Background: an optimization exercise with open tools, aiming at small area and a short achievable clock period. Do not read the settings as production practice. Where RTL was checked, it was by simulation tests only, not by an equivalence proof against the original. The series may have gaps, and a smaller design here may also do less where the tests do not look. The RTL of runs 19 to 25 was laid out without a check of its function. With no activity given, the tool overestimates toggling in this design, so its power and IR-drop figures are unreliable.

**Run 1: signal wires on met3**

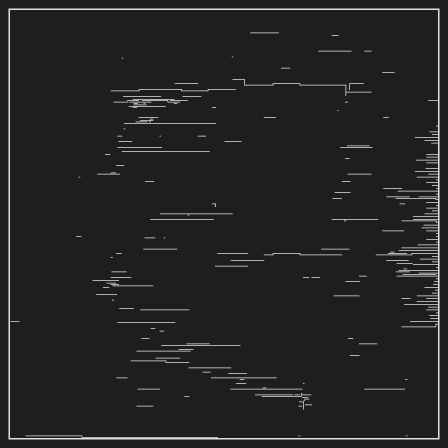
**Run 1: clock distribution**

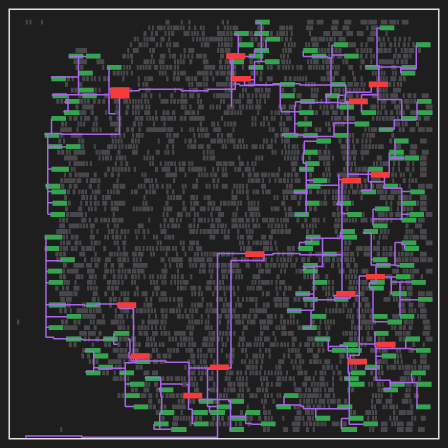
**Run 1: cell density map**

21 x 21 tiles, from white (low) to dark blue (high), 0 to 100% covered.
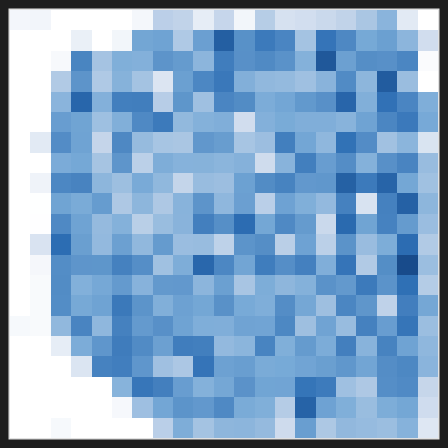
**Run 1: clock tree after CTS**

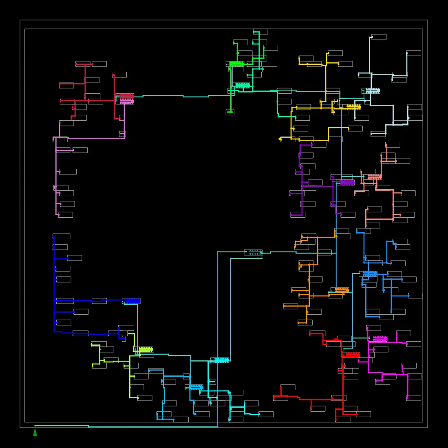
File: flow/flow/run.sh
#!/bin/bash
set -euo pipefail
here=$(pwd)
rm -rf "$here/synth_scripts"
cp -r "$FLOW_HOME/scripts" "$here/synth_scripts"
cp "$here/flow/abc_area.script" "$here/synth_scripts/abc_area.script"
bash standard.sh ADDER_MAP_FILE= SCRIPTS_DIR="$here/synth_scripts" synth > synth.log 2>&1
bash standard.sh ADDER_MAP_FILE= finish > layout.log 2>&1
File: flow/flow/abc_area.script
strash
dch
map -D 3000
topo
stime -c
buffer -c
upsize -c -D 3000
dnsize -c -D 3000
File: flow/standard.sh
#!/bin/bash
# synth_recipe.tcl (not shown) runs the flow's synth.tcl, then flattens the netlist and writes it again
# the make line also repeats each setting of config.mk as NAME=value (left out here)
make -C /OpenROAD-flow-scripts/flow DESIGN_CONFIG=/design/flow/config.mk WORK_HOME=/design/flow/orfs CLKGATE_MAP_FILE= SYNTH_SCRIPT=/design/flow/synth_recipe.tcl "${@:-finish}"
File: flow/config.mk
export PLATFORM = sky130hd
export DESIGN_NAME = part2
export DESIGN_NICKNAME = part2
export VERILOG_FILES = /design/flow/design.v
export SDC_FILE = /design/flow/constraint.sdc
export NUM_CORES = 4
export LEC_CHECK = 0
export ABC_AREA = 1
export CAP_MARGIN = 20
export CORE_MARGIN = 2
export CORE_UTILIZATION = 40
export SETUP_SLACK_MARGIN = 2.2
export SLEW_MARGIN = 20
File: flow/constraint.sdc
create_clock -name core_clock -period 6.5 [get_ports {clock}]
set_input_delay 1.3000 -clock core_clock [delete_from_list [all_inputs] [get_ports {clock}]]
set_output_delay 1.3000 -clock core_clock [all_outputs]
set_load 0.01 [all_outputs]
File: flow/design.v
module part2 (
    clear,
    clock,
    digit,
    digit_valid,
    end_of_line,
    total,
    line_result
);
    input clear;
    input clock;
    input [3:0] digit;
    input digit_valid;
    input end_of_line;
    output [63:0] total;
    output [47:0] line_result;
    reg [47:0] x;        
    reg [39:0] ls;       
    reg [3:0] lg;        
    reg [4:1] lp;        
    reg [63:0] tot;
    integer k;
    wire [51:0] ext = {x, digit};    
    reg  [11:1] shr;     
    wire [11:0] sh = {shr, shr[1] | (x[3:0] < digit)};
    reg  [11:1] ysh;
    always @(*) begin
        ysh[11] = y[47:44] < y[43:40];
        for (k = 10; k >= 1; k = k - 1)
            ysh[k] = ysh[k + 1] | (y[4 * k +: 4] < y[4 * k - 4 +: 4]);
    end
    reg  [47:0] y;       
    always @(*)
        for (k = 0; k < 12; k = k + 1)
            y[4 * k +: 4] = sh[k] ? ext[4 * k +: 4] : ext[4 * k + 4 +: 4];
    reg [3:0] r0;    
    always @(*) case (y[3:0]) 4'd0: r0 = 4'd0; 4'd1: r0 = 4'd1; 4'd2: r0 = 4'd2; 4'd3: r0 = 4'd3; 4'd4: r0 = 4'd4; 4'd5: r0 = 4'd5; 4'd6: r0 = 4'd6; 4'd7: r0 = 4'd7; 4'd8: r0 = 4'd8; 4'd9: r0 = 4'd9; 4'd10: r0 = 4'd8; 4'd11: r0 = 4'd9; 4'd12: r0 = 4'd8; 4'd13: r0 = 4'd9; 4'd14: r0 = 4'd8; 4'd15: r0 = 4'd9; endcase
    reg [5:0] r1;    
    always @(*) case (y[7:4]) 4'd0: r1 = 6'd0; 4'd1: r1 = 6'd5; 4'd2: r1 = 6'd10; 4'd3: r1 = 6'd15; 4'd4: r1 = 6'd20; 4'd5: r1 = 6'd25; 4'd6: r1 = 6'd30; 4'd7: r1 = 6'd35; 4'd8: r1 = 6'd40; 4'd9: r1 = 6'd45; 4'd10: r1 = 6'd40; 4'd11: r1 = 6'd45; 4'd12: r1 = 6'd40; 4'd13: r1 = 6'd45; 4'd14: r1 = 6'd40; 4'd15: r1 = 6'd45; endcase
    reg [7:0] r2;    
    always @(*) case (y[11:8]) 4'd0: r2 = 8'd0; 4'd1: r2 = 8'd25; 4'd2: r2 = 8'd50; 4'd3: r2 = 8'd75; 4'd4: r2 = 8'd100; 4'd5: r2 = 8'd125; 4'd6: r2 = 8'd150; 4'd7: r2 = 8'd175; 4'd8: r2 = 8'd200; 4'd9: r2 = 8'd225; 4'd10: r2 = 8'd200; 4'd11: r2 = 8'd225; 4'd12: r2 = 8'd200; 4'd13: r2 = 8'd225; 4'd14: r2 = 8'd200; 4'd15: r2 = 8'd225; endcase
    reg [10:0] r3;    
    always @(*) case (y[15:12]) 4'd0: r3 = 11'd0; 4'd1: r3 = 11'd125; 4'd2: r3 = 11'd250; 4'd3: r3 = 11'd375; 4'd4: r3 = 11'd500; 4'd5: r3 = 11'd625; 4'd6: r3 = 11'd750; 4'd7: r3 = 11'd875; 4'd8: r3 = 11'd1000; 4'd9: r3 = 11'd1125; 4'd10: r3 = 11'd1000; 4'd11: r3 = 11'd1125; 4'd12: r3 = 11'd1000; 4'd13: r3 = 11'd1125; 4'd14: r3 = 11'd1000; 4'd15: r3 = 11'd1125; endcase
    reg [12:0] r4;    
    always @(*) case (y[19:16]) 4'd0: r4 = 13'd0; 4'd1: r4 = 13'd625; 4'd2: r4 = 13'd1250; 4'd3: r4 = 13'd1875; 4'd4: r4 = 13'd2500; 4'd5: r4 = 13'd3125; 4'd6: r4 = 13'd3750; 4'd7: r4 = 13'd4375; 4'd8: r4 = 13'd5000; 4'd9: r4 = 13'd5625; 4'd10: r4 = 13'd5000; 4'd11: r4 = 13'd5625; 4'd12: r4 = 13'd5000; 4'd13: r4 = 13'd5625; 4'd14: r4 = 13'd5000; 4'd15: r4 = 13'd5625; endcase
    reg [14:0] r5;    
    always @(*) case (y[23:20]) 4'd0: r5 = 15'd0; 4'd1: r5 = 15'd3125; 4'd2: r5 = 15'd6250; 4'd3: r5 = 15'd9375; 4'd4: r5 = 15'd12500; 4'd5: r5 = 15'd15625; 4'd6: r5 = 15'd18750; 4'd7: r5 = 15'd21875; 4'd8: r5 = 15'd25000; 4'd9: r5 = 15'd28125; 4'd10: r5 = 15'd25000; 4'd11: r5 = 15'd28125; 4'd12: r5 = 15'd25000; 4'd13: r5 = 15'd28125; 4'd14: r5 = 15'd25000; 4'd15: r5 = 15'd28125; endcase
    reg [17:0] r6;    
    always @(*) case (y[27:24]) 4'd0: r6 = 18'd0; 4'd1: r6 = 18'd15625; 4'd2: r6 = 18'd31250; 4'd3: r6 = 18'd46875; 4'd4: r6 = 18'd62500; 4'd5: r6 = 18'd78125; 4'd6: r6 = 18'd93750; 4'd7: r6 = 18'd109375; 4'd8: r6 = 18'd125000; 4'd9: r6 = 18'd140625; 4'd10: r6 = 18'd125000; 4'd11: r6 = 18'd140625; 4'd12: r6 = 18'd125000; 4'd13: r6 = 18'd140625; 4'd14: r6 = 18'd125000; 4'd15: r6 = 18'd140625; endcase
    reg [19:0] r7;    
    always @(*) case (y[31:28]) 4'd0: r7 = 20'd0; 4'd1: r7 = 20'd78125; 4'd2: r7 = 20'd156250; 4'd3: r7 = 20'd234375; 4'd4: r7 = 20'd312500; 4'd5: r7 = 20'd390625; 4'd6: r7 = 20'd468750; 4'd7: r7 = 20'd546875; 4'd8: r7 = 20'd625000; 4'd9: r7 = 20'd703125; 4'd10: r7 = 20'd625000; 4'd11: r7 = 20'd703125; 4'd12: r7 = 20'd625000; 4'd13: r7 = 20'd703125; 4'd14: r7 = 20'd625000; 4'd15: r7 = 20'd703125; endcase
    reg [21:0] r8;    
    always @(*) case (y[35:32]) 4'd0: r8 = 22'd0; 4'd1: r8 = 22'd390625; 4'd2: r8 = 22'd781250; 4'd3: r8 = 22'd1171875; 4'd4: r8 = 22'd1562500; 4'd5: r8 = 22'd1953125; 4'd6: r8 = 22'd2343750; 4'd7: r8 = 22'd2734375; 4'd8: r8 = 22'd3125000; 4'd9: r8 = 22'd3515625; 4'd10: r8 = 22'd3125000; 4'd11: r8 = 22'd3515625; 4'd12: r8 = 22'd3125000; 4'd13: r8 = 22'd3515625; 4'd14: r8 = 22'd3125000; 4'd15: r8 = 22'd3515625; endcase
    reg [24:0] r9;    
    always @(*) case (y[39:36]) 4'd0: r9 = 25'd0; 4'd1: r9 = 25'd1953125; 4'd2: r9 = 25'd3906250; 4'd3: r9 = 25'd5859375; 4'd4: r9 = 25'd7812500; 4'd5: r9 = 25'd9765625; 4'd6: r9 = 25'd11718750; 4'd7: r9 = 25'd13671875; 4'd8: r9 = 25'd15625000; 4'd9: r9 = 25'd17578125; 4'd10: r9 = 25'd15625000; 4'd11: r9 = 25'd17578125; 4'd12: r9 = 25'd15625000; 4'd13: r9 = 25'd17578125; 4'd14: r9 = 25'd15625000; 4'd15: r9 = 25'd17578125; endcase
    reg [26:0] r10;    
    always @(*) case (y[43:40]) 4'd0: r10 = 27'd0; 4'd1: r10 = 27'd9765625; 4'd2: r10 = 27'd19531250; 4'd3: r10 = 27'd29296875; 4'd4: r10 = 27'd39062500; 4'd5: r10 = 27'd48828125; 4'd6: r10 = 27'd58593750; 4'd7: r10 = 27'd68359375; 4'd8: r10 = 27'd78125000; 4'd9: r10 = 27'd87890625; 4'd10: r10 = 27'd78125000; 4'd11: r10 = 27'd87890625; 4'd12: r10 = 27'd78125000; 4'd13: r10 = 27'd87890625; 4'd14: r10 = 27'd78125000; 4'd15: r10 = 27'd87890625; endcase
    reg [28:0] r11;    
    always @(*) case (y[47:44]) 4'd0: r11 = 29'd0; 4'd1: r11 = 29'd48828125; 4'd2: r11 = 29'd97656250; 4'd3: r11 = 29'd146484375; 4'd4: r11 = 29'd195312500; 4'd5: r11 = 29'd244140625; 4'd6: r11 = 29'd292968750; 4'd7: r11 = 29'd341796875; 4'd8: r11 = 29'd390625000; 4'd9: r11 = 29'd439453125; 4'd10: r11 = 29'd390625000; 4'd11: r11 = 29'd439453125; 4'd12: r11 = 29'd390625000; 4'd13: r11 = 29'd439453125; 4'd14: r11 = 29'd390625000; 4'd15: r11 = 29'd439453125; endcase
    wire s1 = r2[6] ^ r3[5];
    wire c2 = r2[6] & r3[5];
    wire s3 = r2[7] ^ r3[6] ^ r4[5];
    wire c4 = (r2[7] & r3[6]) | (r2[7] & r4[5]) | (r3[6] & r4[5]);
    wire s5 = r5[4] ^ r6[3];
    wire c6 = r5[4] & r6[3];
    wire s7 = r3[7] ^ r4[6] ^ r5[5];
    wire c8 = (r3[7] & r4[6]) | (r3[7] & r5[5]) | (r4[6] & r5[5]);
    wire s9 = r6[4] ^ r7[3] ^ r8[2];
    wire c10 = (r6[4] & r7[3]) | (r6[4] & r8[2]) | (r7[3] & r8[2]);
    wire s11 = r3[8] ^ r4[7] ^ r5[6];
    wire c12 = (r3[8] & r4[7]) | (r3[8] & r5[6]) | (r4[7] & r5[6]);
    wire s13 = r6[5] ^ r7[4] ^ r8[3];
    wire c14 = (r6[5] & r7[4]) | (r6[5] & r8[3]) | (r7[4] & r8[3]);
    wire s15 = r9[2] ^ r10[1];
    wire c16 = r9[2] & r10[1];
    wire s17 = r3[9] ^ r4[8] ^ r5[7];
    wire c18 = (r3[9] & r4[8]) | (r3[9] & r5[7]) | (r4[8] & r5[7]);
    wire s19 = r6[6] ^ r7[5] ^ r8[4];
    wire c20 = (r6[6] & r7[5]) | (r6[6] & r8[4]) | (r7[5] & r8[4]);
    wire s21 = r9[3] ^ r10[2] ^ r11[1];
    wire c22 = (r9[3] & r10[2]) | (r9[3] & r11[1]) | (r10[2] & r11[1]);
    wire s23 = r3[10] ^ r4[9] ^ r5[8];
    wire c24 = (r3[10] & r4[9]) | (r3[10] & r5[8]) | (r4[9] & r5[8]);
    wire s25 = r6[7] ^ r7[6] ^ r8[5];
    wire c26 = (r6[7] & r7[6]) | (r6[7] & r8[5]) | (r7[6] & r8[5]);
    wire s27 = r9[4] ^ r10[3] ^ r11[2];
    wire c28 = (r9[4] & r10[3]) | (r9[4] & r11[2]) | (r10[3] & r11[2]);
    wire s29 = r4[10] ^ r5[9] ^ r6[8];
    wire c30 = (r4[10] & r5[9]) | (r4[10] & r6[8]) | (r5[9] & r6[8]);
    wire s31 = r7[7] ^ r8[6] ^ r9[5];
    wire c32 = (r7[7] & r8[6]) | (r7[7] & r9[5]) | (r8[6] & r9[5]);
    wire s33 = r10[4] ^ r11[3];
    wire c34 = r10[4] & r11[3];
    wire s35 = r4[11] ^ r5[10] ^ r6[9];
    wire c36 = (r4[11] & r5[10]) | (r4[11] & r6[9]) | (r5[10] & r6[9]);
    wire s37 = r7[8] ^ r8[7] ^ r9[6];
    wire c38 = (r7[8] & r8[7]) | (r7[8] & r9[6]) | (r8[7] & r9[6]);
    wire s39 = r10[5] ^ r11[4];
    wire c40 = r10[5] & r11[4];
    wire s41 = r4[12] ^ r5[11] ^ r6[10];
    wire c42 = (r4[12] & r5[11]) | (r4[12] & r6[10]) | (r5[11] & r6[10]);
    wire s43 = r7[9] ^ r8[8] ^ r9[7];
    wire c44 = (r7[9] & r8[8]) | (r7[9] & r9[7]) | (r8[8] & r9[7]);
    wire s45 = r10[6] ^ r11[5];
    wire c46 = r10[6] & r11[5];
    wire s47 = r5[12] ^ r6[11] ^ r7[10];
    wire c48 = (r5[12] & r6[11]) | (r5[12] & r7[10]) | (r6[11] & r7[10]);
    wire s49 = r8[9] ^ r9[8] ^ r10[7];
    wire c50 = (r8[9] & r9[8]) | (r8[9] & r10[7]) | (r9[8] & r10[7]);
    wire s51 = r5[13] ^ r6[12] ^ r7[11];
    wire c52 = (r5[13] & r6[12]) | (r5[13] & r7[11]) | (r6[12] & r7[11]);
    wire s53 = r8[10] ^ r9[9];
    wire c54 = r8[10] & r9[9];
    wire s55 = r5[14] ^ r6[13] ^ r7[12];
    wire c56 = (r5[14] & r6[13]) | (r5[14] & r7[12]) | (r6[13] & r7[12]);
    wire s57 = r8[11] ^ r9[10];
    wire c58 = r8[11] & r9[10];
    wire s59 = r6[14] ^ r7[13] ^ r8[12];
    wire c60 = (r6[14] & r7[13]) | (r6[14] & r8[12]) | (r7[13] & r8[12]);
    wire s61 = r6[15] ^ r7[14];
    wire c62 = r6[15] & r7[14];
    wire s63 = r6[16] ^ r7[15];
    wire c64 = r6[16] & r7[15];
    wire s65 = r6[17] ^ r7[16];
    wire c66 = r6[17] & r7[16];
    wire s67 = r1[4] ^ r2[3];
    wire c68 = r1[4] & r2[3];
    wire s69 = r1[5] ^ r2[4] ^ r3[3];
    wire c70 = (r1[5] & r2[4]) | (r1[5] & r3[3]) | (r2[4] & r3[3]);
    wire s71 = r4[2] ^ r5[1];
    wire c72 = r4[2] & r5[1];
    wire s73 = r2[5] ^ r3[4] ^ r4[3];
    wire c74 = (r2[5] & r3[4]) | (r2[5] & r4[3]) | (r3[4] & r4[3]);
    wire s75 = r5[2] ^ r6[1] ^ r7[0];
    wire c76 = (r5[2] & r6[1]) | (r5[2] & r7[0]) | (r6[1] & r7[0]);
    wire s77 = s1 ^ r4[4] ^ r5[3];
    wire c78 = (s1 & r4[4]) | (s1 & r5[3]) | (r4[4] & r5[3]);
    wire s79 = r6[2] ^ r7[1] ^ r8[0];
    wire c80 = (r6[2] & r7[1]) | (r6[2] & r8[0]) | (r7[1] & r8[0]);
    wire s81 = c2 ^ s3 ^ s5;
    wire c82 = (c2 & s3) | (c2 & s5) | (s3 & s5);
    wire s83 = r7[2] ^ r8[1] ^ r9[0];
    wire c84 = (r7[2] & r8[1]) | (r7[2] & r9[0]) | (r8[1] & r9[0]);
    wire s85 = c4 ^ c6 ^ s7;
    wire c86 = (c4 & c6) | (c4 & s7) | (c6 & s7);
    wire s87 = s9 ^ r9[1] ^ r10[0];
    wire c88 = (s9 & r9[1]) | (s9 & r10[0]) | (r9[1] & r10[0]);
    wire s89 = c8 ^ c10 ^ s11;
    wire c90 = (c8 & c10) | (c8 & s11) | (c10 & s11);
    wire s91 = s13 ^ s15 ^ r11[0];
    wire c92 = (s13 & s15) | (s13 & r11[0]) | (s15 & r11[0]);
    wire s93 = c12 ^ c14 ^ c16;
    wire c94 = (c12 & c14) | (c12 & c16) | (c14 & c16);
    wire s95 = s17 ^ s19 ^ s21;
    wire c96 = (s17 & s19) | (s17 & s21) | (s19 & s21);
    wire s97 = c18 ^ c20 ^ c22;
    wire c98 = (c18 & c20) | (c18 & c22) | (c20 & c22);
    wire s99 = s23 ^ s25 ^ s27;
    wire c100 = (s23 & s25) | (s23 & s27) | (s25 & s27);
    wire s101 = c24 ^ c26 ^ c28;
    wire c102 = (c24 & c26) | (c24 & c28) | (c26 & c28);
    wire s103 = s29 ^ s31 ^ s33;
    wire c104 = (s29 & s31) | (s29 & s33) | (s31 & s33);
    wire s105 = c30 ^ c32 ^ c34;
    wire c106 = (c30 & c32) | (c30 & c34) | (c32 & c34);
    wire s107 = s35 ^ s37 ^ s39;
    wire c108 = (s35 & s37) | (s35 & s39) | (s37 & s39);
    wire s109 = c36 ^ c38 ^ c40;
    wire c110 = (c36 & c38) | (c36 & c40) | (c38 & c40);
    wire s111 = s41 ^ s43 ^ s45;
    wire c112 = (s41 & s43) | (s41 & s45) | (s43 & s45);
    wire s113 = c42 ^ c44 ^ c46;
    wire c114 = (c42 & c44) | (c42 & c46) | (c44 & c46);
    wire s115 = s47 ^ s49 ^ r11[6];
    wire c116 = (s47 & s49) | (s47 & r11[6]) | (s49 & r11[6]);
    wire s117 = c48 ^ c50 ^ s51;
    wire c118 = (c48 & c50) | (c48 & s51) | (c50 & s51);
    wire s119 = s53 ^ r10[8] ^ r11[7];
    wire c120 = (s53 & r10[8]) | (s53 & r11[7]) | (r10[8] & r11[7]);
    wire s121 = c52 ^ c54 ^ s55;
    wire c122 = (c52 & c54) | (c52 & s55) | (c54 & s55);
    wire s123 = s57 ^ r10[9] ^ r11[8];
    wire c124 = (s57 & r10[9]) | (s57 & r11[8]) | (r10[9] & r11[8]);
    wire s125 = c56 ^ c58 ^ s59;
    wire c126 = (c56 & c58) | (c56 & s59) | (c58 & s59);
    wire s127 = r9[11] ^ r10[10] ^ r11[9];
    wire c128 = (r9[11] & r10[10]) | (r9[11] & r11[9]) | (r10[10] & r11[9]);
    wire s129 = c60 ^ s61 ^ r8[13];
    wire c130 = (c60 & s61) | (c60 & r8[13]) | (s61 & r8[13]);
    wire s131 = r9[12] ^ r10[11] ^ r11[10];
    wire c132 = (r9[12] & r10[11]) | (r9[12] & r11[10]) | (r10[11] & r11[10]);
    wire s133 = c62 ^ s63 ^ r8[14];
    wire c134 = (c62 & s63) | (c62 & r8[14]) | (s63 & r8[14]);
    wire s135 = r9[13] ^ r10[12] ^ r11[11];
    wire c136 = (r9[13] & r10[12]) | (r9[13] & r11[11]) | (r10[12] & r11[11]);
    wire s137 = c64 ^ s65 ^ r8[15];
    wire c138 = (c64 & s65) | (c64 & r8[15]) | (s65 & r8[15]);
    wire s139 = r9[14] ^ r10[13] ^ r11[12];
    wire c140 = (r9[14] & r10[13]) | (r9[14] & r11[12]) | (r10[13] & r11[12]);
    wire s141 = c66 ^ r7[17] ^ r8[16];
    wire c142 = (c66 & r7[17]) | (c66 & r8[16]) | (r7[17] & r8[16]);
    wire s143 = r9[15] ^ r10[14] ^ r11[13];
    wire c144 = (r9[15] & r10[14]) | (r9[15] & r11[13]) | (r10[14] & r11[13]);
    wire s145 = r7[18] ^ r8[17] ^ r9[16];
    wire c146 = (r7[18] & r8[17]) | (r7[18] & r9[16]) | (r8[17] & r9[16]);
    wire s147 = r10[15] ^ r11[14];
    wire c148 = r10[15] & r11[14];
    wire s149 = r7[19] ^ r8[18] ^ r9[17];
    wire c150 = (r7[19] & r8[18]) | (r7[19] & r9[17]) | (r8[18] & r9[17]);
    wire s151 = r10[16] ^ r11[15];
    wire c152 = r10[16] & r11[15];
    wire s153 = r8[19] ^ r9[18] ^ r10[17];
    wire c154 = (r8[19] & r9[18]) | (r8[19] & r10[17]) | (r9[18] & r10[17]);
    wire s155 = r8[20] ^ r9[19];
    wire c156 = r8[20] & r9[19];
    wire s157 = r8[21] ^ r9[20];
    wire c158 = r8[21] & r9[20];
    wire s159 = r1[2] ^ r2[1];
    wire c160 = r1[2] & r2[1];
    wire s161 = r1[3] ^ r2[2] ^ r3[1];
    wire c162 = (r1[3] & r2[2]) | (r1[3] & r3[1]) | (r2[2] & r3[1]);
    wire s163 = s67 ^ r3[2] ^ r4[1];
    wire c164 = (s67 & r3[2]) | (s67 & r4[1]) | (r3[2] & r4[1]);
    wire s165 = c68 ^ s69 ^ s71;
    wire c166 = (c68 & s69) | (c68 & s71) | (s69 & s71);
    wire s167 = c70 ^ c72 ^ s73;
    wire c168 = (c70 & c72) | (c70 & s73) | (c72 & s73);
    wire s169 = c74 ^ c76 ^ s77;
    wire c170 = (c74 & c76) | (c74 & s77) | (c76 & s77);
    wire s171 = c78 ^ c80 ^ s81;
    wire c172 = (c78 & c80) | (c78 & s81) | (c80 & s81);
    wire s173 = c82 ^ c84 ^ s85;
    wire c174 = (c82 & c84) | (c82 & s85) | (c84 & s85);
    wire s175 = c86 ^ c88 ^ s89;
    wire c176 = (c86 & c88) | (c86 & s89) | (c88 & s89);
    wire s177 = c90 ^ c92 ^ s93;
    wire c178 = (c90 & c92) | (c90 & s93) | (c92 & s93);
    wire s179 = c94 ^ c96 ^ s97;
    wire c180 = (c94 & c96) | (c94 & s97) | (c96 & s97);
    wire s181 = c98 ^ c100 ^ s101;
    wire c182 = (c98 & c100) | (c98 & s101) | (c100 & s101);
    wire s183 = c102 ^ c104 ^ s105;
    wire c184 = (c102 & c104) | (c102 & s105) | (c104 & s105);
    wire s185 = c106 ^ c108 ^ s109;
    wire c186 = (c106 & c108) | (c106 & s109) | (c108 & s109);
    wire s187 = c110 ^ c112 ^ s113;
    wire c188 = (c110 & c112) | (c110 & s113) | (c112 & s113);
    wire s189 = c114 ^ c116 ^ s117;
    wire c190 = (c114 & c116) | (c114 & s117) | (c116 & s117);
    wire s191 = c118 ^ c120 ^ s121;
    wire c192 = (c118 & c120) | (c118 & s121) | (c120 & s121);
    wire s193 = c122 ^ c124 ^ s125;
    wire c194 = (c122 & c124) | (c122 & s125) | (c124 & s125);
    wire s195 = c126 ^ c128 ^ s129;
    wire c196 = (c126 & c128) | (c126 & s129) | (c128 & s129);
    wire s197 = c130 ^ c132 ^ s133;
    wire c198 = (c130 & c132) | (c130 & s133) | (c132 & s133);
    wire s199 = c134 ^ c136 ^ s137;
    wire c200 = (c134 & c136) | (c134 & s137) | (c136 & s137);
    wire s201 = c138 ^ c140 ^ s141;
    wire c202 = (c138 & c140) | (c138 & s141) | (c140 & s141);
    wire s203 = c142 ^ c144 ^ s145;
    wire c204 = (c142 & c144) | (c142 & s145) | (c144 & s145);
    wire s205 = c146 ^ c148 ^ s149;
    wire c206 = (c146 & c148) | (c146 & s149) | (c148 & s149);
    wire s207 = c150 ^ c152 ^ s153;
    wire c208 = (c150 & c152) | (c150 & s153) | (c152 & s153);
    wire s209 = c154 ^ s155 ^ r10[18];
    wire c210 = (c154 & s155) | (c154 & r10[18]) | (s155 & r10[18]);
    wire s211 = c156 ^ s157 ^ r10[19];
    wire c212 = (c156 & s157) | (c156 & r10[19]) | (s157 & r10[19]);
    wire s213 = c158 ^ r9[21] ^ r10[20];
    wire c214 = (c158 & r9[21]) | (c158 & r10[20]) | (r9[21] & r10[20]);
    wire s215 = r9[22] ^ r10[21];
    wire c216 = r9[22] & r10[21];
    wire s217 = r9[23] ^ r10[22];
    wire c218 = r9[23] & r10[22];
    wire s219 = r9[24] ^ r10[23];
    wire c220 = r9[24] & r10[23];
    wire s221 = r1[1] ^ r2[0];
    wire c222 = r1[1] & r2[0];
    wire s223 = s159 ^ r3[0] ^ r0[3];
    wire c224 = (s159 & r3[0]) | (s159 & r0[3]) | (r3[0] & r0[3]);
    wire s225 = c160 ^ s161 ^ r4[0];
    wire c226 = (c160 & s161) | (c160 & r4[0]) | (s161 & r4[0]);
    wire s227 = c162 ^ s163 ^ r5[0];
    wire c228 = (c162 & s163) | (c162 & r5[0]) | (s163 & r5[0]);
    wire s229 = c164 ^ s165 ^ r6[0];
    wire c230 = (c164 & s165) | (c164 & r6[0]) | (s165 & r6[0]);
    wire s231 = c166 ^ s167 ^ s75;
    wire c232 = (c166 & s167) | (c166 & s75) | (s167 & s75);
    wire s233 = c168 ^ s169 ^ s79;
    wire c234 = (c168 & s169) | (c168 & s79) | (s169 & s79);
    wire s235 = c170 ^ s171 ^ s83;
    wire c236 = (c170 & s171) | (c170 & s83) | (s171 & s83);
    wire s237 = c172 ^ s173 ^ s87;
    wire c238 = (c172 & s173) | (c172 & s87) | (s173 & s87);
    wire s239 = c174 ^ s175 ^ s91;
    wire c240 = (c174 & s175) | (c174 & s91) | (s175 & s91);
    wire s241 = c176 ^ s177 ^ s95;
    wire c242 = (c176 & s177) | (c176 & s95) | (s177 & s95);
    wire s243 = c178 ^ s179 ^ s99;
    wire c244 = (c178 & s179) | (c178 & s99) | (s179 & s99);
    wire s245 = c180 ^ s181 ^ s103;
    wire c246 = (c180 & s181) | (c180 & s103) | (s181 & s103);
    wire s247 = c182 ^ s183 ^ s107;
    wire c248 = (c182 & s183) | (c182 & s107) | (s183 & s107);
    wire s249 = c184 ^ s185 ^ s111;
    wire c250 = (c184 & s185) | (c184 & s111) | (s185 & s111);
    wire s251 = c186 ^ s187 ^ s115;
    wire c252 = (c186 & s187) | (c186 & s115) | (s187 & s115);
    wire s253 = c188 ^ s189 ^ s119;
    wire c254 = (c188 & s189) | (c188 & s119) | (s189 & s119);
    wire s255 = c190 ^ s191 ^ s123;
    wire c256 = (c190 & s191) | (c190 & s123) | (s191 & s123);
    wire s257 = c192 ^ s193 ^ s127;
    wire c258 = (c192 & s193) | (c192 & s127) | (s193 & s127);
    wire s259 = c194 ^ s195 ^ s131;
    wire c260 = (c194 & s195) | (c194 & s131) | (s195 & s131);
    wire s261 = c196 ^ s197 ^ s135;
    wire c262 = (c196 & s197) | (c196 & s135) | (s197 & s135);
    wire s263 = c198 ^ s199 ^ s139;
    wire c264 = (c198 & s199) | (c198 & s139) | (s199 & s139);
    wire s265 = c200 ^ s201 ^ s143;
    wire c266 = (c200 & s201) | (c200 & s143) | (s201 & s143);
    wire s267 = c202 ^ s203 ^ s147;
    wire c268 = (c202 & s203) | (c202 & s147) | (s203 & s147);
    wire s269 = c204 ^ s205 ^ s151;
    wire c270 = (c204 & s205) | (c204 & s151) | (s205 & s151);
    wire s271 = c206 ^ s207 ^ r11[16];
    wire c272 = (c206 & s207) | (c206 & r11[16]) | (s207 & r11[16]);
    wire s273 = c208 ^ s209 ^ r11[17];
    wire c274 = (c208 & s209) | (c208 & r11[17]) | (s209 & r11[17]);
    wire s275 = c210 ^ s211 ^ r11[18];
    wire c276 = (c210 & s211) | (c210 & r11[18]) | (s211 & r11[18]);
    wire s277 = c212 ^ s213 ^ r11[19];
    wire c278 = (c212 & s213) | (c212 & r11[19]) | (s213 & r11[19]);
    wire s279 = c214 ^ s215 ^ r11[20];
    wire c280 = (c214 & s215) | (c214 & r11[20]) | (s215 & r11[20]);
    wire s281 = c216 ^ s217 ^ r11[21];
    wire c282 = (c216 & s217) | (c216 & r11[21]) | (s217 & r11[21]);
    wire s283 = c218 ^ s219 ^ r11[22];
    wire c284 = (c218 & s219) | (c218 & r11[22]) | (s219 & r11[22]);
    wire s285 = c220 ^ r10[24] ^ r11[23];
    wire c286 = (c220 & r10[24]) | (c220 & r11[23]) | (r10[24] & r11[23]);
    wire s287 = r10[25] ^ r11[24];
    wire c288 = r10[25] & r11[24];
    wire s289 = r10[26] ^ r11[25];
    wire c290 = r10[26] & r11[25];
    wire [39:0] ya = {r11[28], r11[27], c290, c288, c286, c284, c282, c280, c278, c276, c274, c272, c270, c268, c266, c264, c262, c260, c258, c256, c254, c252, c250, c248, c246, c244, c242, c240, c238, c236, c234, c232, c230, c228, c226, c224, c222, s221, r1[0], r0[0]};
    wire [39:0] yb = {1'b0, 1'b0, r11[26], s289, s287, s285, s283, s281, s279, s277, s275, s273, s271, s269, s267, s265, s263, s261, s259, s257, s255, s253, s251, s249, s247, s245, s243, s241, s239, s237, s235, s233, s231, s229, s227, s225, s223, r0[2], r0[1], 1'b0};
    wire b0_g291 = r0[0] & 1'b0;
    wire b0_p292 = r0[0] ^ 1'b0;
    wire b0_g293 = r1[0] & r0[1];
    wire b0_p294 = r1[0] ^ r0[1];
    wire b0_g295 = s221 & r0[2];
    wire b0_p296 = s221 ^ r0[2];
    wire b0_g297 = c222 & s223;
    wire b0_p298 = c222 ^ s223;
    wire b0_g299 = c224 & s225;
    wire b0_p300 = c224 ^ s225;
    wire b0_g301 = c226 & s227;
    wire b0_p302 = c226 ^ s227;
    wire b0_g303 = c228 & s229;
    wire b0_p304 = c228 ^ s229;
    wire b0_g305 = c230 & s231;
    wire b0_p306 = c230 ^ s231;
    wire b0_G307 = b0_g293 | (b0_p294 & b0_g291);
    wire b0_P308 = b0_p294 & b0_p292;
    wire b0_G309 = b0_g297 | (b0_p298 & b0_g295);
    wire b0_P310 = b0_p298 & b0_p296;
    wire b0_G311 = b0_g301 | (b0_p302 & b0_g299);
    wire b0_P312 = b0_p302 & b0_p300;
    wire b0_G313 = b0_g305 | (b0_p306 & b0_g303);
    wire b0_P314 = b0_p306 & b0_p304;
    wire b0_G315 = b0_g295 | (b0_p296 & b0_G307);
    wire b0_P316 = b0_p296 & b0_P308;
    wire b0_G317 = b0_G309 | (b0_P310 & b0_G307);
    wire b0_P318 = b0_P310 & b0_P308;
    wire b0_G319 = b0_g303 | (b0_p304 & b0_G311);
    wire b0_P320 = b0_p304 & b0_P312;
    wire b0_G321 = b0_G313 | (b0_P314 & b0_G311);
    wire b0_P322 = b0_P314 & b0_P312;
    wire b0_G323 = b0_g299 | (b0_p300 & b0_G317);
    wire b0_P324 = b0_p300 & b0_P318;
    wire b0_G325 = b0_G311 | (b0_P312 & b0_G317);
    wire b0_P326 = b0_P312 & b0_P318;
    wire b0_G327 = b0_G319 | (b0_P320 & b0_G317);
    wire b0_P328 = b0_P320 & b0_P318;
    wire b0_G329 = b0_G321 | (b0_P322 & b0_G317);
    wire b0_P330 = b0_P322 & b0_P318;
    wire b0_s331 = b0_p294 ^ b0_g291;
    wire b0_s332 = b0_p296 ^ b0_G307;
    wire b0_s333 = b0_p298 ^ b0_G315;
    wire b0_s334 = b0_p300 ^ b0_G317;
    wire b0_s335 = b0_p302 ^ b0_G323;
    wire b0_s336 = b0_p304 ^ b0_G325;
    wire b0_s337 = b0_p306 ^ b0_G327;
    wire bp338 = (r0[0] ^ 1'b0) & (r1[0] ^ r0[1]) & (s221 ^ r0[2]) & (c222 ^ s223) & (c224 ^ s225) & (c226 ^ s227) & (c228 ^ s229) & (c230 ^ s231);
    wire b1_g339 = c232 & s233;
    wire b1_p340 = c232 ^ s233;
    wire b1_g341 = c234 & s235;
    wire b1_p342 = c234 ^ s235;
    wire b1_g343 = c236 & s237;
    wire b1_p344 = c236 ^ s237;
    wire b1_g345 = c238 & s239;
    wire b1_p346 = c238 ^ s239;
    wire b1_g347 = c240 & s241;
    wire b1_p348 = c240 ^ s241;
    wire b1_g349 = c242 & s243;
    wire b1_p350 = c242 ^ s243;
    wire b1_g351 = c244 & s245;
    wire b1_p352 = c244 ^ s245;
    wire b1_g353 = c246 & s247;
    wire b1_p354 = c246 ^ s247;
    wire b1_G355 = b1_g341 | (b1_p342 & b1_g339);
    wire b1_P356 = b1_p342 & b1_p340;
    wire b1_G357 = b1_g345 | (b1_p346 & b1_g343);
    wire b1_P358 = b1_p346 & b1_p344;
    wire b1_G359 = b1_g349 | (b1_p350 & b1_g347);
    wire b1_P360 = b1_p350 & b1_p348;
    wire b1_G361 = b1_g353 | (b1_p354 & b1_g351);
    wire b1_P362 = b1_p354 & b1_p352;
    wire b1_G363 = b1_g343 | (b1_p344 & b1_G355);
    wire b1_P364 = b1_p344 & b1_P356;
    wire b1_G365 = b1_G357 | (b1_P358 & b1_G355);
    wire b1_P366 = b1_P358 & b1_P356;
    wire b1_G367 = b1_g351 | (b1_p352 & b1_G359);
    wire b1_P368 = b1_p352 & b1_P360;
    wire b1_G369 = b1_G361 | (b1_P362 & b1_G359);
    wire b1_P370 = b1_P362 & b1_P360;
    wire b1_G371 = b1_g347 | (b1_p348 & b1_G365);
    wire b1_P372 = b1_p348 & b1_P366;
    wire b1_G373 = b1_G359 | (b1_P360 & b1_G365);
    wire b1_P374 = b1_P360 & b1_P366;
    wire b1_G375 = b1_G367 | (b1_P368 & b1_G365);
    wire b1_P376 = b1_P368 & b1_P366;
    wire b1_G377 = b1_G369 | (b1_P370 & b1_G365);
    wire b1_P378 = b1_P370 & b1_P366;
    wire b1_s379 = b1_p342 ^ b1_g339;
    wire b1_s380 = b1_p344 ^ b1_G355;
    wire b1_s381 = b1_p346 ^ b1_G363;
    wire b1_s382 = b1_p348 ^ b1_G365;
    wire b1_s383 = b1_p350 ^ b1_G371;
    wire b1_s384 = b1_p352 ^ b1_G373;
    wire b1_s385 = b1_p354 ^ b1_G375;
    wire bp386 = (c232 ^ s233) & (c234 ^ s235) & (c236 ^ s237) & (c238 ^ s239) & (c240 ^ s241) & (c242 ^ s243) & (c244 ^ s245) & (c246 ^ s247);
    wire b2_g387 = c248 & s249;
    wire b2_p388 = c248 ^ s249;
    wire b2_g389 = c250 & s251;
    wire b2_p390 = c250 ^ s251;
    wire b2_g391 = c252 & s253;
    wire b2_p392 = c252 ^ s253;
    wire b2_g393 = c254 & s255;
    wire b2_p394 = c254 ^ s255;
    wire b2_g395 = c256 & s257;
    wire b2_p396 = c256 ^ s257;
    wire b2_g397 = c258 & s259;
    wire b2_p398 = c258 ^ s259;
    wire b2_g399 = c260 & s261;
    wire b2_p400 = c260 ^ s261;
    wire b2_g401 = c262 & s263;
    wire b2_p402 = c262 ^ s263;
    wire b2_G403 = b2_g389 | (b2_p390 & b2_g387);
    wire b2_P404 = b2_p390 & b2_p388;
    wire b2_G405 = b2_g393 | (b2_p394 & b2_g391);
    wire b2_P406 = b2_p394 & b2_p392;
    wire b2_G407 = b2_g397 | (b2_p398 & b2_g395);
    wire b2_P408 = b2_p398 & b2_p396;
    wire b2_G409 = b2_g401 | (b2_p402 & b2_g399);
    wire b2_P410 = b2_p402 & b2_p400;
    wire b2_G411 = b2_g391 | (b2_p392 & b2_G403);
    wire b2_P412 = b2_p392 & b2_P404;
    wire b2_G413 = b2_G405 | (b2_P406 & b2_G403);
    wire b2_P414 = b2_P406 & b2_P404;
    wire b2_G415 = b2_g399 | (b2_p400 & b2_G407);
    wire b2_P416 = b2_p400 & b2_P408;
    wire b2_G417 = b2_G409 | (b2_P410 & b2_G407);
    wire b2_P418 = b2_P410 & b2_P408;
    wire b2_G419 = b2_g395 | (b2_p396 & b2_G413);
    wire b2_P420 = b2_p396 & b2_P414;
    wire b2_G421 = b2_G407 | (b2_P408 & b2_G413);
    wire b2_P422 = b2_P408 & b2_P414;
    wire b2_G423 = b2_G415 | (b2_P416 & b2_G413);
    wire b2_P424 = b2_P416 & b2_P414;
    wire b2_G425 = b2_G417 | (b2_P418 & b2_G413);
    wire b2_P426 = b2_P418 & b2_P414;
    wire b2_s427 = b2_p390 ^ b2_g387;
    wire b2_s428 = b2_p392 ^ b2_G403;
    wire b2_s429 = b2_p394 ^ b2_G411;
    wire b2_s430 = b2_p396 ^ b2_G413;
    wire b2_s431 = b2_p398 ^ b2_G419;
    wire b2_s432 = b2_p400 ^ b2_G421;
    wire b2_s433 = b2_p402 ^ b2_G423;
    wire bp434 = (c248 ^ s249) & (c250 ^ s251) & (c252 ^ s253) & (c254 ^ s255) & (c256 ^ s257) & (c258 ^ s259) & (c260 ^ s261) & (c262 ^ s263);
    wire b3_g435 = c264 & s265;
    wire b3_p436 = c264 ^ s265;
    wire b3_g437 = c266 & s267;
    wire b3_p438 = c266 ^ s267;
    wire b3_g439 = c268 & s269;
    wire b3_p440 = c268 ^ s269;
    wire b3_g441 = c270 & s271;
    wire b3_p442 = c270 ^ s271;
    wire b3_g443 = c272 & s273;
    wire b3_p444 = c272 ^ s273;
    wire b3_g445 = c274 & s275;
    wire b3_p446 = c274 ^ s275;
    wire b3_g447 = c276 & s277;
    wire b3_p448 = c276 ^ s277;
    wire b3_g449 = c278 & s279;
    wire b3_p450 = c278 ^ s279;
    wire b3_G451 = b3_g437 | (b3_p438 & b3_g435);
    wire b3_P452 = b3_p438 & b3_p436;
    wire b3_G453 = b3_g441 | (b3_p442 & b3_g439);
    wire b3_P454 = b3_p442 & b3_p440;
    wire b3_G455 = b3_g445 | (b3_p446 & b3_g443);
    wire b3_P456 = b3_p446 & b3_p444;
    wire b3_G457 = b3_g449 | (b3_p450 & b3_g447);
    wire b3_P458 = b3_p450 & b3_p448;
    wire b3_G459 = b3_g439 | (b3_p440 & b3_G451);
    wire b3_P460 = b3_p440 & b3_P452;
    wire b3_G461 = b3_G453 | (b3_P454 & b3_G451);
    wire b3_P462 = b3_P454 & b3_P452;
    wire b3_G463 = b3_g447 | (b3_p448 & b3_G455);
    wire b3_P464 = b3_p448 & b3_P456;
    wire b3_G465 = b3_G457 | (b3_P458 & b3_G455);
    wire b3_P466 = b3_P458 & b3_P456;
    wire b3_G467 = b3_g443 | (b3_p444 & b3_G461);
    wire b3_P468 = b3_p444 & b3_P462;
    wire b3_G469 = b3_G455 | (b3_P456 & b3_G461);
    wire b3_P470 = b3_P456 & b3_P462;
    wire b3_G471 = b3_G463 | (b3_P464 & b3_G461);
    wire b3_P472 = b3_P464 & b3_P462;
    wire b3_G473 = b3_G465 | (b3_P466 & b3_G461);
    wire b3_P474 = b3_P466 & b3_P462;
    wire b3_s475 = b3_p438 ^ b3_g435;
    wire b3_s476 = b3_p440 ^ b3_G451;
    wire b3_s477 = b3_p442 ^ b3_G459;
    wire b3_s478 = b3_p444 ^ b3_G461;
    wire b3_s479 = b3_p446 ^ b3_G467;
    wire b3_s480 = b3_p448 ^ b3_G469;
    wire b3_s481 = b3_p450 ^ b3_G471;
    wire bp482 = (c264 ^ s265) & (c266 ^ s267) & (c268 ^ s269) & (c270 ^ s271) & (c272 ^ s273) & (c274 ^ s275) & (c276 ^ s277) & (c278 ^ s279);
    wire b4_g483 = c280 & s281;
    wire b4_p484 = c280 ^ s281;
    wire b4_g485 = c282 & s283;
    wire b4_p486 = c282 ^ s283;
    wire b4_g487 = c284 & s285;
    wire b4_p488 = c284 ^ s285;
    wire b4_g489 = c286 & s287;
    wire b4_p490 = c286 ^ s287;
    wire b4_g491 = c288 & s289;
    wire b4_p492 = c288 ^ s289;
    wire b4_g493 = c290 & r11[26];
    wire b4_p494 = c290 ^ r11[26];
    wire b4_g495 = r11[27] & 1'b0;
    wire b4_p496 = r11[27] ^ 1'b0;
    wire b4_g497 = r11[28] & 1'b0;
    wire b4_p498 = r11[28] ^ 1'b0;
    wire b4_G499 = b4_g485 | (b4_p486 & b4_g483);
    wire b4_P500 = b4_p486 & b4_p484;
    wire b4_G501 = b4_g489 | (b4_p490 & b4_g487);
    wire b4_P502 = b4_p490 & b4_p488;
    wire b4_G503 = b4_g493 | (b4_p494 & b4_g491);
    wire b4_P504 = b4_p494 & b4_p492;
    wire b4_G505 = b4_g497 | (b4_p498 & b4_g495);
    wire b4_P506 = b4_p498 & b4_p496;
    wire b4_G507 = b4_g487 | (b4_p488 & b4_G499);
    wire b4_P508 = b4_p488 & b4_P500;
    wire b4_G509 = b4_G501 | (b4_P502 & b4_G499);
    wire b4_P510 = b4_P502 & b4_P500;
    wire b4_G511 = b4_g495 | (b4_p496 & b4_G503);
    wire b4_P512 = b4_p496 & b4_P504;
    wire b4_G513 = b4_G505 | (b4_P506 & b4_G503);
    wire b4_P514 = b4_P506 & b4_P504;
    wire b4_G515 = b4_g491 | (b4_p492 & b4_G509);
    wire b4_P516 = b4_p492 & b4_P510;
    wire b4_G517 = b4_G503 | (b4_P504 & b4_G509);
    wire b4_P518 = b4_P504 & b4_P510;
    wire b4_G519 = b4_G511 | (b4_P512 & b4_G509);
    wire b4_P520 = b4_P512 & b4_P510;
    wire b4_G521 = b4_G513 | (b4_P514 & b4_G509);
    wire b4_P522 = b4_P514 & b4_P510;
    wire b4_s523 = b4_p486 ^ b4_g483;
    wire b4_s524 = b4_p488 ^ b4_G499;
    wire b4_s525 = b4_p490 ^ b4_G507;
    wire b4_s526 = b4_p492 ^ b4_G509;
    wire b4_s527 = b4_p494 ^ b4_G515;
    wire b4_s528 = b4_p496 ^ b4_G517;
    wire b4_s529 = b4_p498 ^ b4_G519;
    wire bp530 = (c280 ^ s281) & (c282 ^ s283) & (c284 ^ s285) & (c286 ^ s287) & (c288 ^ s289) & (c290 ^ r11[26]) & (r11[27] ^ 1'b0) & (r11[28] ^ 1'b0);
    wire [39:0] ys = {b4_s529, b4_s528, b4_s527, b4_s526, b4_s525, b4_s524, b4_s523, b4_p484, b3_s481, b3_s480, b3_s479, b3_s478, b3_s477, b3_s476, b3_s475, b3_p436, b2_s433, b2_s432, b2_s431, b2_s430, b2_s429, b2_s428, b2_s427, b2_p388, b1_s385, b1_s384, b1_s383, b1_s382, b1_s381, b1_s380, b1_s379, b1_p340, b0_s337, b0_s336, b0_s335, b0_s334, b0_s333, b0_s332, b0_s331, b0_p292};
    wire [3:0] yg = {b3_G473, b2_G425, b1_G377, b0_G329};
    wire [4:1] yp = {bp530, bp482, bp434, bp386};
    wire [4:0] lc;
    assign lc[0] = 1'b0;
    assign lc[1] = lg[0];
    assign lc[2] = lg[1] | (lp[1] & lc[1]);
    assign lc[3] = lg[2] | (lp[2] & lc[2]);
    assign lc[4] = lg[3] | (lp[3] & lc[3]);
    wire [39:0] lr = {(ls[39] ^ (lc[4] & ls[32] & ls[33] & ls[34] & ls[35] & ls[36] & ls[37] & ls[38])), (ls[38] ^ (lc[4] & ls[32] & ls[33] & ls[34] & ls[35] & ls[36] & ls[37])), (ls[37] ^ (lc[4] & ls[32] & ls[33] & ls[34] & ls[35] & ls[36])), (ls[36] ^ (lc[4] & ls[32] & ls[33] & ls[34] & ls[35])), (ls[35] ^ (lc[4] & ls[32] & ls[33] & ls[34])), (ls[34] ^ (lc[4] & ls[32] & ls[33])), (ls[33] ^ (lc[4] & ls[32])), (ls[32] ^ (lc[4])), (ls[31] ^ (lc[3] & ls[24] & ls[25] & ls[26] & ls[27] & ls[28] & ls[29] & ls[30])), (ls[30] ^ (lc[3] & ls[24] & ls[25] & ls[26] & ls[27] & ls[28] & ls[29])), (ls[29] ^ (lc[3] & ls[24] & ls[25] & ls[26] & ls[27] & ls[28])), (ls[28] ^ (lc[3] & ls[24] & ls[25] & ls[26] & ls[27])), (ls[27] ^ (lc[3] & ls[24] & ls[25] & ls[26])), (ls[26] ^ (lc[3] & ls[24] & ls[25])), (ls[25] ^ (lc[3] & ls[24])), (ls[24] ^ (lc[3])), (ls[23] ^ (lc[2] & ls[16] & ls[17] & ls[18] & ls[19] & ls[20] & ls[21] & ls[22])), (ls[22] ^ (lc[2] & ls[16] & ls[17] & ls[18] & ls[19] & ls[20] & ls[21])), (ls[21] ^ (lc[2] & ls[16] & ls[17] & ls[18] & ls[19] & ls[20])), (ls[20] ^ (lc[2] & ls[16] & ls[17] & ls[18] & ls[19])), (ls[19] ^ (lc[2] & ls[16] & ls[17] & ls[18])), (ls[18] ^ (lc[2] & ls[16] & ls[17])), (ls[17] ^ (lc[2] & ls[16])), (ls[16] ^ (lc[2])), (ls[15] ^ (lc[1] & ls[8] & ls[9] & ls[10] & ls[11] & ls[12] & ls[13] & ls[14])), (ls[14] ^ (lc[1] & ls[8] & ls[9] & ls[10] & ls[11] & ls[12] & ls[13])), (ls[13] ^ (lc[1] & ls[8] & ls[9] & ls[10] & ls[11] & ls[12])), (ls[12] ^ (lc[1] & ls[8] & ls[9] & ls[10] & ls[11])), (ls[11] ^ (lc[1] & ls[8] & ls[9] & ls[10])), (ls[10] ^ (lc[1] & ls[8] & ls[9])), (ls[9] ^ (lc[1] & ls[8])), (ls[8] ^ (lc[1])), ls[7], ls[6], ls[5], ls[4], ls[3], ls[2], ls[1], ls[0]};
    wire tg531 = tot[0] & lr[0];
    wire tp532 = tot[0] ^ lr[0];
    wire tg533 = tot[1] & lr[1];
    wire tp534 = tot[1] ^ lr[1];
    wire tg535 = tot[2] & lr[2];
    wire tp536 = tot[2] ^ lr[2];
    wire tg537 = tot[3] & lr[3];
    wire tp538 = tot[3] ^ lr[3];
    wire tg539 = tot[4] & lr[4];
    wire tp540 = tot[4] ^ lr[4];
    wire tg541 = tot[5] & lr[5];
    wire tp542 = tot[5] ^ lr[5];
    wire tg543 = tot[6] & lr[6];
    wire tp544 = tot[6] ^ lr[6];
    wire tg545 = tot[7] & lr[7];
    wire tp546 = tot[7] ^ lr[7];
    wire tg547 = tot[8] & lr[8];
    wire tp548 = tot[8] ^ lr[8];
    wire tg549 = tot[9] & lr[9];
    wire tp550 = tot[9] ^ lr[9];
    wire tg551 = tot[10] & lr[10];
    wire tp552 = tot[10] ^ lr[10];
    wire tg553 = tot[11] & lr[11];
    wire tp554 = tot[11] ^ lr[11];
    wire tg555 = tot[12] & lr[12];
    wire tp556 = tot[12] ^ lr[12];
    wire tg557 = tot[13] & lr[13];
    wire tp558 = tot[13] ^ lr[13];
    wire tg559 = tot[14] & lr[14];
    wire tp560 = tot[14] ^ lr[14];
    wire tg561 = tot[15] & lr[15];
    wire tp562 = tot[15] ^ lr[15];
    wire tg563 = tot[16] & lr[16];
    wire tp564 = tot[16] ^ lr[16];
    wire tg565 = tot[17] & lr[17];
    wire tp566 = tot[17] ^ lr[17];
    wire tg567 = tot[18] & lr[18];
    wire tp568 = tot[18] ^ lr[18];
    wire tg569 = tot[19] & lr[19];
    wire tp570 = tot[19] ^ lr[19];
    wire tg571 = tot[20] & lr[20];
    wire tp572 = tot[20] ^ lr[20];
    wire tg573 = tot[21] & lr[21];
    wire tp574 = tot[21] ^ lr[21];
    wire tg575 = tot[22] & lr[22];
    wire tp576 = tot[22] ^ lr[22];
    wire tg577 = tot[23] & lr[23];
    wire tp578 = tot[23] ^ lr[23];
    wire tg579 = tot[24] & lr[24];
    wire tp580 = tot[24] ^ lr[24];
    wire tg581 = tot[25] & lr[25];
    wire tp582 = tot[25] ^ lr[25];
    wire tg583 = tot[26] & lr[26];
    wire tp584 = tot[26] ^ lr[26];
    wire tg585 = tot[27] & lr[27];
    wire tp586 = tot[27] ^ lr[27];
    wire tg587 = tot[28] & lr[28];
    wire tp588 = tot[28] ^ lr[28];
    wire tg589 = tot[29] & lr[29];
    wire tp590 = tot[29] ^ lr[29];
    wire tg591 = tot[30] & lr[30];
    wire tp592 = tot[30] ^ lr[30];
    wire tg593 = tot[31] & lr[31];
    wire tp594 = tot[31] ^ lr[31];
    wire tg595 = tot[32] & lr[32];
    wire tp596 = tot[32] ^ lr[32];
    wire tg597 = tot[33] & lr[33];
    wire tp598 = tot[33] ^ lr[33];
    wire tg599 = tot[34] & lr[34];
    wire tp600 = tot[34] ^ lr[34];
    wire tg601 = tot[35] & lr[35];
    wire tp602 = tot[35] ^ lr[35];
    wire tg603 = tot[36] & lr[36];
    wire tp604 = tot[36] ^ lr[36];
    wire tg605 = tot[37] & lr[37];
    wire tp606 = tot[37] ^ lr[37];
    wire tg607 = tot[38] & lr[38];
    wire tp608 = tot[38] ^ lr[38];
    wire tg609 = tot[39] & lr[39];
    wire tp610 = tot[39] ^ lr[39];
    wire tG611 = tg533 | (tp534 & tg531);
    wire tP612 = tp534 & tp532;
    wire tG613 = tg537 | (tp538 & tg535);
    wire tP614 = tp538 & tp536;
    wire tG615 = tg541 | (tp542 & tg539);
    wire tP616 = tp542 & tp540;
    wire tG617 = tg545 | (tp546 & tg543);
    wire tP618 = tp546 & tp544;
    wire tG619 = tg549 | (tp550 & tg547);
    wire tP620 = tp550 & tp548;
    wire tG621 = tg553 | (tp554 & tg551);
    wire tP622 = tp554 & tp552;
    wire tG623 = tg557 | (tp558 & tg555);
    wire tP624 = tp558 & tp556;
    wire tG625 = tg561 | (tp562 & tg559);
    wire tP626 = tp562 & tp560;
    wire tG627 = tg565 | (tp566 & tg563);
    wire tP628 = tp566 & tp564;
    wire tG629 = tg569 | (tp570 & tg567);
    wire tP630 = tp570 & tp568;
    wire tG631 = tg573 | (tp574 & tg571);
    wire tP632 = tp574 & tp572;
    wire tG633 = tg577 | (tp578 & tg575);
    wire tP634 = tp578 & tp576;
    wire tG635 = tg581 | (tp582 & tg579);
    wire tP636 = tp582 & tp580;
    wire tG637 = tg585 | (tp586 & tg583);
    wire tP638 = tp586 & tp584;
    wire tG639 = tg589 | (tp590 & tg587);
    wire tP640 = tp590 & tp588;
    wire tG641 = tg593 | (tp594 & tg591);
    wire tP642 = tp594 & tp592;
    wire tG643 = tg597 | (tp598 & tg595);
    wire tP644 = tp598 & tp596;
    wire tG645 = tg601 | (tp602 & tg599);
    wire tP646 = tp602 & tp600;
    wire tG647 = tg605 | (tp606 & tg603);
    wire tP648 = tp606 & tp604;
    wire tG649 = tg609 | (tp610 & tg607);
    wire tP650 = tp610 & tp608;
    wire tG651 = tg535 | (tp536 & tG611);
    wire tP652 = tp536 & tP612;
    wire tG653 = tG613 | (tP614 & tG611);
    wire tP654 = tP614 & tP612;
    wire tG655 = tg543 | (tp544 & tG615);
    wire tP656 = tp544 & tP616;
    wire tG657 = tG617 | (tP618 & tG615);
    wire tP658 = tP618 & tP616;
    wire tG659 = tg551 | (tp552 & tG619);
    wire tP660 = tp552 & tP620;
    wire tG661 = tG621 | (tP622 & tG619);
    wire tP662 = tP622 & tP620;
    wire tG663 = tg559 | (tp560 & tG623);
    wire tP664 = tp560 & tP624;
    wire tG665 = tG625 | (tP626 & tG623);
    wire tP666 = tP626 & tP624;
    wire tG667 = tg567 | (tp568 & tG627);
    wire tP668 = tp568 & tP628;
    wire tG669 = tG629 | (tP630 & tG627);
    wire tP670 = tP630 & tP628;
    wire tG671 = tg575 | (tp576 & tG631);
    wire tP672 = tp576 & tP632;
    wire tG673 = tG633 | (tP634 & tG631);
    wire tP674 = tP634 & tP632;
    wire tG675 = tg583 | (tp584 & tG635);
    wire tP676 = tp584 & tP636;
    wire tG677 = tG637 | (tP638 & tG635);
    wire tP678 = tP638 & tP636;
    wire tG679 = tg591 | (tp592 & tG639);
    wire tP680 = tp592 & tP640;
    wire tG681 = tG641 | (tP642 & tG639);
    wire tP682 = tP642 & tP640;
    wire tG683 = tg599 | (tp600 & tG643);
    wire tP684 = tp600 & tP644;
    wire tG685 = tG645 | (tP646 & tG643);
    wire tP686 = tP646 & tP644;
    wire tG687 = tg607 | (tp608 & tG647);
    wire tP688 = tp608 & tP648;
    wire tG689 = tG649 | (tP650 & tG647);
    wire tP690 = tP650 & tP648;
    wire tG691 = tg539 | (tp540 & tG653);
    wire tP692 = tp540 & tP654;
    wire tG693 = tG615 | (tP616 & tG653);
    wire tP694 = tP616 & tP654;
    wire tG695 = tG655 | (tP656 & tG653);
    wire tP696 = tP656 & tP654;
    wire tG697 = tG657 | (tP658 & tG653);
    wire tP698 = tP658 & tP654;
    wire tG699 = tg555 | (tp556 & tG661);
    wire tP700 = tp556 & tP662;
    wire tG701 = tG623 | (tP624 & tG661);
    wire tP702 = tP624 & tP662;
    wire tG703 = tG663 | (tP664 & tG661);
    wire tP704 = tP664 & tP662;
    wire tG705 = tG665 | (tP666 & tG661);
    wire tP706 = tP666 & tP662;
    wire tG707 = tg571 | (tp572 & tG669);
    wire tP708 = tp572 & tP670;
    wire tG709 = tG631 | (tP632 & tG669);
    wire tP710 = tP632 & tP670;
    wire tG711 = tG671 | (tP672 & tG669);
    wire tP712 = tP672 & tP670;
    wire tG713 = tG673 | (tP674 & tG669);
    wire tP714 = tP674 & tP670;
    wire tG715 = tg587 | (tp588 & tG677);
    wire tP716 = tp588 & tP678;
    wire tG717 = tG639 | (tP640 & tG677);
    wire tP718 = tP640 & tP678;
    wire tG719 = tG679 | (tP680 & tG677);
    wire tP720 = tP680 & tP678;
    wire tG721 = tG681 | (tP682 & tG677);
    wire tP722 = tP682 & tP678;
    wire tG723 = tg603 | (tp604 & tG685);
    wire tP724 = tp604 & tP686;
    wire tG725 = tG647 | (tP648 & tG685);
    wire tP726 = tP648 & tP686;
    wire tG727 = tG687 | (tP688 & tG685);
    wire tP728 = tP688 & tP686;
    wire tG729 = tG689 | (tP690 & tG685);
    wire tP730 = tP690 & tP686;
    wire tG731 = tg547 | (tp548 & tG697);
    wire tP732 = tp548 & tP698;
    wire tG733 = tG619 | (tP620 & tG697);
    wire tP734 = tP620 & tP698;
    wire tG735 = tG659 | (tP660 & tG697);
    wire tP736 = tP660 & tP698;
    wire tG737 = tG661 | (tP662 & tG697);
    wire tP738 = tP662 & tP698;
    wire tG739 = tG699 | (tP700 & tG697);
    wire tP740 = tP700 & tP698;
    wire tG741 = tG701 | (tP702 & tG697);
    wire tP742 = tP702 & tP698;
    wire tG743 = tG703 | (tP704 & tG697);
    wire tP744 = tP704 & tP698;
    wire tG745 = tG705 | (tP706 & tG697);
    wire tP746 = tP706 & tP698;
    wire tG747 = tg579 | (tp580 & tG713);
    wire tP748 = tp580 & tP714;
    wire tG749 = tG635 | (tP636 & tG713);
    wire tP750 = tP636 & tP714;
    wire tG751 = tG675 | (tP676 & tG713);
    wire tP752 = tP676 & tP714;
    wire tG753 = tG677 | (tP678 & tG713);
    wire tP754 = tP678 & tP714;
    wire tG755 = tG715 | (tP716 & tG713);
    wire tP756 = tP716 & tP714;
    wire tG757 = tG717 | (tP718 & tG713);
    wire tP758 = tP718 & tP714;
    wire tG759 = tG719 | (tP720 & tG713);
    wire tP760 = tP720 & tP714;
    wire tG761 = tG721 | (tP722 & tG713);
    wire tP762 = tP722 & tP714;
    wire tG763 = tg563 | (tp564 & tG745);
    wire tP764 = tp564 & tP746;
    wire tG765 = tG627 | (tP628 & tG745);
    wire tP766 = tP628 & tP746;
    wire tG767 = tG667 | (tP668 & tG745);
    wire tP768 = tP668 & tP746;
    wire tG769 = tG669 | (tP670 & tG745);
    wire tP770 = tP670 & tP746;
    wire tG771 = tG707 | (tP708 & tG745);
    wire tP772 = tP708 & tP746;
    wire tG773 = tG709 | (tP710 & tG745);
    wire tP774 = tP710 & tP746;
    wire tG775 = tG711 | (tP712 & tG745);
    wire tP776 = tP712 & tP746;
    wire tG777 = tG713 | (tP714 & tG745);
    wire tP778 = tP714 & tP746;
    wire tG779 = tG747 | (tP748 & tG745);
    wire tP780 = tP748 & tP746;
    wire tG781 = tG749 | (tP750 & tG745);
    wire tP782 = tP750 & tP746;
    wire tG783 = tG751 | (tP752 & tG745);
    wire tP784 = tP752 & tP746;
    wire tG785 = tG753 | (tP754 & tG745);
    wire tP786 = tP754 & tP746;
    wire tG787 = tG755 | (tP756 & tG745);
    wire tP788 = tP756 & tP746;
    wire tG789 = tG757 | (tP758 & tG745);
    wire tP790 = tP758 & tP746;
    wire tG791 = tG759 | (tP760 & tG745);
    wire tP792 = tP760 & tP746;
    wire tG793 = tG761 | (tP762 & tG745);
    wire tP794 = tP762 & tP746;
    wire tG795 = tg595 | (tp596 & tG793);
    wire tP796 = tp596 & tP794;
    wire tG797 = tG643 | (tP644 & tG793);
    wire tP798 = tP644 & tP794;
    wire tG799 = tG683 | (tP684 & tG793);
    wire tP800 = tP684 & tP794;
    wire tG801 = tG685 | (tP686 & tG793);
    wire tP802 = tP686 & tP794;
    wire tG803 = tG723 | (tP724 & tG793);
    wire tP804 = tP724 & tP794;
    wire tG805 = tG725 | (tP726 & tG793);
    wire tP806 = tP726 & tP794;
    wire tG807 = tG727 | (tP728 & tG793);
    wire tP808 = tP728 & tP794;
    wire tG809 = tG729 | (tP730 & tG793);
    wire tP810 = tP730 & tP794;
    wire ts811 = tp534 ^ tg531;
    wire ts812 = tp536 ^ tG611;
    wire ts813 = tp538 ^ tG651;
    wire ts814 = tp540 ^ tG653;
    wire ts815 = tp542 ^ tG691;
    wire ts816 = tp544 ^ tG693;
    wire ts817 = tp546 ^ tG695;
    wire ts818 = tp548 ^ tG697;
    wire ts819 = tp550 ^ tG731;
    wire ts820 = tp552 ^ tG733;
    wire ts821 = tp554 ^ tG735;
    wire ts822 = tp556 ^ tG737;
    wire ts823 = tp558 ^ tG739;
    wire ts824 = tp560 ^ tG741;
    wire ts825 = tp562 ^ tG743;
    wire ts826 = tp564 ^ tG745;
    wire ts827 = tp566 ^ tG763;
    wire ts828 = tp568 ^ tG765;
    wire ts829 = tp570 ^ tG767;
    wire ts830 = tp572 ^ tG769;
    wire ts831 = tp574 ^ tG771;
    wire ts832 = tp576 ^ tG773;
    wire ts833 = tp578 ^ tG775;
    wire ts834 = tp580 ^ tG777;
    wire ts835 = tp582 ^ tG779;
    wire ts836 = tp584 ^ tG781;
    wire ts837 = tp586 ^ tG783;
    wire ts838 = tp588 ^ tG785;
    wire ts839 = tp590 ^ tG787;
    wire ts840 = tp592 ^ tG789;
    wire ts841 = tp594 ^ tG791;
    wire ts842 = tp596 ^ tG793;
    wire ts843 = tp598 ^ tG795;
    wire ts844 = tp600 ^ tG797;
    wire ts845 = tp602 ^ tG799;
    wire ts846 = tp604 ^ tG801;
    wire ts847 = tp606 ^ tG803;
    wire ts848 = tp608 ^ tG805;
    wire ts849 = tp610 ^ tG807;
    wire tP850 = tot[41] & tot[40];
    wire tP851 = tot[43] & tot[42];
    wire tP852 = tot[45] & tot[44];
    wire tP853 = tot[47] & tot[46];
    wire tP854 = tot[49] & tot[48];
    wire tP855 = tot[51] & tot[50];
    wire tP856 = tot[53] & tot[52];
    wire tP857 = tot[55] & tot[54];
    wire tP858 = tot[57] & tot[56];
    wire tP859 = tot[59] & tot[58];
    wire tP860 = tot[61] & tot[60];
    wire tP861 = tot[63] & tot[62];
    wire tP862 = tot[42] & tP850;
    wire tP863 = tP851 & tP850;
    wire tP864 = tot[46] & tP852;
    wire tP865 = tP853 & tP852;
    wire tP866 = tot[50] & tP854;
    wire tP867 = tP855 & tP854;
    wire tP868 = tot[54] & tP856;
    wire tP869 = tP857 & tP856;
    wire tP870 = tot[58] & tP858;
    wire tP871 = tP859 & tP858;
    wire tP872 = tot[62] & tP860;
    wire tP873 = tP861 & tP860;
    wire tP874 = tot[44] & tP863;
    wire tP875 = tP852 & tP863;
    wire tP876 = tP864 & tP863;
    wire tP877 = tP865 & tP863;
    wire tP878 = tot[52] & tP867;
    wire tP879 = tP856 & tP867;
    wire tP880 = tP868 & tP867;
    wire tP881 = tP869 & tP867;
    wire tP882 = tot[60] & tP871;
    wire tP883 = tP860 & tP871;
    wire tP884 = tP872 & tP871;
    wire tP885 = tP873 & tP871;
    wire tP886 = tot[48] & tP877;
    wire tP887 = tP854 & tP877;
    wire tP888 = tP866 & tP877;
    wire tP889 = tP867 & tP877;
    wire tP890 = tP878 & tP877;
    wire tP891 = tP879 & tP877;
    wire tP892 = tP880 & tP877;
    wire tP893 = tP881 & tP877;
    wire tP894 = tot[56] & tP893;
    wire tP895 = tP858 & tP893;
    wire tP896 = tP870 & tP893;
    wire tP897 = tP871 & tP893;
    wire tP898 = tP882 & tP893;
    wire tP899 = tP883 & tP893;
    wire tP900 = tP884 & tP893;
    wire tP901 = tP885 & tP893;
    wire [63:0] tsum = {(tot[63] ^ (tG809 & tP900)), (tot[62] ^ (tG809 & tP899)), (tot[61] ^ (tG809 & tP898)), (tot[60] ^ (tG809 & tP897)), (tot[59] ^ (tG809 & tP896)), (tot[58] ^ (tG809 & tP895)), (tot[57] ^ (tG809 & tP894)), (tot[56] ^ (tG809 & tP893)), (tot[55] ^ (tG809 & tP892)), (tot[54] ^ (tG809 & tP891)), (tot[53] ^ (tG809 & tP890)), (tot[52] ^ (tG809 & tP889)), (tot[51] ^ (tG809 & tP888)), (tot[50] ^ (tG809 & tP887)), (tot[49] ^ (tG809 & tP886)), (tot[48] ^ (tG809 & tP877)), (tot[47] ^ (tG809 & tP876)), (tot[46] ^ (tG809 & tP875)), (tot[45] ^ (tG809 & tP874)), (tot[44] ^ (tG809 & tP863)), (tot[43] ^ (tG809 & tP862)), (tot[42] ^ (tG809 & tP850)), (tot[41] ^ (tG809 & tot[40])), (tot[40] ^ tG809), ts849, ts848, ts847, ts846, ts845, ts844, ts843, ts842, ts841, ts840, ts839, ts838, ts837, ts836, ts835, ts834, ts833, ts832, ts831, ts830, ts829, ts828, ts827, ts826, ts825, ts824, ts823, ts822, ts821, ts820, ts819, ts818, ts817, ts816, ts815, ts814, ts813, ts812, ts811, tp532};
    always @(posedge clock) begin
        if (clear | end_of_line) begin
            x  <= 48'd0;
            shr <= 11'd0;
            ls <= 40'd0;
            lg <= 0;
            lp <= 0;
        end else if (digit_valid) begin
            x  <= y;
            shr <= ysh;
            ls <= ys;
            lg <= yg;
            lp <= yp;
        end
        if (clear)
            tot <= 64'd0;
        else if (end_of_line)
            tot <= tsum;
    end
    assign total = tot;
    assign line_result = {8'd0, lr};
endmodule
==> summary.md, run 1 <==
| Metric | Value |
|---|---|
| Worst-path clk slew | 0.07 ns |
| Number of global-route vias before repair | 15050 |
| GP Congestion | 0.9257 |
| Total length of routed met3 wires | slightly below 2000 um |
| CP bufs+invs | 4 |
| Initial antenna violation count | 0 |
| Mux share of post-synthesis cell area | 0% |
| WHS Endpoint | tot[62]$_SDFFE_PP0P_ |
| FF-to-FF Start | shr[6]$_SDFFE_PP0P_ |
| Routed WL | roughly 46000 um |
| Inst Count DP | ~3300 |
| Min-delay src | tot[62]$_SDFFE_PP0P_ |
| DR iter-0 viols | about 1100 |
| Reg2reg path depth | 28 |
| CP Cell Sequence | clkdlybuf4s50_1 > inv_1 > a22oi_1 > o21ai_0 > o211ai_1 > nand2_1 > o21ai_1 > inv_1 > nand2_1 > o21a_1 > nor2_1 > a31o_2 > nand2_1 > nand2_1 > inv_1 > o21ai_1 > nand2_1 > o21ai_1 > maj3_1 > a21oi_1 > o21ai_1 > a21oi_1 |
| First-pass GRT wire length | ~74000 um |
| FFs w/ async S/R, synth | 0% |
| Most common cell after layout, fill and taps aside | nand2_1 |
| Cts-stage hold buffer count | 0 |
| Delay-heaviest family, CP | compound AO/OA/AOI/OAI gates |
| Worst endpoint required time | ~7 ns |
| Count of final hold-check violations | 0 |
| Final nets | about 2900 |
| CTS buffer count | 17 |
| Total global routing overflow | 0 |
| Layout Utilization | 47.53% |
| DP HPWL | ~37000 um |
| Top post-synthesis cells by area | dfxtp_1 (21%), nand2_1 (14%), nor2_1 (11%) |
| CTS tree | yes |
| Synthesized instance count | between 2000 and 3000 |
| Layout fillers | about 4200 |
| Status | timing/DRC/antenna clean |
| Type of origin of the critical path | input port |
| Hold Path Stages | 2 |
| Area of the multi-input gates | ~0.011 mm2 |
| Setup slack after placement | between 1.5 and 2 ns |
| Setup Viol. Count Final | 0 |
| Core area | between 0.03 and 0.04 mm2 |
## Picture notes: 'signal wires on met3'
The longest straight run is 65.3 um. 175 nets have wire on it. The layer carries 1970 um of wire. The layer holds 4.3% of the routed length.

## Picture notes: 'clock distribution'
clock-net drivers: in red, count 17. clock wires: in purple, length 2620 um. flip-flops: in green, count 169.
There are 18 routed clock nets.
clock latency (worst-skew pair): 0.47 ns

## Picture notes: 'cell density map'
3.4% of the tiles are over 75% full. The fullest tile reaches 89%. The mean over all tiles is 43%.

## Picture notes: 'clock tree after CTS'
clock sinks: 169
root buf cell: clkbuf_16
FFs & Latches: 169

run 1: worst reg2reg max path: cells and delay by family, from the launching register on:
family / cells / cell delay, ns
and+or+nand+nor: 14 / 1.44
xor gates and xnor gates: 1 / 0.17
DFF: 1 / 0.40
buffers and inverters: 4 / 0.49
AOI/OAI and AO/OA: 9 / 1.34
run 1: synthesized netlist by cell type, drive strengths merged (6+ instances only):
cell	instances
a211oi	11
a21boi	26
a21o	6
a21oi	242
a221oi	8
a22oi	9
a31oi	22
and2	14
buf	31
clkbuf	46
dfxtp	169
inv	399
nand2	621
nand3	56
nand4	7
nor2	482
nor3	26
nor4	6
o211ai	13
o21a	15
o21ai	257
o22ai	14
o32ai	6
or2	53
xnor2	50
xor2	142
run 1: worst max-delay path by stage:
| stage | from | end | slack, ns | cells past startpoint |
|---|---|---|---|---|
| floorplan | digit[2] | ls[7]$_SDFFE_PP0P_ | 2.69 | 20 |
| global placement | digit[3] | ls[7]$_SDFFE_PP0P_ | 1.96 | 21 |
| detailed placement | digit[3] | ls[7]$_SDFFE_PP0P_ | 1.87 | 21 |
| CTS | lg[0]$_SDFFE_PP0P_ | line_result[31] | 2.21 | 14 |
| global route | digit[2] | ls[7]$_SDFFE_PP0P_ | 2.17 | 21 |
| finish | digit[2] | ls[7]$_SDFFE_PP0P_ | 2.44 | 22 |
run 1: repair_timing:
| action | CTS | global route |
|---|---|---|
| cloned | 0 | 1 |
| gates resized for setup | 11 | 114 |
| setup endpoints to repair | 12 | 68 |
| pin swaps | 0 | 13 |
| setup buffers | 0 | 25 |
| endpoints found under the hold margin | 0 | 0 |
run 1: cell type report:
cell class                 count  share of cell area, %
sequential                   169                  17.95
tap                          525                  3.462
clock inverter                11                 0.5936
inverter                     401                  8.006
timing repair buffer         143                  7.215
multi-input combinational   2130                  60.36
clock buffer                  20                  2.407
run 1: registers in the layout (all words and copies together) (netlist names):
signal  cells
lp          3
shr        11
ls         40
tot        64
x          47
lg          4
--- run 2 (diff from run 1) ---
--- a/flow/config.mk
+++ b/flow/config.mk
@@ -8,6 +8,6 @@
 export ABC_AREA = 1
 export CAP_MARGIN = 20
 export CORE_MARGIN = 2
-export CORE_UTILIZATION = 40
+export CORE_UTILIZATION = 65
 export SETUP_SLACK_MARGIN = 2.2
 export SLEW_MARGIN = 20
**Run 2: IR drop map**

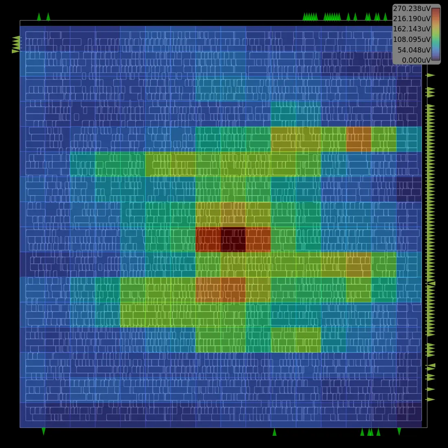

**Run 2: clock distribution**

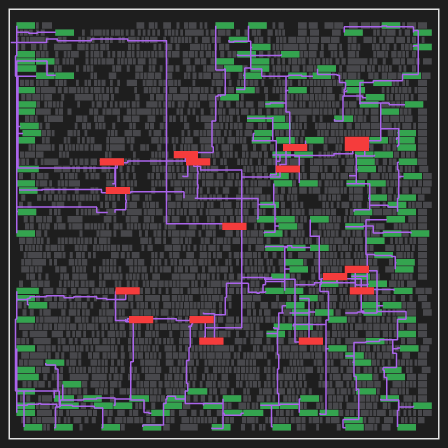
flip-flops: in green, count 169. clock wires: in purple, length 2540 um. clock-net drivers: in red, count 17.
There are 18 routed clock nets. Position of the flops: widely spread.

==> run 2 against run 1 <==
Net effect: worst setup slack lost 0.090 ns; die area is 38% lower; largest cell class unchanged; sequential share of layout area grew 0.25 points; utilization rose by 29 points; global-route usage increased by 12 points; cell area decreased by 1.4%; non-clock buffer count grew 3; critical path type unchanged; fmax fell by 2.2%.
==> summary.md, run 2 <==
| Metric | Value |
|---|---|
| Setup Viol. Count Final | 0 (unchanged) |
| Inst Count DP | 3141 (was 3342) |
| Layout Utilization | 76.50% (was 47.53%) |
| Synthesized instance count | 2770 (unchanged) |
| Top-count cell post-synth | nand2_1 (unchanged) |
| Worst-path clk slew | 0.07 ns (about the same) |
| GP Congestion | 0.9850 (was 0.9257) |
| Routed Antenna Nets | 0 (unchanged) |
| Root buf cell | clkbuf_16 (unchanged) |
| Most common cell after layout, fill and taps aside | nand2_1 (unchanged) |
| Core area | 0.02446 mm2 (was 0.03991 mm2) |
| CTS buffer count | 17 (unchanged) |
| Xor-xnor portion of the synthesized cell area | 10.70% (unchanged) |
| Clock sinks | 169 (unchanged) |
| Largest stage delay, worst path | 0.50 ns (was 0.48 ns) |
| Worst endpoint required time | 6.86 ns (was 6.88 ns) |
| Row count | 57 (was 73) |
| IO Port Bufs | 111 (unchanged) |
| Status | timing/DRC/antenna clean (unchanged) |
| Distinct cells, synth | 78 (unchanged) |
| CTS tree | yes (unchanged) |
| FFs w/ async S/R, synth | 0% (unchanged) |
| Count of final hold-check violations | 0 (unchanged) |
| Routed WL | 46270 um (was 46100 um) |
| Hold Slack | 0.4676 ns (was 0.4753 ns) |
| Max FFs per register | 64 (unchanged) |
| DP HPWL | 34660 um (was 36560 um) |
| Total global routing overflow | 0 (unchanged) |
| First-pass GRT wire length | 73650 um (was 74500 um) |
| Effective utilization at floorplan | 66.57% (was 40.80%) |
| Initial antenna violation count | 0 (unchanged) |
| Number of global-route vias before repair | 15870 (was 15050) |
| Clock latency (worst-skew pair) | 0.45 ns (was 0.47 ns) |
| Biggest regs | tot: 64 flops, x: 47 flops, ls: 40 flops (unchanged) |
| Mux share of post-synthesis cell area | 0% (unchanged) |
| Top post-synthesis cells by area | dfxtp_1 (21%), nand2_1 (14%), nor2_1 (11%) (unchanged) |
| Type of origin of the critical path | input port (unchanged) |
| Cts-stage hold buffer count | 0 (unchanged) |
| DR iter-0 viols | 1728 (was 1087) |
| CP Cell Sequence | clkdlybuf4s50_1 > inv_1 > a22oi_1 > o21ai_1 > o211ai_1 > buf_4 > nand2_1 > o21ai_2 > inv_1 > nand2_1 > o21a_1 > nor2_1 > a31o_2 > nand2_1 > nand2_1 > inv_1 > o21ai_1 > nand2_1 > o21ai_1 > maj3_1 > a21oi_2 > o21ai_1 > a21oi_1 (was clkdlybuf4s50_1 > inv_1 > a22oi_1 > o21ai_0 > o211ai_1 > nand2_1 > o21ai_1 > inv_1 > nand2_1 > o21a_1 > nor2_1 > a31o_2 > nand2_1 > nand2_1 > inv_1 > o21ai_1 > nand2_1 > o21ai_1 > maj3_1 > a21oi_1 > o21ai_1 > a21oi_1) |
| Most flops, register | tot (unchanged) |
| Final nets | 2872 (was 2870) |
| Setup slack after placement | 1.828 ns (was 1.872 ns) |
| Synth top cells by count | nand2_1 (604), nor2_1 (459), inv_1 (362), a21oi_1 (234), o21ai_0 (197) (unchanged) |
| Boundary pin count | 120 (unchanged) |
-- run 2: per-layer routing --
metal	part of all wire [%]	vias up	wire (um)	GRT usage [%]
met1	44	7982	20270	44.36
met4	2.4	0	1105	8.648
li1	-	9005	-	-
met5	0	-	0	0
met2	46	770	21520	58.68
met3	7.3	128	3383	4.009
-- run 2: worst paths after layout --
path	start	slack (ns)	endpoint	depth (start not counted)
hold reg to reg	tot[62]$_SDFFE_PP0P_	0.47	tot[62]$_SDFFE_PP0P_	2
hold / removal	tot[62]$_SDFFE_PP0P_	0.47	tot[62]$_SDFFE_PP0P_	2
setup / recovery	digit[3]	2.35	ls[7]$_SDFFE_PP0P_	23
setup reg to reg	lg[0]$_SDFFE_PP0P_	2.40	tot[59]$_SDFFE_PP0P_	24
-- run 2: area by class of cell --
| type | instances | area [um2] |
|---|---|---|
| repair buffers | 146 | 1410 |
| well taps | 324 | 405.4 |
| fillers | 1987 | 5749 |
| clock buffers | 18 | 439.2 |
| flip-flops and latches | 169 | 3406 |
| inverters | 401 | 1524 |
| multi-input cells | 2129 | 11360 |
| clock inverters | 14 | 168.9 |
-- run 2: critical path: cells and delay by family --
| kind | cells | cell delay (ns) |
|---|---|---|
| buffers and inverters | 5 | 0.90 |
| and+or+nand+nor | 6 | 0.41 |
| adders and majority gates | 1 | 0.38 |
| AOI/OAI and AO/OA | 11 | 1.51 |
-- run 2: repair_timing --
action	in CTS	in global routing
pin swaps	1	14
gates cloned	0	0
buffers inserted	0	27
endpoints found under the setup margin	5	59
gates resized for setup	4	101
hold endpoints to repair	0	0
-- run 2: logic make-up after synthesis --
kind of cell / after synthesis
AO/OA/AOI/OAI: 649
buffers and inverters: 479
XOR/XNOR: 192
other: 1
adder cells (fa/ha/maj): 5
AND/OR/NAND/NOR: 1275
flip-flops: 169
**Run 2: logic cells by family**

Bar = 50 um.
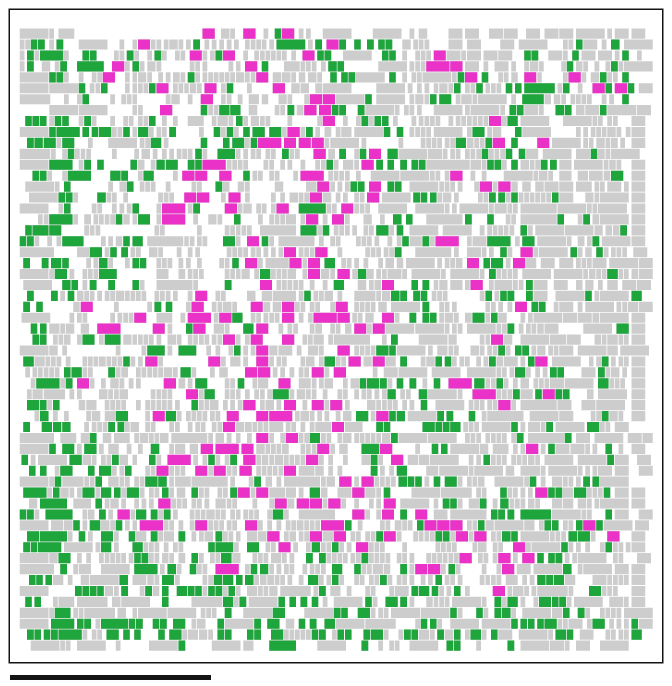

--- run 3 (diff from run 2) ---
--- a/flow/config.mk
+++ b/flow/config.mk
@@ -8,6 +8,6 @@
 export ABC_AREA = 1
 export CAP_MARGIN = 20
 export CORE_MARGIN = 2
-export CORE_UTILIZATION = 65
-export SETUP_SLACK_MARGIN = 2.2
+export CORE_UTILIZATION = 40
+export SETUP_SLACK_MARGIN = 3.0
 export SLEW_MARGIN = 20
**Run 3: logic cells by family**

Bar = 50 um.
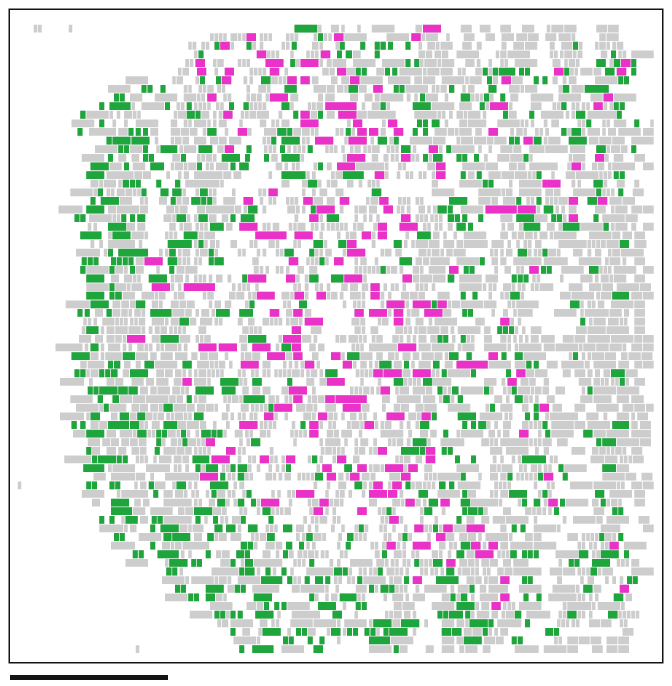
aoi and oai cells: in green, cells 623, most used a21oi_1, where widely spread. xor and xnor cells: in magenta, cells 192, most used xor2_1.
fraction of area in multi-input gates: 58.24%
non-filler cells, final: 3660
most common cell after layout, fill and taps aside: nand2_1

**Run 3: clock tree after CTS**

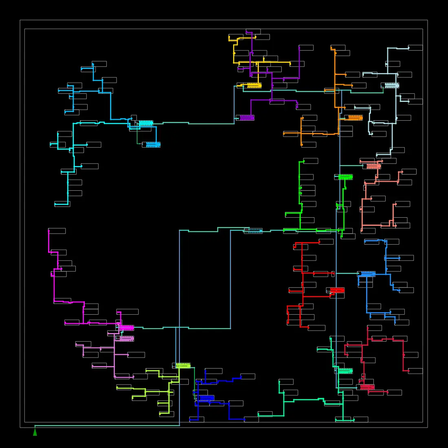
H-tree depth: 4
CTS buffer count: 17

==> run 3 against run 2 <==
Net effect: clock-buffer cell count is 5 higher; clock skew is 0.010 ns lower; still clean; critical path type is now register to register; largest cell class unchanged; fmax is 7.1% higher.
==> summary.md, run 3 <==
| Metric | Value |
|---|---|
| DR iter-0 viols | 1089 (was 1728) |
| Worst endpoint required time | 6.86 ns (about the same) |
| Top-count cell post-synth | nand2_1 (unchanged) |
| Status | timing/DRC/antenna clean (unchanged) |
| Reg2reg path depth | 25 (was 24) |
| GP Congestion | 0.9617 (was 0.9850) |
| Worst-path clk slew | 0.07 ns (about the same) |
| Clock sinks | 169 (unchanged) |
| Xor-xnor portion of the synthesized cell area | 10.70% (unchanged) |
| Boundary pin count | 120 (unchanged) |
| Number of global-route vias before repair | 17120 (was 15870) |
| Routed WL | 53660 um (was 46270 um) |
| Biggest regs | tot: 64 flops, x: 47 flops, ls: 40 flops (unchanged) |
| Area of the multi-input gates | 0.01368 mm2 (was 0.01136 mm2) |
| Storage cell area | 0.003442 mm2 (was 0.003406 mm2) |
| Initial antenna violation count | 0 (unchanged) |
| Largest stage delay, worst path | 0.37 ns (was 0.50 ns) |
| Setup Viol. Count Final | 0 (unchanged) |
| Period Utilization, post-route | 59.69% (was 63.91%) |
| Final nets | 3130 (was 2872) |
| DP HPWL | 36780 um (was 34660 um) |
| Synth top cells by count | nand2_1 (604), nor2_1 (459), inv_1 (362), a21oi_1 (234), o21ai_0 (197) (unchanged) |
| FFs w/ async S/R, synth | 0% (unchanged) |
| Clock latency (worst-skew pair) | 0.47 ns (was 0.45 ns) |
| Effective utilization at floorplan | 40.80% (was 66.57%) |
| CTS tree | yes (unchanged) |
| Layout Utilization | 58.87% (was 76.50%) |
| IO Port Bufs | 111 (unchanged) |
| Top post-synthesis cells by area | dfxtp_1 (21%), nand2_1 (14%), nor2_1 (11%) (unchanged) |
| Hold Path Stages | 2 (unchanged) |
| Type of origin of the critical path | register (was input port) |
| Max FFs per register | 64 (unchanged) |
| Distinct cells, synth | 78 (unchanged) |
| Root buf cell | clkbuf_16 (unchanged) |
| Routed Antenna Nets | 0 (unchanged) |
| Layout fillers | 3597 (was 1987) |
| Mux share of post-synthesis cell area | 0% (unchanged) |
| Core area | 0.03991 mm2 (was 0.02446 mm2) |
## run 3: logic make-up (layout without fill, tap and decap cells)
family                   Yosys count  count (layout)
AND/OR/NAND/NOR                 1275            1275
buffers and inverters            479             836
other                              1               8
XOR/XNOR                         192             192
AO/OA/AOI/OAI                    649             650
adder cells (fa/ha/maj)            5               5
flip-flops                       169             169
## run 3: worst max-delay path: cells and delay by family (launching register included)
family / cells / cell delay (ns)
xor gates and xnor gates: 3 / 0.50
and+or+nand+nor: 10 / 1.10
DFF: 1 / 0.37
buffers and inverters: 4 / 0.51
AOI/OAI and AO/OA: 8 / 1.26
## run 3: stage by stage
stage               area [um2]  setup WS (ns)  hold slack (ns)
global placement         17750          2.063           0.4491
CTS                      21690          2.711           0.4700
global route             23500          2.435           0.4825
floorplan                16350          2.902           0.4442
detailed placement       17750          1.943           0.4638
finish                   23500          2.620           0.4680
## run 3: area by class of cell
class	instances	area share [%]
Clock inverter	9	0.4846
Sequential cell	169	14.65
Clock buffer	23	2.077
Timing Repair Buffer	403	15.03
Multi-Input combinational cell	2130	58.24
Inverter	401	6.720
Tap cell	525	2.796
## run 3: timing repair
| action | 4_1_cts | 5_1_grt |
|---|---|---|
| setup buffers | 200 | 85 |
| hold buffers | 0 | 0 |
| pin swaps | 168 | 166 |
| endpoints found under the setup margin | 101 | 102 |
| resized for setup | 559 | 317 |
| cloned | 1 | 0 |
## run 3: path summary, 6_finish.rpt
check | startpoint | end | slack, ns
max | shr[7]$_SDFFE_PP0P_ | ls[15]$_SDFFE_PP0P_ | 2.62
min | tot[62]$_SDFFE_PP0P_ | tot[62]$_SDFFE_PP0P_ | 0.47
max reg2reg | shr[7]$_SDFFE_PP0P_ | ls[15]$_SDFFE_PP0P_ | 2.62
min reg2reg | tot[62]$_SDFFE_PP0P_ | tot[62]$_SDFFE_PP0P_ | 0.47
## run 3: routing by layer
| metal | part of all wire, % | global-route usage (%) | vias up |
|---|---|---|---|
| met1 | 46 | 31.98 | 8417 |
| li1 | - | - | 9499 |
| met3 | 4.3 | 3.627 | 81 |
| met4 | 2.1 | 7.832 | 0 |
| met2 | 47 | 40.63 | 433 |
| met5 | 0 | 0 | - |
--- run 4 (diff from run 3) ---
==> flow/flow/abc_area.script (replaced) <==
strash
dch
amap
topo
stime -c
buffer -c
upsize -c
dnsize -c
--- a/flow/config.mk
+++ b/flow/config.mk
@@ -9,5 +9,5 @@
 export CAP_MARGIN = 20
 export CORE_MARGIN = 2
 export CORE_UTILIZATION = 40
-export SETUP_SLACK_MARGIN = 3.0
+export SETUP_SLACK_MARGIN = 2.0
 export SLEW_MARGIN = 20
==> run 4 against run 3 <==
Net effect: cell area down 13%; critical path depth grew 6; via count down 5.1%; synthesized cell count decreased by 15%; worst setup slack lost 0.88 ns; synthesized area fell by 10%; critical path type unchanged; largest cell class unchanged.
==> summary.md, run 4 <==
| Metric | Value |
|---|---|
| WL met2 | 23510 um (was 25450 um) |
| H-tree depth | 4 (unchanged) |
| Worst-path clk slew | 0.07 ns (about the same) |
| Largest stage delay, worst path | 0.34 ns (was 0.37 ns) |
| Mux share of post-synthesis cell area | 0% (unchanged) |
| Status | timing/DRC/antenna clean (unchanged) |
| Critical path origin | lp[0]$_SDFFE_PP0P_ (was shr[7]$_SDFFE_PP0P_) |
| Synth top cells by count | nor2_1 (506), nand2_1 (263), o21ai_0 (252), a21oi_1 (246), dfxtp_1 (169) (was nand2_1 (604), nor2_1 (459), inv_1 (362), a21oi_1 (234), o21ai_0 (197)) |
| M1 GR Usage | 33.40% (was 31.98%) |
| Clock latency (worst-skew pair) | 0.47 ns (about the same) |
| Routed WL | 50730 um (was 53660 um) |
| Synthesized instance count | 2351 (was 2770) |
| Most flops, register | tot (unchanged) |
| Max FFs per register | 64 (unchanged) |
| Cts-stage hold buffer count | 0 (unchanged) |
| Top routing layer used | met4 (unchanged) |
| Routed Antenna Nets | 0 (unchanged) |
| DR iter-0 viols | 1292 (was 1089) |
| CTS buffer count | 17 (unchanged) |
| Worst endpoint required time | 6.86 ns (about the same) |
| Final nets | 2631 (was 3130) |
| Layout fillers | 3432 (was 3597) |
| IO Port Bufs | 111 (unchanged) |
| Count of final hold-check violations | 0 (unchanged) |
| Total global routing overflow | 0 (unchanged) |
| GP Congestion | 0.9245 (was 0.9617) |
| FFs w/ async S/R, synth | 0% (unchanged) |
==> run 4: changes by cell type in the layout (fill, tap and decap cells not counted), sizes merged, moves of 65 or more <==
cell,before,now
buf,310,214
inv,399,215
nand2,621,264
o21ai,258,323
o22ai,14,96
xor2,142,5
==> run 4: path summary, 6_finish.rpt <==
path | endpoint | slack (ns) | cells past startpoint
worst max register to register | tot[33]$_SDFFE_PP0P_ | 1.74 | 31
worst max-delay path | tot[33]$_SDFFE_PP0P_ | 1.74 | 31
worst min register to register | tot[63]$_SDFFE_PP0P_ | 0.47 | 1
worst min-delay path | tot[63]$_SDFFE_PP0P_ | 0.47 | 1
==> run 4: timing repair <==
| action | 4_1_cts | 5_1_grt |
|---|---|---|
| buffers inserted | 57 | 136 |
| resized for setup | 199 | 421 |
| pin swaps | 51 | 118 |
| gates cloned | 1 | 0 |
| setup endpoints to repair | 51 | 62 |
==> run 4: kinds of logic (layout without fill, tap and decap cells) <==
kind of cell    after synthesis  in the layout
other cells                   1              8
buf+inv                     294            572
simple gates                955            955
compound gates              925            925
xor+xnor                      7              7
flops                       169            169
==> run 4: area by class of cell <==
type / count / area, um2 / share of cell area [%]
multi-input combinational: 1895 / 12190 / 59.58
sequential: 169 / 3433 / 16.78
timing repair buffer: 322 / 2780 / 13.58
inverter: 217 / 874.6 / 4.273
tap: 468 / 585.6 / 2.861
clock buffer: 19 / 442.9 / 2.164
clock inverter: 13 / 138.9 / 0.6786
timing repair inverter: 1 / 16.27 / 0.07948
==> run 4: through the flow <==
step / hold slack [ns] / instances / utilization (%)
after detailed placement: 0.4630 / 2878 / 44.34
after floorplan: 0.4416 / 2358 / -
after CTS: 0.4732 / 2968 / 49.24
after global routing: 0.4934 / 3104 / 56.31
after global placement: 0.4484 / 2878 / 44.34
final: 0.4653 / 3104 / 56.31
==> run 4: critical path: cells and delay by family, from the launching register on <==
kind	cells	cell delay, ns
AO/OA/AOI/OAI	5	0.90
buffers and inverters	14	1.72
flip-flops	1	0.32
AND/OR/NAND/NOR	12	1.70
**Run 4: cell density map**

20 x 20 tiles, from white (low) to dark blue (high), 0 to 100% covered.
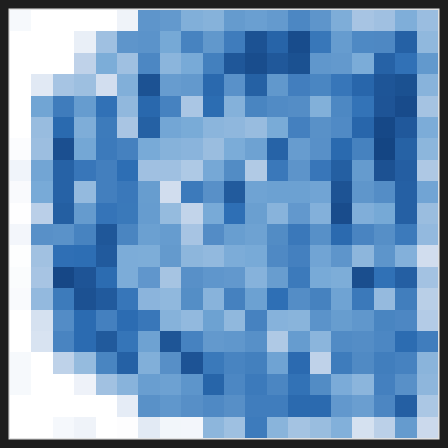
The fullest tile reaches 92%. The mean over all tiles is 52%. 7.5% of the tiles are nearly empty. 16% of the tiles are over 75% full.
effective utilization at floorplan: 40.23%
Layout Utilization: 56.31%
core area: 0.03635 mm2

**Run 4: clock distribution**

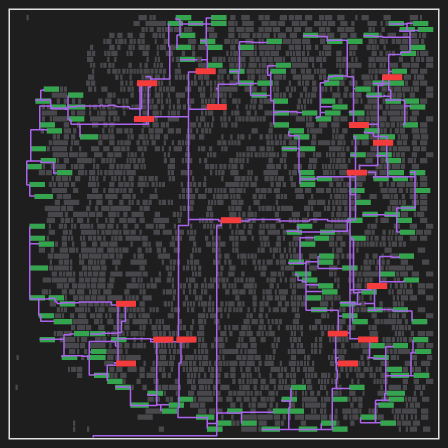
clock-net drivers: in red, count 17. clock wires: in purple, length 2590 um. flip-flops: in green, count 169.
There are 18 routed clock nets. Position of the flops: widely spread.

**Run 4: signal wires on met3**

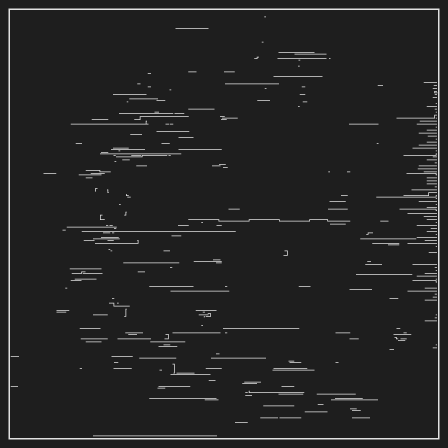

--- run 5 (diff from run 4) ---
==> flow/flow/abc_area.script (replaced) <==
strash
dch
map -D 2500
topo
stime -c
buffer -c
upsize -c -D 2500
dnsize -c -D 2500
--- a/flow/config.mk
+++ b/flow/config.mk
@@ -9,5 +9,5 @@
 export CAP_MARGIN = 20
 export CORE_MARGIN = 2
 export CORE_UTILIZATION = 40
-export SETUP_SLACK_MARGIN = 2.0
+export SETUP_SLACK_MARGIN = 2.5
 export SLEW_MARGIN = 20
**Run 5: signal wires on met3**

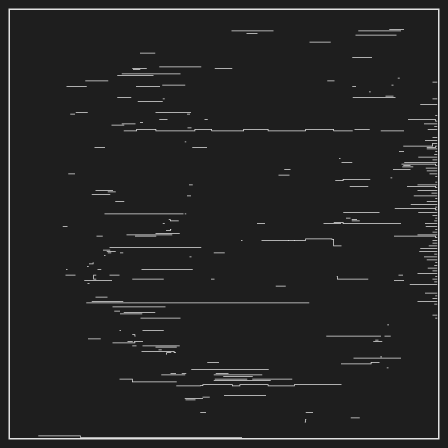
The wires run mostly horizontal. The layer holds 4.1% of the routed length. The longest straight run is 109 um. 183 nets have wire on it.

==> run 5 against run 4 <==
Net effect: still clean; critical path depth shrank 22; worst setup slack gained 0.91 ns; critical endpoint is now line_result[34].
==> summary.md, run 5 <==
| Metric | Value |
|---|---|
| Status | timing/DRC/antenna clean (unchanged) |
| Worst endpoint required time | 5.20 ns (was 6.86 ns) |
| WHS Endpoint | lp[0]$_SDFFE_PP0P_ (was tot[63]$_SDFFE_PP0P_) |
| Most common cell after layout, fill and taps aside | nand2_1 (was nor2_1) |
| FF-to-FF End | ls[29]$_SDFFE_PP0P_ (was tot[33]$_SDFFE_PP0P_) |
| DR iter-0 viols | 1371 (was 1292) |
| Min-delay src | lp[0]$_SDFFE_PP0P_ (was tot[63]$_SDFFE_PP0P_) |
| Dpl cell area | 0.01833 mm2 (was 0.01612 mm2) |
| Setup Viol. Count Final | 0 (unchanged) |
| CTS buffer count | 17 (unchanged) |
| Core area | 0.04185 mm2 (was 0.03635 mm2) |
| Clock latency (worst-skew pair) | 0.48 ns (was 0.47 ns) |
| CTS tree | yes (unchanged) |
| Count of final hold-check violations | 0 (unchanged) |
| FF-to-FF Start | shr[7]$_SDFFE_PP0P_ (was lp[0]$_SDFFE_PP0P_) |
| Worst-path clk slew | 0.07 ns (about the same) |
| Row count | 75 (was 70) |
| FFs w/ async S/R, synth | 0% (unchanged) |
| Unrepaired setup endpoints after global routing | true (unchanged) |
| Routed WL | 51110 um (was 50730 um) |
| Root buf cell | clkbuf_16 (unchanged) |
| Flop-to-flop setup slack | 2.73 ns (was 1.74 ns) |
| Distinct cells, synth | 86 (was 68) |
| Type of origin of the critical path | register (unchanged) |
| IO Port Bufs | 111 (unchanged) |
| Most flops, register | tot (unchanged) |
| Routed Antenna Nets | 0 (unchanged) |
| Post-route cell area | 0.02036 mm2 (was 0.02047 mm2) |
| Top-count cell post-synth | nand2_1 (was nor2_1) |
| Synth top cells by count | nand2_1 (719), nor2_1 (339), inv_1 (290), o21ai_0 (213), a21oi_1 (209) (was nor2_1 (506), nand2_1 (263), o21ai_0 (252), a21oi_1 (246), dfxtp_1 (169)) |
| Layout Utilization | 48.64% (was 56.31%) |
| H-tree depth | 4 (unchanged) |
| DP HPWL | 39800 um (was 35220 um) |
| Hold Path Stages | 2 (was 1) |
| Cts-stage hold buffer count | 0 (unchanged) |
| Clock sinks | 169 (unchanged) |
| First-pass GRT wire length | 81260 um (was 76730 um) |
| Effective utilization at floorplan | 40.49% (was 40.23%) |
| Reg2reg path depth | 19 (was 31) |
| Final worst slack | 2.647 ns (was 1.740 ns) |
| Top post-synthesis cells by area | dfxtp_1 (20%), nand2_1 (16%), nor2_1 (7.5%) (was dfxtp_1 (23%), nor2_1 (13%), o21ai_0 (8.6%)) |
| Synthesized instance count | 2795 (was 2351) |
| Initial antenna violation count | 0 (unchanged) |
| Max FFs per register | 64 (unchanged) |
| Non-filler cells, final | 3496 (was 3104) |
| Final nets | 2952 (was 2631) |
| Maxcap violations | 0 (unchanged) |
| Period Utilization, post-route | 59.28% (was 73.23%) |
| GP Congestion | 0.9613 (was 0.9245) |
| Worst-path maximum fanout | 4 (unchanged) |
| Biggest regs | tot: 64 flops, x: 47 flops, ls: 40 flops (unchanged) |
| Setup slack after placement | 1.822 ns (was 1.353 ns) |
| Boundary pin count | 120 (unchanged) |
**Run 5: clock distribution**

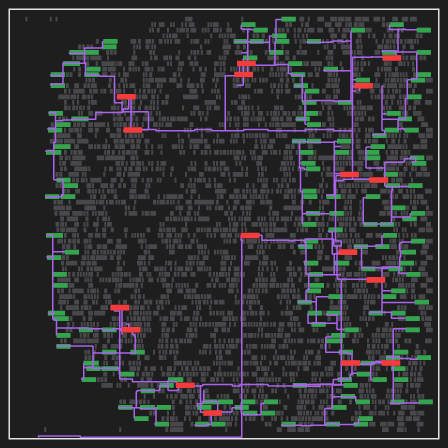
clock-net drivers: in red, count 17. clock wires: in purple, length 2700 um. flip-flops: in green, count 169.
There are 18 routed clock nets.

==> run 5: how the worst max path moves through the flow <==
| stage | slack (ns) | to | from | cells past startpoint |
|---|---|---|---|---|
| 3_5_place_dp | 1.82 | ls[7]$_SDFFE_PP0P_ | digit[3] | 22 |
| 4_1_cts | 2.33 | line_result[39] | lg[0]$_SDFFE_PP0P_ | 13 |
| 6_report | 2.65 | line_result[34] | lg[0]$_SDFFE_PP0P_ | 9 |
| 2_1_floorplan | 2.74 | ls[7]$_SDFFE_PP0P_ | digit[2] | 21 |
| 3_3_place_gp | 1.90 | ls[7]$_SDFFE_PP0P_ | digit[3] | 22 |
| 5_1_grt | 2.38 | ls[15]$_SDFFE_PP0P_ | shr[7]$_SDFFE_PP0P_ | 24 |
==> run 5: layer usage <==
metal,vias up,wire length [um],global-route usage [%]
li1,9434,-,-
met1,7932,25540,31.58
met2,360,22600,36.50
met3,53,2103,3.591
met4,0,865,6.163
met5,-,0,0
==> run 5: area by class of cell <==
type	count	area [um2]	share of cell area [%]
Clock buffer	21	450.4	2.213
Clock inverter	11	90.09	0.4425
Inverter	311	1189	5.839
Multi-Input combinational cell	2243	12750	62.61
Sequential cell	169	3421	16.80
Tap cell	539	674.4	3.313
Timing Repair Buffer	202	1787	8.777
==> run 5: what timing repair did <==
action,CTS,global route
resized for setup,37,191
endpoints found under the setup margin,42,71
pin swaps,9,45
buffers inserted,17,67
gates cloned,0,3
==> run 5: kinds of logic (layout without fill, tap and decap cells) <==
family          Yosys count  after routing  share of synthesized area (%)
simple gates           1348           1348                          34.24
fa+ha+maj                 3              3                         0.1846
buf+inv                 393            545                          9.761
xor+xnor                188            188                          10.16
flops                   169            169                          19.96
compound gates          693            696                          25.66
other cells               1              8                        0.02213
==> run 5: worst max-delay path, cell delays in order, from the launching register on <==
cell	delay [ns]
dfxtp_4	0.36
a21o_1	0.19
a21o_1	0.18
buf_4	0.14
a21oi_2	0.16
nor2_2	0.06
nand2_1	0.09
nor2_2	0.06
nor2_1	0.23
clkdlybuf4s50_1	0.59
--- run 6 (diff from run 5) ---
--- a/flow/config.mk
+++ b/flow/config.mk
@@ -8,6 +8,6 @@
 export ABC_AREA = 1
 export CAP_MARGIN = 20
 export CORE_MARGIN = 2
-export CORE_UTILIZATION = 40
+export CORE_UTILIZATION = 65
 export SETUP_SLACK_MARGIN = 2.5
 export SLEW_MARGIN = 20
**Run 6: logic cells by family**

Bar = 50 um.
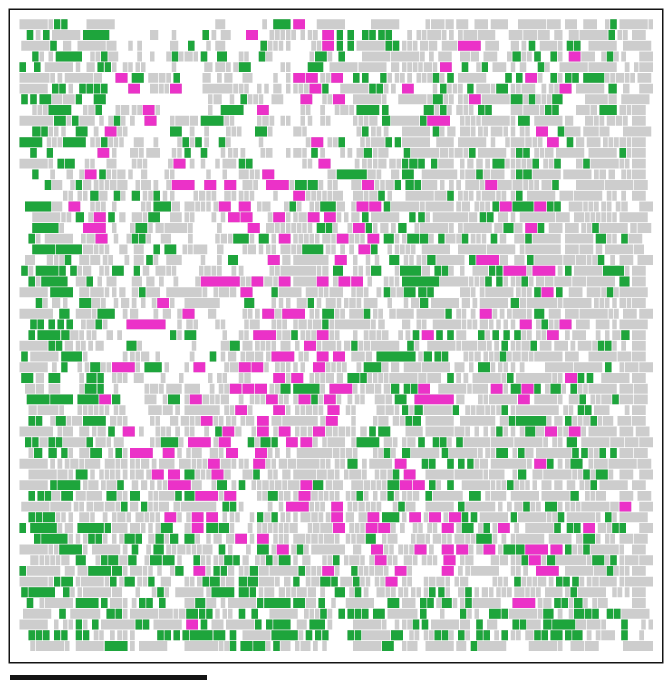
xor and xnor cells: in magenta, cells 188, most used xor2_1. aoi and oai cells: in green, cells 642, most used o21ai_0, where widely spread.
fraction of area in multi-input gates: 63.23%
non-filler cells, final: 3282

==> run 6 against run 5 <==
Net effect: critical path depth is 13 higher; worst setup slack worse by 0.24 ns; sequential share of layout area is 0.17 points higher; critical endpoint is now tot[52]$_SDFFE_PP0P_; clock skew is 0.011 ns higher; synthesized area stayed put; cell area is 1.0% lower; first-iteration DRC count is 35% higher; die area is 38% lower.
==> summary.md, run 6 <==
| Metric | Value |
|---|---|
| Status | timing/DRC/antenna clean (unchanged) |
| Worst-path maximum fanout | 5 (was 4) |
| Boundary pin count | 120 (unchanged) |
| Dpl cell area | 0.01807 mm2 (was 0.01833 mm2) |
| Row count | 59 (was 75) |
| Clock latency (worst-skew pair) | 0.46 ns (was 0.48 ns) |
| Storage cell area | 0.003418 mm2 (was 0.003421 mm2) |
| First-pass GRT wire length | 78780 um (was 81260 um) |
| H-tree depth | 4 (unchanged) |
| Flop-to-flop setup slack | 2.41 ns (was 2.73 ns) |
| Delay-heaviest family, CP | simple AND/OR/NAND/NOR gates (was buffers and inverters) |
| Core area | 0.02584 mm2 (was 0.04185 mm2) |
| Crit-path slowest cell | nor2_1 (was clkdlybuf4s50_1) |
| Top post-synthesis cells by area | dfxtp_1 (20%), nand2_1 (16%), nor2_1 (7.5%) (unchanged) |
| Area of the multi-input gates | 0.01274 mm2 (was 0.01275 mm2) |
| Biggest regs | tot: 64 flops, x: 47 flops, ls: 40 flops (unchanged) |
| Initial antenna violation count | 0 (unchanged) |
| FF-to-FF End | tot[52]$_SDFFE_PP0P_ (was ls[29]$_SDFFE_PP0P_) |
| Root buf cell | clkbuf_16 (unchanged) |
| Worst endpoint required time | 6.86 ns (was 5.20 ns) |
| Post-route cell area | 0.02014 mm2 (was 0.02036 mm2) |
| Most common cell after layout, fill and taps aside | nand2_1 (unchanged) |
| Max FFs per register | 64 (unchanged) |
| Routed Antenna Nets | 0 (unchanged) |
| Setup Viol. Count Final | 0 (unchanged) |
| Largest stage delay, worst path | 0.39 ns (was 0.59 ns) |
| Most used cell, CP | nor2_1 |
| Worst-path clk slew | 0.09 ns (was 0.07 ns) |
| Cts-stage hold buffer count | 0 (unchanged) |
| DP HPWL | 37700 um (was 39800 um) |
**Run 6: cell density map**

17 x 17 tiles, from white (low) to dark blue (high), 0 to 100% covered.
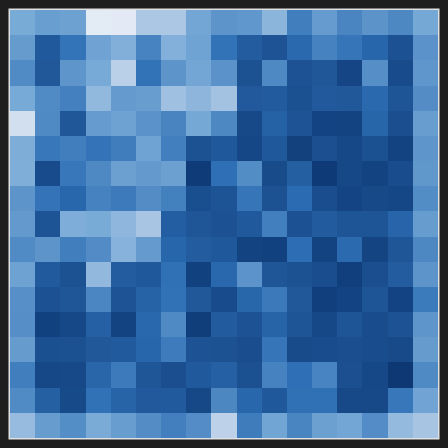
The emptiest ninth of the die: top left. The fullest tile reaches 97%. 50% of the tiles are over 75% full. The mean over all tiles is 72%.

-- run 6: cell counts after synthesis --
Identical to the previous run, type by type.
-- run 6: repair_timing --
action,CTS,global route
resized for setup,24,198
pin swaps,8,47
gates cloned,1,0
setup endpoints to repair,27,72
setup buffers,13,64
hold endpoints to repair,0,0
-- run 6: worst register-to-register path, cell delays in order, from the launching register on --
cell      delay [ns]
dfxtp_2         0.36
nand2_1         0.10
nor2_4          0.15
nand2_2         0.10
inv_1           0.10
nor2_1          0.05
nor2_1          0.36
nand2_1         0.18
nand2_1         0.20
nor2_1          0.08
nand2_1         0.09
o211ai_1        0.13
a21oi_1         0.32
nor2_1          0.12
nor2_1          0.39
o211ai_4        0.20
nand3_2         0.11
and2_4          0.16
nor2_4          0.04
nor2_4          0.25
nor2_4          0.09
buf_4           0.17
a221oi_2        0.25
-- run 6: final cells by class --
class / instances / area share, %
clock buffer: 17 / 2.112
clock inverter: 15 / 1.068
inverter: 311 / 5.826
multi-input combinational: 2241 / 63.23
sequential: 169 / 16.97
tap: 335 / 2.081
timing repair buffer: 194 / 8.714
-- run 6: layer usage --
layer / up-vias / GRT usage (%) / routed length (um)
met5: - / 0 / 0
met1: 8724 / 47.01 / 22180
met2: 945 / 59.39 / 24520
met4: 0 / 12.11 / 1955
met3: 166 / 4.096 / 4102
li1: 9423 / - / -
-- run 6: per-stage QoR --
step	std cells	setup slack, ns
after floorplan	2802	2.737
after global placement	3172	1.906
after detailed placement	3172	1.757
after CTS	3218	2.488
after global routing	3282	2.153
final	3282	2.406
-- run 6: logic make-up (layout without fill, tap and decap cells) --
kind of cell / count (synthesis) / count (layout) / synth area share (%)
other: 1 / 8 / 0.02213
flip-flops: 169 / 169 / 19.96
adder cells (fa/ha/maj): 3 / 3 / 0.1846
AND/OR/NAND/NOR: 1348 / 1349 / 34.24
AO/OA/AOI/OAI: 693 / 693 / 25.66
XOR/XNOR: 188 / 188 / 10.16
buffers and inverters: 393 / 537 / 9.761
--- run 7 (diff from run 6) ---
==> flow/run.sh (new file) <==
#!/bin/bash
# synth_recipe.tcl (not shown) runs the flow's synth.tcl, then flattens the netlist and writes it again
# the make line also repeats each setting of config.mk as NAME=value (left out here)
make -C /OpenROAD-flow-scripts/flow DESIGN_CONFIG=/design/flow/config.mk WORK_HOME=/design/flow/orfs CLKGATE_MAP_FILE= SYNTH_SCRIPT=/design/flow/synth_recipe.tcl finish
--- a/flow/config.mk
+++ b/flow/config.mk
@@ -8,6 +8,6 @@
 export ABC_AREA = 1
 export CAP_MARGIN = 20
 export CORE_MARGIN = 2
-export CORE_UTILIZATION = 65
-export SETUP_SLACK_MARGIN = 2.5
+export CORE_UTILIZATION = 40
+export SETUP_SLACK_MARGIN = 3.0
 export SLEW_MARGIN = 20
removed: flow/flow/run.sh
removed: flow/flow/abc_area.script
removed: flow/standard.sh
==> run 7 against run 6 <==
Net effect: via count is 21% lower; still clean; critical path type unchanged; fmax is 12% lower; sequential share of layout area is 2.0 points lower; flip-flop and latch count stayed put.
==> summary.md, run 7 <==
| Metric | Value |
|---|---|
| IO Port Bufs | 111 (unchanged) |
| Effective utilization at floorplan | 40.32% (was 65.59%) |
| Dpl cell area | 0.01935 mm2 (was 0.01807 mm2) |
| Clock sinks | 169 (unchanged) |
| Unrepaired setup endpoints after global routing | true (unchanged) |
| Setup Viol. Count Final | 0 (unchanged) |
| Non-filler cells, final | 3073 (was 3282) |
| Xor-xnor portion of the synthesized cell area | 1.564% (was 10.16%) |
| Synthesized instance count | 2279 (was 2795) |
| Status | timing/DRC/antenna clean (unchanged) |
| Cts-stage hold buffer count | 0 (unchanged) |
| Core area | 0.04167 mm2 (was 0.02584 mm2) |
| Most flops, register | tot (unchanged) |
| Period Utilization, post-route | 71.30% (was 62.99%) |
| Worst-path maximum fanout | 5 (unchanged) |
| Layout fillers | 3799 (was 1944) |
| Final nets | 2879 (was 2942) |
| DR iter-0 viols | 832 (was 1848) |
| Top-count cell post-synth | inv_1 (was nand2_1) |
| Synth top cells by count | inv_1 (486), nand2_1 (393), ha_1 (215), nor2_1 (193), a21oi_1 (175) (was nand2_1 (719), nor2_1 (339), inv_1 (290), o21ai_0 (213), a21oi_1 (209)) |
| CTS buffer count | 17 (unchanged) |
| Number of global-route vias before repair | 15200 (was 16480) |
| Worst-path clk slew | 0.08 ns (was 0.09 ns) |
| Layout Utilization | 55.20% (was 77.97%) |
| Row count | 75 (was 59) |
| Mux share of post-synthesis cell area | 0% (unchanged) |
| Root buf cell | clkbuf_16 (unchanged) |
| Largest stage delay, worst path | 0.52 ns (was 0.39 ns) |
| First-pass GRT wire length | 78600 um (was 78780 um) |
| Boundary pin count | 120 (unchanged) |
| Simple-Gate Fraction of Synth Area | 17.33% (was 34.24%) |
| Most used cell, CP | inv_2 (was nor2_1) |
| H-tree depth | 4 (unchanged) |
| Count of final hold-check violations | 0 (unchanged) |
| Most common cell after layout, fill and taps aside | inv_1 (was nand2_1) |
| Total global routing overflow | 0 (unchanged) |
| Post-route cell area | 0.02300 mm2 (was 0.02014 mm2) |
| CP Cell Sequence | inv_2 > o21ai_4 > inv_4 > ha_4 > o21ai_4 > a21oi_4 > fa_2 > inv_2 > fa_1 > inv_1 > fa_1 > inv_2 > fa_1 > inv_2 > ha_4 > fa_2 > nand2_2 > nand2_2 > fa_2 > nand2_1 > a21oi_2 (was nand2_1 > nor2_4 > nand2_2 > inv_1 > nor2_1 > nor2_1 > nand2_1 > nand2_1 > nor2_1 > nand2_1 > o211ai_1 > a21oi_1 > nor2_1 > nor2_1 > o211ai_4 > nand3_2 > and2_4 > nor2_4 > nor2_4 > nor2_4 > buf_4 > a221oi_2) |
| Max FFs per register | 64 (unchanged) |
| Synth Area in Compound Gates | 15.37% (was 25.66%) |
| DP HPWL | 35000 um (was 37700 um) |
| CP bufs+invs | 6 (was 2) |
| Initial antenna violation count | 0 (unchanged) |
| Delay-heaviest family, CP | adder cells (was simple AND/OR/NAND/NOR gates) |
## run 7: cell families after synthesis
group                      count (synthesis)
AOI/OAI and AO/OA                        459
xor gates and xnor gates                  30
adders and majority gates                350
buffers and inverters                    574
DFF                                      169
other                                      1
and+or+nand+nor                          696
## run 7: tightest hold or removal path, cell delays in order (launching register included)
cell and delay (ns):
dfxtp_2 0.33, nand2_1 0.05, a21oi_1 0.05
## run 7: path summary, 6_finish.rpt
path,start,end,slack [ns],cells past startpoint
worst max-delay path,x[37]$_SDFFE_PP0P_,ls[20]$_SDFFE_PP0P_,1.87,21
worst min-delay path,lp[0]$_SDFFE_PP0P_,lp[0]$_SDFFE_PP0P_,0.47,2
worst max register to register,x[37]$_SDFFE_PP0P_,ls[20]$_SDFFE_PP0P_,1.87,21
worst min register to register,lp[0]$_SDFFE_PP0P_,lp[0]$_SDFFE_PP0P_,0.47,2
## run 7: timing repair
action / CTS / global route
resized for setup: 346 / 256
setup buffers: 120 / 50
pin swaps: 107 / 102
cloned: 3 / 0
endpoints found under the setup margin: 105 / 111
## run 7: final cells by class
cell class	count	area [um2]	area share, %
clock buffer	18	439.2	1.910
timing repair buffer	290	2671	11.62
clock inverter	14	168.9	0.7345
tap	539	674.4	2.933
inverter	497	1957	8.509
multi-input combinational	1546	13650	59.35
sequential	169	3438	14.95
## run 7: per-layer routing
layer	part of all wire (%)	global-route usage, %	up-vias
li1	-	-	7647
met1	47	29.60	7214
met2	48	37.98	312
met3	3.3	2.946	60
met4	2.0	6.700	0
met5	0	0	-
## run 7: stage by stage
step | hold slack [ns]
CTS | 0.4674
floorplan | 0.4411
global route | 0.4773
global placement | 0.4533
detailed placement | 0.4550
finish | 0.4684
**Run 7: logic cells by family**

Bar = 50 um.
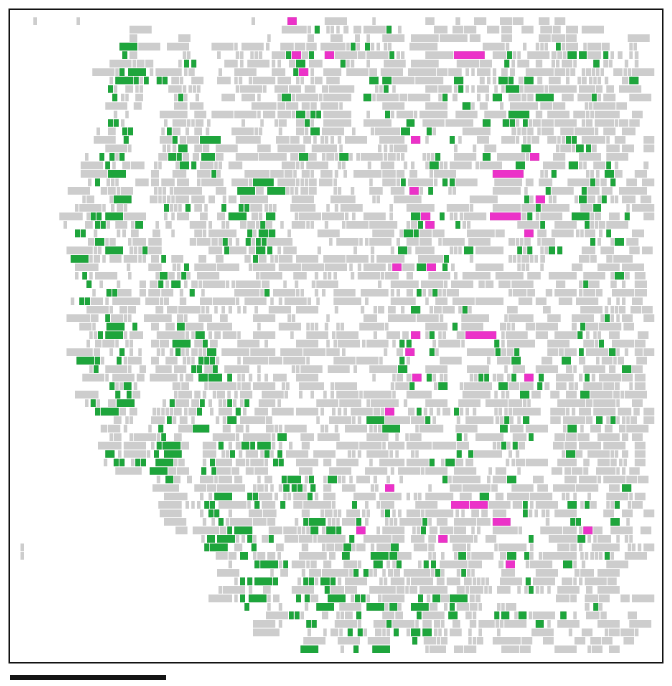
aoi and oai cells: in green, cells 435, most used a21oi_1, where widely spread. xor and xnor cells: in magenta, cells 30, most used xor2_1.

**Run 7: clock distribution**

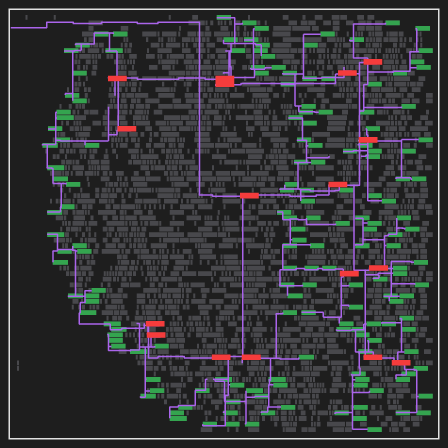
clock-net drivers: in red, count 17. flip-flops: in green, count 169. clock wires: in purple, length 2640 um.
There are 18 routed clock nets. Position of the flops: widely spread.
clk_skew: 0.01762 ns
clock latency (worst-skew pair): 0.48 ns

--- run 8 (diff from run 7) ---
--- a/flow/config.mk
+++ b/flow/config.mk
@@ -9,5 +9,5 @@
 export CAP_MARGIN = 20
 export CORE_MARGIN = 2
 export CORE_UTILIZATION = 40
-export SETUP_SLACK_MARGIN = 3.0
+export SETUP_SLACK_MARGIN = 2.0
 export SLEW_MARGIN = 20
==> run 8 against run 7 <==
Net effect: still clean; hold slack lost 0.00080 ns; clock skew is 0.0088 ns lower; synthesized area is the same; critical path depth is the same; clock-buffer cell count unchanged; first-iteration DRC count increased by 16%; worst setup slack worse by 0.053 ns; non-clock buffer count decreased by 35; critical path type unchanged; critical endpoint is now ls[12]$_SDFFE_PP0P_; highest routed layer unchanged.
==> summary.md, run 8 <==
| Metric | Value |
|---|---|
| Setup slack after placement | 1.430 ns (was 1.459 ns) |
| Worst endpoint required time | 6.83 ns (was 6.90 ns) |
| Most used cell, CP | fa_1 (was inv_2) |
| Clk_skew | 0.008803 ns (was 0.01762 ns) |
| Delay-heaviest family, CP | adder cells (unchanged) |
| Stages on worst setup path | 21 (unchanged) |
| GP Congestion | 0.9433 (was 0.9574) |
| Row count | 75 (unchanged) |
| Top Usage Layer GRT | met2 (unchanged) |
| Routed WL | 46930 um (was 48530 um) |
| Reg2reg path depth | 21 (unchanged) |
| CTS tree | yes (unchanged) |
| CP Cell Sequence | buf_6 > o21ai_4 > clkinv_4 > ha_4 > nand2_2 > nand2_2 > nor2_2 > nor2_1 > fa_1 > fa_1 > inv_1 > fa_1 > inv_1 > fa_1 > inv_2 > ha_4 > nand2_4 > o21ai_4 > fa_2 > nand2_1 > a21oi_1 (was inv_2 > o21ai_4 > inv_4 > ha_4 > o21ai_4 > a21oi_4 > fa_2 > inv_2 > fa_1 > inv_1 > fa_1 > inv_2 > fa_1 > inv_2 > ha_4 > fa_2 > nand2_2 > nand2_2 > fa_2 > nand2_1 > a21oi_2) |
| Biggest regs | tot: 64 flops, x: 47 flops, ls: 40 flops (unchanged) |
| Most common cell after layout, fill and taps aside | inv_1 (unchanged) |
| Status | timing/DRC/antenna clean (unchanged) |
| Maxcap violations | 0 (unchanged) |
| Boundary pin count | 120 (unchanged) |
| Worst-path maximum fanout | 8 (was 5) |
| Synthesized instance count | 2279 (unchanged) |
| Storage cell area | 0.003430 mm2 (was 0.003438 mm2) |
| Period Utilization, post-route | 72.11% (was 71.30%) |
| Root buf cell | clkbuf_16 (unchanged) |
| Final worst slack | 1.813 ns (was 1.866 ns) |
| Unrepaired setup endpoints after global routing | true (unchanged) |
| Cts-stage hold buffer count | 0 (unchanged) |
| Crit-path slowest cell | fa_1 (was fa_2) |
| Distinct cells, synth | 56 (unchanged) |
| Effective utilization at floorplan | 40.32% (unchanged) |
| Count of final hold-check violations | 0 (unchanged) |
run 8: final timing paths:
check | from | to | slack [ns]
setup reg to reg | shr[5]$_SDFFE_PP0P_ | ls[12]$_SDFFE_PP0P_ | 1.81
setup / recovery | shr[5]$_SDFFE_PP0P_ | ls[12]$_SDFFE_PP0P_ | 1.81
hold reg to reg | tot[60]$_SDFFE_PP0P_ | tot[60]$_SDFFE_PP0P_ | 0.47
hold / removal | tot[60]$_SDFFE_PP0P_ | tot[60]$_SDFFE_PP0P_ | 0.47
run 8: layout make-up:
class / count / area share (%)
timing repair buffer: 255 / 10.91
multi-input combinational: 1544 / 58.15
tap: 539 / 3.166
clock buffer: 18 / 2.061
sequential: 169 / 16.10
inverter: 497 / 9.003
clock inverter: 14 / 0.6167
run 8: repair_timing:
action                                 4_1_cts  5_1_grt
gates resized for setup                    168      174
pin swaps                                   73       88
cloned                                       0        1
endpoints found under the hold margin        0        0
setup endpoints to repair                   29       38
buffers inserted                            96       39
run 8: cells by family (layout without fill, tap and decap cells):
group / Yosys count / in the layout / synth area share, %
and+or+nand+nor: 696 / 697 / 17.33
buffers and inverters: 574 / 784 / 13.47
AOI/OAI and AO/OA: 459 / 459 / 15.37
adders and majority gates: 350 / 350 / 32.10
DFF: 169 / 169 / 20.14
xor gates and xnor gates: 30 / 30 / 1.564
other: 1 / 8 / 0.02232
run 8: stage by stage:
step                hold slack [ns]  instances  utilization, %
finish                       0.4676       3036           51.13
global placement             0.4475       2868           44.74
floorplan                    0.4444       2286               -
global route                 0.4816       3036           51.13
detailed placement           0.4558       2868           44.74
CTS                          0.4676       2996           49.09
run 8: routing by layer:
layer / part of all wire [%] / vias up
met2: 47 / 303
li1: - / 7571
met3: 4.1 / 60
met5: 0 / -
met1: 47 / 7118
met4: 2.2 / 0
**Run 8: logic cells by family**

Bar = 50 um.
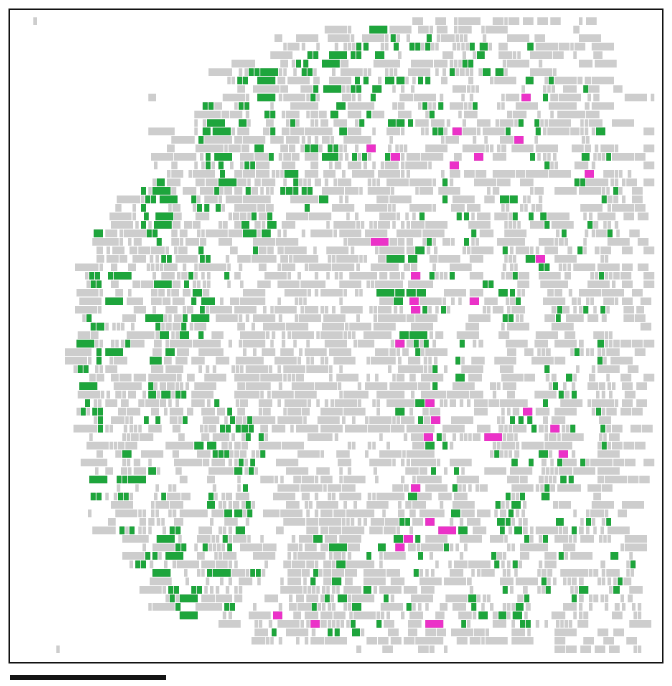
xor and xnor cells: in magenta, cells 30, most used xor2_1. aoi and oai cells: in green, cells 435, most used a21oi_1, where widely spread.

**Run 8: cell density map**

21 x 21 tiles, from white (low) to dark blue (high), 0 to 100% covered.
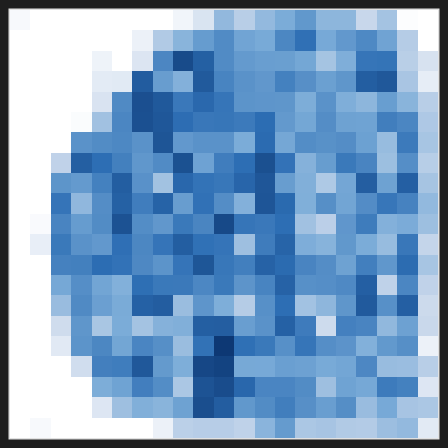
The densest ninth of the die: middle. 13% of the tiles are over 75% full. The fullest tile reaches 97%. The mean over all tiles is 47%. The emptiest ninth of the die: top left.

**Run 8: IR drop map**

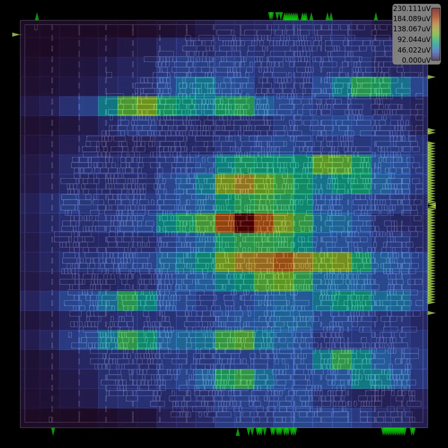

--- run 9 (diff from run 8) ---
==> flow/flow/run.sh (new file) <==
#!/bin/bash
# The standard layout, except that synthesis maps adders to plain gates
# (no full/half adder cells), so ABC can restructure the arithmetic.
set -euo pipefail
bash standard.sh ADDER_MAP_FILE= finish > standard_flow.log 2>&1
==> flow/standard.sh (new file) <==
#!/bin/bash
# synth_recipe.tcl (not shown) runs the flow's synth.tcl, then flattens the netlist and writes it again
# the make line also repeats each setting of config.mk as NAME=value (left out here)
make -C /OpenROAD-flow-scripts/flow DESIGN_CONFIG=/design/flow/config.mk WORK_HOME=/design/flow/orfs CLKGATE_MAP_FILE= SYNTH_SCRIPT=/design/flow/synth_recipe.tcl "${@:-finish}"
--- a/flow/config.mk
+++ b/flow/config.mk
@@ -9,5 +9,4 @@
 export CAP_MARGIN = 20
 export CORE_MARGIN = 2
 export CORE_UTILIZATION = 40
-export SETUP_SLACK_MARGIN = 2.0
 export SLEW_MARGIN = 20
removed: flow/run.sh
**Run 9: IR drop map**

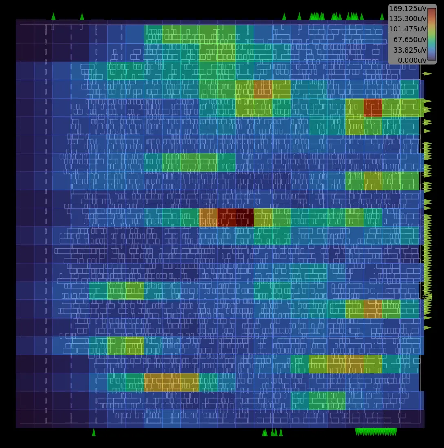

==> run 9 against run 8 <==
Net effect: first-iteration DRC count is 40% higher; utilization is 6.5 points lower; die area is 14% higher; global-route usage is 0.84 points higher; flip-flop and latch count stayed put; critical path type is now register to output port; critical endpoint is now line_result[39]; largest cell class unchanged.
==> summary.md, run 9 <==
| Metric | Value |
|---|---|
| Delay-heaviest family, CP | simple AND/OR/NAND/NOR gates (was adder cells) |
| Unrepaired setup endpoints after global routing | false (was true) |
| Most common cell after layout, fill and taps aside | nand2_1 (was inv_1) |
| Final worst slack | 2.171 ns (was 1.813 ns) |
| Period Utilization, post-route | 66.60% (was 72.11%) |
| Critical path origin | lg[0]$_SDFFE_PP0P_ (was shr[5]$_SDFFE_PP0P_) |
| Total global routing overflow | 0 (unchanged) |
| Worst-path clk slew | 0.07 ns (was 0.08 ns) |
| Core area | 0.04755 mm2 (was 0.04167 mm2) |
| Largest stage delay, worst path | 0.65 ns (was 0.49 ns) |
| Layout Utilization | 44.59% (was 51.13%) |
| Clk_skew | 0.02180 ns (was 0.008803 ns) |
| Clock latency (worst-skew pair) | 0.48 ns (was 0.47 ns) |
| Inst Count DP | 4129 (was 2868) |
| Postcts setup bufs | 0 (was 96) |
| Synth top cells by count | nand2_1 (1233), inv_1 (512), nand3_1 (325), nor2_1 (217), a21oi_1 (172) (was inv_1 (486), nand2_1 (393), ha_1 (215), nor2_1 (193), a21oi_1 (175)) |
| Distinct cells, synth | 64 (was 56) |
| IO Port Bufs | 111 (unchanged) |
| FF-to-FF Start | shr[8]$_SDFFE_PP0P_ (was shr[5]$_SDFFE_PP0P_) |
| Synthesized instance count | 3477 (was 2279) |
| CTS buffer count | 17 (unchanged) |
| Resize count post-CTS | 0 (was 168) |
| CP Cell Sequence | a21o_2 > nand2_2 > nand2_2 > nand2_1 > nand2_1 > nand4_2 > nor2_1 > nand2_1 > inv_2 > nand3_1 > xor2_1 > clkdlybuf4s50_1 (was buf_6 > o21ai_4 > clkinv_4 > ha_4 > nand2_2 > nand2_2 > nor2_2 > nor2_1 > fa_1 > fa_1 > inv_1 > fa_1 > inv_1 > fa_1 > inv_2 > ha_4 > nand2_4 > o21ai_4 > fa_2 > nand2_1 > a21oi_1) |
| Boundary pin count | 120 (unchanged) |
| Status | timing/DRC/antenna clean (unchanged) |
| Setup Viol. Count Final | 0 (unchanged) |
| Routed Antenna Nets | 0 (unchanged) |
| CP bufs+invs | 2 (was 5) |
| Root buf cell | clkbuf_16 (unchanged) |
| Max FFs per register | 64 (unchanged) |
| Top post-synthesis cells by area | nand2_1 (24%), dfxtp_1 (18%), inv_1 (10%) (was dfxtp_1 (20%), fa_1 (16%), ha_1 (16%)) |
| Worst endpoint required time | 5.20 ns (was 6.83 ns) |
**Run 9: clock tree after CTS**

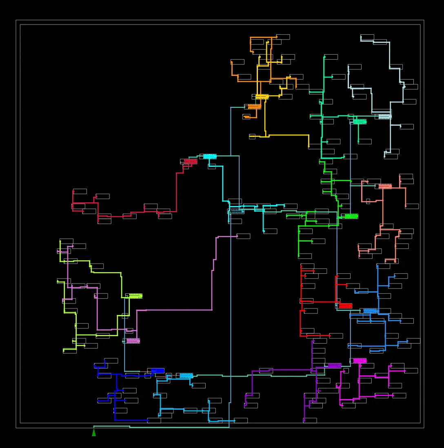

[run 9: layer usage]
| metal | wire length (um) | vias up | GRT usage, % | share of wire [%] |
|---|---|---|---|---|
| met5 | 0 | - | 0 | 0 |
| met2 | 23170 | 408 | 35.63 | 42 |
| met3 | 2170 | 59 | 2.354 | 4.0 |
| met4 | 1418 | 0 | 6.755 | 2.6 |
| met1 | 27930 | 8761 | 31.26 | 51 |
| li1 | - | 11040 | - | - |
[run 9: cell type report]
type                            instances  area share [%]
Clock inverter                         14          0.7848
Tap cell                              615           3.629
Multi-Input combinational cell       2640           61.53
Sequential cell                       169           15.96
Clock buffer                           18           2.071
Timing Repair Buffer                  119           5.571
Inverter                              587           10.46
[run 9: path summary, 6_finish.rpt]
path / end / slack (ns) / cells after the start
setup / recovery: line_result[39] / 2.17 / 12
hold / removal: tot[46]$_SDFFE_PP0P_ / 0.47 / 2
setup reg to reg: ls[21]$_SDFFE_PP0P_ / 2.56 / 25
hold reg to reg: tot[46]$_SDFFE_PP0P_ / 0.47 / 2
[run 9: stage by stage]
stage                     area (um2)
after global placement         20570
after floorplan                19180
after detailed placement       20570
after CTS                      21180
final                          21200
after global routing           21200
[run 9: logic make-up (layout without fill, tap and decap cells)]
family,count (synthesis),in the layout,synth area share [%]
AND/OR/NAND/NOR,2023,2023,46.51
buffers and inverters,675,738,14.38
AO/OA/AOI/OAI,495,495,15.79
flip-flops,169,169,17.67
XOR/XNOR,111,111,5.469
adder cells (fa/ha/maj),3,3,0.1568
other,1,8,0.01958
[run 9: worst reg2reg max path: cells and delay by family, from the launching register on]
family                 cells  cell delay [ns]
buffers and inverters      3             0.28
flip-flops                 1             0.60
AND/OR/NAND/NOR           21             2.74
AO/OA/AOI/OAI              1             0.20
**Run 9: logic cells by family**

Bar = 50 um.
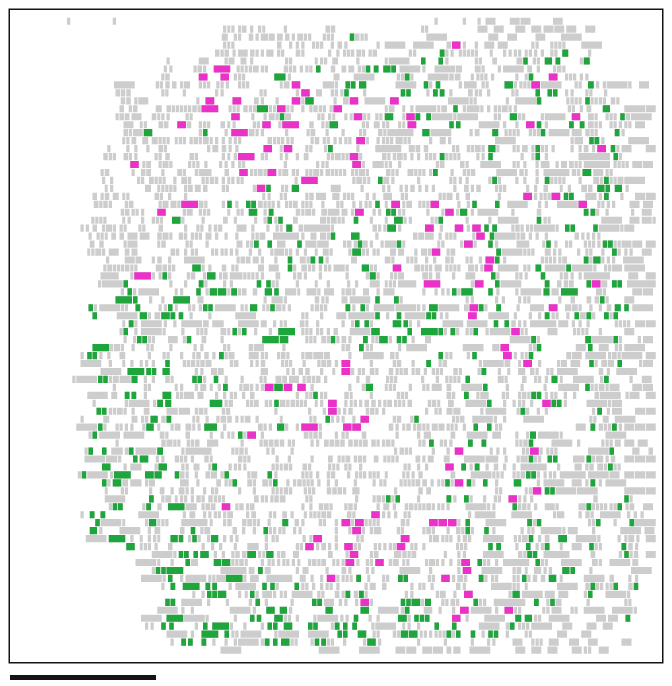

--- run 10 (diff from run 9) ---
--- a/flow/config.mk
+++ b/flow/config.mk
@@ -9,4 +9,5 @@
 export CAP_MARGIN = 20
 export CORE_MARGIN = 2
 export CORE_UTILIZATION = 40
+export SETUP_SLACK_MARGIN = 2.5
 export SLEW_MARGIN = 20
**Run 10: logic cells by family**

Bar = 50 um.
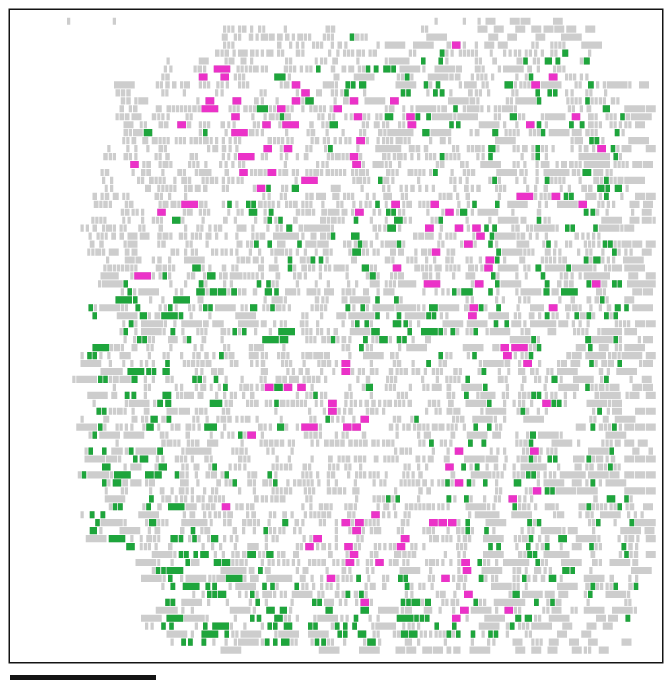
xor and xnor cells: in magenta, cells 111, most used xor2_1. aoi and oai cells: in green, cells 484, most used a21oi_1, where widely spread.
fraction of area in multi-input gates: 61.54%
non-filler cells, final: 4166

==> run 10 against run 9 <==
Net effect: still clean on timing, DRC and antenna; non-clock buffer count is 3 higher; clock skew hardly changed; synthesized cell count stayed put; critical endpoint is now line_result[31]; highest routed layer unchanged.
==> summary.md, run 10 <==
| Metric | Value |
|---|---|
| Unrepaired setup endpoints after global routing | true (was false) |
| Max FFs per register | 64 (unchanged) |
| Synth top cells by count | nand2_1 (1233), inv_1 (512), nand3_1 (325), nor2_1 (217), a21oi_1 (172) (unchanged) |
| Synthesized instance count | 3477 (unchanged) |
| CTS tree | yes (unchanged) |
| Final nets | 3546 (was 3542) |
| Setup Viol. Count Final | 0 (unchanged) |
| DR iter-0 viols | 1225 (was 1343) |
| DP HPWL | 43860 um (unchanged) |
| Biggest regs | tot: 64 flops, x: 47 flops, ls: 40 flops (unchanged) |
| Cts-stage hold buffer count | 0 (unchanged) |
| Maxcap violations | 0 (unchanged) |
| Most flops, register | tot (unchanged) |
| Root buf cell | clkbuf_16 (unchanged) |
| Top post-synthesis cells by area | nand2_1 (24%), dfxtp_1 (18%), inv_1 (10%) (unchanged) |
| Type of origin of the critical path | register (unchanged) |
| Most common cell after layout, fill and taps aside | nand2_1 (unchanged) |
| GP Congestion | 0.9665 (unchanged) |
| Total global routing overflow | 0 (unchanged) |
| Initial antenna violation count | 0 (unchanged) |
| Distinct cells, synth | 64 (unchanged) |
| Post-route cell area | 0.02133 mm2 (was 0.02120 mm2) |
| Clock sinks | 169 (unchanged) |
| Final worst slack | 2.671 ns (was 2.171 ns) |
| Worst-path maximum fanout | 5 (unchanged) |
| Layout fillers | 5149 (was 5167) |
| CTS buffer count | 17 (unchanged) |
| Status | timing/DRC/antenna clean (unchanged) |
| IO Port Bufs | 111 (unchanged) |
| Count of final hold-check violations | 0 (unchanged) |
| Top-count cell post-synth | nand2_1 (unchanged) |
| Core area | 0.04755 mm2 (unchanged) |
| Row count | 80 (unchanged) |
| Setup slack after placement | 2.306 ns (unchanged) |
**Run 10: clock distribution**

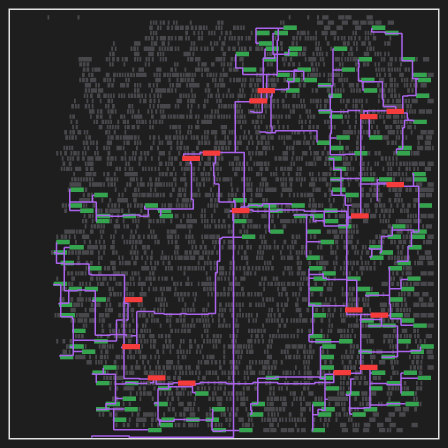
flip-flops: in green, count 169. clock wires: in purple, length 3000 um. clock-net drivers: in red, count 17.
Position of the flops: widely spread.

[run 10: changes by cell type in the layout (fill, tap and decap cells not counted), sizes merged]
cell           change
buf                +3
clkdlybuf4s50      -2
dlygate4sd2        +1
dlymetal6s2s       +1
o21ai              +1
[run 10: worst paths after layout]
path | start | endpoint | slack (ns)
worst min register to register | tot[46]$_SDFFE_PP0P_ | tot[46]$_SDFFE_PP0P_ | 0.47
worst max register to register | x[44]$_SDFFE_PP0P_ | ls[21]$_SDFFE_PP0P_ | 2.87
worst min-delay path | tot[46]$_SDFFE_PP0P_ | tot[46]$_SDFFE_PP0P_ | 0.47
worst max-delay path | lg[0]$_SDFFE_PP0P_ | line_result[31] | 2.67
[run 10: layer usage]
metal | wire length (um) | up-vias | share of wire (%) | global-route usage [%]
met2 | 23530 | 399 | 43 | 35.66
met1 | 28030 | 8827 | 51 | 31.26
met5 | 0 | - | 0 | 0
met3 | 2181 | 60 | 4.0 | 2.354
met4 | 1331 | 0 | 2.4 | 6.755
li1 | - | 11050 | - | -
[run 10: cell type report]
cell class                      instances  area (um2)  area share (%)
Clock buffer                           18       439.2           2.059
Clock inverter                         14       166.4          0.7801
Inverter                              587        2217           10.39
Multi-Input combinational cell       2641       13130           61.54
Sequential cell                       169        3395           15.91
Tap cell                              615       769.5           3.607
Timing Repair Buffer                  122        1217           5.707
[run 10: kinds of logic after synthesis]
group                    synth area share (%)
AO/OA/AOI/OAI                           15.79
adder cells (fa/ha/maj)                0.1568
other                                 0.01958
flip-flops                              17.67
buffers and inverters                   14.38
XOR/XNOR                                5.469
AND/OR/NAND/NOR                         46.51
[run 10: timing repair]
item | CTS | global route
setup buffers | 0 | 3
cloned | 0 | 1
resized for setup | 6 | 23
pin swaps | 0 | 3
endpoints found under the hold margin | 0 | 0
endpoints found under the setup margin | 5 | 48
[run 10: worst max-delay path: stages (launching register included)]
cell and delay (ns):
dfxtp_4 0.37, a21o_4 0.16, nand2_2 0.06, nand2_2 0.09, nand4_2 0.14, nor2_4 0.14
nand2_1 0.09, inv_2 0.08, nand3_1 0.12, xor2_2 0.19, inv_1 0.08, clkdlybuf4s50_1 0.53
--- run 11 (diff from run 10) ---
--- a/flow/config.mk
+++ b/flow/config.mk
@@ -9,5 +9,5 @@
 export CAP_MARGIN = 20
 export CORE_MARGIN = 2
 export CORE_UTILIZATION = 40
-export SETUP_SLACK_MARGIN = 2.5
+export SETUP_SLACK_MARGIN = 3.5
 export SLEW_MARGIN = 20
==> run 11 against run 10 <==
Net effect: clock-buffer cell count is 3 higher; synthesized area unchanged; via count up 21%; first-iteration DRC count is 95% higher.
==> summary.md, run 11 <==
| Metric | Value |
|---|---|
| Distinct cells, synth | 64 (unchanged) |
| Largest stage delay, worst path | 0.40 ns (was 0.53 ns) |
| Worst endpoint required time | 6.85 ns (was 5.20 ns) |
| Area of the multi-input gates | 0.01853 mm2 (was 0.01313 mm2) |
| CTS buffer count | 17 (unchanged) |
| Top-count cell post-synth | nand2_1 (unchanged) |
| Cts-stage hold buffer count | 0 (unchanged) |
| Hold Slack | 0.4632 ns (was 0.4662 ns) |
| Clk_skew | 0.01650 ns (was 0.02170 ns) |
| Max FFs per register | 64 (unchanged) |
| Largest family of logic cells by synthesized area | simple AND/OR/NAND/NOR gates (unchanged) |
| DP HPWL | 44340 um (was 43860 um) |
| Boundary pin count | 120 (unchanged) |
| Number of global-route vias before repair | 20910 (was 18050) |
| IO Port Bufs | 111 (unchanged) |
| Final worst slack | 3.017 ns (was 2.671 ns) |
| Synthesized instance count | 3477 (unchanged) |
| Routed Antenna Nets | 0 (unchanged) |
| Final nets | 3969 (was 3546) |
| Setup Viol. Count Final | 0 (unchanged) |
| Delay-heaviest family, CP | simple AND/OR/NAND/NOR gates (was buffers and inverters) |
| Unrepaired setup endpoints after global routing | true (unchanged) |
| Count of final hold-check violations | 0 (unchanged) |
| Most flops, register | tot (unchanged) |
| Type of origin of the critical path | register (unchanged) |
| Layout fillers | 3872 (was 5149) |
| Storage cell area | 0.003445 mm2 (was 0.003395 mm2) |
| Clock latency (worst-skew pair) | 0.47 ns (was 0.48 ns) |
| Simple-Gate Fraction of Synth Area | 46.51% (unchanged) |
| Clock sinks | 169 (unchanged) |
| Total global routing overflow | 0 (unchanged) |
| Routed WL | 75670 um (was 55080 um) |
| Worst-path maximum fanout | 8 (was 5) |
| Biggest regs | tot: 64 flops, x: 47 flops, ls: 40 flops (unchanged) |
| Initial antenna violation count | 0 (unchanged) |
| CP bufs+invs | 4 (was 3) |
| Status | timing/DRC/antenna clean (unchanged) |
| Xor-xnor portion of the synthesized cell area | 5.469% (unchanged) |
| Setup slack after placement | 2.396 ns (was 2.306 ns) |
| Top post-synthesis cells by area | nand2_1 (24%), dfxtp_1 (18%), inv_1 (10%) (unchanged) |
| Post-Synth Adder-Cell Area | 0.1568% (unchanged) |
| Mux share of post-synthesis cell area | 0% (unchanged) |
| Inst Count DP | 4130 (was 4129) |
| Worst-path clk slew | 0.08 ns (was 0.07 ns) |
| DR iter-0 viols | 2394 (was 1225) |
| CTS tree | yes (unchanged) |
## run 11: changes by cell type in the layout (fill, tap and decap cells not counted), sizes merged, moves of 2 or more
| cell | before | now |
|---|---|---|
| buf | 13 | 460 |
| clkdlybuf4s15 | 0 | 3 |
| inv | 587 | 584 |
| clkbuf | 18 | 24 |
| clkdlybuf4s50 | 107 | 73 |
| bufinv | 2 | 4 |
| clkinvlp | 2 | 5 |
| clkinv | 10 | 6 |
| nand2 | 1323 | 1325 |
## run 11: area by class of cell
type / count / area share, %
multi-input combinational: 2645 / 60.48
tap: 615 / 2.512
sequential: 169 / 11.25
clock inverter: 11 / 0.5923
inverter: 587 / 7.549
clock buffer: 21 / 1.569
timing repair inverter: 1 / 0.01634
timing repair buffer: 540 / 16.03
## run 11: what timing repair did
action / CTS / global route
hold endpoints to repair: 0 / 0
buffers inserted: 248 / 172
gates cloned: 4 / 3
pin swaps: 248 / 443
gates resized for setup: 825 / 894
setup endpoints to repair: 152 / 120
## run 11: metal layers
| layer | wire length, um | vias up | share of wire [%] | track usage, % |
|---|---|---|---|---|
| met5 | 0 | - | 0 | 0 |
| met4 | 3787 | 0 | 5.0 | 9.569 |
| met3 | 5396 | 341 | 7.1 | 3.253 |
| met2 | 35450 | 1092 | 47 | 42.56 |
| met1 | 31030 | 11190 | 41 | 32.87 |
| li1 | - | 11920 | - | - |
## run 11: metrics by stage
| step | instance area (um2) |
|---|---|
| final | 30630 |
| after detailed placement | 20600 |
| after global routing | 30630 |
| after floorplan | 19200 |
| after global placement | 20600 |
| after CTS | 25890 |
## run 11: final timing paths
kind	start	end	slack, ns	cells past startpoint
min	tot[43]$_SDFFE_PP0P_	tot[43]$_SDFFE_PP0P_	0.46	2
max	shr[9]$_SDFFE_PP0P_	ls[23]$_SDFFE_PP0P_	3.02	26
max reg2reg	shr[9]$_SDFFE_PP0P_	ls[23]$_SDFFE_PP0P_	3.02	26
min reg2reg	tot[43]$_SDFFE_PP0P_	tot[43]$_SDFFE_PP0P_	0.46	2
**Run 11: cell density map**

22 x 22 tiles, from white (low) to dark blue (high), 0 to 100% covered.
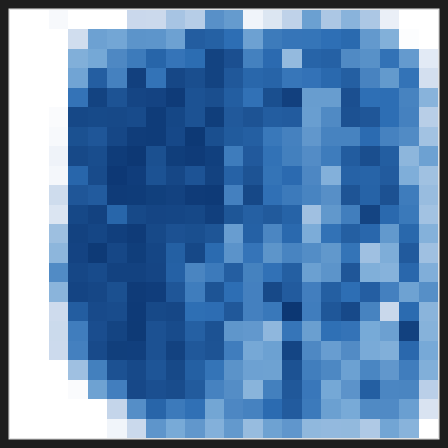
The fullest tile reaches 97%. 41% of the tiles are over 75% full. 13% of the tiles are nearly empty.
core area: 0.04755 mm2
Layout Utilization: 64.42%
effective utilization at floorplan: 40.28%

**Run 11: logic cells by family**

Bar = 50 um.
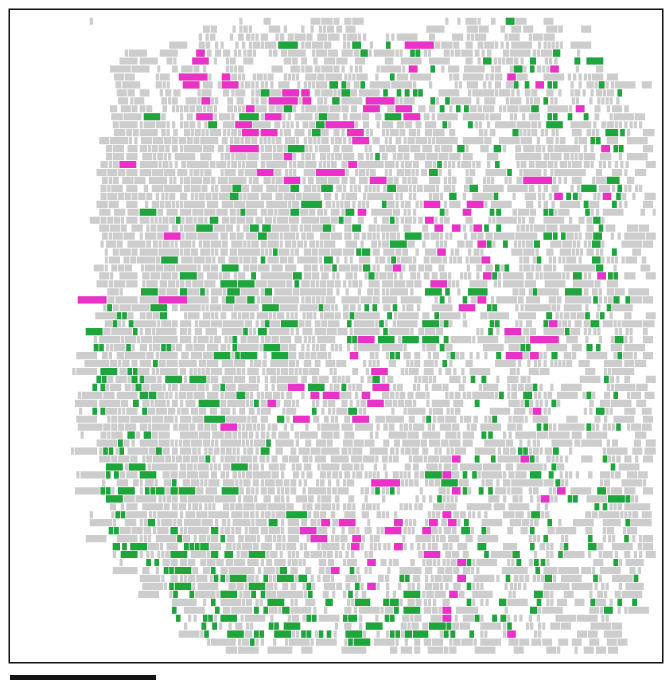
xor and xnor cells: in magenta, cells 111, most used xor2_1. aoi and oai cells: in green, cells 485, most used a21oi_1, where widely spread.
non-filler cells, final: 4589
fraction of area in multi-input gates: 60.48%

**Run 11: clock tree after CTS**

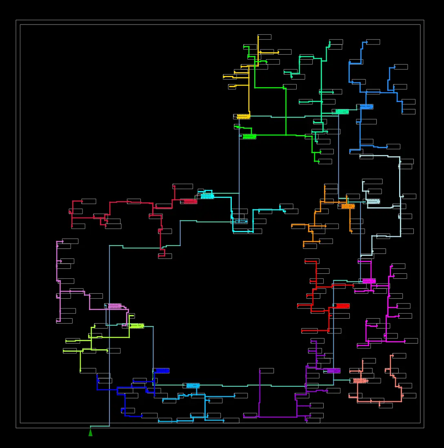

--- run 12 (diff from run 11) ---
==> flow/flow/run.sh (replaced) <==
#!/bin/bash
# The standard layout (standard.sh), with these changes:
#  - synthesis leaves adders to ABC as plain gates (ADDER_MAP_FILE empty: no
#    full or half adder cells), so ABC can restructure the arithmetic;
#  - ABC's area script maps for a delay target (flow/abc_area.script) instead
#    of the unreachable default, so it can recover area off the critical paths;
set -euo pipefail
here=$(pwd)
rm -rf "$here/synth_scripts"
cp -r "$FLOW_HOME/scripts" "$here/synth_scripts"
cp "$here/flow/abc_area.script" "$here/synth_scripts/abc_area.script"
bash standard.sh ADDER_MAP_FILE= SCRIPTS_DIR="$here/synth_scripts" synth > synth.log 2>&1
export BUFFER_PORTS_ARGS="-buffer_cell sky130_fd_sc_hd__buf_2"
bash standard.sh ADDER_MAP_FILE= "BUFFER_PORTS_ARGS=$BUFFER_PORTS_ARGS" finish > layout.log 2>&1
==> flow/flow/abc_area.script (new file) <==
strash
dch
map -D 3000
topo
stime -c
buffer -c
upsize -c -D 3000
dnsize -c -D 3000
--- a/flow/config.mk
+++ b/flow/config.mk
@@ -9,5 +9,5 @@
 export CAP_MARGIN = 20
 export CORE_MARGIN = 2
 export CORE_UTILIZATION = 40
-export SETUP_SLACK_MARGIN = 3.5
+export SETUP_SLACK_MARGIN = 2.2
 export SLEW_MARGIN = 20
**Run 12: clock tree after CTS**

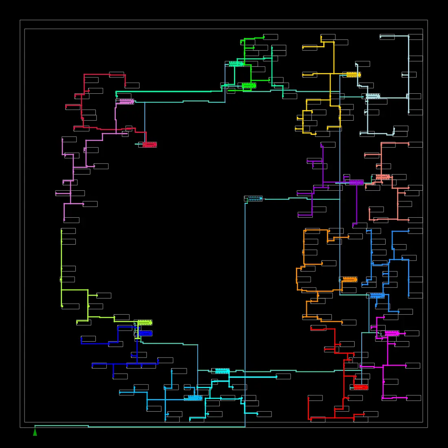

==> run 12 against run 11 <==
Net effect: still clean; register-to-register slack lost 0.48 ns; wire length down 39%; cell area fell by 41%; critical path depth down 12; sequential share of layout area rose by 7.5 points; non-clock buffer count is 412 lower; hold slack better by 0.0052 ns; fmax is 12% lower; synthesized cell count decreased by 20%; critical path type is now register to output port; largest cell class unchanged.
==> summary.md, run 12 <==
| Metric | Value |
|---|---|
| Status | timing/DRC/antenna clean (unchanged) |
| Clock sinks | 169 (unchanged) |
| N_taps | 525 (was 615) |
| H-tree depth | 4 (unchanged) |
| IO Port Bufs | 111 (unchanged) |
| Synth Area in Compound Gates | 23.87% (was 15.79%) |
| Synthesized instance count | 2770 (was 3477) |
| CTS tree | yes (unchanged) |
| Setup Viol. Count Final | 0 (unchanged) |
| Layout fillers | 4198 (was 3872) |
| FFs & Latches | 169 (unchanged) |
| Unrepaired setup endpoints after global routing | true (unchanged) |
| Signal buf overhead | 3.909% (was 16.03%) |
| Total global routing overflow | 0 (unchanged) |
| Worst-path clk slew | 0.07 ns (was 0.08 ns) |
| Most flops, register | tot (unchanged) |
| Hold Path Stages | 2 (unchanged) |
| CP Cell Sequence | a21oi_1 > inv_1 > a21oi_1 > inv_1 > a21oi_1 > nor2_1 > inv_1 > nor3_2 > nand2_1 > nor2_1 > nand2_1 > nor2_2 > xor2_2 > buf_2 |
| Sequential cell area share | 18.70% (was 11.25%) |
| Largest family of logic cells by synthesized area | simple AND/OR/NAND/NOR gates (unchanged) |
| Comb_multi_in | 2130 (was 2645) |
| Mux share of post-synthesis cell area | 0% (unchanged) |
| Buffers excl. clock | 128 (was 540) |
| Count of final hold-check violations | 0 (unchanged) |
| Distinct cells, synth | 78 (was 64) |
| Reg2reg path depth | 23 (was 26) |
**Run 12: clock distribution**

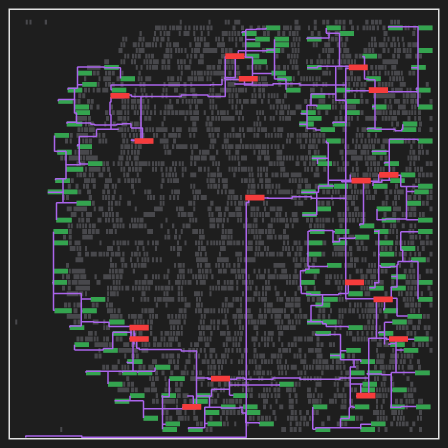
clock wires: in purple, length 2790 um. clock-net drivers: in red, count 17. flip-flops: in green, count 169.
There are 18 routed clock nets.

[run 12: cell types whose count changed after synthesis, moves of 14 or more]
cell	change
nor2_1	+242
nand3_1	-271
o21ai_0	+39
or2_1	+22
nand4_1	-30
xor2_1	+68
o21ai_4	-14
inv_1	-150
inv_2	-33
nand3_2	-25
nand2_1	-629
nand2_2	-62
xnor2_1	+15
a21oi_1	+62
[run 12: stage by stage]
| step | std cells | area, um2 | hold slack [ns] | setup WS, ns |
|---|---|---|---|---|
| after floorplan | 2777 | 16310 | 0.4442 | 2.694 |
| final | 3385 | 18180 | 0.4684 | 2.536 |
| after CTS | 3371 | 17730 | 0.4652 | 2.218 |
| after global routing | 3385 | 18180 | 0.4776 | 2.109 |
| after detailed placement | 3339 | 17130 | 0.4522 | 1.911 |
| after global placement | 3339 | 17130 | 0.4478 | 1.915 |
[run 12: what timing repair did]
action                     in CTS  in global routing
setup buffers                   0                 13
setup endpoints to repair      11                 54
pin swaps                       0                  7
hold buffers                    0                  0
gates cloned                    0                  1
gates resized for setup         4                 80
[run 12: how the worst max path moves through the flow]
| stage | slack (ns) | startpoint | endpoint | cells past startpoint |
|---|---|---|---|---|
| final | 2.54 | lg[0]$_SDFFE_PP0P_ | line_result[39] | 14 |
| after global routing | 2.11 | shr[7]$_SDFFE_PP0P_ | lg[2]$_SDFFE_PP0P_ | 24 |
| after CTS | 2.22 | lg[0]$_SDFFE_PP0P_ | tot[42]$_SDFFE_PP0P_ | 24 |
| after detailed placement | 1.91 | shr[7]$_SDFFE_PP0P_ | ls[15]$_SDFFE_PP0P_ | 22 |
| after global placement | 1.91 | shr[7]$_SDFFE_PP0P_ | ls[15]$_SDFFE_PP0P_ | 22 |
| after floorplan | 2.69 | digit[2] | ls[7]$_SDFFE_PP0P_ | 20 |
[run 12: layer usage]
layer / track usage [%] / up-vias / routed length [um]
met1: 30.23 / 7239 / 23010
li1: - / 9002 / -
met2: 34.32 / 314 / 19660
met5: 0 / - / 0
met4: 5.638 / 0 / 927
met3: 3.706 / 58 / 2259
--- run 13 (diff from run 12) ---
==> flow/flow/abc_area.script (replaced) <==
strash
dch -f
map -D 3000
topo
stime -c
buffer -c
upsize -c -D 3000
dnsize -c -D 3000
==> run 13 against run 12 <==
Net effect: still clean on timing, DRC and antenna; synthesized cell count fell by 0.54%; critical endpoint unchanged.
==> summary.md, run 13 <==
| Metric | Value |
|---|---|
| Distinct cells, synth | 79 (was 78) |
| Buffers excl. clock | 135 (was 128) |
| CP Cell Sequence | a21oi_2 > inv_2 > a21oi_2 > inv_1 > a21oi_1 > nor2_1 > inv_1 > nor2_2 > and2_1 > nand2_1 > nor2_1 > nand2_1 > nor2_1 > xnor2_1 > inv_1 > buf_2 (was a21oi_1 > inv_1 > a21oi_1 > inv_1 > a21oi_1 > nor2_1 > inv_1 > nor3_2 > nand2_1 > nor2_1 > nand2_1 > nor2_2 > xor2_2 > buf_2) |
| DR iter-0 viols | 1080 (was 1191) |
| Top Usage Layer GRT | met2 (unchanged) |
| Worst endpoint required time | 5.20 ns (about the same) |
| GP Congestion | 0.9723 (was 0.9602) |
| Effective utilization at floorplan | 40.45% (was 40.80%) |
| Total global routing overflow | 0 (unchanged) |
| Top post-synthesis cells by area | dfxtp_1 (21%), nand2_1 (16%), nor2_1 (10%) (was dfxtp_1 (21%), nand2_1 (14%), nor2_1 (11%)) |
| Status | timing/DRC/antenna clean (unchanged) |
| Hold Slack | 0.4713 ns (was 0.4684 ns) |
| Resize count post-CTS | 2 (was 4) |
| DP HPWL | 36080 um (was 36130 um) |
| Sequential cell area share | 19.02% (was 18.70%) |
| Storage cell area | 0.003396 mm2 (was 0.003400 mm2) |
| Dpl cell area | 0.01696 mm2 (was 0.01713 mm2) |
| FF-to-FF Start | shr[7]$_SDFFE_PP0P_ (unchanged) |
| Maxcap violations | 0 (unchanged) |
| Final nets | 2850 (was 2855) |
| Clock latency (worst-skew pair) | 0.47 ns (about the same) |
| Area of the multi-input gates | 0.01115 mm2 (was 0.01130 mm2) |
| Routed WL | 45530 um (was 45860 um) |
| Clk_skew | 0.01162 ns (was 0.01057 ns) |
| Initial antenna violation count | 0 (unchanged) |
| Inst Count DP | 3332 (was 3339) |
| Boundary pin count | 120 (unchanged) |
| Setup slack after placement | 1.962 ns (was 1.911 ns) |
| Core area | 0.03973 mm2 (was 0.03991 mm2) |
| Fraction of area in multi-input gates | 62.48% (was 62.18%) |
| Max FFs per register | 64 (unchanged) |
| Routed Antenna Nets | 0 (unchanged) |
| Flop-to-flop setup slack | 2.50 ns (was 2.54 ns) |
| Root buf cell | clkbuf_16 (unchanged) |
| Worst-path clk slew | 0.07 ns (about the same) |
| Post-route cell area | 0.01785 mm2 (was 0.01818 mm2) |
| N_taps | 525 (unchanged) |
| M1 GR Usage | 30.07% (was 30.23%) |
| CP bufs+invs | 5 (was 4) |
| Cts-stage hold buffer count | 0 (unchanged) |
| IO Port Bufs | 111 (unchanged) |
| Biggest regs | tot: 64 flops, x: 47 flops, ls: 40 flops (unchanged) |
| Postcts setup bufs | 0 (unchanged) |
| Non-filler cells, final | 3378 (was 3385) |
| Row count | 73 (unchanged) |
| GR met2 Demand/Resource | 34.30% (was 34.32%) |
| WHS Endpoint | lp[2]$_SDFFE_PP0P_ (was tot[63]$_SDFFE_PP0P_) |
| Period Utilization, post-route | 62.21% (was 60.98%) |
| First-pass GRT wire length | 73730 um (was 73990 um) |
[run 13: changes by cell type after synthesis, moves of 10 or more]
cell | previous run | this run
or2_2 | 15 | 29
o21ai_2 | 23 | 9
nand2_1 | 604 | 667
inv_2 | 34 | 24
a21oi_1 | 234 | 247
o21ai_1 | 36 | 21
nor2_2 | 20 | 9
nor3_1 | 24 | 34
inv_1 | 362 | 333
xnor2_1 | 48 | 58
nor2_1 | 459 | 443
[run 13: worst register-to-register path, stage by stage, from the launching register on]
cell and delay (ns):
dfxtp_4 0.44, nand2_1 0.13, o21ai_4 0.16, nand2_1 0.16
nand2_1 0.14, nand2_1 0.07, a21oi_1 0.18, nor2_1 0.08
o21ai_1 0.21, nand2_1 0.10, xor2_1 0.31, a21boi_1 0.16
or2_2 0.31, nand2_1 0.09, xnor2_1 0.19, a31oi_1 0.19
o21ai_2 0.20, a21oi_2 0.10, nor4_1 0.20, nor2_1 0.11
o21ai_1 0.16, nor2_1 0.06, nor2_1 0.08, a21oi_1 0.06
[run 13: worst max path at each step]
stage                            to  slack, ns           startpoint
5_1_grt        tot[61]$_SDFFE_PP0P_       2.13   ls[1]$_SDFFE_PP0P_
3_3_place_gp     ls[7]$_SDFFE_PP0P_       2.08             digit[1]
3_5_place_dp     ls[7]$_SDFFE_PP0P_       1.96             digit[1]
2_1_floorplan    ls[7]$_SDFFE_PP0P_       2.43             digit[1]
6_report            line_result[39]       2.46   lg[0]$_SDFFE_PP0P_
4_1_cts         ls[15]$_SDFFE_PP0P_       2.24  shr[7]$_SDFFE_PP0P_
[run 13: cells by family (layout without fill, tap and decap cells)]
kind of cell / count (synthesis) / count (layout) / synth area share (%)
simple gates: 1339 / 1339 / 34.54
compound gates: 607 / 607 / 21.65
buf+inv: 437 / 528 / 11.15
xor+xnor: 197 / 197 / 11.27
flops: 169 / 169 / 21.05
fa+ha+maj: 5 / 5 / 0.3114
other cells: 1 / 8 / 0.02333
[run 13: layer usage]
| layer | routed length [um] | part of all wire (%) | vias up |
|---|---|---|---|
| li1 | - | - | 8941 |
| met1 | 22840 | 50 | 7442 |
| met2 | 19850 | 44 | 326 |
| met3 | 1935 | 4.2 | 39 |
| met4 | 901 | 2.0 | 0 |
| met5 | 0 | 0 | - |
**Run 13: logic cells by family**

Bar = 50 um.
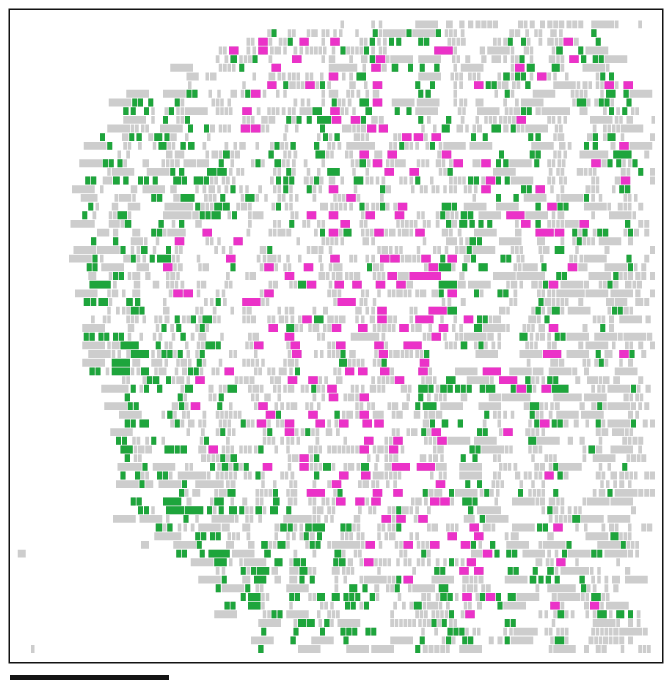
xor and xnor cells: in magenta, cells 197, most used xor2_1. aoi and oai cells: in green, cells 595, most used a21oi_1, where widely spread.

**Run 13: IR drop map**

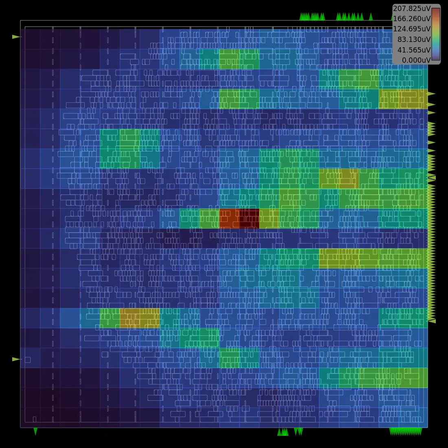

--- run 14 (diff from run 13) ---
==> flow/flow/abc_area.script (replaced) <==
strash
dch -f
map -D 3000 -A 0.9
topo
stime -c
buffer -c
upsize -c -D 3000
dnsize -c -D 3000
**Run 14: cell density map**

21 x 21 tiles, from white (low) to dark blue (high), 0 to 100% covered.
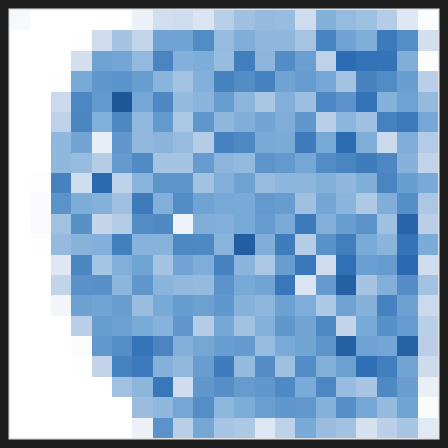
The emptiest ninth of the die: bottom left. 14% of the tiles are nearly empty. 2.3% of the tiles are over 75% full.

==> run 14 against run 13 <==
Net effect: clock-buffer cell count shrank 2; first-iteration DRC count shrank 12%; via count grew 1.9%; utilization shrank 0.12 points; synthesized area grew 2.1%; die area grew 2.1%; clock skew is essentially flat; critical endpoint unchanged; non-clock buffer count shrank 18; register-to-register slack gained 0.11 ns; largest cell class unchanged; cell area grew 2.0%; critical path type unchanged.
==> summary.md, run 14 <==
| Metric | Value |
|---|---|
| Worst-path maximum fanout | 4 (unchanged) |
| Root buf cell | clkbuf_16 (unchanged) |
| IO Port Bufs | 111 (unchanged) |
| Total global routing overflow | 0 (unchanged) |
| Biggest regs | tot: 64 flops, x: 47 flops, ls: 40 flops (unchanged) |
| Type of origin of the critical path | register (unchanged) |
| Count of final hold-check violations | 0 (unchanged) |
| Post-route cell area | 0.01821 mm2 (was 0.01785 mm2) |
| Layout Utilization | 44.80% (was 44.93%) |
| GP Congestion | 0.9272 (was 0.9723) |
| Final worst slack | 2.526 ns (was 2.456 ns) |
| Final nets | 3070 (was 2850) |
| Dpl cell area | 0.01736 mm2 (was 0.01696 mm2) |
| Synthesized instance count | 2988 (was 2755) |
| Flop-to-flop setup slack | 2.61 ns (was 2.50 ns) |
| Unrepaired setup endpoints after global routing | false (was true) |
| CTS buffer count | 17 (unchanged) |
| Distinct cells, synth | 52 (was 79) |
| Synth top cells by count | nand2_1 (908), nor2_1 (534), inv_1 (382), a21oi_1 (232), o21ai_0 (206) (was nand2_1 (667), nor2_1 (443), inv_1 (333), a21oi_1 (247), o21ai_0 (202)) |
| First-pass GRT wire length | 75130 um (was 73730 um) |
| FF-to-FF Start | shr[10]$_SDFFE_PP0P_ (was shr[7]$_SDFFE_PP0P_) |
| DR iter-0 viols | 948 (was 1080) |
| Clock latency (worst-skew pair) | 0.47 ns (about the same) |
| Row count | 74 (was 73) |
| Min-delay src | tot[58]$_SDFFE_PP0P_ (was lp[2]$_SDFFE_PP0P_) |
| Status | timing/DRC/antenna clean (unchanged) |
| Top post-synthesis cells by area | nand2_1 (21%), dfxtp_1 (21%), nor2_1 (12%) (was dfxtp_1 (21%), nand2_1 (16%), nor2_1 (10%)) |
| Core area | 0.04065 mm2 (was 0.03973 mm2) |
| Maxcap violations | 0 (unchanged) |
| Setup slack after placement | 2.205 ns (was 1.962 ns) |
| Period Utilization, post-route | 61.13% (was 62.21%) |
| Setup Viol. Count Final | 0 (unchanged) |
| Top-count cell post-synth | nand2_1 (unchanged) |
| Most common cell after layout, fill and taps aside | nand2_1 (unchanged) |
| Most flops, register | tot (unchanged) |
**Run 14: IR drop map**

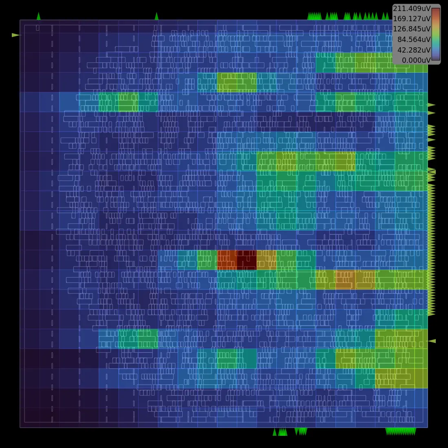

run 14: changes by cell type after synthesis, moves of 9 or more:
cell	before	now
inv_1	333	382
a31oi_1	24	6
inv_2	24	33
nand2_1	667	908
nor3_1	34	14
nor2_1	443	534
a21oi_1	247	232
xnor2_1	58	84
a211oi_1	12	0
o22ai_1	16	1
o21ai_1	21	12
nand3_1	49	29
run 14: cell families after synthesis:
kind of cell	synth area share, %
other	0.02285
flip-flops	20.61
buffers and inverters	11.75
AND/OR/NAND/NOR	40.04
XOR/XNOR	12.11
AO/OA/AOI/OAI	15.46
run 14: timing repair:
| action | 4_1_cts | 5_1_grt |
|---|---|---|
| pin swaps | 0 | 5 |
| endpoints found under the hold margin | 0 | 0 |
| setup endpoints to repair | 2 | 42 |
| buffers inserted | 0 | 1 |
| gates resized for setup | 2 | 59 |
run 14: layer usage:
layer / wire (um) / global-route usage, %
met5: 0 / 0
met4: 674 / 5.459
met3: 1792 / 2.810
met2: 20220 / 35.22
met1: 23070 / 30.38
run 14: critical path, stage by stage, from the launching register on:
cell and delay [ns]:
dfxtp_1 0.37, a21oi_1 0.12, inv_1 0.08, nand2_1 0.08, inv_1 0.06, nor2_1 0.06, inv_1 0.07, a21oi_1 0.06
inv_1 0.06, nand2_1 0.06, nor2_1 0.15, and2_1 0.19, nand2_1 0.08, nor2_1 0.17, nand2_1 0.11, nor2_2 0.15
xnor2_2 0.14, inv_1 0.07, buf_2 0.14
run 14: how the worst max path moves through the flow:
stage                                       to  cells after the start
after floorplan             ls[7]$_SDFFE_PP0P_                     23
final                          line_result[39]                     18
after CTS                 tot[42]$_SDFFE_PP0P_                     29
after global placement    tot[43]$_SDFFE_PP0P_                     27
after detailed placement  tot[44]$_SDFFE_PP0P_                     27
after global routing        lp[0]$_SDFFE_PP0P_                     24
run 14: area by class of cell:
class | count | area [um2]
clock buffer | 18 | 439.2
timing repair buffer | 117 | 615.6
sequential | 169 | 3390
clock inverter | 14 | 185.2
inverter | 420 | 1595
multi-input combinational | 2337 | 11320
tap | 532 | 665.6
fill | 4407 | 22440
--- run 15 (diff from run 14) ---
--- a/flow/config.mk
+++ b/flow/config.mk
@@ -9,5 +9,6 @@
 export CAP_MARGIN = 20
 export CORE_MARGIN = 2
 export CORE_UTILIZATION = 40
+export GPL_TIMING_DRIVEN = 1
 export SETUP_SLACK_MARGIN = 2.2
 export SLEW_MARGIN = 20
==> run 15 against run 14 <==
Net effect: synthesized cell count did not move; non-clock buffer count did not move; utilization did not move; largest cell class unchanged; global-route usage did not move; hold slack did not move; register-to-register slack barely moved.
==> summary.md, run 15 <==
| Metric | Value |
|---|---|
| Maxcap violations | 0 (unchanged) |
| Status | timing/DRC/antenna clean (unchanged) |
| CTS tree | yes (unchanged) |
| H-tree depth | 4 (unchanged) |
| Count of final hold-check violations | 0 (unchanged) |
| Distinct cells, synth | 52 (unchanged) |
| Reg2reg path depth | 25 (unchanged) |
| M1 WL | 23070 um (unchanged) |
| Storage cell area | 0.003390 mm2 (unchanged) |
| Unrepaired setup endpoints after global routing | false (unchanged) |
| WHS Endpoint | tot[58]$_SDFFE_PP0P_ (unchanged) |
| Clk_skew | 0.01117 ns (unchanged) |
| DR iter-0 viols | 948 (unchanged) |
| Max FFs per register | 64 (unchanged) |
| Layout fillers | 4407 (unchanged) |
| Root buf cell | clkbuf_16 (unchanged) |
| Top routing layer used | met4 (unchanged) |
| Min-delay src | tot[58]$_SDFFE_PP0P_ (unchanged) |
| Synthesized instance count | 2988 (unchanged) |
| DP HPWL | 36570 um (unchanged) |
| Biggest regs | tot: 64 flops, x: 47 flops, ls: 40 flops (unchanged) |
| CTS buffer count | 17 (unchanged) |
| Hold Path Stages | 2 (unchanged) |
| Period Utilization, post-route | 61.13% (unchanged) |
| Clock latency (worst-skew pair) | 0.47 ns (about the same) |
| Synth top cells by count | nand2_1 (908), nor2_1 (534), inv_1 (382), a21oi_1 (232), o21ai_0 (206) (unchanged) |
| Cts-stage hold buffer count | 0 (unchanged) |
| Final nets | 3070 (unchanged) |
| Area of the multi-input gates | 0.01132 mm2 (unchanged) |
| Total length of routed met3 wires | 1792 um (unchanged) |
-- run 15: worst max-delay path by stage --
stage	start	slack, ns	cells past startpoint	to
2_1_floorplan	digit[1]	3.01	23	ls[7]$_SDFFE_PP0P_
6_report	lg[0]$_SDFFE_PP0P_	2.53	18	line_result[39]
5_1_grt	shr[10]$_SDFFE_PP0P_	2.20	24	lp[0]$_SDFFE_PP0P_
4_1_cts	ls[1]$_SDFFE_PP0P_	2.31	29	tot[42]$_SDFFE_PP0P_
3_3_place_gp	lg[0]$_SDFFE_PP0P_	2.29	27	tot[43]$_SDFFE_PP0P_
3_5_place_dp	lg[0]$_SDFFE_PP0P_	2.21	27	tot[44]$_SDFFE_PP0P_
-- run 15: metrics by stage --
step	hold WS [ns]	setup slack [ns]	cell area, um2	utilization, %
global route	0.4884	2.205	18210	44.80
finish	0.4638	2.526	18210	44.80
global placement	0.4483	2.292	17360	42.71
CTS	0.4656	2.309	17990	44.26
floorplan	0.4454	3.006	16440	-
detailed placement	0.4540	2.205	17360	42.71
-- run 15: layout make-up --
cell class / instances / share of cell area (%)
multi-input cells: 2337 / 62.16
flip-flops and latches: 169 / 18.61
inverters: 420 / 8.760
well taps: 532 / 3.655
repair buffers: 117 / 3.380
clock buffers: 18 / 2.412
clock inverters: 14 / 1.017
-- run 15: cell families after synthesis --
| kind of cell | share of synthesized area, % |
|---|---|
| simple gates | 40.04 |
| buf+inv | 11.75 |
| other cells | 0.02285 |
| compound gates | 15.46 |
| xor+xnor | 12.11 |
| flops | 20.61 |
-- run 15: critical path, stage by stage (launching register included) --
cell	delay [ns]
dfxtp_1	0.37
a21oi_1	0.12
inv_1	0.08
nand2_1	0.08
inv_1	0.06
nor2_1	0.06
inv_1	0.07
a21oi_1	0.06
inv_1	0.06
nand2_1	0.06
nor2_1	0.15
and2_1	0.19
nand2_1	0.08
nor2_1	0.17
nand2_1	0.11
nor2_2	0.15
xnor2_2	0.14
inv_1	0.07
buf_2	0.14
-- run 15: metal layers --
layer	track usage [%]	up-vias
met5	0	-
met4	5.459	0
met3	2.810	33
met2	35.22	289
met1	30.38	7493
li1	-	9257
-- run 15: timing repair --
item,in CTS,in global routing
endpoints found under the setup margin,2,42
gates resized for setup,2,59
pin swaps,0,5
buffers inserted,0,1
**Run 15: logic cells by family**

Bar = 50 um.
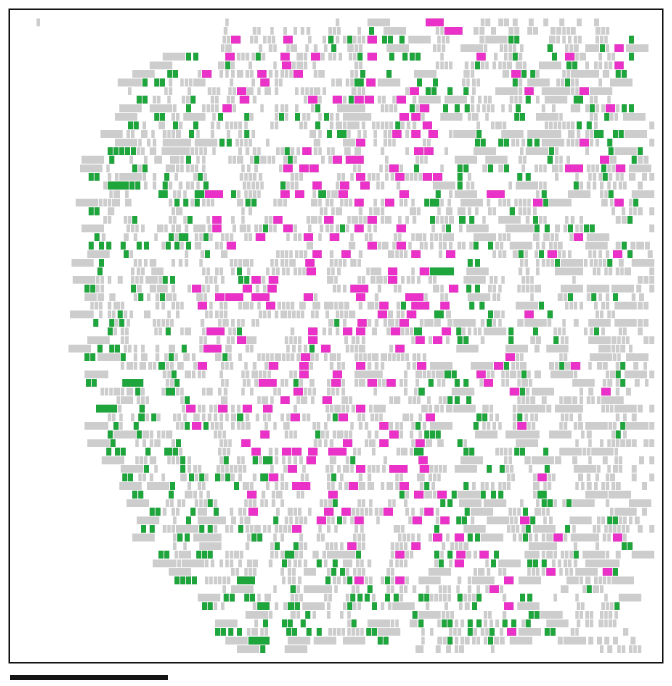
aoi and oai cells: in green, cells 478, most used a21oi_1, where widely spread. xor and xnor cells: in magenta, cells 220, most used xor2_1.
fraction of area in multi-input gates: 62.16%
non-filler cells, final: 3607

**Run 15: clock tree after CTS**

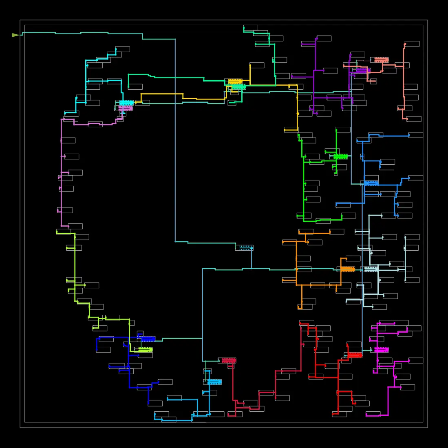

**Run 15: clock distribution**

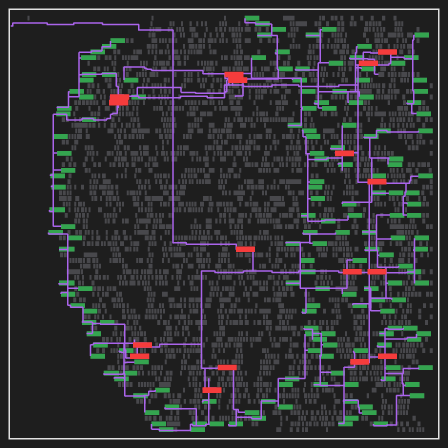

--- run 16 (diff from run 15) ---
--- a/flow/config.mk
+++ b/flow/config.mk
@@ -9,6 +9,5 @@
 export CAP_MARGIN = 20
 export CORE_MARGIN = 2
 export CORE_UTILIZATION = 40
-export GPL_TIMING_DRIVEN = 1
-export SETUP_SLACK_MARGIN = 2.2
+export SETUP_SLACK_MARGIN = 2.4
 export SLEW_MARGIN = 20
**Run 16: clock distribution**

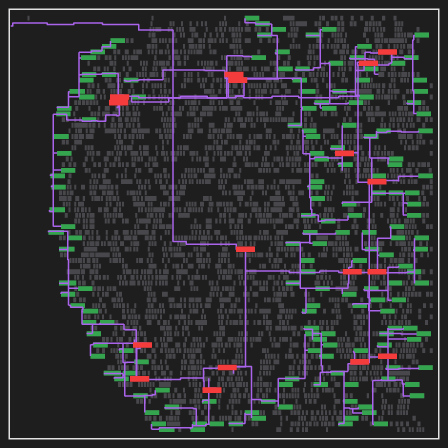
flip-flops: in green, count 169. clock-net drivers: in red, count 17. clock wires: in purple, length 2780 um.
There are 18 routed clock nets.

**Run 16: signal wires on met3**

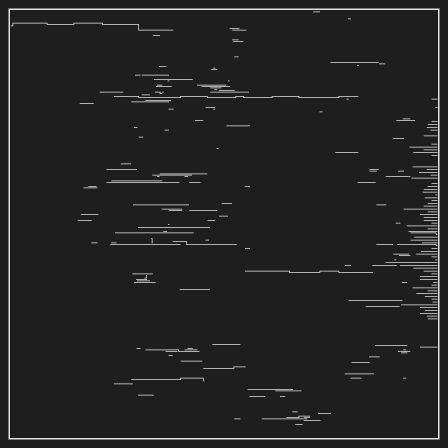
The layer holds 4.0% of the routed length. The wires run mostly horizontal. The longest straight run is 37.7 um. 177 nets have wire on it.

==> run 16 against run 15 <==
Net effect: still clean on timing, DRC and antenna; sequential share of layout area decreased by 0.52 points; register-to-register slack better by 0.10 ns; utilization grew 1.5 points; clock-buffer cell count unchanged; synthesized cell count unchanged; worst setup slack better by 0.14 ns; highest routed layer unchanged.
==> summary.md, run 16 <==
| Metric | Value |
|---|---|
| Status | timing/DRC/antenna clean (unchanged) |
| Clock sinks | 169 (unchanged) |
| Critical path origin | lg[0]$_SDFFE_PP0P_ (unchanged) |
| Reg2reg path depth | 24 (was 25) |
| Row count | 74 (unchanged) |
| Distinct cells, synth | 52 (unchanged) |
| First-pass GRT wire length | 75120 um (was 75130 um) |
| Core area | 0.04065 mm2 (unchanged) |
| Boundary pin count | 120 (unchanged) |
| Type of origin of the critical path | register (unchanged) |
| Most flops, register | tot (unchanged) |
| CTS buffer count | 17 (unchanged) |
| Count of final hold-check violations | 0 (unchanged) |
| Period Utilization, post-route | 59.01% (was 61.13%) |
| FF-to-FF Start | shr[4]$_SDFFE_PP0P_ (was shr[10]$_SDFFE_PP0P_) |
| Synthesized instance count | 2988 (unchanged) |
| GP Congestion | 0.9272 (unchanged) |
| Routed WL | 46450 um (was 45760 um) |
| Clk_skew | 0.01297 ns (was 0.01117 ns) |
| Total global routing overflow | 0 (unchanged) |
| Setup slack after placement | 2.205 ns (unchanged) |
| CTS tree | yes (unchanged) |
| Root buf cell | clkbuf_16 (unchanged) |
| Min-delay src | lp[1]$_SDFFE_PP0P_ (was tot[58]$_SDFFE_PP0P_) |
| FFs w/ async S/R, synth | 0% (unchanged) |
| Area of the multi-input gates | 0.01160 mm2 (was 0.01132 mm2) |
| Effective utilization at floorplan | 40.38% (unchanged) |
| DP HPWL | 36570 um (unchanged) |
| Biggest regs | tot: 64 flops, x: 47 flops, ls: 40 flops (unchanged) |
| Unrepaired setup endpoints after global routing | true (was false) |
| Top-count cell post-synth | nand2_1 (unchanged) |
| Final nets | 3107 (was 3070) |
| DR iter-0 viols | 938 (was 948) |
| Cts-stage hold buffer count | 0 (unchanged) |
| Hold Path Stages | 2 (unchanged) |
| Final worst slack | 2.664 ns (was 2.526 ns) |
| Max FFs per register | 64 (unchanged) |
| H-tree depth | 4 (unchanged) |
| Crit path to | line_result[39] (unchanged) |
| Flop-to-flop setup slack | 2.71 ns (was 2.61 ns) |
| Top post-synthesis cells by area | nand2_1 (21%), dfxtp_1 (21%), nor2_1 (12%) (unchanged) |
| Clock latency (worst-skew pair) | 0.47 ns (about the same) |
| Worst endpoint required time | 5.20 ns (about the same) |
| Maxcap violations | 0 (unchanged) |
| Layout fillers | 4350 (was 4407) |
| Worst-path maximum fanout | 4 (unchanged) |
-- run 16: cell counts after synthesis --
No cell type changed its count.
-- run 16: logic make-up after synthesis --
logic type / after synthesis / synth area share, %
compound gates: 480 / 15.46
buf+inv: 489 / 11.75
xor+xnor: 220 / 12.11
simple gates: 1629 / 40.04
other cells: 1 / 0.02285
flops: 169 / 20.61
-- run 16: what timing repair did --
| item | in CTS | in global routing |
|---|---|---|
| resized for setup | 5 | 151 |
| pin swaps | 0 | 21 |
| cloned | 0 | 1 |
| setup buffers | 0 | 37 |
| setup endpoints to repair | 24 | 61 |
-- run 16: cell type report --
cell class              instances  share of cell area (%)
flip-flops and latches        169                   18.10
multi-input cells            2338                   61.71
repair buffers                153                   4.711
well taps                     532                   3.540
clock inverters                14                  0.9847
inverters                     420                   8.623
clock buffers                  18                   2.335
-- run 16: worst max-delay path, cell delays in order, from the launching register on --
cell and delay (ns):
dfxtp_2 0.34, a21oi_2 0.16, inv_1 0.07, nand2_1 0.09
inv_1 0.05, nor2_2 0.12, inv_1 0.07, a21oi_1 0.12
inv_1 0.06, nand2_1 0.09, nor2_2 0.05, and2_1 0.15
nand2_1 0.10, nor2_2 0.05, nand2_1 0.11, nor2_4 0.06
xnor2_2 0.16, inv_1 0.07, buf_2 0.14
-- run 16: per-layer routing --
layer,GRT usage (%),share of wire [%],vias to the layer above
li1,-,-,9333
met1,30.37,50,7571
met4,5.383,1.9,0
met5,0,0,-
met3,2.810,4.0,45
met2,35.28,44,316
-- run 16: per-stage QoR --
stage | area [um2] | utilization [%] | hold WS, ns | std cells
global route | 18810 | 46.27 | 0.4884 | 3644
finish | 18810 | 46.27 | 0.4651 | 3644
CTS | 18000 | 44.29 | 0.4656 | 3606
global placement | 17360 | 42.71 | 0.4483 | 3574
floorplan | 16440 | - | 0.4454 | 2995
detailed placement | 17360 | 42.71 | 0.4540 | 3574
--- run 17 (diff from run 16) ---
==> flow/flow/abc_area.script (replaced) <==
strash
dch
map -D 3500
topo
stime -c
buffer -c
upsize -c -D 3500
dnsize -c -D 3500
--- a/flow/config.mk
+++ b/flow/config.mk
@@ -9,5 +9,5 @@
 export CAP_MARGIN = 20
 export CORE_MARGIN = 2
 export CORE_UTILIZATION = 40
-export SETUP_SLACK_MARGIN = 2.4
+export SETUP_SLACK_MARGIN = 2.2
 export SLEW_MARGIN = 20
==> run 17 against run 16 <==
Net effect: still clean on timing, DRC and antenna; global-route usage up 0.20 points; register-to-register slack got worse by 0.35 ns; first-iteration DRC count is 34% higher; synthesized area is 2.2% lower; clock-buffer cell count shrank 1; sequential share of layout area fell by 0.78 points; final cell count down 3.9%; die area shrank 2.2%; critical path type is now register to register; critical endpoint is now ls[31]$_SDFFE_PP0P_; highest routed layer unchanged.
==> summary.md, run 17 <==
| Metric | Value |
|---|---|
| Biggest regs | tot: 64 flops, x: 47 flops, ls: 40 flops (unchanged) |
| Root buf cell | clkbuf_16 (unchanged) |
| First-pass GRT wire length | 74510 um (was 75120 um) |
| Synthesized instance count | 2770 (was 2988) |
| Largest stage delay, worst path | 0.42 ns (was 0.34 ns) |
| Most common cell after layout, fill and taps aside | nor2_1 (was nand2_1) |
| Top post-synthesis cells by area | dfxtp_1 (21%), nor2_1 (13%), nand2_1 (12%) (was nand2_1 (21%), dfxtp_1 (21%), nor2_1 (12%)) |
| Clock sinks | 169 (unchanged) |
| Post-Synth Adder-Cell Area | 0.3197% (was 0%) |
| Non-filler cells, final | 3503 (was 3644) |
| Initial antenna violation count | 0 (unchanged) |
| Type of origin of the critical path | register (unchanged) |
| Core area | 0.03964 mm2 (was 0.04065 mm2) |
| Routed Antenna Nets | 0 (unchanged) |
| Synth Area in Compound Gates | 23.40% (was 15.46%) |
| Simple-Gate Fraction of Synth Area | 31.48% (was 40.04%) |
| Unrepaired setup endpoints after global routing | true (unchanged) |
| Top-count cell post-synth | nor2_1 (was nand2_1) |
| Max FFs per register | 64 (unchanged) |
| Worst-path maximum fanout | 8 (was 4) |
| Setup Viol. Count Final | 0 (unchanged) |
| Dpl cell area | 0.01697 mm2 (was 0.01736 mm2) |
| Worst endpoint required time | 6.83 ns (was 5.20 ns) |
| H-tree depth | 4 (unchanged) |
| Reg2reg path depth | 28 (was 24) |
| DP HPWL | 36090 um (was 36570 um) |
| Synth top cells by count | nor2_1 (550), nand2_1 (499), inv_1 (402), a21oi_1 (261), o21ai_0 (209) (was nand2_1 (908), nor2_1 (534), inv_1 (382), a21oi_1 (232), o21ai_0 (206)) |
| Number of global-route vias before repair | 15080 (was 15240) |
| CTS tree | yes (unchanged) |
| FFs w/ async S/R, synth | 0% (unchanged) |
| Most used cell, CP | nand2_2 (was inv_1) |
| Status | timing/DRC/antenna clean (unchanged) |
| Row count | 73 (was 74) |
| Total global routing overflow | 0 (unchanged) |
## run 17: worst max-delay path, delay by kind of cell (launching register included)
kind | cells | cell delay [ns]
and+or+nand+nor | 15 | 1.62
xor gates and xnor gates | 5 | 1.03
AOI/OAI and AO/OA | 6 | 0.78
DFF | 1 | 0.42
buffers and inverters | 2 | 0.12
## run 17: cells by family after synthesis
group,count (synthesis)
XOR/XNOR,187
AND/OR/NAND/NOR,1233
AO/OA/AOI/OAI,647
other,1
flip-flops,169
buffers and inverters,528
adder cells (fa/ha/maj),5
## run 17: per-layer routing
| metal | wire length (um) | track usage, % |
|---|---|---|
| met1 | 23100 | 30.44 |
| met2 | 21440 | 35.25 |
| met3 | 2357 | 3.221 |
| met4 | 951 | 5.952 |
| met5 | 0 | 0 |
## run 17: area by class of cell
cell class / count / area, um2 / area share, %
Timing Repair Buffer: 247 / 1640 / 8.294
Inverter: 449 / 1710 / 8.648
Clock inverter: 15 / 172.7 / 0.8730
Sequential cell: 169 / 3425 / 17.32
Multi-Input combinational cell: 2081 / 11750 / 59.40
Tap cell: 525 / 656.9 / 3.321
Clock buffer: 17 / 425.4 / 2.151
## run 17: timing repair
action / CTS / global route
buffers inserted: 6 / 122
gates cloned: 0 / 1
endpoints found under the setup margin: 38 / 65
gates resized for setup: 43 / 269
pin swaps: 4 / 80
## run 17: path summary, 6_finish.rpt
path | slack (ns) | end | start
setup reg to reg | 2.36 | ls[31]$_SDFFE_PP0P_ | shr[7]$_SDFFE_PP0P_
setup / recovery | 2.36 | ls[31]$_SDFFE_PP0P_ | shr[7]$_SDFFE_PP0P_
hold / removal | 0.47 | tot[63]$_SDFFE_PP0P_ | tot[63]$_SDFFE_PP0P_
hold reg to reg | 0.47 | tot[63]$_SDFFE_PP0P_ | tot[63]$_SDFFE_PP0P_
**Run 17: cell density map**

20 x 20 tiles, from white (low) to dark blue (high), 0 to 100% covered.
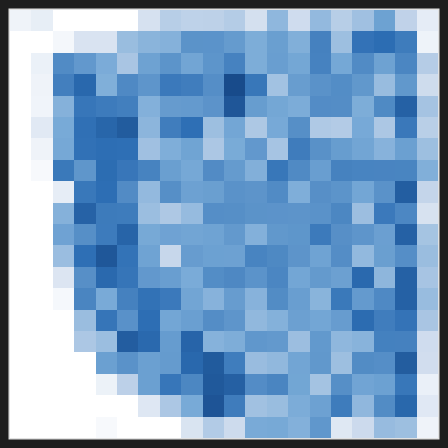
The emptiest ninth of the die: bottom left. 7.5% of the tiles are over 75% full. The fullest tile reaches 89%. The mean over all tiles is 46%. 13% of the tiles are nearly empty.

**Run 17: clock tree after CTS**

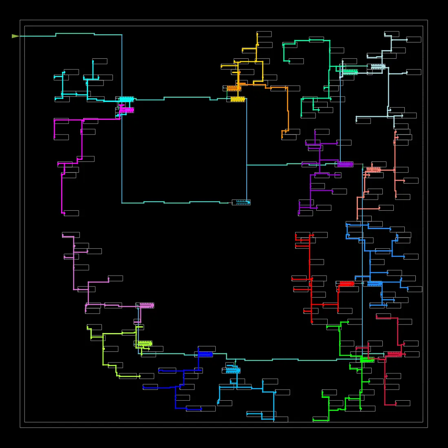

**Run 17: clock distribution**

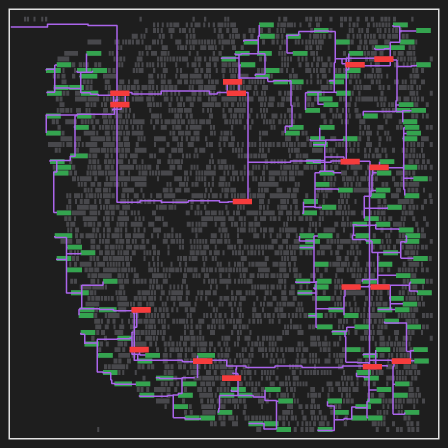

--- run 18 (diff from run 17) ---
==> flow/flow/abc_area.script (replaced) <==
strash
dch
map -D 3000
topo
stime -c
buffer -c
upsize -c -D 3000
dnsize -c -D 3000
--- a/flow/config.mk
+++ b/flow/config.mk
@@ -9,5 +9,6 @@
 export CAP_MARGIN = 20
 export CORE_MARGIN = 2
 export CORE_UTILIZATION = 40
+export CTS_BUF_LIST = sky130_fd_sc_hd__clkbuf_4 sky130_fd_sc_hd__clkbuf_8
 export SETUP_SLACK_MARGIN = 2.2
 export SLEW_MARGIN = 20
**Run 18: clock distribution**

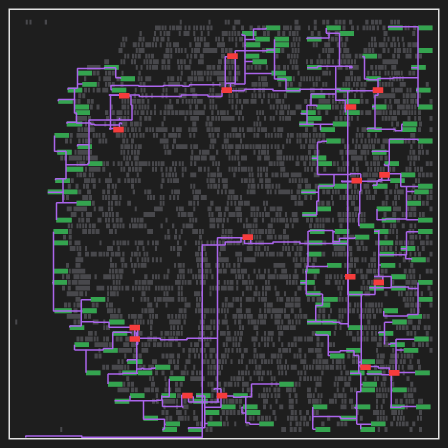
clock-net drivers: in red, count 17. clock wires: in purple, length 2700 um. flip-flops: in green, count 169.
Position of the flops: widely spread. There are 18 routed clock nets.
clock latency (worst-skew pair): 0.54 ns
clk_skew: 0.01736 ns

==> run 18 against run 17 <==
Net effect: largest cell class unchanged; clock-buffer cell count grew 2; critical path depth shrank 14; still clean on timing, DRC and antenna; fmax is 3.4% higher; non-clock buffer count is 114 lower; via count down 4.4%.
==> summary.md, run 18 <==
| Metric | Value |
|---|---|
| Status | timing/DRC/antenna clean (unchanged) |
| FFs w/ async S/R, synth | 0% (unchanged) |
| Non-filler cells, final | 3390 (was 3503) |
| IO Port Bufs | 111 (unchanged) |
| First-pass GRT wire length | 73580 um (was 74510 um) |
| Worst-path clk slew | 0.10 ns (was 0.07 ns) |
| Total global routing overflow | 0 (unchanged) |
| Layout fillers | 4223 (was 4039) |
| Reg2reg path depth | 23 (was 28) |
| Synth top cells by count | nand2_1 (604), nor2_1 (459), inv_1 (362), a21oi_1 (234), o21ai_0 (197) (was nor2_1 (550), nand2_1 (499), inv_1 (402), a21oi_1 (261), o21ai_0 (209)) |
| CP Cell Sequence | a21oi_1 > inv_1 > a21oi_1 > inv_1 > a21oi_1 > nor2_1 > inv_1 > nor3_4 > nand2_1 > nor2_2 > nand2_1 > nor2_1 > xor2_1 > buf_2 |
| Stages on worst setup path | 14 (was 28) |
| FF-to-FF Start | shr[7]$_SDFFE_PP0P_ (unchanged) |
| Min-delay src | tot[63]$_SDFFE_PP0P_ (unchanged) |
| Core area | 0.03991 mm2 (was 0.03964 mm2) |
| Setup slack after placement | 1.911 ns (was 1.724 ns) |
| H-tree depth | 4 (unchanged) |
| Simple-Gate Fraction of Synth Area | 32.39% (was 31.48%) |
| Top post-synthesis cells by area | dfxtp_1 (21%), nand2_1 (14%), nor2_1 (11%) (was dfxtp_1 (21%), nor2_1 (13%), nand2_1 (12%)) |
| CTS tree | yes (unchanged) |
| GP Congestion | 0.9602 (was 0.9467) |
| Unrepaired setup endpoints after global routing | true (unchanged) |
| CTS buffer count | 17 (unchanged) |
| Distinct cells, synth | 78 (was 66) |
| WHS Endpoint | tot[63]$_SDFFE_PP0P_ (unchanged) |
| Top-count cell post-synth | nand2_1 (was nor2_1) |
| Number of global-route vias before repair | 14780 (was 15080) |
| Max FFs per register | 64 (unchanged) |
| Most flops, register | tot (unchanged) |
| Count of final hold-check violations | 0 (unchanged) |
| Inst Count DP | 3339 (was 3342) |
| Cts-stage hold buffer count | 0 (unchanged) |
| Hold Slack | 0.4720 ns (was 0.4685 ns) |
| Crit path to | line_result[39] (was ls[31]$_SDFFE_PP0P_) |
| Worst-path maximum fanout | 4 (was 8) |
| FF-to-FF End | ls[15]$_SDFFE_PP0P_ (was ls[31]$_SDFFE_PP0P_) |
| Routed Antenna Nets | 0 (unchanged) |
| Synth Area in Compound Gates | 23.87% (was 23.40%) |
| Routed WL | 45860 um (was 47850 um) |
| Row count | 73 (unchanged) |
| Post-Synth Adder-Cell Area | 0.3073% (was 0.3197%) |
| Most common cell after layout, fill and taps aside | nand2_1 (was nor2_1) |
| Effective utilization at floorplan | 40.80% (was 40.48%) |
| Crit-path slowest cell | dfxtp_2 (was dfxtp_4) |
| Delay-heaviest family, CP | simple AND/OR/NAND/NOR gates (unchanged) |
| Hold Path Stages | 2 (unchanged) |
| Type of origin of the critical path | register (unchanged) |
**Run 18: clock tree after CTS**

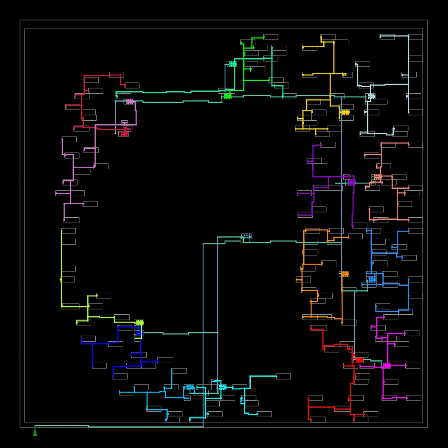
root buf cell: clkbuf_8

## run 18: cell count changes after synthesis, moves of 12 or more
| cell | delta |
|---|---|
| a21oi_1 | -27 |
| inv_1 | -40 |
| nand2_1 | +105 |
| nand3_1 | +16 |
| nor2_1 | -91 |
| o21ai_0 | -12 |
## run 18: what timing repair did
item,4_1_cts,5_1_grt
setup endpoints to repair,12,54
gates cloned,0,1
pin swaps,1,10
buffers inserted,1,17
gates resized for setup,4,85
## run 18: area by class of cell
type	count	area, um2	share of cell area, %
Clock buffer	19	261.5	1.449
Clock inverter	13	132.6	0.7350
Inverter	401	1519	8.418
Multi-Input combinational cell	2130	11320	62.76
Sequential cell	169	3402	18.85
Tap cell	525	656.9	3.641
Timing Repair Buffer	133	748.2	4.147
## run 18: per-stage QoR
step                      util [%]  instance area [um2]
final                        45.21                18040
after global routing         45.21                18040
after CTS                    43.96                17550
after detailed placement     42.93                17130
after global placement       42.93                17130
after floorplan                  -                16310
## run 18: logic make-up after synthesis
group                    count (synthesis)
AO/OA/AOI/OAI                          649
adder cells (fa/ha/maj)                  5
other                                    1
flip-flops                             169
XOR/XNOR                               192
AND/OR/NAND/NOR                       1275
buffers and inverters                  479
## run 18: worst register-to-register path, cell delays in order (launching register included)
cell and delay [ns]:
dfxtp_4 0.42, nor2_2 0.20, o21bai_4 0.25, nor2_2 0.10, nor2_2 0.15, nand2_1 0.07, a21oi_1 0.22, nand2_1 0.10
nand2_1 0.13, xor2_2 0.25, nand2_1 0.13, a21oi_4 0.25, nand2b_1 0.19, nand3_1 0.10, nand3_1 0.16, nand2_1 0.08
xor2_1 0.15, or2_1 0.25, o211ai_2 0.09, nand4_2 0.12, nor2_1 0.14, nand2_1 0.09, a31oi_1 0.17, a21oi_1 0.08
## run 18: per-layer routing
layer,share of wire [%],vias up,track usage [%]
li1,-,9003,-
met1,50,7232,30.01
met2,43,323,34.04
met3,4.8,51,3.579
met4,2.1,0,6.148
met5,0,-,0
==> run 19: a larger rewrite; changed files in full <==
removed: flow/flow/run.sh
removed: flow/flow/abc_area.script
removed: flow/standard.sh
==> flow/design.v <==
module part2 (
    clear,
    clock,
    digit,
    digit_valid,
    end_of_line,
    total,
    line_result
);
    input clear;
    input clock;
    input [3:0] digit;
    input digit_valid;
    input end_of_line;
    output [63:0] total;
    output [47:0] line_result;
    reg [47:0] x;        
    reg [39:0] lr;       
    reg [63:0] tot;
    function [3:0] dig;
        input [47:0] v;
        input integer i;
        dig = v[48 - 4 * i +: 4];
    endfunction
    wire [51:0] ext = {x, digit};    
    reg  [12:1] asc;
    reg  [12:1] sh;
    reg  [47:0] y;
    integer i;
    always @(*) begin
        for (i = 1; i <= 12; i = i + 1)
            asc[i] = ext[52 - 4 * i +: 4] < ext[48 - 4 * i +: 4];
        sh[1] = asc[1];
        for (i = 2; i <= 12; i = i + 1)
            sh[i] = sh[i - 1] | asc[i];
        for (i = 1; i <= 12; i = i + 1)
            y[48 - 4 * i +: 4] = sh[i] ? ext[48 - 4 * i +: 4] : ext[52 - 4 * i +: 4];
    end
    wire [39:0] yv =
          y[47:44] * 40'd100000000000 + y[43:40] * 40'd10000000000
        + y[39:36] * 40'd1000000000   + y[35:32] * 40'd100000000
        + y[31:28] * 40'd10000000     + y[27:24] * 40'd1000000
        + y[23:20] * 40'd100000       + y[19:16] * 40'd10000
        + y[15:12] * 40'd1000         + y[11:8]  * 40'd100
        + y[7:4]   * 40'd10           + y[3:0];
    always @(posedge clock) begin
        if (clear | end_of_line) begin
            x  <= 48'd0;
            lr <= 40'd0;
        end else if (digit_valid) begin
            x  <= y;
            lr <= yv;
        end
        if (clear)
            tot <= 64'd0;
        else if (end_of_line)
            tot <= tot + {24'd0, lr};
    end
    assign total = tot;
    assign line_result = {8'd0, lr};
endmodule
==> flow/run.sh <==
#!/bin/bash
# synth_recipe.tcl (not shown) runs the flow's synth.tcl, then flattens the netlist and writes it again
# the make line also repeats each setting of config.mk as NAME=value (left out here)
make -C /OpenROAD-flow-scripts/flow DESIGN_CONFIG=/design/flow/config.mk WORK_HOME=/design/flow/orfs CLKGATE_MAP_FILE= SYNTH_SCRIPT=/design/flow/synth_recipe.tcl finish
==> flow/config.mk <==
export PLATFORM = sky130hd
export DESIGN_NAME = part2
export DESIGN_NICKNAME = part2
export VERILOG_FILES = /design/flow/design.v
export SDC_FILE = /design/flow/constraint.sdc
export NUM_CORES = 4
export LEC_CHECK = 0
export CAP_MARGIN = 20
export CORE_MARGIN = 2
export CORE_UTILIZATION = 40
export SLEW_MARGIN = 20
**Run 19: logic cells by family**

Bar = 50 um.
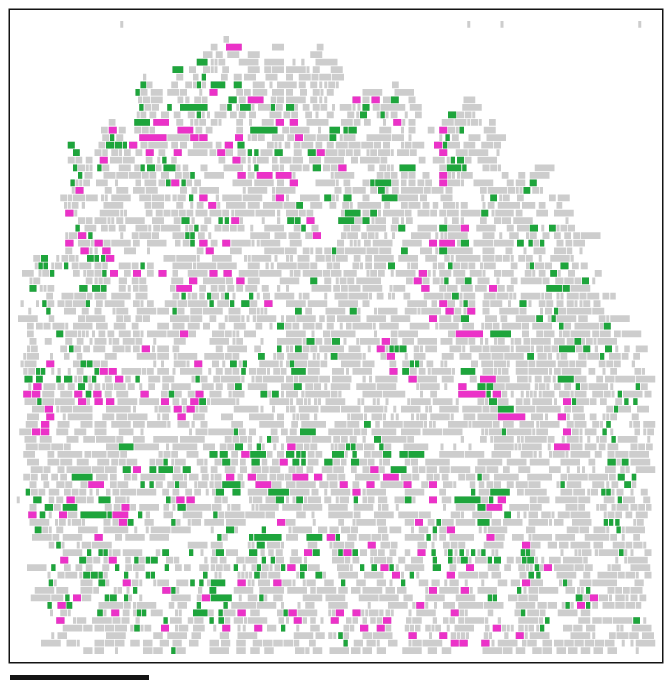
xor and xnor cells: in magenta, cells 196, most used xnor2_1. aoi and oai cells: in green, cells 409, most used a21oi_1, where widely spread.

**Run 19: clock distribution**

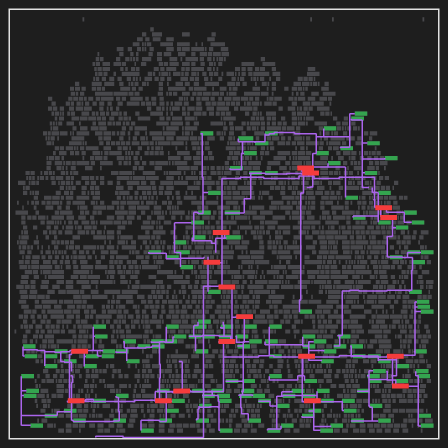
clock-net drivers: in red, count 17. clock wires: in purple, length 2620 um. flip-flops: in green, count 151.
There are 18 routed clock nets.
clk_skew: 0.02062 ns

==> run 19 against run 18 <==
Net effect: final cell count up 14%; global-route usage up 2.0 points; synthesized area up 31%; first-iteration DRC count down 12%; flip-flop and latch count down 18; die area up 30%; utilization up 11 points; synthesized cell count down 11%; now fails the layout checks on negative setup slack; cell area up 65%; wire length up 44%.
==> summary.md, run 19 <==
| Metric | Value |
|---|---|
| Layout fillers | 4686 (was 4223) |
| FFs w/ async S/R, synth | 0% (unchanged) |
| Dpl cell area | 0.02784 mm2 (was 0.01713 mm2) |
| Top-count cell post-synth | ha_1 (was nand2_1) |
| Delay-heaviest family, CP | adder cells (was simple AND/OR/NAND/NOR gates) |
| DP HPWL | 54380 um (was 36130 um) |
| Final worst slack | -2.137 ns (was 2.494 ns) |
| M1 GR Usage | 31.85% (was 30.01%) |
| Boundary pin count | 120 (unchanged) |
| Root buf cell | clkbuf_16 (was clkbuf_8) |
| Max FFs per register | 64 (unchanged) |
| Synthesized instance count | 2457 (was 2770) |
| Most common cell after layout, fill and taps aside | buf_4 (was nand2_1) |
| Crit-path slowest cell | fa_1 (was dfxtp_2) |
| Maxcap violations | 0 (unchanged) |
| Row count | 84 (was 73) |
| Type of origin of the critical path | register (unchanged) |
| Flop-to-flop setup slack | -2.14 ns (was 2.51 ns) |
| GR met2 Demand/Resource | 39.80% (was 34.04%) |
| CP bufs+invs | 9 (was 4) |
| Met3 GRT Util | 2.514% (was 3.579%) |
| Setup Viol. Count Final | 32 (was 0) |
| Inst Count DP | 3763 (was 3339) |
| H-tree depth | 4 (unchanged) |
| First-pass GRT wire length | 105300 um (was 73580 um) |
| Number of global-route vias before repair | 20320 (was 14780) |
| Status | complete, but fails checks (was timing/DRC/antenna clean) |
| Worst endpoint required time | 6.83 ns (was 5.20 ns) |
| Total global routing overflow | 0 (unchanged) |
| CTS tree | yes (unchanged) |
| Clock sinks | 151 (was 169) |
| Top post-synthesis cells by area | ha_1 (23%), fa_1 (17%), dfxtp_1 (14%) (was dfxtp_1 (21%), nand2_1 (14%), nor2_1 (11%)) |
| CTS buffer count | 17 (unchanged) |
| Largest stage delay, worst path | 0.57 ns (was 0.37 ns) |
| Worst-path clk slew | 0.08 ns (was 0.10 ns) |
| Routed Antenna Nets | 0 (unchanged) |
| Biggest regs | tot: 64 flops, x: 48 flops, lr: 39 flops (was tot: 64 flops, x: 47 flops, ls: 40 flops) |
| Routed WL | 65880 um (was 45860 um) |
| Effective utilization at floorplan | 40.55% (was 40.80%) |
| Violated checks | negative setup slack |
| Final nets | 3716 (was 2860) |
| Layout Utilization | 56.58% (was 45.21%) |
| Top Usage Layer GRT | met2 (unchanged) |
| Worst-path maximum fanout | 6 (was 4) |
## run 19: cell count changes after synthesis, sizes merged, moves of 65 or more
cell,before,now
a21o,6,97
o21ai,257,98
nand2,621,106
fa,0,176
xor2,142,62
mux2i,0,65
nor2,482,227
xnor2,50,134
ha,0,384
a21oi,242,167
## run 19: metal layers
layer	share of wire, %	routed length [um]	up-vias
met4	2.4	1561	0
met1	46	30050	9642
met5	0	0	-
met3	3.4	2249	95
met2	49	32020	376
li1	-	-	9763
## run 19: timing repair
item	in CTS	in global routing
gates resized for setup	107	105
endpoints found under the setup margin	34	34
hold endpoints to repair	0	0
hold buffers	0	0
setup buffers	35	26
pin swaps	132	102
## run 19: logic make-up after synthesis
family | after synthesis | share of synthesized area (%)
xor+xnor | 196 | 8.040
compound gates | 546 | 16.70
other cells | 1 | 0.01756
simple gates | 535 | 11.67
flops | 151 | 14.16
buf+inv | 401 | 7.261
fa+ha+maj | 560 | 39.01
mux | 67 | 3.153
## run 19: area by class of cell
type	count	area (um2)	share of cell area (%)
well taps	688	860.8	2.889
multi-input cells	1912	18200	61.09
clock inverters	14	116.4	0.3905
repair buffers	728	5866	19.69
clock buffers	18	439.2	1.474
inverters	338	1271	4.267
flip-flops and latches	151	3039	10.20
## run 19: final timing paths
| kind | depth (start not counted) | end | from |
|---|---|---|---|
| worst min-delay path | 2 | tot[24]$_SDFFE_PP0P_ | tot[24]$_SDFFE_PP0P_ |
| worst max register to register | 42 | lr[39]$_SDFFE_PP0P_ | x[37]$_SDFFE_PP0P_ |
| worst max-delay path | 42 | lr[39]$_SDFFE_PP0P_ | x[37]$_SDFFE_PP0P_ |
| worst min register to register | 2 | tot[24]$_SDFFE_PP0P_ | tot[24]$_SDFFE_PP0P_ |
## run 19: through the flow
step | worst slack (ns) | hold slack, ns | setup TNS [ns]
finish | -2.137 | 0.4868 | -53.39
global route | -2.448 | 0.5101 | -62.56
CTS | -2.064 | 0.4867 | -49.56
detailed placement | -2.402 | 0.4765 | -55.78
global placement | -2.134 | 0.4739 | -50.43
floorplan | -1.887 | 0.4718 | -36.99
==> run 20: a larger rewrite; changed files in full <==
==> flow/design.v <==
module part2 (
    clear,
    clock,
    digit,
    digit_valid,
    end_of_line,
    total,
    line_result
);
    input clear;
    input clock;
    input [3:0] digit;
    input digit_valid;
    input end_of_line;
    output [63:0] total;
    output [47:0] line_result;
    wire [63:0] _205;
    wire [47:0] _38;
    wire [43:0] _196;
    wire [47:0] _197;
    wire [47:0] _193;
    wire [47:0] _186;
    wire [47:0] _172;
    wire [47:0] _158;
    wire [47:0] _144;
    wire [47:0] _130;
    wire [47:0] _116;
    wire [47:0] _102;
    wire [47:0] _88;
    wire [47:0] _74;
    wire [47:0] _60;
    wire vdd;
    wire _3;
    wire _5;
    wire [47:0] _49;
    wire [3:0] _7;
    wire [47:0] _45;
    wire _46;
    wire _47;
    wire [47:0] _50;
    wire [47:0] _52;
    wire [47:0] _8;
    reg [47:0] _43;
    wire [47:0] _9;
    wire [95:0] _57;
    wire [47:0] _58;
    wire [47:0] _61;
    wire _62;
    wire _63;
    wire [47:0] _64;
    wire [47:0] _66;
    wire [47:0] _10;
    reg [47:0] _55;
    wire [47:0] _11;
    wire [95:0] _71;
    wire [47:0] _72;
    wire [47:0] _75;
    wire _76;
    wire _77;
    wire [47:0] _78;
    wire [47:0] _80;
    wire [47:0] _12;
    reg [47:0] _69;
    wire [47:0] _13;
    wire [95:0] _85;
    wire [47:0] _86;
    wire [47:0] _89;
    wire _90;
    wire _91;
    wire [47:0] _92;
    wire [47:0] _94;
    wire [47:0] _14;
    reg [47:0] _83;
    wire [47:0] _15;
    wire [95:0] _99;
    wire [47:0] _100;
    wire [47:0] _103;
    wire _104;
    wire _105;
    wire [47:0] _106;
    wire [47:0] _108;
    wire [47:0] _16;
    reg [47:0] _97;
    wire [47:0] _17;
    wire [95:0] _113;
    wire [47:0] _114;
    wire [47:0] _117;
    wire _118;
    wire _119;
    wire [47:0] _120;
    wire [47:0] _122;
    wire [47:0] _18;
    reg [47:0] _111;
    wire [47:0] _19;
    wire [95:0] _127;
    wire [47:0] _128;
    wire [47:0] _131;
    wire _132;
    wire _133;
    wire [47:0] _134;
    wire [47:0] _136;
    wire [47:0] _20;
    reg [47:0] _125;
    wire [47:0] _21;
    wire [95:0] _141;
    wire [47:0] _142;
    wire [47:0] _145;
    wire _146;
    wire _147;
    wire [47:0] _148;
    wire [47:0] _150;
    wire [47:0] _22;
    reg [47:0] _139;
    wire [47:0] _23;
    wire [95:0] _155;
    wire [47:0] _156;
    wire [47:0] _159;
    wire _160;
    wire _161;
    wire [47:0] _162;
    wire [47:0] _164;
    wire [47:0] _24;
    reg [47:0] _153;
    wire [47:0] _25;
    wire [95:0] _169;
    wire [47:0] _170;
    wire [47:0] _173;
    wire _174;
    wire _175;
    wire [47:0] _176;
    wire [47:0] _178;
    wire [47:0] _26;
    reg [47:0] _167;
    wire [47:0] _27;
    wire [95:0] _183;
    wire [47:0] _184;
    wire [47:0] _187;
    wire _188;
    wire _189;
    wire [47:0] _190;
    wire [47:0] _192;
    wire [47:0] _28;
    reg [47:0] _181;
    wire [47:0] _29;
    wire [95:0] _194;
    wire [47:0] _195;
    wire [47:0] _198;
    wire _199;
    wire _31;
    wire _200;
    wire [47:0] _201;
    wire _33;
    wire [47:0] _203;
    wire [47:0] _34;
    reg [47:0] _40;
    wire [15:0] _207;
    wire [63:0] _208;
    wire [63:0] _209;
    wire [63:0] _35;
    reg [63:0] _206;
    assign _205 = 64'b0000000000000000000000000000000000000000000000000000000000000000;
    assign _38 = 48'b000000000000000000000000000000000000000000000000;
    assign _196 = 44'b00000000000000000000000000000000000000000000;
    assign _197 = { _196,
                    _7 };
    assign _193 = 48'b000000000000000000000000000000000000000000001010;
    assign _186 = { _196,
                    _7 };
    assign _172 = { _196,
                    _7 };
    assign _158 = { _196,
                    _7 };
    assign _144 = { _196,
                    _7 };
    assign _130 = { _196,
                    _7 };
    assign _116 = { _196,
                    _7 };
    assign _102 = { _196,
                    _7 };
    assign _88 = { _196,
                   _7 };
    assign _74 = { _196,
                   _7 };
    assign _60 = { _196,
                   _7 };
    assign vdd = 1'b1;
    assign _3 = clear;
    assign _5 = clock;
    assign _49 = { _196,
                   _7 };
    assign _7 = digit;
    assign _45 = { _196,
                   _7 };
    assign _46 = _43 < _45;
    assign _47 = _31 & _46;
    assign _50 = _47 ? _49 : _43;
    assign _52 = _33 ? _38 : _50;
    assign _8 = _52;
    always @(posedge _5) begin
        if (_3)
            _43 <= _38;
        else
            _43 <= _8;
    end
    assign _9 = _43;
    assign _57 = _9 * _193;
    assign _58 = _57[47:0];
    assign _61 = _58 + _60;
    assign _62 = _55 < _61;
    assign _63 = _31 & _62;
    assign _64 = _63 ? _61 : _55;
    assign _66 = _33 ? _38 : _64;
    assign _10 = _66;
    always @(posedge _5) begin
        if (_3)
            _55 <= _38;
        else
            _55 <= _10;
    end
    assign _11 = _55;
    assign _71 = _11 * _193;
    assign _72 = _71[47:0];
    assign _75 = _72 + _74;
    assign _76 = _69 < _75;
    assign _77 = _31 & _76;
    assign _78 = _77 ? _75 : _69;
    assign _80 = _33 ? _38 : _78;
    assign _12 = _80;
    always @(posedge _5) begin
        if (_3)
            _69 <= _38;
        else
            _69 <= _12;
    end
    assign _13 = _69;
    assign _85 = _13 * _193;
    assign _86 = _85[47:0];
    assign _89 = _86 + _88;
    assign _90 = _83 < _89;
    assign _91 = _31 & _90;
    assign _92 = _91 ? _89 : _83;
    assign _94 = _33 ? _38 : _92;
    assign _14 = _94;
    always @(posedge _5) begin
        if (_3)
            _83 <= _38;
        else
            _83 <= _14;
    end
    assign _15 = _83;
    assign _99 = _15 * _193;
    assign _100 = _99[47:0];
    assign _103 = _100 + _102;
    assign _104 = _97 < _103;
    assign _105 = _31 & _104;
    assign _106 = _105 ? _103 : _97;
    assign _108 = _33 ? _38 : _106;
    assign _16 = _108;
    always @(posedge _5) begin
        if (_3)
            _97 <= _38;
        else
            _97 <= _16;
    end
    assign _17 = _97;
    assign _113 = _17 * _193;
    assign _114 = _113[47:0];
    assign _117 = _114 + _116;
    assign _118 = _111 < _117;
    assign _119 = _31 & _118;
    assign _120 = _119 ? _117 : _111;
    assign _122 = _33 ? _38 : _120;
    assign _18 = _122;
    always @(posedge _5) begin
        if (_3)
            _111 <= _38;
        else
            _111 <= _18;
    end
    assign _19 = _111;
    assign _127 = _19 * _193;
    assign _128 = _127[47:0];
    assign _131 = _128 + _130;
    assign _132 = _125 < _131;
    assign _133 = _31 & _132;
    assign _134 = _133 ? _131 : _125;
    assign _136 = _33 ? _38 : _134;
    assign _20 = _136;
    always @(posedge _5) begin
        if (_3)
            _125 <= _38;
        else
            _125 <= _20;
    end
    assign _21 = _125;
    assign _141 = _21 * _193;
    assign _142 = _141[47:0];
    assign _145 = _142 + _144;
    assign _146 = _139 < _145;
    assign _147 = _31 & _146;
    assign _148 = _147 ? _145 : _139;
    assign _150 = _33 ? _38 : _148;
    assign _22 = _150;
    always @(posedge _5) begin
        if (_3)
            _139 <= _38;
        else
            _139 <= _22;
    end
    assign _23 = _139;
    assign _155 = _23 * _193;
    assign _156 = _155[47:0];
    assign _159 = _156 + _158;
    assign _160 = _153 < _159;
    assign _161 = _31 & _160;
    assign _162 = _161 ? _159 : _153;
    assign _164 = _33 ? _38 : _162;
    assign _24 = _164;
    always @(posedge _5) begin
        if (_3)
            _153 <= _38;
        else
            _153 <= _24;
    end
    assign _25 = _153;
    assign _169 = _25 * _193;
    assign _170 = _169[47:0];
    assign _173 = _170 + _172;
    assign _174 = _167 < _173;
    assign _175 = _31 & _174;
    assign _176 = _175 ? _173 : _167;
    assign _178 = _33 ? _38 : _176;
    assign _26 = _178;
    always @(posedge _5) begin
        if (_3)
            _167 <= _38;
        else
            _167 <= _26;
    end
    assign _27 = _167;
    assign _183 = _27 * _193;
    assign _184 = _183[47:0];
    assign _187 = _184 + _186;
    assign _188 = _181 < _187;
    assign _189 = _31 & _188;
    assign _190 = _189 ? _187 : _181;
    assign _192 = _33 ? _38 : _190;
    assign _28 = _192;
    always @(posedge _5) begin
        if (_3)
            _181 <= _38;
        else
            _181 <= _28;
    end
    assign _29 = _181;
    assign _194 = _29 * _193;
    assign _195 = _194[47:0];
    assign _198 = _195 + _197;
    assign _199 = _40 < _198;
    assign _31 = digit_valid;
    assign _200 = _31 & _199;
    assign _201 = _200 ? _198 : _40;
    assign _33 = end_of_line;
    assign _203 = _33 ? _38 : _201;
    assign _34 = _203;
    always @(posedge _5) begin
        if (_3)
            _40 <= _38;
        else
            _40 <= _34;
    end
    assign _207 = 16'b0000000000000000;
    assign _208 = { _207,
                    _40 };
    assign _209 = _206 + _208;
    assign _35 = _209;
    always @(posedge _5) begin
        if (_3)
            _206 <= _205;
        else
            if (_33)
                _206 <= _35;
    end
    assign total = _206;
    assign line_result = _40;
endmodule
**Run 20: IR drop map**

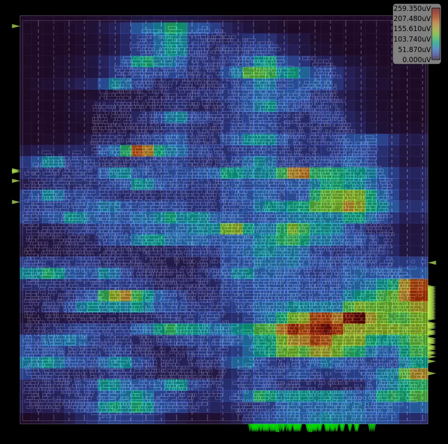

**Run 20: logic cells by family**

Bar = 100 um.
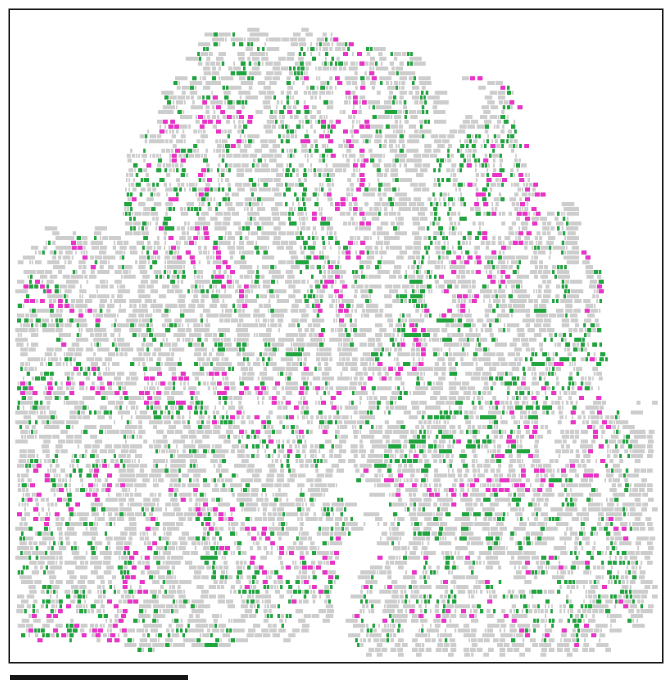
xor and xnor cells: in magenta, cells 542, most used xnor2_1, where widely spread. aoi and oai cells: in green, cells 1475, most used a21oi_1, where widely spread.
fraction of area in multi-input gates: 70.49%
non-filler cells, final: 8730
most common cell after layout, fill and taps aside: ha_1

==> run 20 against run 19 <==
Net effect: the run now finishes clean; via count is 150% higher; worst setup slack better by 2.3 ns; utilization is 9.2 points lower; largest cell class unchanged; flip-flop and latch count is 273 higher; global-route usage is 2.7 points lower.
==> summary.md, run 20 <==
| Metric | Value |
|---|---|
| Status | timing/DRC/antenna clean (was complete, but fails checks) |
| Setup Crit Path Kind | register to register (unchanged) |
| CTS buffer count | 56 (was 17) |
| Routed Antenna Nets | 0 (unchanged) |
| IO Port Bufs | 119 (was 111) |
| GP Congestion | 0.8961 (was 0.9481) |
| Clk_skew | 0.04196 ns (was 0.02062 ns) |
| FFs w/ async S/R, synth | 0% (unchanged) |
| Setup TNS | 0 ns (was -53.39 ns) |
| Synth top cells by count | ha_1 (999), nor2_1 (604), a21oi_1 (515), nand2_1 (448), dfxtp_1 (424) (was ha_1 (384), inv_1 (335), nor2_1 (226), fa_1 (176), a21oi_1 (164)) |
| Core area | 0.1298 mm2 (was 0.05266 mm2) |
| Clock latency (worst-skew pair) | 0.66 ns (was 0.47 ns) |
| Period Utilization, post-route | 96.93% (was 132.9%) |
| Storage cell area | 0.008507 mm2 (was 0.003039 mm2) |
| Crit-path slowest cell | or4b_4 (was fa_1) |
| Initial antenna violation count | 3 (was 0) |
| Most used cell, CP | a21o_1 (was inv_2) |
| Number of global-route vias before repair | 47340 (was 20320) |
| Worst-path clk slew | 0.06 ns (was 0.08 ns) |
| Final worst slack | 0.1995 ns (was -2.137 ns) |
| Maxcap violations | 0 (unchanged) |
| Min-delay src | _181[47]$_SDFFE_PP0P_ (was tot[24]$_SDFFE_PP0P_) |
| Layout fillers | 12790 (was 4686) |
| CTS tree | yes (unchanged) |
| Resize count post-CTS | 23 (was 107) |
| Inst Count DP | 8585 (was 3763) |
| Effective utilization at floorplan | 40.38% (was 40.55%) |
| Hold Path Stages | 2 (unchanged) |
| First-pass GRT wire length | 240100 um (was 105300 um) |
| Post-route cell area | 0.06147 mm2 (was 0.02979 mm2) |
| Largest stage delay, worst path | 0.54 ns (was 0.57 ns) |
| H-tree depth | 2 (was 4) |
| Top post-synthesis cells by area | ha_1 (24%), dfxtp_1 (16%), xnor2_1 (5.1%) (was ha_1 (23%), fa_1 (17%), dfxtp_1 (14%)) |
| Synthesized instance count | 6594 (was 2457) |
| Worst-path maximum fanout | 8 (was 6) |
| Type of origin of the critical path | register (unchanged) |
| Row count | 132 (was 84) |
| Area of the multi-input gates | 0.04333 mm2 (was 0.01820 mm2) |
| Layout Utilization | 47.35% (was 56.58%) |
| Hold Slack | 0.4653 ns (was 0.4868 ns) |
| Reg2reg path depth | 29 (was 42) |
| DR iter-0 viols | 2556 (was 1081) |
| Top-count cell post-synth | ha_1 (unchanged) |
| Setup Viol. Count Final | 0 (was 32) |
| DP HPWL | 116900 um (was 54380 um) |
| Clock sinks | 424 (was 151) |
| Boundary pin count | 120 (unchanged) |
| Max FFs per register | 64 (unchanged) |
| Setup slack after placement | -0.6919 ns (was -2.402 ns) |
| Critical path origin | _181[3]$_SDFFE_PP0P_ (was x[37]$_SDFFE_PP0P_) |
| Worst endpoint required time | 7.03 ns (was 6.83 ns) |
[run 20: cell count changes after synthesis, sizes merged, moves of 144 or more]
| cell | before | now |
|---|---|---|
| a211oi | 45 | 260 |
| a21o | 97 | 260 |
| a21oi | 167 | 517 |
| clkbuf | 43 | 225 |
| dfxtp | 151 | 424 |
| fa | 176 | 23 |
| ha | 384 | 999 |
| inv | 337 | 193 |
| nand2 | 106 | 448 |
| nor2 | 227 | 605 |
| o21ai | 98 | 348 |
| xnor2 | 134 | 305 |
| xor2 | 62 | 237 |
[run 20: logic make-up (layout without fill, tap and decap cells)]
kind of cell | Yosys count | in the layout | synth area share [%]
compound gates | 1927 | 1927 | 24.27
buf+inv | 452 | 840 | 3.325
fa+ha+maj | 1022 | 1022 | 24.72
simple gates | 2126 | 2126 | 20.51
other cells | 1 | 7 | 0.007153
mux | 100 | 100 | 1.921
flops | 424 | 424 | 16.19
xor+xnor | 542 | 542 | 9.055
[run 20: final cells by class]
class,instances,area share (%)
clock buffer,74,2.571
inverter,194,1.185
tap,1742,3.546
timing repair buffer,543,7.784
sequential,424,13.84
clock inverter,29,0.5842
multi-input combinational,5724,70.49
[run 20: per-layer routing]
metal,global-route usage (%),wire [um],vias up
met1,26.87,68480,23270
met2,37.50,72260,819
li1,-,-,25330
met4,4.471,2827,4
met3,1.806,4409,183
met5,0,28,-
[run 20: worst paths after layout]
kind / end / slack (ns)
worst max register to register: _40[15]$_SDFFE_PP0P_ / 0.20
worst min-delay path: _181[47]$_SDFFE_PP0P_ / 0.47
worst min register to register: _181[47]$_SDFFE_PP0P_ / 0.47
worst max-delay path: _40[15]$_SDFFE_PP0P_ / 0.20
[run 20: critical path, delay by kind of cell, from the launching register on]
kind            cells  cell delay, ns
fa+ha+maj           4            1.07
flops               1            0.36
buf+inv             7            0.86
simple gates        4            1.03
compound gates     12            2.40
xor+xnor            2            0.42
**Run 20: cell density map**

37 x 37 tiles, from white (low) to dark blue (high), 0 to 100% covered.
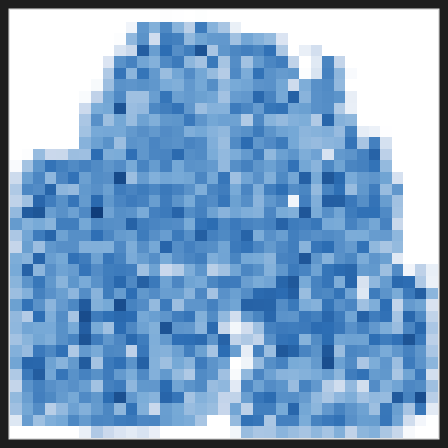

==> run 21: too many edits to list; what changed since run 20 <==
flow/design.v: 387 -> 1046 lines; modules unchanged: 0
  part2: edited, 387 -> 1046 lines
**Run 21: cell density map**

20 x 20 tiles, from white (low) to dark blue (high), 0 to 100% covered.
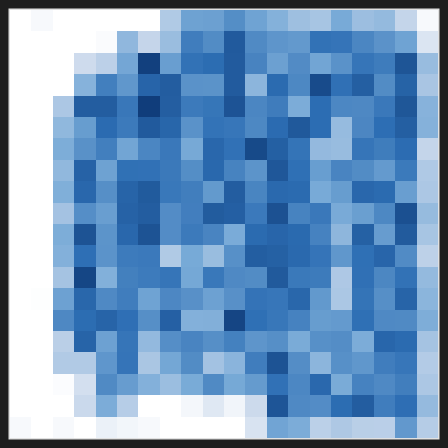
19% of the tiles are over 75% full. The mean over all tiles is 51%. 14% of the tiles are nearly empty. The fullest tile reaches 95%.

**Run 21: clock tree after CTS**

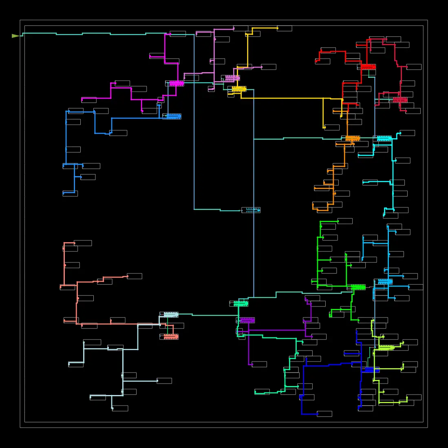
FFs & Latches: 151
clock sinks: 151
root buf cell: clkbuf_16

==> run 21 against run 20 <==
Net effect: critical path type unchanged; register-to-register slack got worse by 0.57 ns; the layout now fails its checks (negative setup slack); final cell count fell by 68%; hold slack improved by 0.017 ns; utilization rose by 8.3 points; synthesized cell count fell by 72%; non-clock buffer count fell by 79; critical endpoint is now lr[33]$_SDFFE_PP0P_.
==> summary.md, run 21 <==
| Metric | Value |
|---|---|
| Status | complete, but fails checks (was timing/DRC/antenna clean) |
| Violated checks | negative setup slack |
| Biggest regs | tot: 64 flops, x: 47 flops, lr: 40 flops |
| Storage cell area | 0.003047 mm2 (was 0.008507 mm2) |
| Unrepaired setup endpoints after global routing | true |
| Clk_skew | 0.01155 ns (was 0.04196 ns) |
| Hold Slack | 0.4823 ns (was 0.4653 ns) |
| Setup Viol. Count Final | 22 (was 0) |
| Worst-path clk slew | 0.07 ns (was 0.06 ns) |
| Routed Antenna Nets | 0 (unchanged) |
| Distinct cells, synth | 76 (was 115) |
| Synthesized instance count | 1821 (was 6594) |
| Boundary pin count | 120 (unchanged) |
| Synth top cells by count | inv_1 (264), ha_1 (187), nor2_1 (184), dfxtp_1 (151), fa_1 (126) (was ha_1 (999), nor2_1 (604), a21oi_1 (515), nand2_1 (448), dfxtp_1 (424)) |
| Period Utilization, post-route | 105.7% (was 96.93%) |
| Top-count cell post-synth | inv_1 (was ha_1) |
| GP Congestion | 0.9443 (was 0.8961) |
| Layout fillers | 3511 (was 12790) |
| Final nets | 2571 (was 7973) |
| Setup Crit Path Kind | register to register (unchanged) |
| Clock latency (worst-skew pair) | 0.45 ns (was 0.66 ns) |
| Count of final hold-check violations | 0 (unchanged) |
| Worst-path maximum fanout | 7 (was 8) |
| Maxcap violations | 0 (unchanged) |
| Delay-heaviest family, CP | adder cells (was compound AO/OA/AOI/OAI gates) |
| Final worst slack | -0.3703 ns (was 0.1995 ns) |
| Worst endpoint required time | 6.87 ns (was 7.03 ns) |
| First-pass GRT wire length | 71710 um (was 240100 um) |
| H-tree depth | 4 (was 2) |
| DR iter-0 viols | 698 (was 2556) |
| Largest stage delay, worst path | 0.54 ns (about the same) |
| CTS buffer count | 17 (was 56) |
| Setup TNS | -4.989 ns (was 0 ns) |
| Most used cell, CP | inv_2 (was a21o_1) |
==> run 21: cell count changes after synthesis, moves of 188 or more <==
cell	before	now
o21ai_0	327	74
nor2_1	604	184
ha_1	999	187
xor2_1	237	46
nand2_1	448	100
a21o_1	260	46
dfxtp_1	424	151
clkbuf_1	225	37
a21oi_1	515	101
xnor2_1	305	30
a211oi_1	256	56
==> run 21: logic make-up (layout without fill, tap and decap cells) <==
family / after synthesis / after routing / synth area share, %
AOI/OAI and AO/OA: 394 / 394 / 16.76
xor gates and xnor gates: 76 / 76 / 4.273
adders and majority gates: 313 / 313 / 31.22
buffers and inverters: 328 / 763 / 8.185
DFF: 151 / 151 / 19.41
muxes: 90 / 90 / 6.000
other: 1 / 8 / 0.02408
and+or+nand+nor: 468 / 468 / 14.14
==> run 21: per-stage QoR <==
stage          cells  utilization (%)
4_1_cts         2760            54.41
3_3_place_gp    2704            51.65
3_5_place_dp    2704            51.65
6_report        2781            55.70
5_1_grt         2781            55.70
2_1_floorplan   1828                -
==> run 21: what timing repair did <==
action,CTS,global route
endpoints found under the hold margin,0,0
buffers inserted,24,21
resized for setup,67,79
setup endpoints to repair,27,30
hold buffers,0,0
pin swaps,55,58
==> run 21: path summary, 6_finish.rpt <==
check                       start                   end  slack (ns)  cells past startpoint
max            x[43]$_SDFFE_PP0P_   lr[33]$_SDFFE_PP0P_       -0.37                     32
min          tot[25]$_SDFFE_PP0P_  tot[25]$_SDFFE_PP0P_        0.48                      2
max reg2reg    x[43]$_SDFFE_PP0P_   lr[33]$_SDFFE_PP0P_       -0.37                     32
min reg2reg  tot[25]$_SDFFE_PP0P_  tot[25]$_SDFFE_PP0P_        0.48                      2
==> run 21: routing by layer <==
metal  routed length, um  part of all wire (%)  GRT usage (%)
met1               21450                    48          29.45
met2               20750                    47          36.58
met3                1522                   3.4          2.980
met4                 829                   1.9          5.961
met5                   0                     0              0
==> run 21: final cells by class <==
type | count | area share (%)
Clock buffer | 21 | 2.243
Clock inverter | 11 | 0.5010
Inverter | 267 | 4.678
Multi-Input combinational cell | 1349 | 57.46
Sequential cell | 151 | 14.19
Tap cell | 518 | 3.018
Timing Repair Buffer | 464 | 17.92
--- run 22: outline of the changes from run 21 ---
flow/design.v: 1046 -> 1051 lines; modules unchanged: 0
  part2: edited, 1046 -> 1051 lines
**Run 22: logic cells by family**

Bar = 50 um.
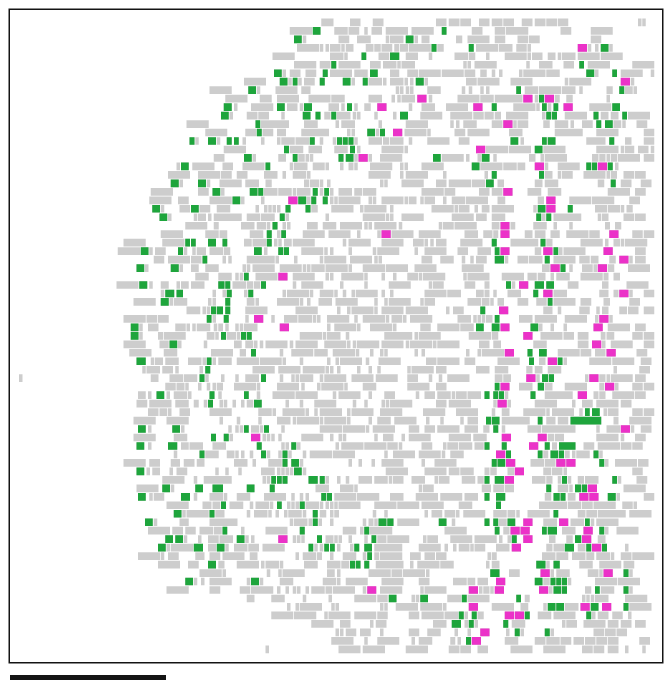
aoi and oai cells: in green, cells 320, most used o21ai_0. xor and xnor cells: in magenta, cells 87, most used xnor2_1.
most common cell after layout, fill and taps aside: nor2_1
non-filler cells, final: 2520
fraction of area in multi-input gates: 61.07%

==> run 22 against run 21 <==
Net effect: now clean on timing, DRC and antenna; final cell count down 9.4%; wire length down 5.7%; synthesized area up 8.3%; flip-flop and latch count up 47; critical path type unchanged; critical endpoint is now tot[61]$_SDFFE_PP0P_; highest routed layer unchanged.
==> summary.md, run 22 <==
| Metric | Value |
|---|---|
| Routed WL | 41990 um (was 44550 um) |
| Inst Count DP | 2488 (was 2704) |
| Worst endpoint required time | 6.90 ns (was 6.87 ns) |
| Distinct cells, synth | 64 (was 76) |
| Status | timing/DRC/antenna clean (was complete, but fails checks) |
| Total global routing overflow | 0 (unchanged) |
| Effective utilization at floorplan | 40.39% (was 40.40%) |
| Maxcap violations | 0 (unchanged) |
| Boundary pin count | 120 (unchanged) |
| Worst-path maximum fanout | 9 (was 7) |
| IO Port Bufs | 111 (unchanged) |
| Max FFs per register | 64 (unchanged) |
| Clock sinks | 198 (was 151) |
| Setup Viol. Count Final | 0 (was 22) |
| Setup Crit Path Kind | register to register (unchanged) |
| Root buf cell | clkbuf_16 (unchanged) |
| Setup TNS | 0 ns (was -4.989 ns) |
| Resize count post-CTS | 0 (was 67) |
| Largest stage delay, worst path | 0.59 ns (was 0.54 ns) |
| Post-route cell area | 0.01875 mm2 (was 0.02148 mm2) |
| DP HPWL | 33790 um (was 35740 um) |
| Synth top cells by count | nor2_1 (249), inv_1 (222), dfxtp_1 (198), ha_1 (183), fa_1 (127) (was inv_1 (264), ha_1 (187), nor2_1 (184), dfxtp_1 (151), fa_1 (126)) |
| Row count | 75 (was 72) |
| First-pass GRT wire length | 67560 um (was 71710 um) |
| Final nets | 2286 (was 2571) |
| Biggest regs | tot: 64 flops, x: 46 flops, la: 40 flops (was tot: 64 flops, x: 47 flops, lr: 40 flops) |
| CP bufs+invs | 2 (was 9) |
**Run 22: clock distribution**

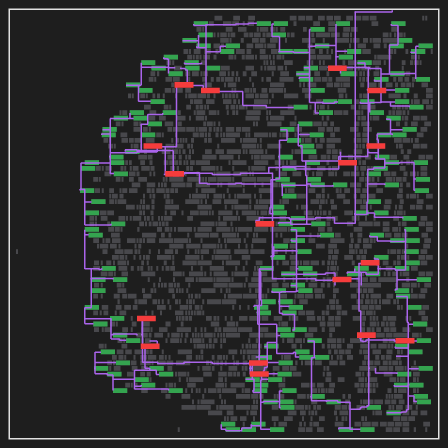
clock-net drivers: in red, count 17. flip-flops: in green, count 198. clock wires: in purple, length 2870 um.
Position of the flops: widely spread. There are 18 routed clock nets.
clock latency (worst-skew pair): 0.47 ns
clk_skew: 0.01414 ns

run 22: layout make-up:
cell class                 count  area, um2  area share, %
sequential                   198       3964          21.14
timing repair buffer         129       1247          6.654
inverter                     228      855.8          4.565
clock inverter                13      123.9         0.6608
tap                          539      674.4          3.597
clock buffer                  19      432.9          2.309
multi-input combinational   1394      11450          61.07
run 22: final timing paths:
check / start / to / slack [ns] / depth (start not counted)
max: la[1]$_SDFFE_PP0P_ / tot[61]$_SDFFE_PP0P_ / 0.59 / 23
max reg2reg: la[1]$_SDFFE_PP0P_ / tot[61]$_SDFFE_PP0P_ / 0.59 / 23
min reg2reg: lb[2]$_SDFFE_PP0P_ / lb[2]$_SDFFE_PP0P_ / 0.47 / 2
min: lb[2]$_SDFFE_PP0P_ / lb[2]$_SDFFE_PP0P_ / 0.47 / 2
run 22: worst min-delay path: cells and delay by family, from the launching register on:
| kind | cells | cell delay, ns |
|---|---|---|
| DFF | 1 | 0.32 |
| and+or+nand+nor | 1 | 0.06 |
| AOI/OAI and AO/OA | 1 | 0.05 |
run 22: routing by layer:
metal / share of wire, % / global-route usage [%]
met1: 50 / 27.16
met2: 45 / 30.84
met3: 3.0 / 2.708
met4: 2.0 / 5.788
met5: 0 / 0
run 22: cells by family after synthesis:
| logic type | share of synthesized area, % |
|---|---|
| adders and majority gates | 28.65 |
| other | 0.02223 |
| AOI/OAI and AO/OA | 14.40 |
| muxes | 7.567 |
| and+or+nand+nor | 12.54 |
| DFF | 23.50 |
| xor gates and xnor gates | 4.518 |
| buffers and inverters | 8.806 |
--- run 23 (diff from run 22) ---
--- a/flow/config.mk
+++ b/flow/config.mk
@@ -5,6 +5,7 @@
 export SDC_FILE = /design/flow/constraint.sdc
 export NUM_CORES = 4
 export LEC_CHECK = 0
+export ABC_AREA = 1
 export CAP_MARGIN = 20
 export CORE_MARGIN = 2
 export CORE_UTILIZATION = 40
**Run 23: IR drop map**

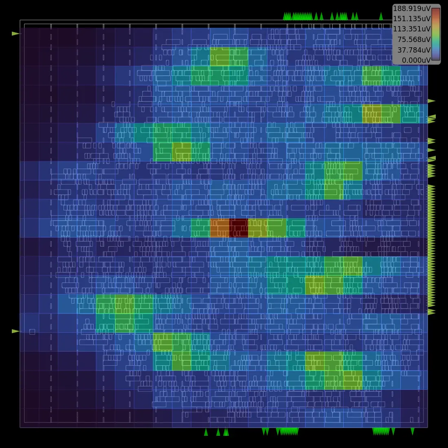

==> run 23 against run 22 <==
Net effect: fmax rose by 14%; critical path type is now register to output port; clock skew rose by 0.0011 ns; die area rose by 4.7%; register-to-register slack improved by 1.1 ns; synthesized cell count rose by 27%; critical endpoint is now line_result[34]; worst setup slack improved by 0.73 ns; hold slack got worse by 0.010 ns; wire length rose by 12%.
==> summary.md, run 23 <==
| Metric | Value |
|---|---|
| Flop-to-flop setup slack | 1.69 ns (was 0.59 ns) |
| Total global routing overflow | 0 (unchanged) |
| Final nets | 2811 (was 2286) |
| FFs w/ async S/R, synth | 0% (unchanged) |
| WL met2 | 20760 um (was 18790 um) |
| Layout Utilization | 44.62% (was 44.89%) |
| Total length of routed met3 wires | 2009 um (was 1263 um) |
| Initial antenna violation count | 0 (unchanged) |
| Count of final hold-check violations | 0 (unchanged) |
| Clock sinks | 198 (unchanged) |
| Setup slack after placement | 1.739 ns (was 0.6397 ns) |
| H-tree depth | 4 (unchanged) |
| Hold Slack | 0.4618 ns (was 0.4722 ns) |
| CTS tree | yes (unchanged) |
| Largest stage delay, worst path | 0.60 ns (was 0.59 ns) |
| First-pass GRT wire length | 76460 um (was 67560 um) |
| Setup TNS | 0 ns (unchanged) |
| IO Port Bufs | 111 (unchanged) |
| Top-count cell post-synth | nand2_1 (was nor2_1) |
| Number of global-route vias before repair | 14570 (was 12620) |
| Row count | 77 (was 75) |
| Top routing layer used | met4 (unchanged) |
| Max FFs per register | 64 (unchanged) |
| CTS buffer count | 17 (unchanged) |
| Effective utilization at floorplan | 40.24% (was 40.39%) |
| Most used cell, CP | nand2_1 |
| Status | timing/DRC/antenna clean (unchanged) |
| Routed Antenna Nets | 0 (unchanged) |
| Most flops, register | tot (unchanged) |
| Synth top cells by count | nand2_1 (541), inv_1 (462), a21oi_1 (228), dfxtp_1 (198), ha_1 (183) (was nor2_1 (249), inv_1 (222), dfxtp_1 (198), ha_1 (183), fa_1 (127)) |
| DR iter-0 viols | 1134 (was 1016) |
| DP HPWL | 37230 um (was 33790 um) |
| Period Utilization, post-route | 79.66% (was 90.94%) |
| M1 WL | 23270 um (was 21110 um) |
| Resize count post-CTS | 0 (unchanged) |
| Setup Viol. Count Final | 0 (unchanged) |
| Maxcap violations | 0 (unchanged) |
| Routed WL | 47030 um (was 41990 um) |
| Worst-path maximum fanout | 12 (was 9) |
| CP Cell Sequence | ha_1 > inv_1 > fa_1 > o21ai_1 > nand2_1 > nand2_1 > nand3_1 > nand2_2 > nand2_1 > nand2_2 > nand2_1 > nand2_1 > fa_1 > xor2_1 > clkdlybuf4s50_1 (was ha_1 > inv_1 > fa_1 > nor2b_1 > o31a_1 > o31ai_1 > a211oi_1 > buf_4 > o2111ai_1 > o21ai_0 > a21o_1 > fa_1 > xor2_1 > ha_1 > nand4_1 > nor3_1 > nand2_1 > nor2_1 > a221oi_2 > a2111oi_4 > nand3_4 > or4_1 > a21oi_1) |
| Synthesized instance count | 2460 (was 1931) |
| Final worst slack | 1.322 ns (was 0.5886 ns) |
| Non-filler cells, final | 3098 (was 2520) |
| Inst Count DP | 3065 (was 2488) |
| Top post-synthesis cells by area | dfxtp_1 (22%), fa_1 (14%), ha_1 (13%) (was dfxtp_1 (24%), fa_1 (15%), ha_1 (14%)) |
| Boundary pin count | 120 (unchanged) |
| Core area | 0.04393 mm2 (was 0.04176 mm2) |
| CP bufs+invs | 2 (unchanged) |
| Post-route cell area | 0.01960 mm2 (was 0.01875 mm2) |
| Postcts setup bufs | 0 (unchanged) |
| Clk_skew | 0.01526 ns (was 0.01414 ns) |
| Worst endpoint required time | 5.20 ns (was 6.90 ns) |
**Run 23: signal wires on met3**

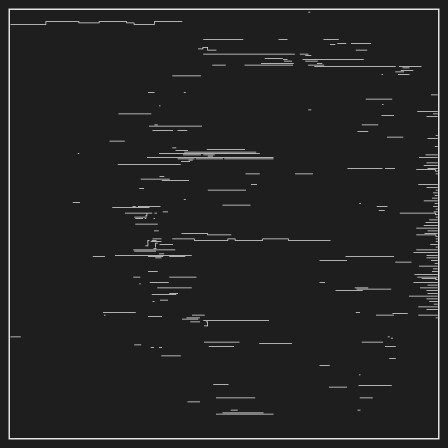
The layer holds 4.3% of the routed length. The longest straight run is 63.0 um.

==> run 23: cell types whose count changed after synthesis, sizes merged, moves of 61 or more <==
| cell | change |
|---|---|
| nand2 | +437 |
| a211oi | -61 |
| a21oi | +134 |
| inv | +248 |
| o21ai | +77 |
| nor2 | -80 |
| mux2i | -123 |
==> run 23: cell families (layout without fill, tap and decap cells) <==
kind of cell               after synthesis  count (layout)  synth area share (%)
xor gates and xnor gates                30              30                 1.486
DFF                                    198             198                 22.42
other                                    1               8               0.02121
buffers and inverters                  591             630                 13.81
adders and majority gates              310             310                 27.33
and+or+nand+nor                        836             836                 19.47
AOI/OAI and AO/OA                      494             494                 15.46
==> run 23: worst min-delay path, stage by stage, from the launching register on <==
cell	delay (ns)
dfxtp_1	0.33
inv_1	0.05
a21oi_1	0.05
==> run 23: metal layers <==
| layer | track usage (%) | up-vias |
|---|---|---|
| met5 | 0 | - |
| met4 | 6.759 | 0 |
| met3 | 2.723 | 53 |
| met2 | 32.78 | 351 |
| met1 | 29.35 | 7117 |
| li1 | - | 7778 |
==> run 23: final timing paths <==
path                   startpoint              endpoint  cells after the start
max            la[1]$_SDFFE_PP0P_       line_result[34]                     15
min reg2reg  tot[45]$_SDFFE_PP0P_  tot[45]$_SDFFE_PP0P_                      2
max reg2reg    la[1]$_SDFFE_PP0P_  tot[40]$_SDFFE_PP0P_                     21
min          tot[45]$_SDFFE_PP0P_  tot[45]$_SDFFE_PP0P_                      2
==> run 23: final cells by class <==
type                            instances  area (um2)
Clock buffer                           20       456.7
Clock inverter                         12       133.9
Fill cell                            4518       24330
Inverter                              474        1785
Multi-Input combinational cell       1678       11310
Sequential cell                       198        3964
Tap cell                              592       740.7
Timing Repair Buffer                  124        1214
**Run 23: clock distribution**

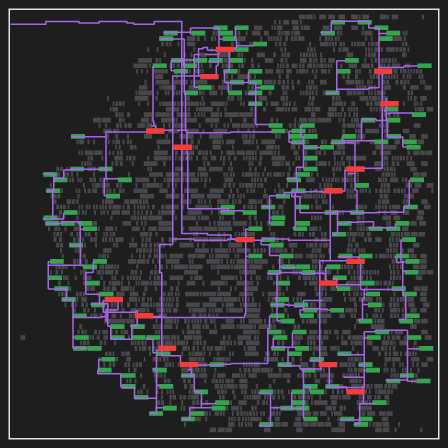

--- run 24 (diff from run 23) ---
==> flow/flow/run.sh (new file) <==
#!/bin/bash
# The standard layout, except that synthesis maps adders to plain gates
# (no full/half adder cells), so ABC can restructure the arithmetic.
set -euo pipefail
bash standard.sh ADDER_MAP_FILE= finish > standard_flow.log 2>&1
==> flow/standard.sh (new file) <==
#!/bin/bash
# synth_recipe.tcl (not shown) runs the flow's synth.tcl, then flattens the netlist and writes it again
# the make line also repeats each setting of config.mk as NAME=value (left out here)
make -C /OpenROAD-flow-scripts/flow DESIGN_CONFIG=/design/flow/config.mk WORK_HOME=/design/flow/orfs CLKGATE_MAP_FILE= SYNTH_SCRIPT=/design/flow/synth_recipe.tcl "${@:-finish}"
removed: flow/run.sh
**Run 24: clock distribution**

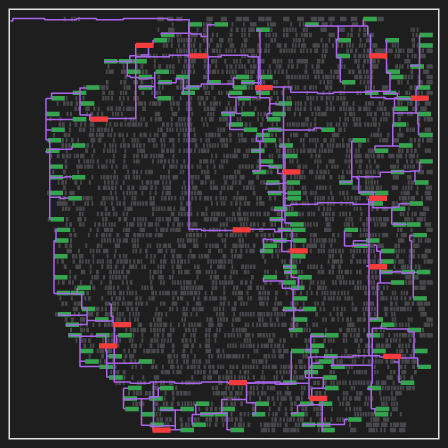
flip-flops: in green, count 198. clock wires: in purple, length 3080 um. clock-net drivers: in red, count 17.
There are 18 routed clock nets. Position of the flops: widely spread.

**Run 24: signal wires on met3**

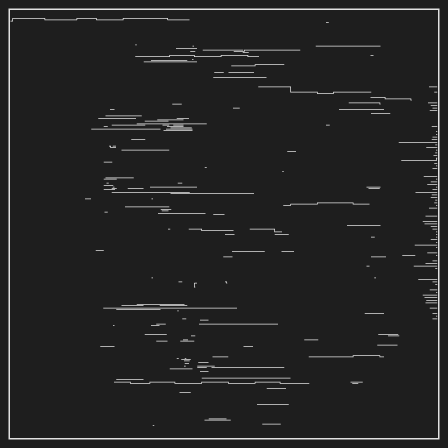
167 nets have wire on it. The layer holds 4.0% of the routed length.
met3 GRT Util: 3.439%
routed vias: 19320
Routed WL: 51490 um

==> run 24 against run 23 <==
Net effect: still clean on timing, DRC and antenna; global-route usage up 0.49 points; sequential share of layout area fell by 1.0 points; register-to-register slack gained 1.1 ns; worst setup slack better by 0.83 ns; highest routed layer unchanged; flip-flop and latch count did not move; critical path type unchanged; first-iteration DRC count rose by 19%.
==> summary.md, run 24 <==
| Metric | Value |
|---|---|
| Status | timing/DRC/antenna clean (unchanged) |
| Worst-path clk slew | 0.08 ns (about the same) |
| Postcts setup bufs | 0 (unchanged) |
| Storage cell area | 0.003964 mm2 (unchanged) |
| Hold Path Stages | 2 (unchanged) |
| Worst-path maximum fanout | 6 (was 12) |
| Crit-path slowest cell | clkdlybuf4s50_1 (unchanged) |
| FF-to-FF Start | la[1]$_SDFFE_PP0P_ (unchanged) |
| Period Utilization, post-route | 66.87% (was 79.66%) |
| DP HPWL | 40740 um (was 37230 um) |
| Delay-heaviest family, CP | simple AND/OR/NAND/NOR gates (unchanged) |
| CP bufs+invs | 5 (was 2) |
| Setup Crit Path Kind | register to output port (unchanged) |
| Setup Viol. Count Final | 0 (unchanged) |
| Root buf cell | clkbuf_16 (unchanged) |
| Total global routing overflow | 0 (unchanged) |
| Final nets | 3462 (was 2811) |
| FFs w/ async S/R, synth | 0% (unchanged) |
| Synthesized instance count | 3433 (was 2460) |
| CP Cell Sequence | nand2_1 > inv_1 > nor2_1 > inv_1 > nor2_2 > nand2_1 > nor2_1 > inv_1 > nor2_1 > a21oi_1 > nand2_4 > nand3_2 > nand2_1 > nand2_1 > inv_1 > clkdlybuf4s50_1 (was ha_1 > inv_1 > fa_1 > o21ai_1 > nand2_1 > nand2_1 > nand3_1 > nand2_2 > nand2_1 > nand2_2 > nand2_1 > nand2_1 > fa_1 > xor2_1 > clkdlybuf4s50_1) |
| Most flops, register | tot (unchanged) |
| GP Congestion | 0.9220 (was 0.9368) |
| WHS Endpoint | tot[44]$_SDFFE_PP0P_ (was tot[45]$_SDFFE_PP0P_) |
| Post-route cell area | 0.02066 mm2 (was 0.01960 mm2) |
| Most common cell after layout, fill and taps aside | nand2_1 (unchanged) |
| CTS buffer count | 17 (unchanged) |
| Unrepaired setup endpoints after global routing | false (unchanged) |
| Layout fillers | 5128 (was 4518) |
| IO Port Bufs | 111 (unchanged) |
| DR iter-0 viols | 1344 (was 1134) |
| Max FFs per register | 64 (unchanged) |
| Clock latency (worst-skew pair) | 0.50 ns (was 0.48 ns) |
| Top-count cell post-synth | nand2_1 (unchanged) |
| Effective utilization at floorplan | 40.52% (was 40.24%) |
| Non-filler cells, final | 4074 (was 3098) |
| Boundary pin count | 120 (unchanged) |
| Inst Count DP | 4042 (was 3065) |
| Top post-synthesis cells by area | nand2_1 (22%), dfxtp_1 (21%), inv_1 (12%) (was dfxtp_1 (22%), fa_1 (14%), ha_1 (13%)) |
| Clock sinks | 198 (unchanged) |
| Worst endpoint required time | 5.20 ns (about the same) |
| Setup TNS | 0 ns (unchanged) |
| CTS tree | yes (unchanged) |
| Resize count post-CTS | 0 (unchanged) |
| Biggest regs | tot: 64 flops, x: 46 flops, la: 40 flops (unchanged) |
| Count of final hold-check violations | 0 (unchanged) |
| Number of global-route vias before repair | 17110 (was 14570) |
| Flop-to-flop setup slack | 2.82 ns (was 1.69 ns) |
| Synth top cells by count | nand2_1 (1086), inv_1 (585), nor2_1 (348), a21oi_1 (221), nand3_1 (212) (was nand2_1 (541), inv_1 (462), a21oi_1 (228), dfxtp_1 (198), ha_1 (183)) |
| Largest stage delay, worst path | 0.52 ns (was 0.60 ns) |
-- run 24: worst min-delay path, stage by stage, from the launching register on --
cell     delay [ns]
dfxtp_1        0.31
inv_1          0.06
a21oi_1        0.05
-- run 24: worst max path at each step --
stage	start	end	slack, ns	cells past startpoint
floorplan	digit[0]	shr[1]$_SDFFE_PP0P_	3.31	14
CTS	la[1]$_SDFFE_PP0P_	line_result[39]	2.12	15
detailed placement	clear	la[39]$_SDFFE_PP0P_	2.45	9
global route	la[27]$_SDFFE_PP0P_	line_result[36]	1.83	15
global placement	clear	la[39]$_SDFFE_PP0P_	2.46	9
finish	la[26]$_SDFFE_PP0P_	line_result[38]	2.15	16
-- run 24: kinds of logic (layout without fill, tap and decap cells) --
| group | Yosys count | in the layout | share of synthesized area [%] |
|---|---|---|---|
| other | 1 | 8 | 0.01992 |
| xor gates and xnor gates | 121 | 121 | 5.709 |
| adders and majority gates | 5 | 5 | 0.2659 |
| buffers and inverters | 732 | 759 | 15.86 |
| DFF | 198 | 198 | 21.06 |
| and+or+nand+nor | 1804 | 1804 | 40.13 |
| AOI/OAI and AO/OA | 572 | 572 | 16.96 |
-- run 24: through the flow --
| step | hold slack, ns | setup WS (ns) |
|---|---|---|
| after global placement | 0.4505 | 2.458 |
| after floorplan | 0.4495 | 3.312 |
| after global routing | 0.4995 | 1.832 |
| after CTS | 0.4735 | 2.119 |
| final | 0.4656 | 2.154 |
| after detailed placement | 0.4614 | 2.452 |
-- run 24: cell type report --
type / instances / area share (%)
Multi-Input combinational cell: 2510 / 57.61
Sequential cell: 198 / 19.18
Tap cell: 607 / 3.675
Timing Repair Buffer: 126 / 5.885
Clock buffer: 18 / 2.077
Inverter: 601 / 10.94
Clock inverter: 14 / 0.6297
-- run 24: per-layer routing --
layer  up-vias  wire length (um)  global-route usage, %
met1      8266             27220                  30.98
met5         -                 0                      0
li1      10680                 -                      -
met4         0               770                  5.499
met3        45              2066                  3.439
met2       325             21430                  32.31
**Run 24: logic cells by family**

Bar = 50 um.
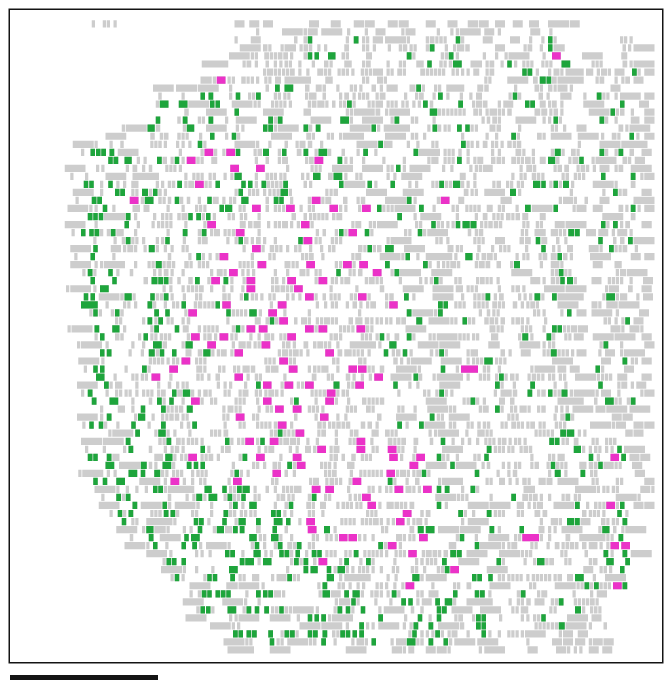

--- run 25 (diff from run 24) ---
--- a/flow/config.mk
+++ b/flow/config.mk
@@ -9,4 +9,5 @@
 export CAP_MARGIN = 20
 export CORE_MARGIN = 2
 export CORE_UTILIZATION = 40
+export SETUP_SLACK_MARGIN = 2.5
 export SLEW_MARGIN = 20
**Run 25: logic cells by family**

Bar = 50 um.
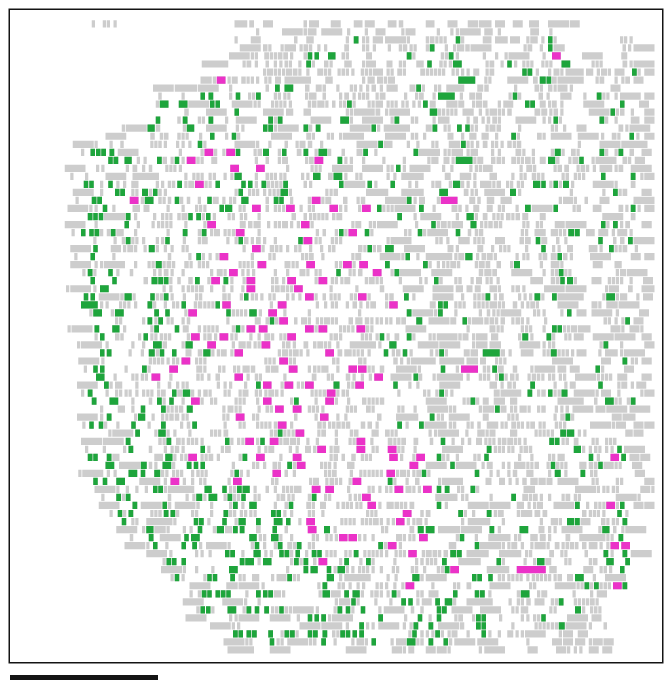
aoi and oai cells: in green, cells 555, most used a21oi_1, where widely spread. xor and xnor cells: in magenta, cells 121, most used xor2_1.
fraction of area in multi-input gates: 57.81%
most common cell after layout, fill and taps aside: nand2_1
non-filler cells, final: 4096

**Run 25: IR drop map**

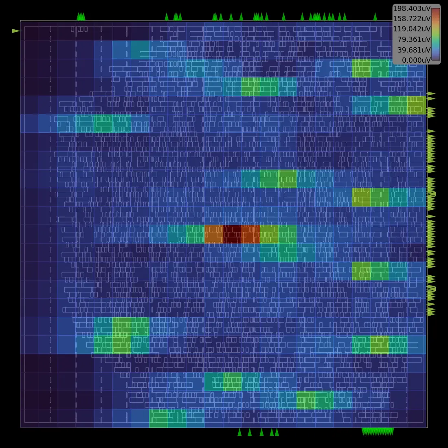

==> run 25 against run 24 <==
Net effect: critical path depth is 1 higher; worst setup slack better by 0.44 ns; fmax is 11% higher; non-clock buffer count is 21 higher; register-to-register slack better by 0.05 ns; sequential share of layout area is 0.37 points lower; critical path type unchanged.
==> summary.md, run 25 <==
| Metric | Value |
|---|---|
| First-pass GRT wire length | 86440 um (was 86100 um) |
| Delay-heaviest family, CP | simple AND/OR/NAND/NOR gates (unchanged) |
| Hold Slack | 0.4657 ns (was 0.4656 ns) |
| Synthesized instance count | 3433 (unchanged) |
| Synth top cells by count | nand2_1 (1086), inv_1 (585), nor2_1 (348), a21oi_1 (221), nand3_1 (212) (unchanged) |
| Setup TNS | 0 ns (unchanged) |
| Boundary pin count | 120 (unchanged) |
| IO Port Bufs | 111 (unchanged) |
| GP Congestion | 0.9220 (unchanged) |
| CTS buffer count | 17 (unchanged) |
| Routed vias | 19610 (was 19320) |
| Status | timing/DRC/antenna clean (unchanged) |
| Top-count cell post-synth | nand2_1 (unchanged) |
| FFs w/ async S/R, synth | 0% (unchanged) |
| Total global routing overflow | 0 (unchanged) |
| Worst-path maximum fanout | 5 (was 6) |
| Effective utilization at floorplan | 40.52% (unchanged) |
| Maxcap violations | 0 (unchanged) |
| Clock sinks | 198 (unchanged) |
| Setup slack after placement | 2.452 ns (unchanged) |
| Critical path origin | la[26]$_SDFFE_PP0P_ (unchanged) |
| Final nets | 3484 (was 3462) |
| Cts-stage hold buffer count | 0 (unchanged) |
| Most flops, register | tot (unchanged) |
| Count of final hold-check violations | 0 (unchanged) |
| Largest stage delay, worst path | 0.34 ns (was 0.52 ns) |
| Biggest regs | tot: 64 flops, x: 46 flops, la: 40 flops (unchanged) |
| Max FFs per register | 64 (unchanged) |
| Clock latency (worst-skew pair) | 0.50 ns (about the same) |
| Worst-path clk slew | 0.08 ns (about the same) |
| Setup Viol. Count Final | 0 (unchanged) |
| Min-delay src | tot[44]$_SDFFE_PP0P_ (unchanged) |
-- run 25: cell counts after synthesis --
No cell type changed its count.
-- run 25: metal layers --
metal | routed length (um) | part of all wire (%) | GRT usage [%] | up-vias
met2 | 22090 | 42 | 32.63 | 360
met1 | 27350 | 52 | 30.95 | 8451
li1 | - | - | - | 10750
met3 | 1983 | 3.8 | 3.439 | 47
met5 | 0 | 0 | 0 | -
met4 | 817 | 1.6 | 5.499 | 0
-- run 25: kinds of logic (layout without fill, tap and decap cells) --
family	after synthesis	after routing	synth area share, %
adder cells (fa/ha/maj)	5	5	0.2659
other	1	8	0.01992
flip-flops	198	198	21.06
buffers and inverters	732	780	15.86
AO/OA/AOI/OAI	572	572	16.96
AND/OR/NAND/NOR	1804	1805	40.13
XOR/XNOR	121	121	5.709
-- run 25: worst register-to-register path: cells and delay by family, from the launching register on --
family	cells	cell delay (ns)
flip-flops	1	0.38
buffers and inverters	3	0.53
AO/OA/AOI/OAI	2	0.91
XOR/XNOR	3	0.51
AND/OR/NAND/NOR	9	1.19
-- run 25: final timing paths --
| path | cells after the start | slack [ns] | endpoint |
|---|---|---|---|
| setup / recovery | 17 | 2.60 | line_result[37] |
| hold / removal | 2 | 0.47 | tot[44]$_SDFFE_PP0P_ |
| setup reg to reg | 17 | 2.87 | lb[14]$_SDFFE_PP0P_ |
| hold reg to reg | 2 | 0.47 | tot[44]$_SDFFE_PP0P_ |
-- run 25: cell type report --
class | instances | area, um2
Clock buffer | 18 | 429.2
Clock inverter | 14 | 130.1
Fill cell | 5112 | 25260
Inverter | 601 | 2261
Multi-Input combinational cell | 2511 | 12260
Sequential cell | 198 | 3989
Tap cell | 607 | 759.5
Timing Repair Buffer | 147 | 1375
-- run 25: repair_timing --
action,CTS,global route
gates resized for setup,50,102
pin swaps,5,16
setup endpoints to repair,22,36
buffers inserted,5,16
cloned,0,1
-- run 25: through the flow --
step	cells	instance area (um2)	utilization (%)
after global placement	4042	20110	43.28
after floorplan	3440	18850	-
final	4096	21200	45.63
after detailed placement	4042	20110	43.28
after global routing	4096	21200	45.63
after CTS	4079	20800	44.77

==> separate check: timing with driven ports <==
Ports are ideal in the flow. The routed layouts listed here were re-timed in OpenROAD. Step 1, drivers: a clkbuf_16 drives clock and a buf_2 each remaining input, both assumed. Step 2 times the ports against the registers' clock, not the clock port: input delays grow and output delays shrink by t, the midpoint of the rising clock arrivals with the driver on. Slacks: no drivers / after step 1 / after step 2; pairs: no drivers / after step 1.
| run | t (ns) | setup WS [ns] | worst hold slack (ns) | pins driven straight from the clock port |
|---|---|---|---|---|
| run 1 | 0.511 | 2.436 / 2.419 / 1.953 | 0.475 / 0.475 / 0.475 | 1 |
| run 2 | 0.493 | 2.346 / 2.305 / 1.883 | 0.468 / 0.468 / 0.468 | 1 |
| run 3 | 0.522 | 2.620 / 2.620 / 2.499 | 0.468 / 0.468 / 0.468 | 1 |
| run 4 | 0.508 | 1.740 / 1.740 / 1.740 | 0.465 / 0.465 / 0.465 | 1 |
| run 5 | 0.523 | 2.647 / 2.597 / 2.253 | 0.475 / 0.475 / 0.475 | 1 |
| run 6 | 0.506 | 2.406 / 2.406 / 2.106 | 0.472 / 0.472 / 0.472 | 1 |
| run 7 | 0.520 | 1.866 / 1.866 / 1.866 | 0.468 / 0.468 / 0.468 | 1 |
| run 8 | 0.517 | 1.813 / 1.813 / 1.787 | 0.468 / 0.468 / 0.468 | 1 |
| run 9 | 0.521 | 2.171 / 2.119 / 2.269 | 0.465 / 0.465 / 0.465 | 1 |
| run 10 | 0.522 | 2.671 / 2.618 / 2.319 | 0.466 / 0.466 / 0.466 | 1 |
| run 11 | 0.527 | 3.017 / 3.017 / 2.985 | 0.463 / 0.463 / 0.463 | 1 |
| run 12 | 0.522 | 2.536 / 2.483 / 2.267 | 0.468 / 0.468 / 0.468 | 1 |
| run 13 | 0.517 | 2.456 / 2.402 / 2.077 | 0.471 / 0.471 / 0.471 | 1 |
| run 14 | 0.517 | 2.526 / 2.470 / 2.533 | 0.464 / 0.464 / 0.464 | 1 |
| run 15 | 0.517 | 2.526 / 2.470 / 2.533 | 0.464 / 0.464 / 0.464 | 1 |
| run 16 | 0.521 | 2.664 / 2.608 / 2.503 | 0.465 / 0.465 / 0.465 | 1 |
| run 17 | 0.518 | 2.358 / 2.358 / 2.232 | 0.468 / 0.468 / 0.468 | 1 |
| run 18 | 0.579 | 2.494 / 2.446 / 2.251 | 0.472 / 0.472 / 0.472 | 1 |
| run 19 | 0.508 | -2.137 / -2.137 / -2.137 | 0.487 / 0.487 / 0.487 | 1 |
| run 20 | 0.719 | 0.200 / 0.200 / -0.383 | 0.465 / 0.465 / 0.465 | 1 |
| run 21 | 0.502 | -0.370 / -0.370 / -0.370 | 0.482 / 0.482 / 0.482 | 1 |
| run 22 | 0.520 | 0.589 / 0.589 / 0.589 | 0.472 / 0.472 / 0.472 | 1 |
| run 23 | 0.526 | 1.322 / 1.264 / 1.685 | 0.462 / 0.462 / 0.462 | 1 |
| run 24 | 0.549 | 2.154 / 2.097 / 2.462 | 0.466 / 0.466 / 0.466 | 1 |
| run 25 | 0.551 | 2.597 / 2.540 / 2.454 | 0.466 / 0.466 / 0.466 | 1 |
Met with ideal ports but missed after step 2: setup timing in run 20. For run 20, which loses most, drivers alone change the setup slack by 0.000 ns; drivers and shift together by -0.583 ns.
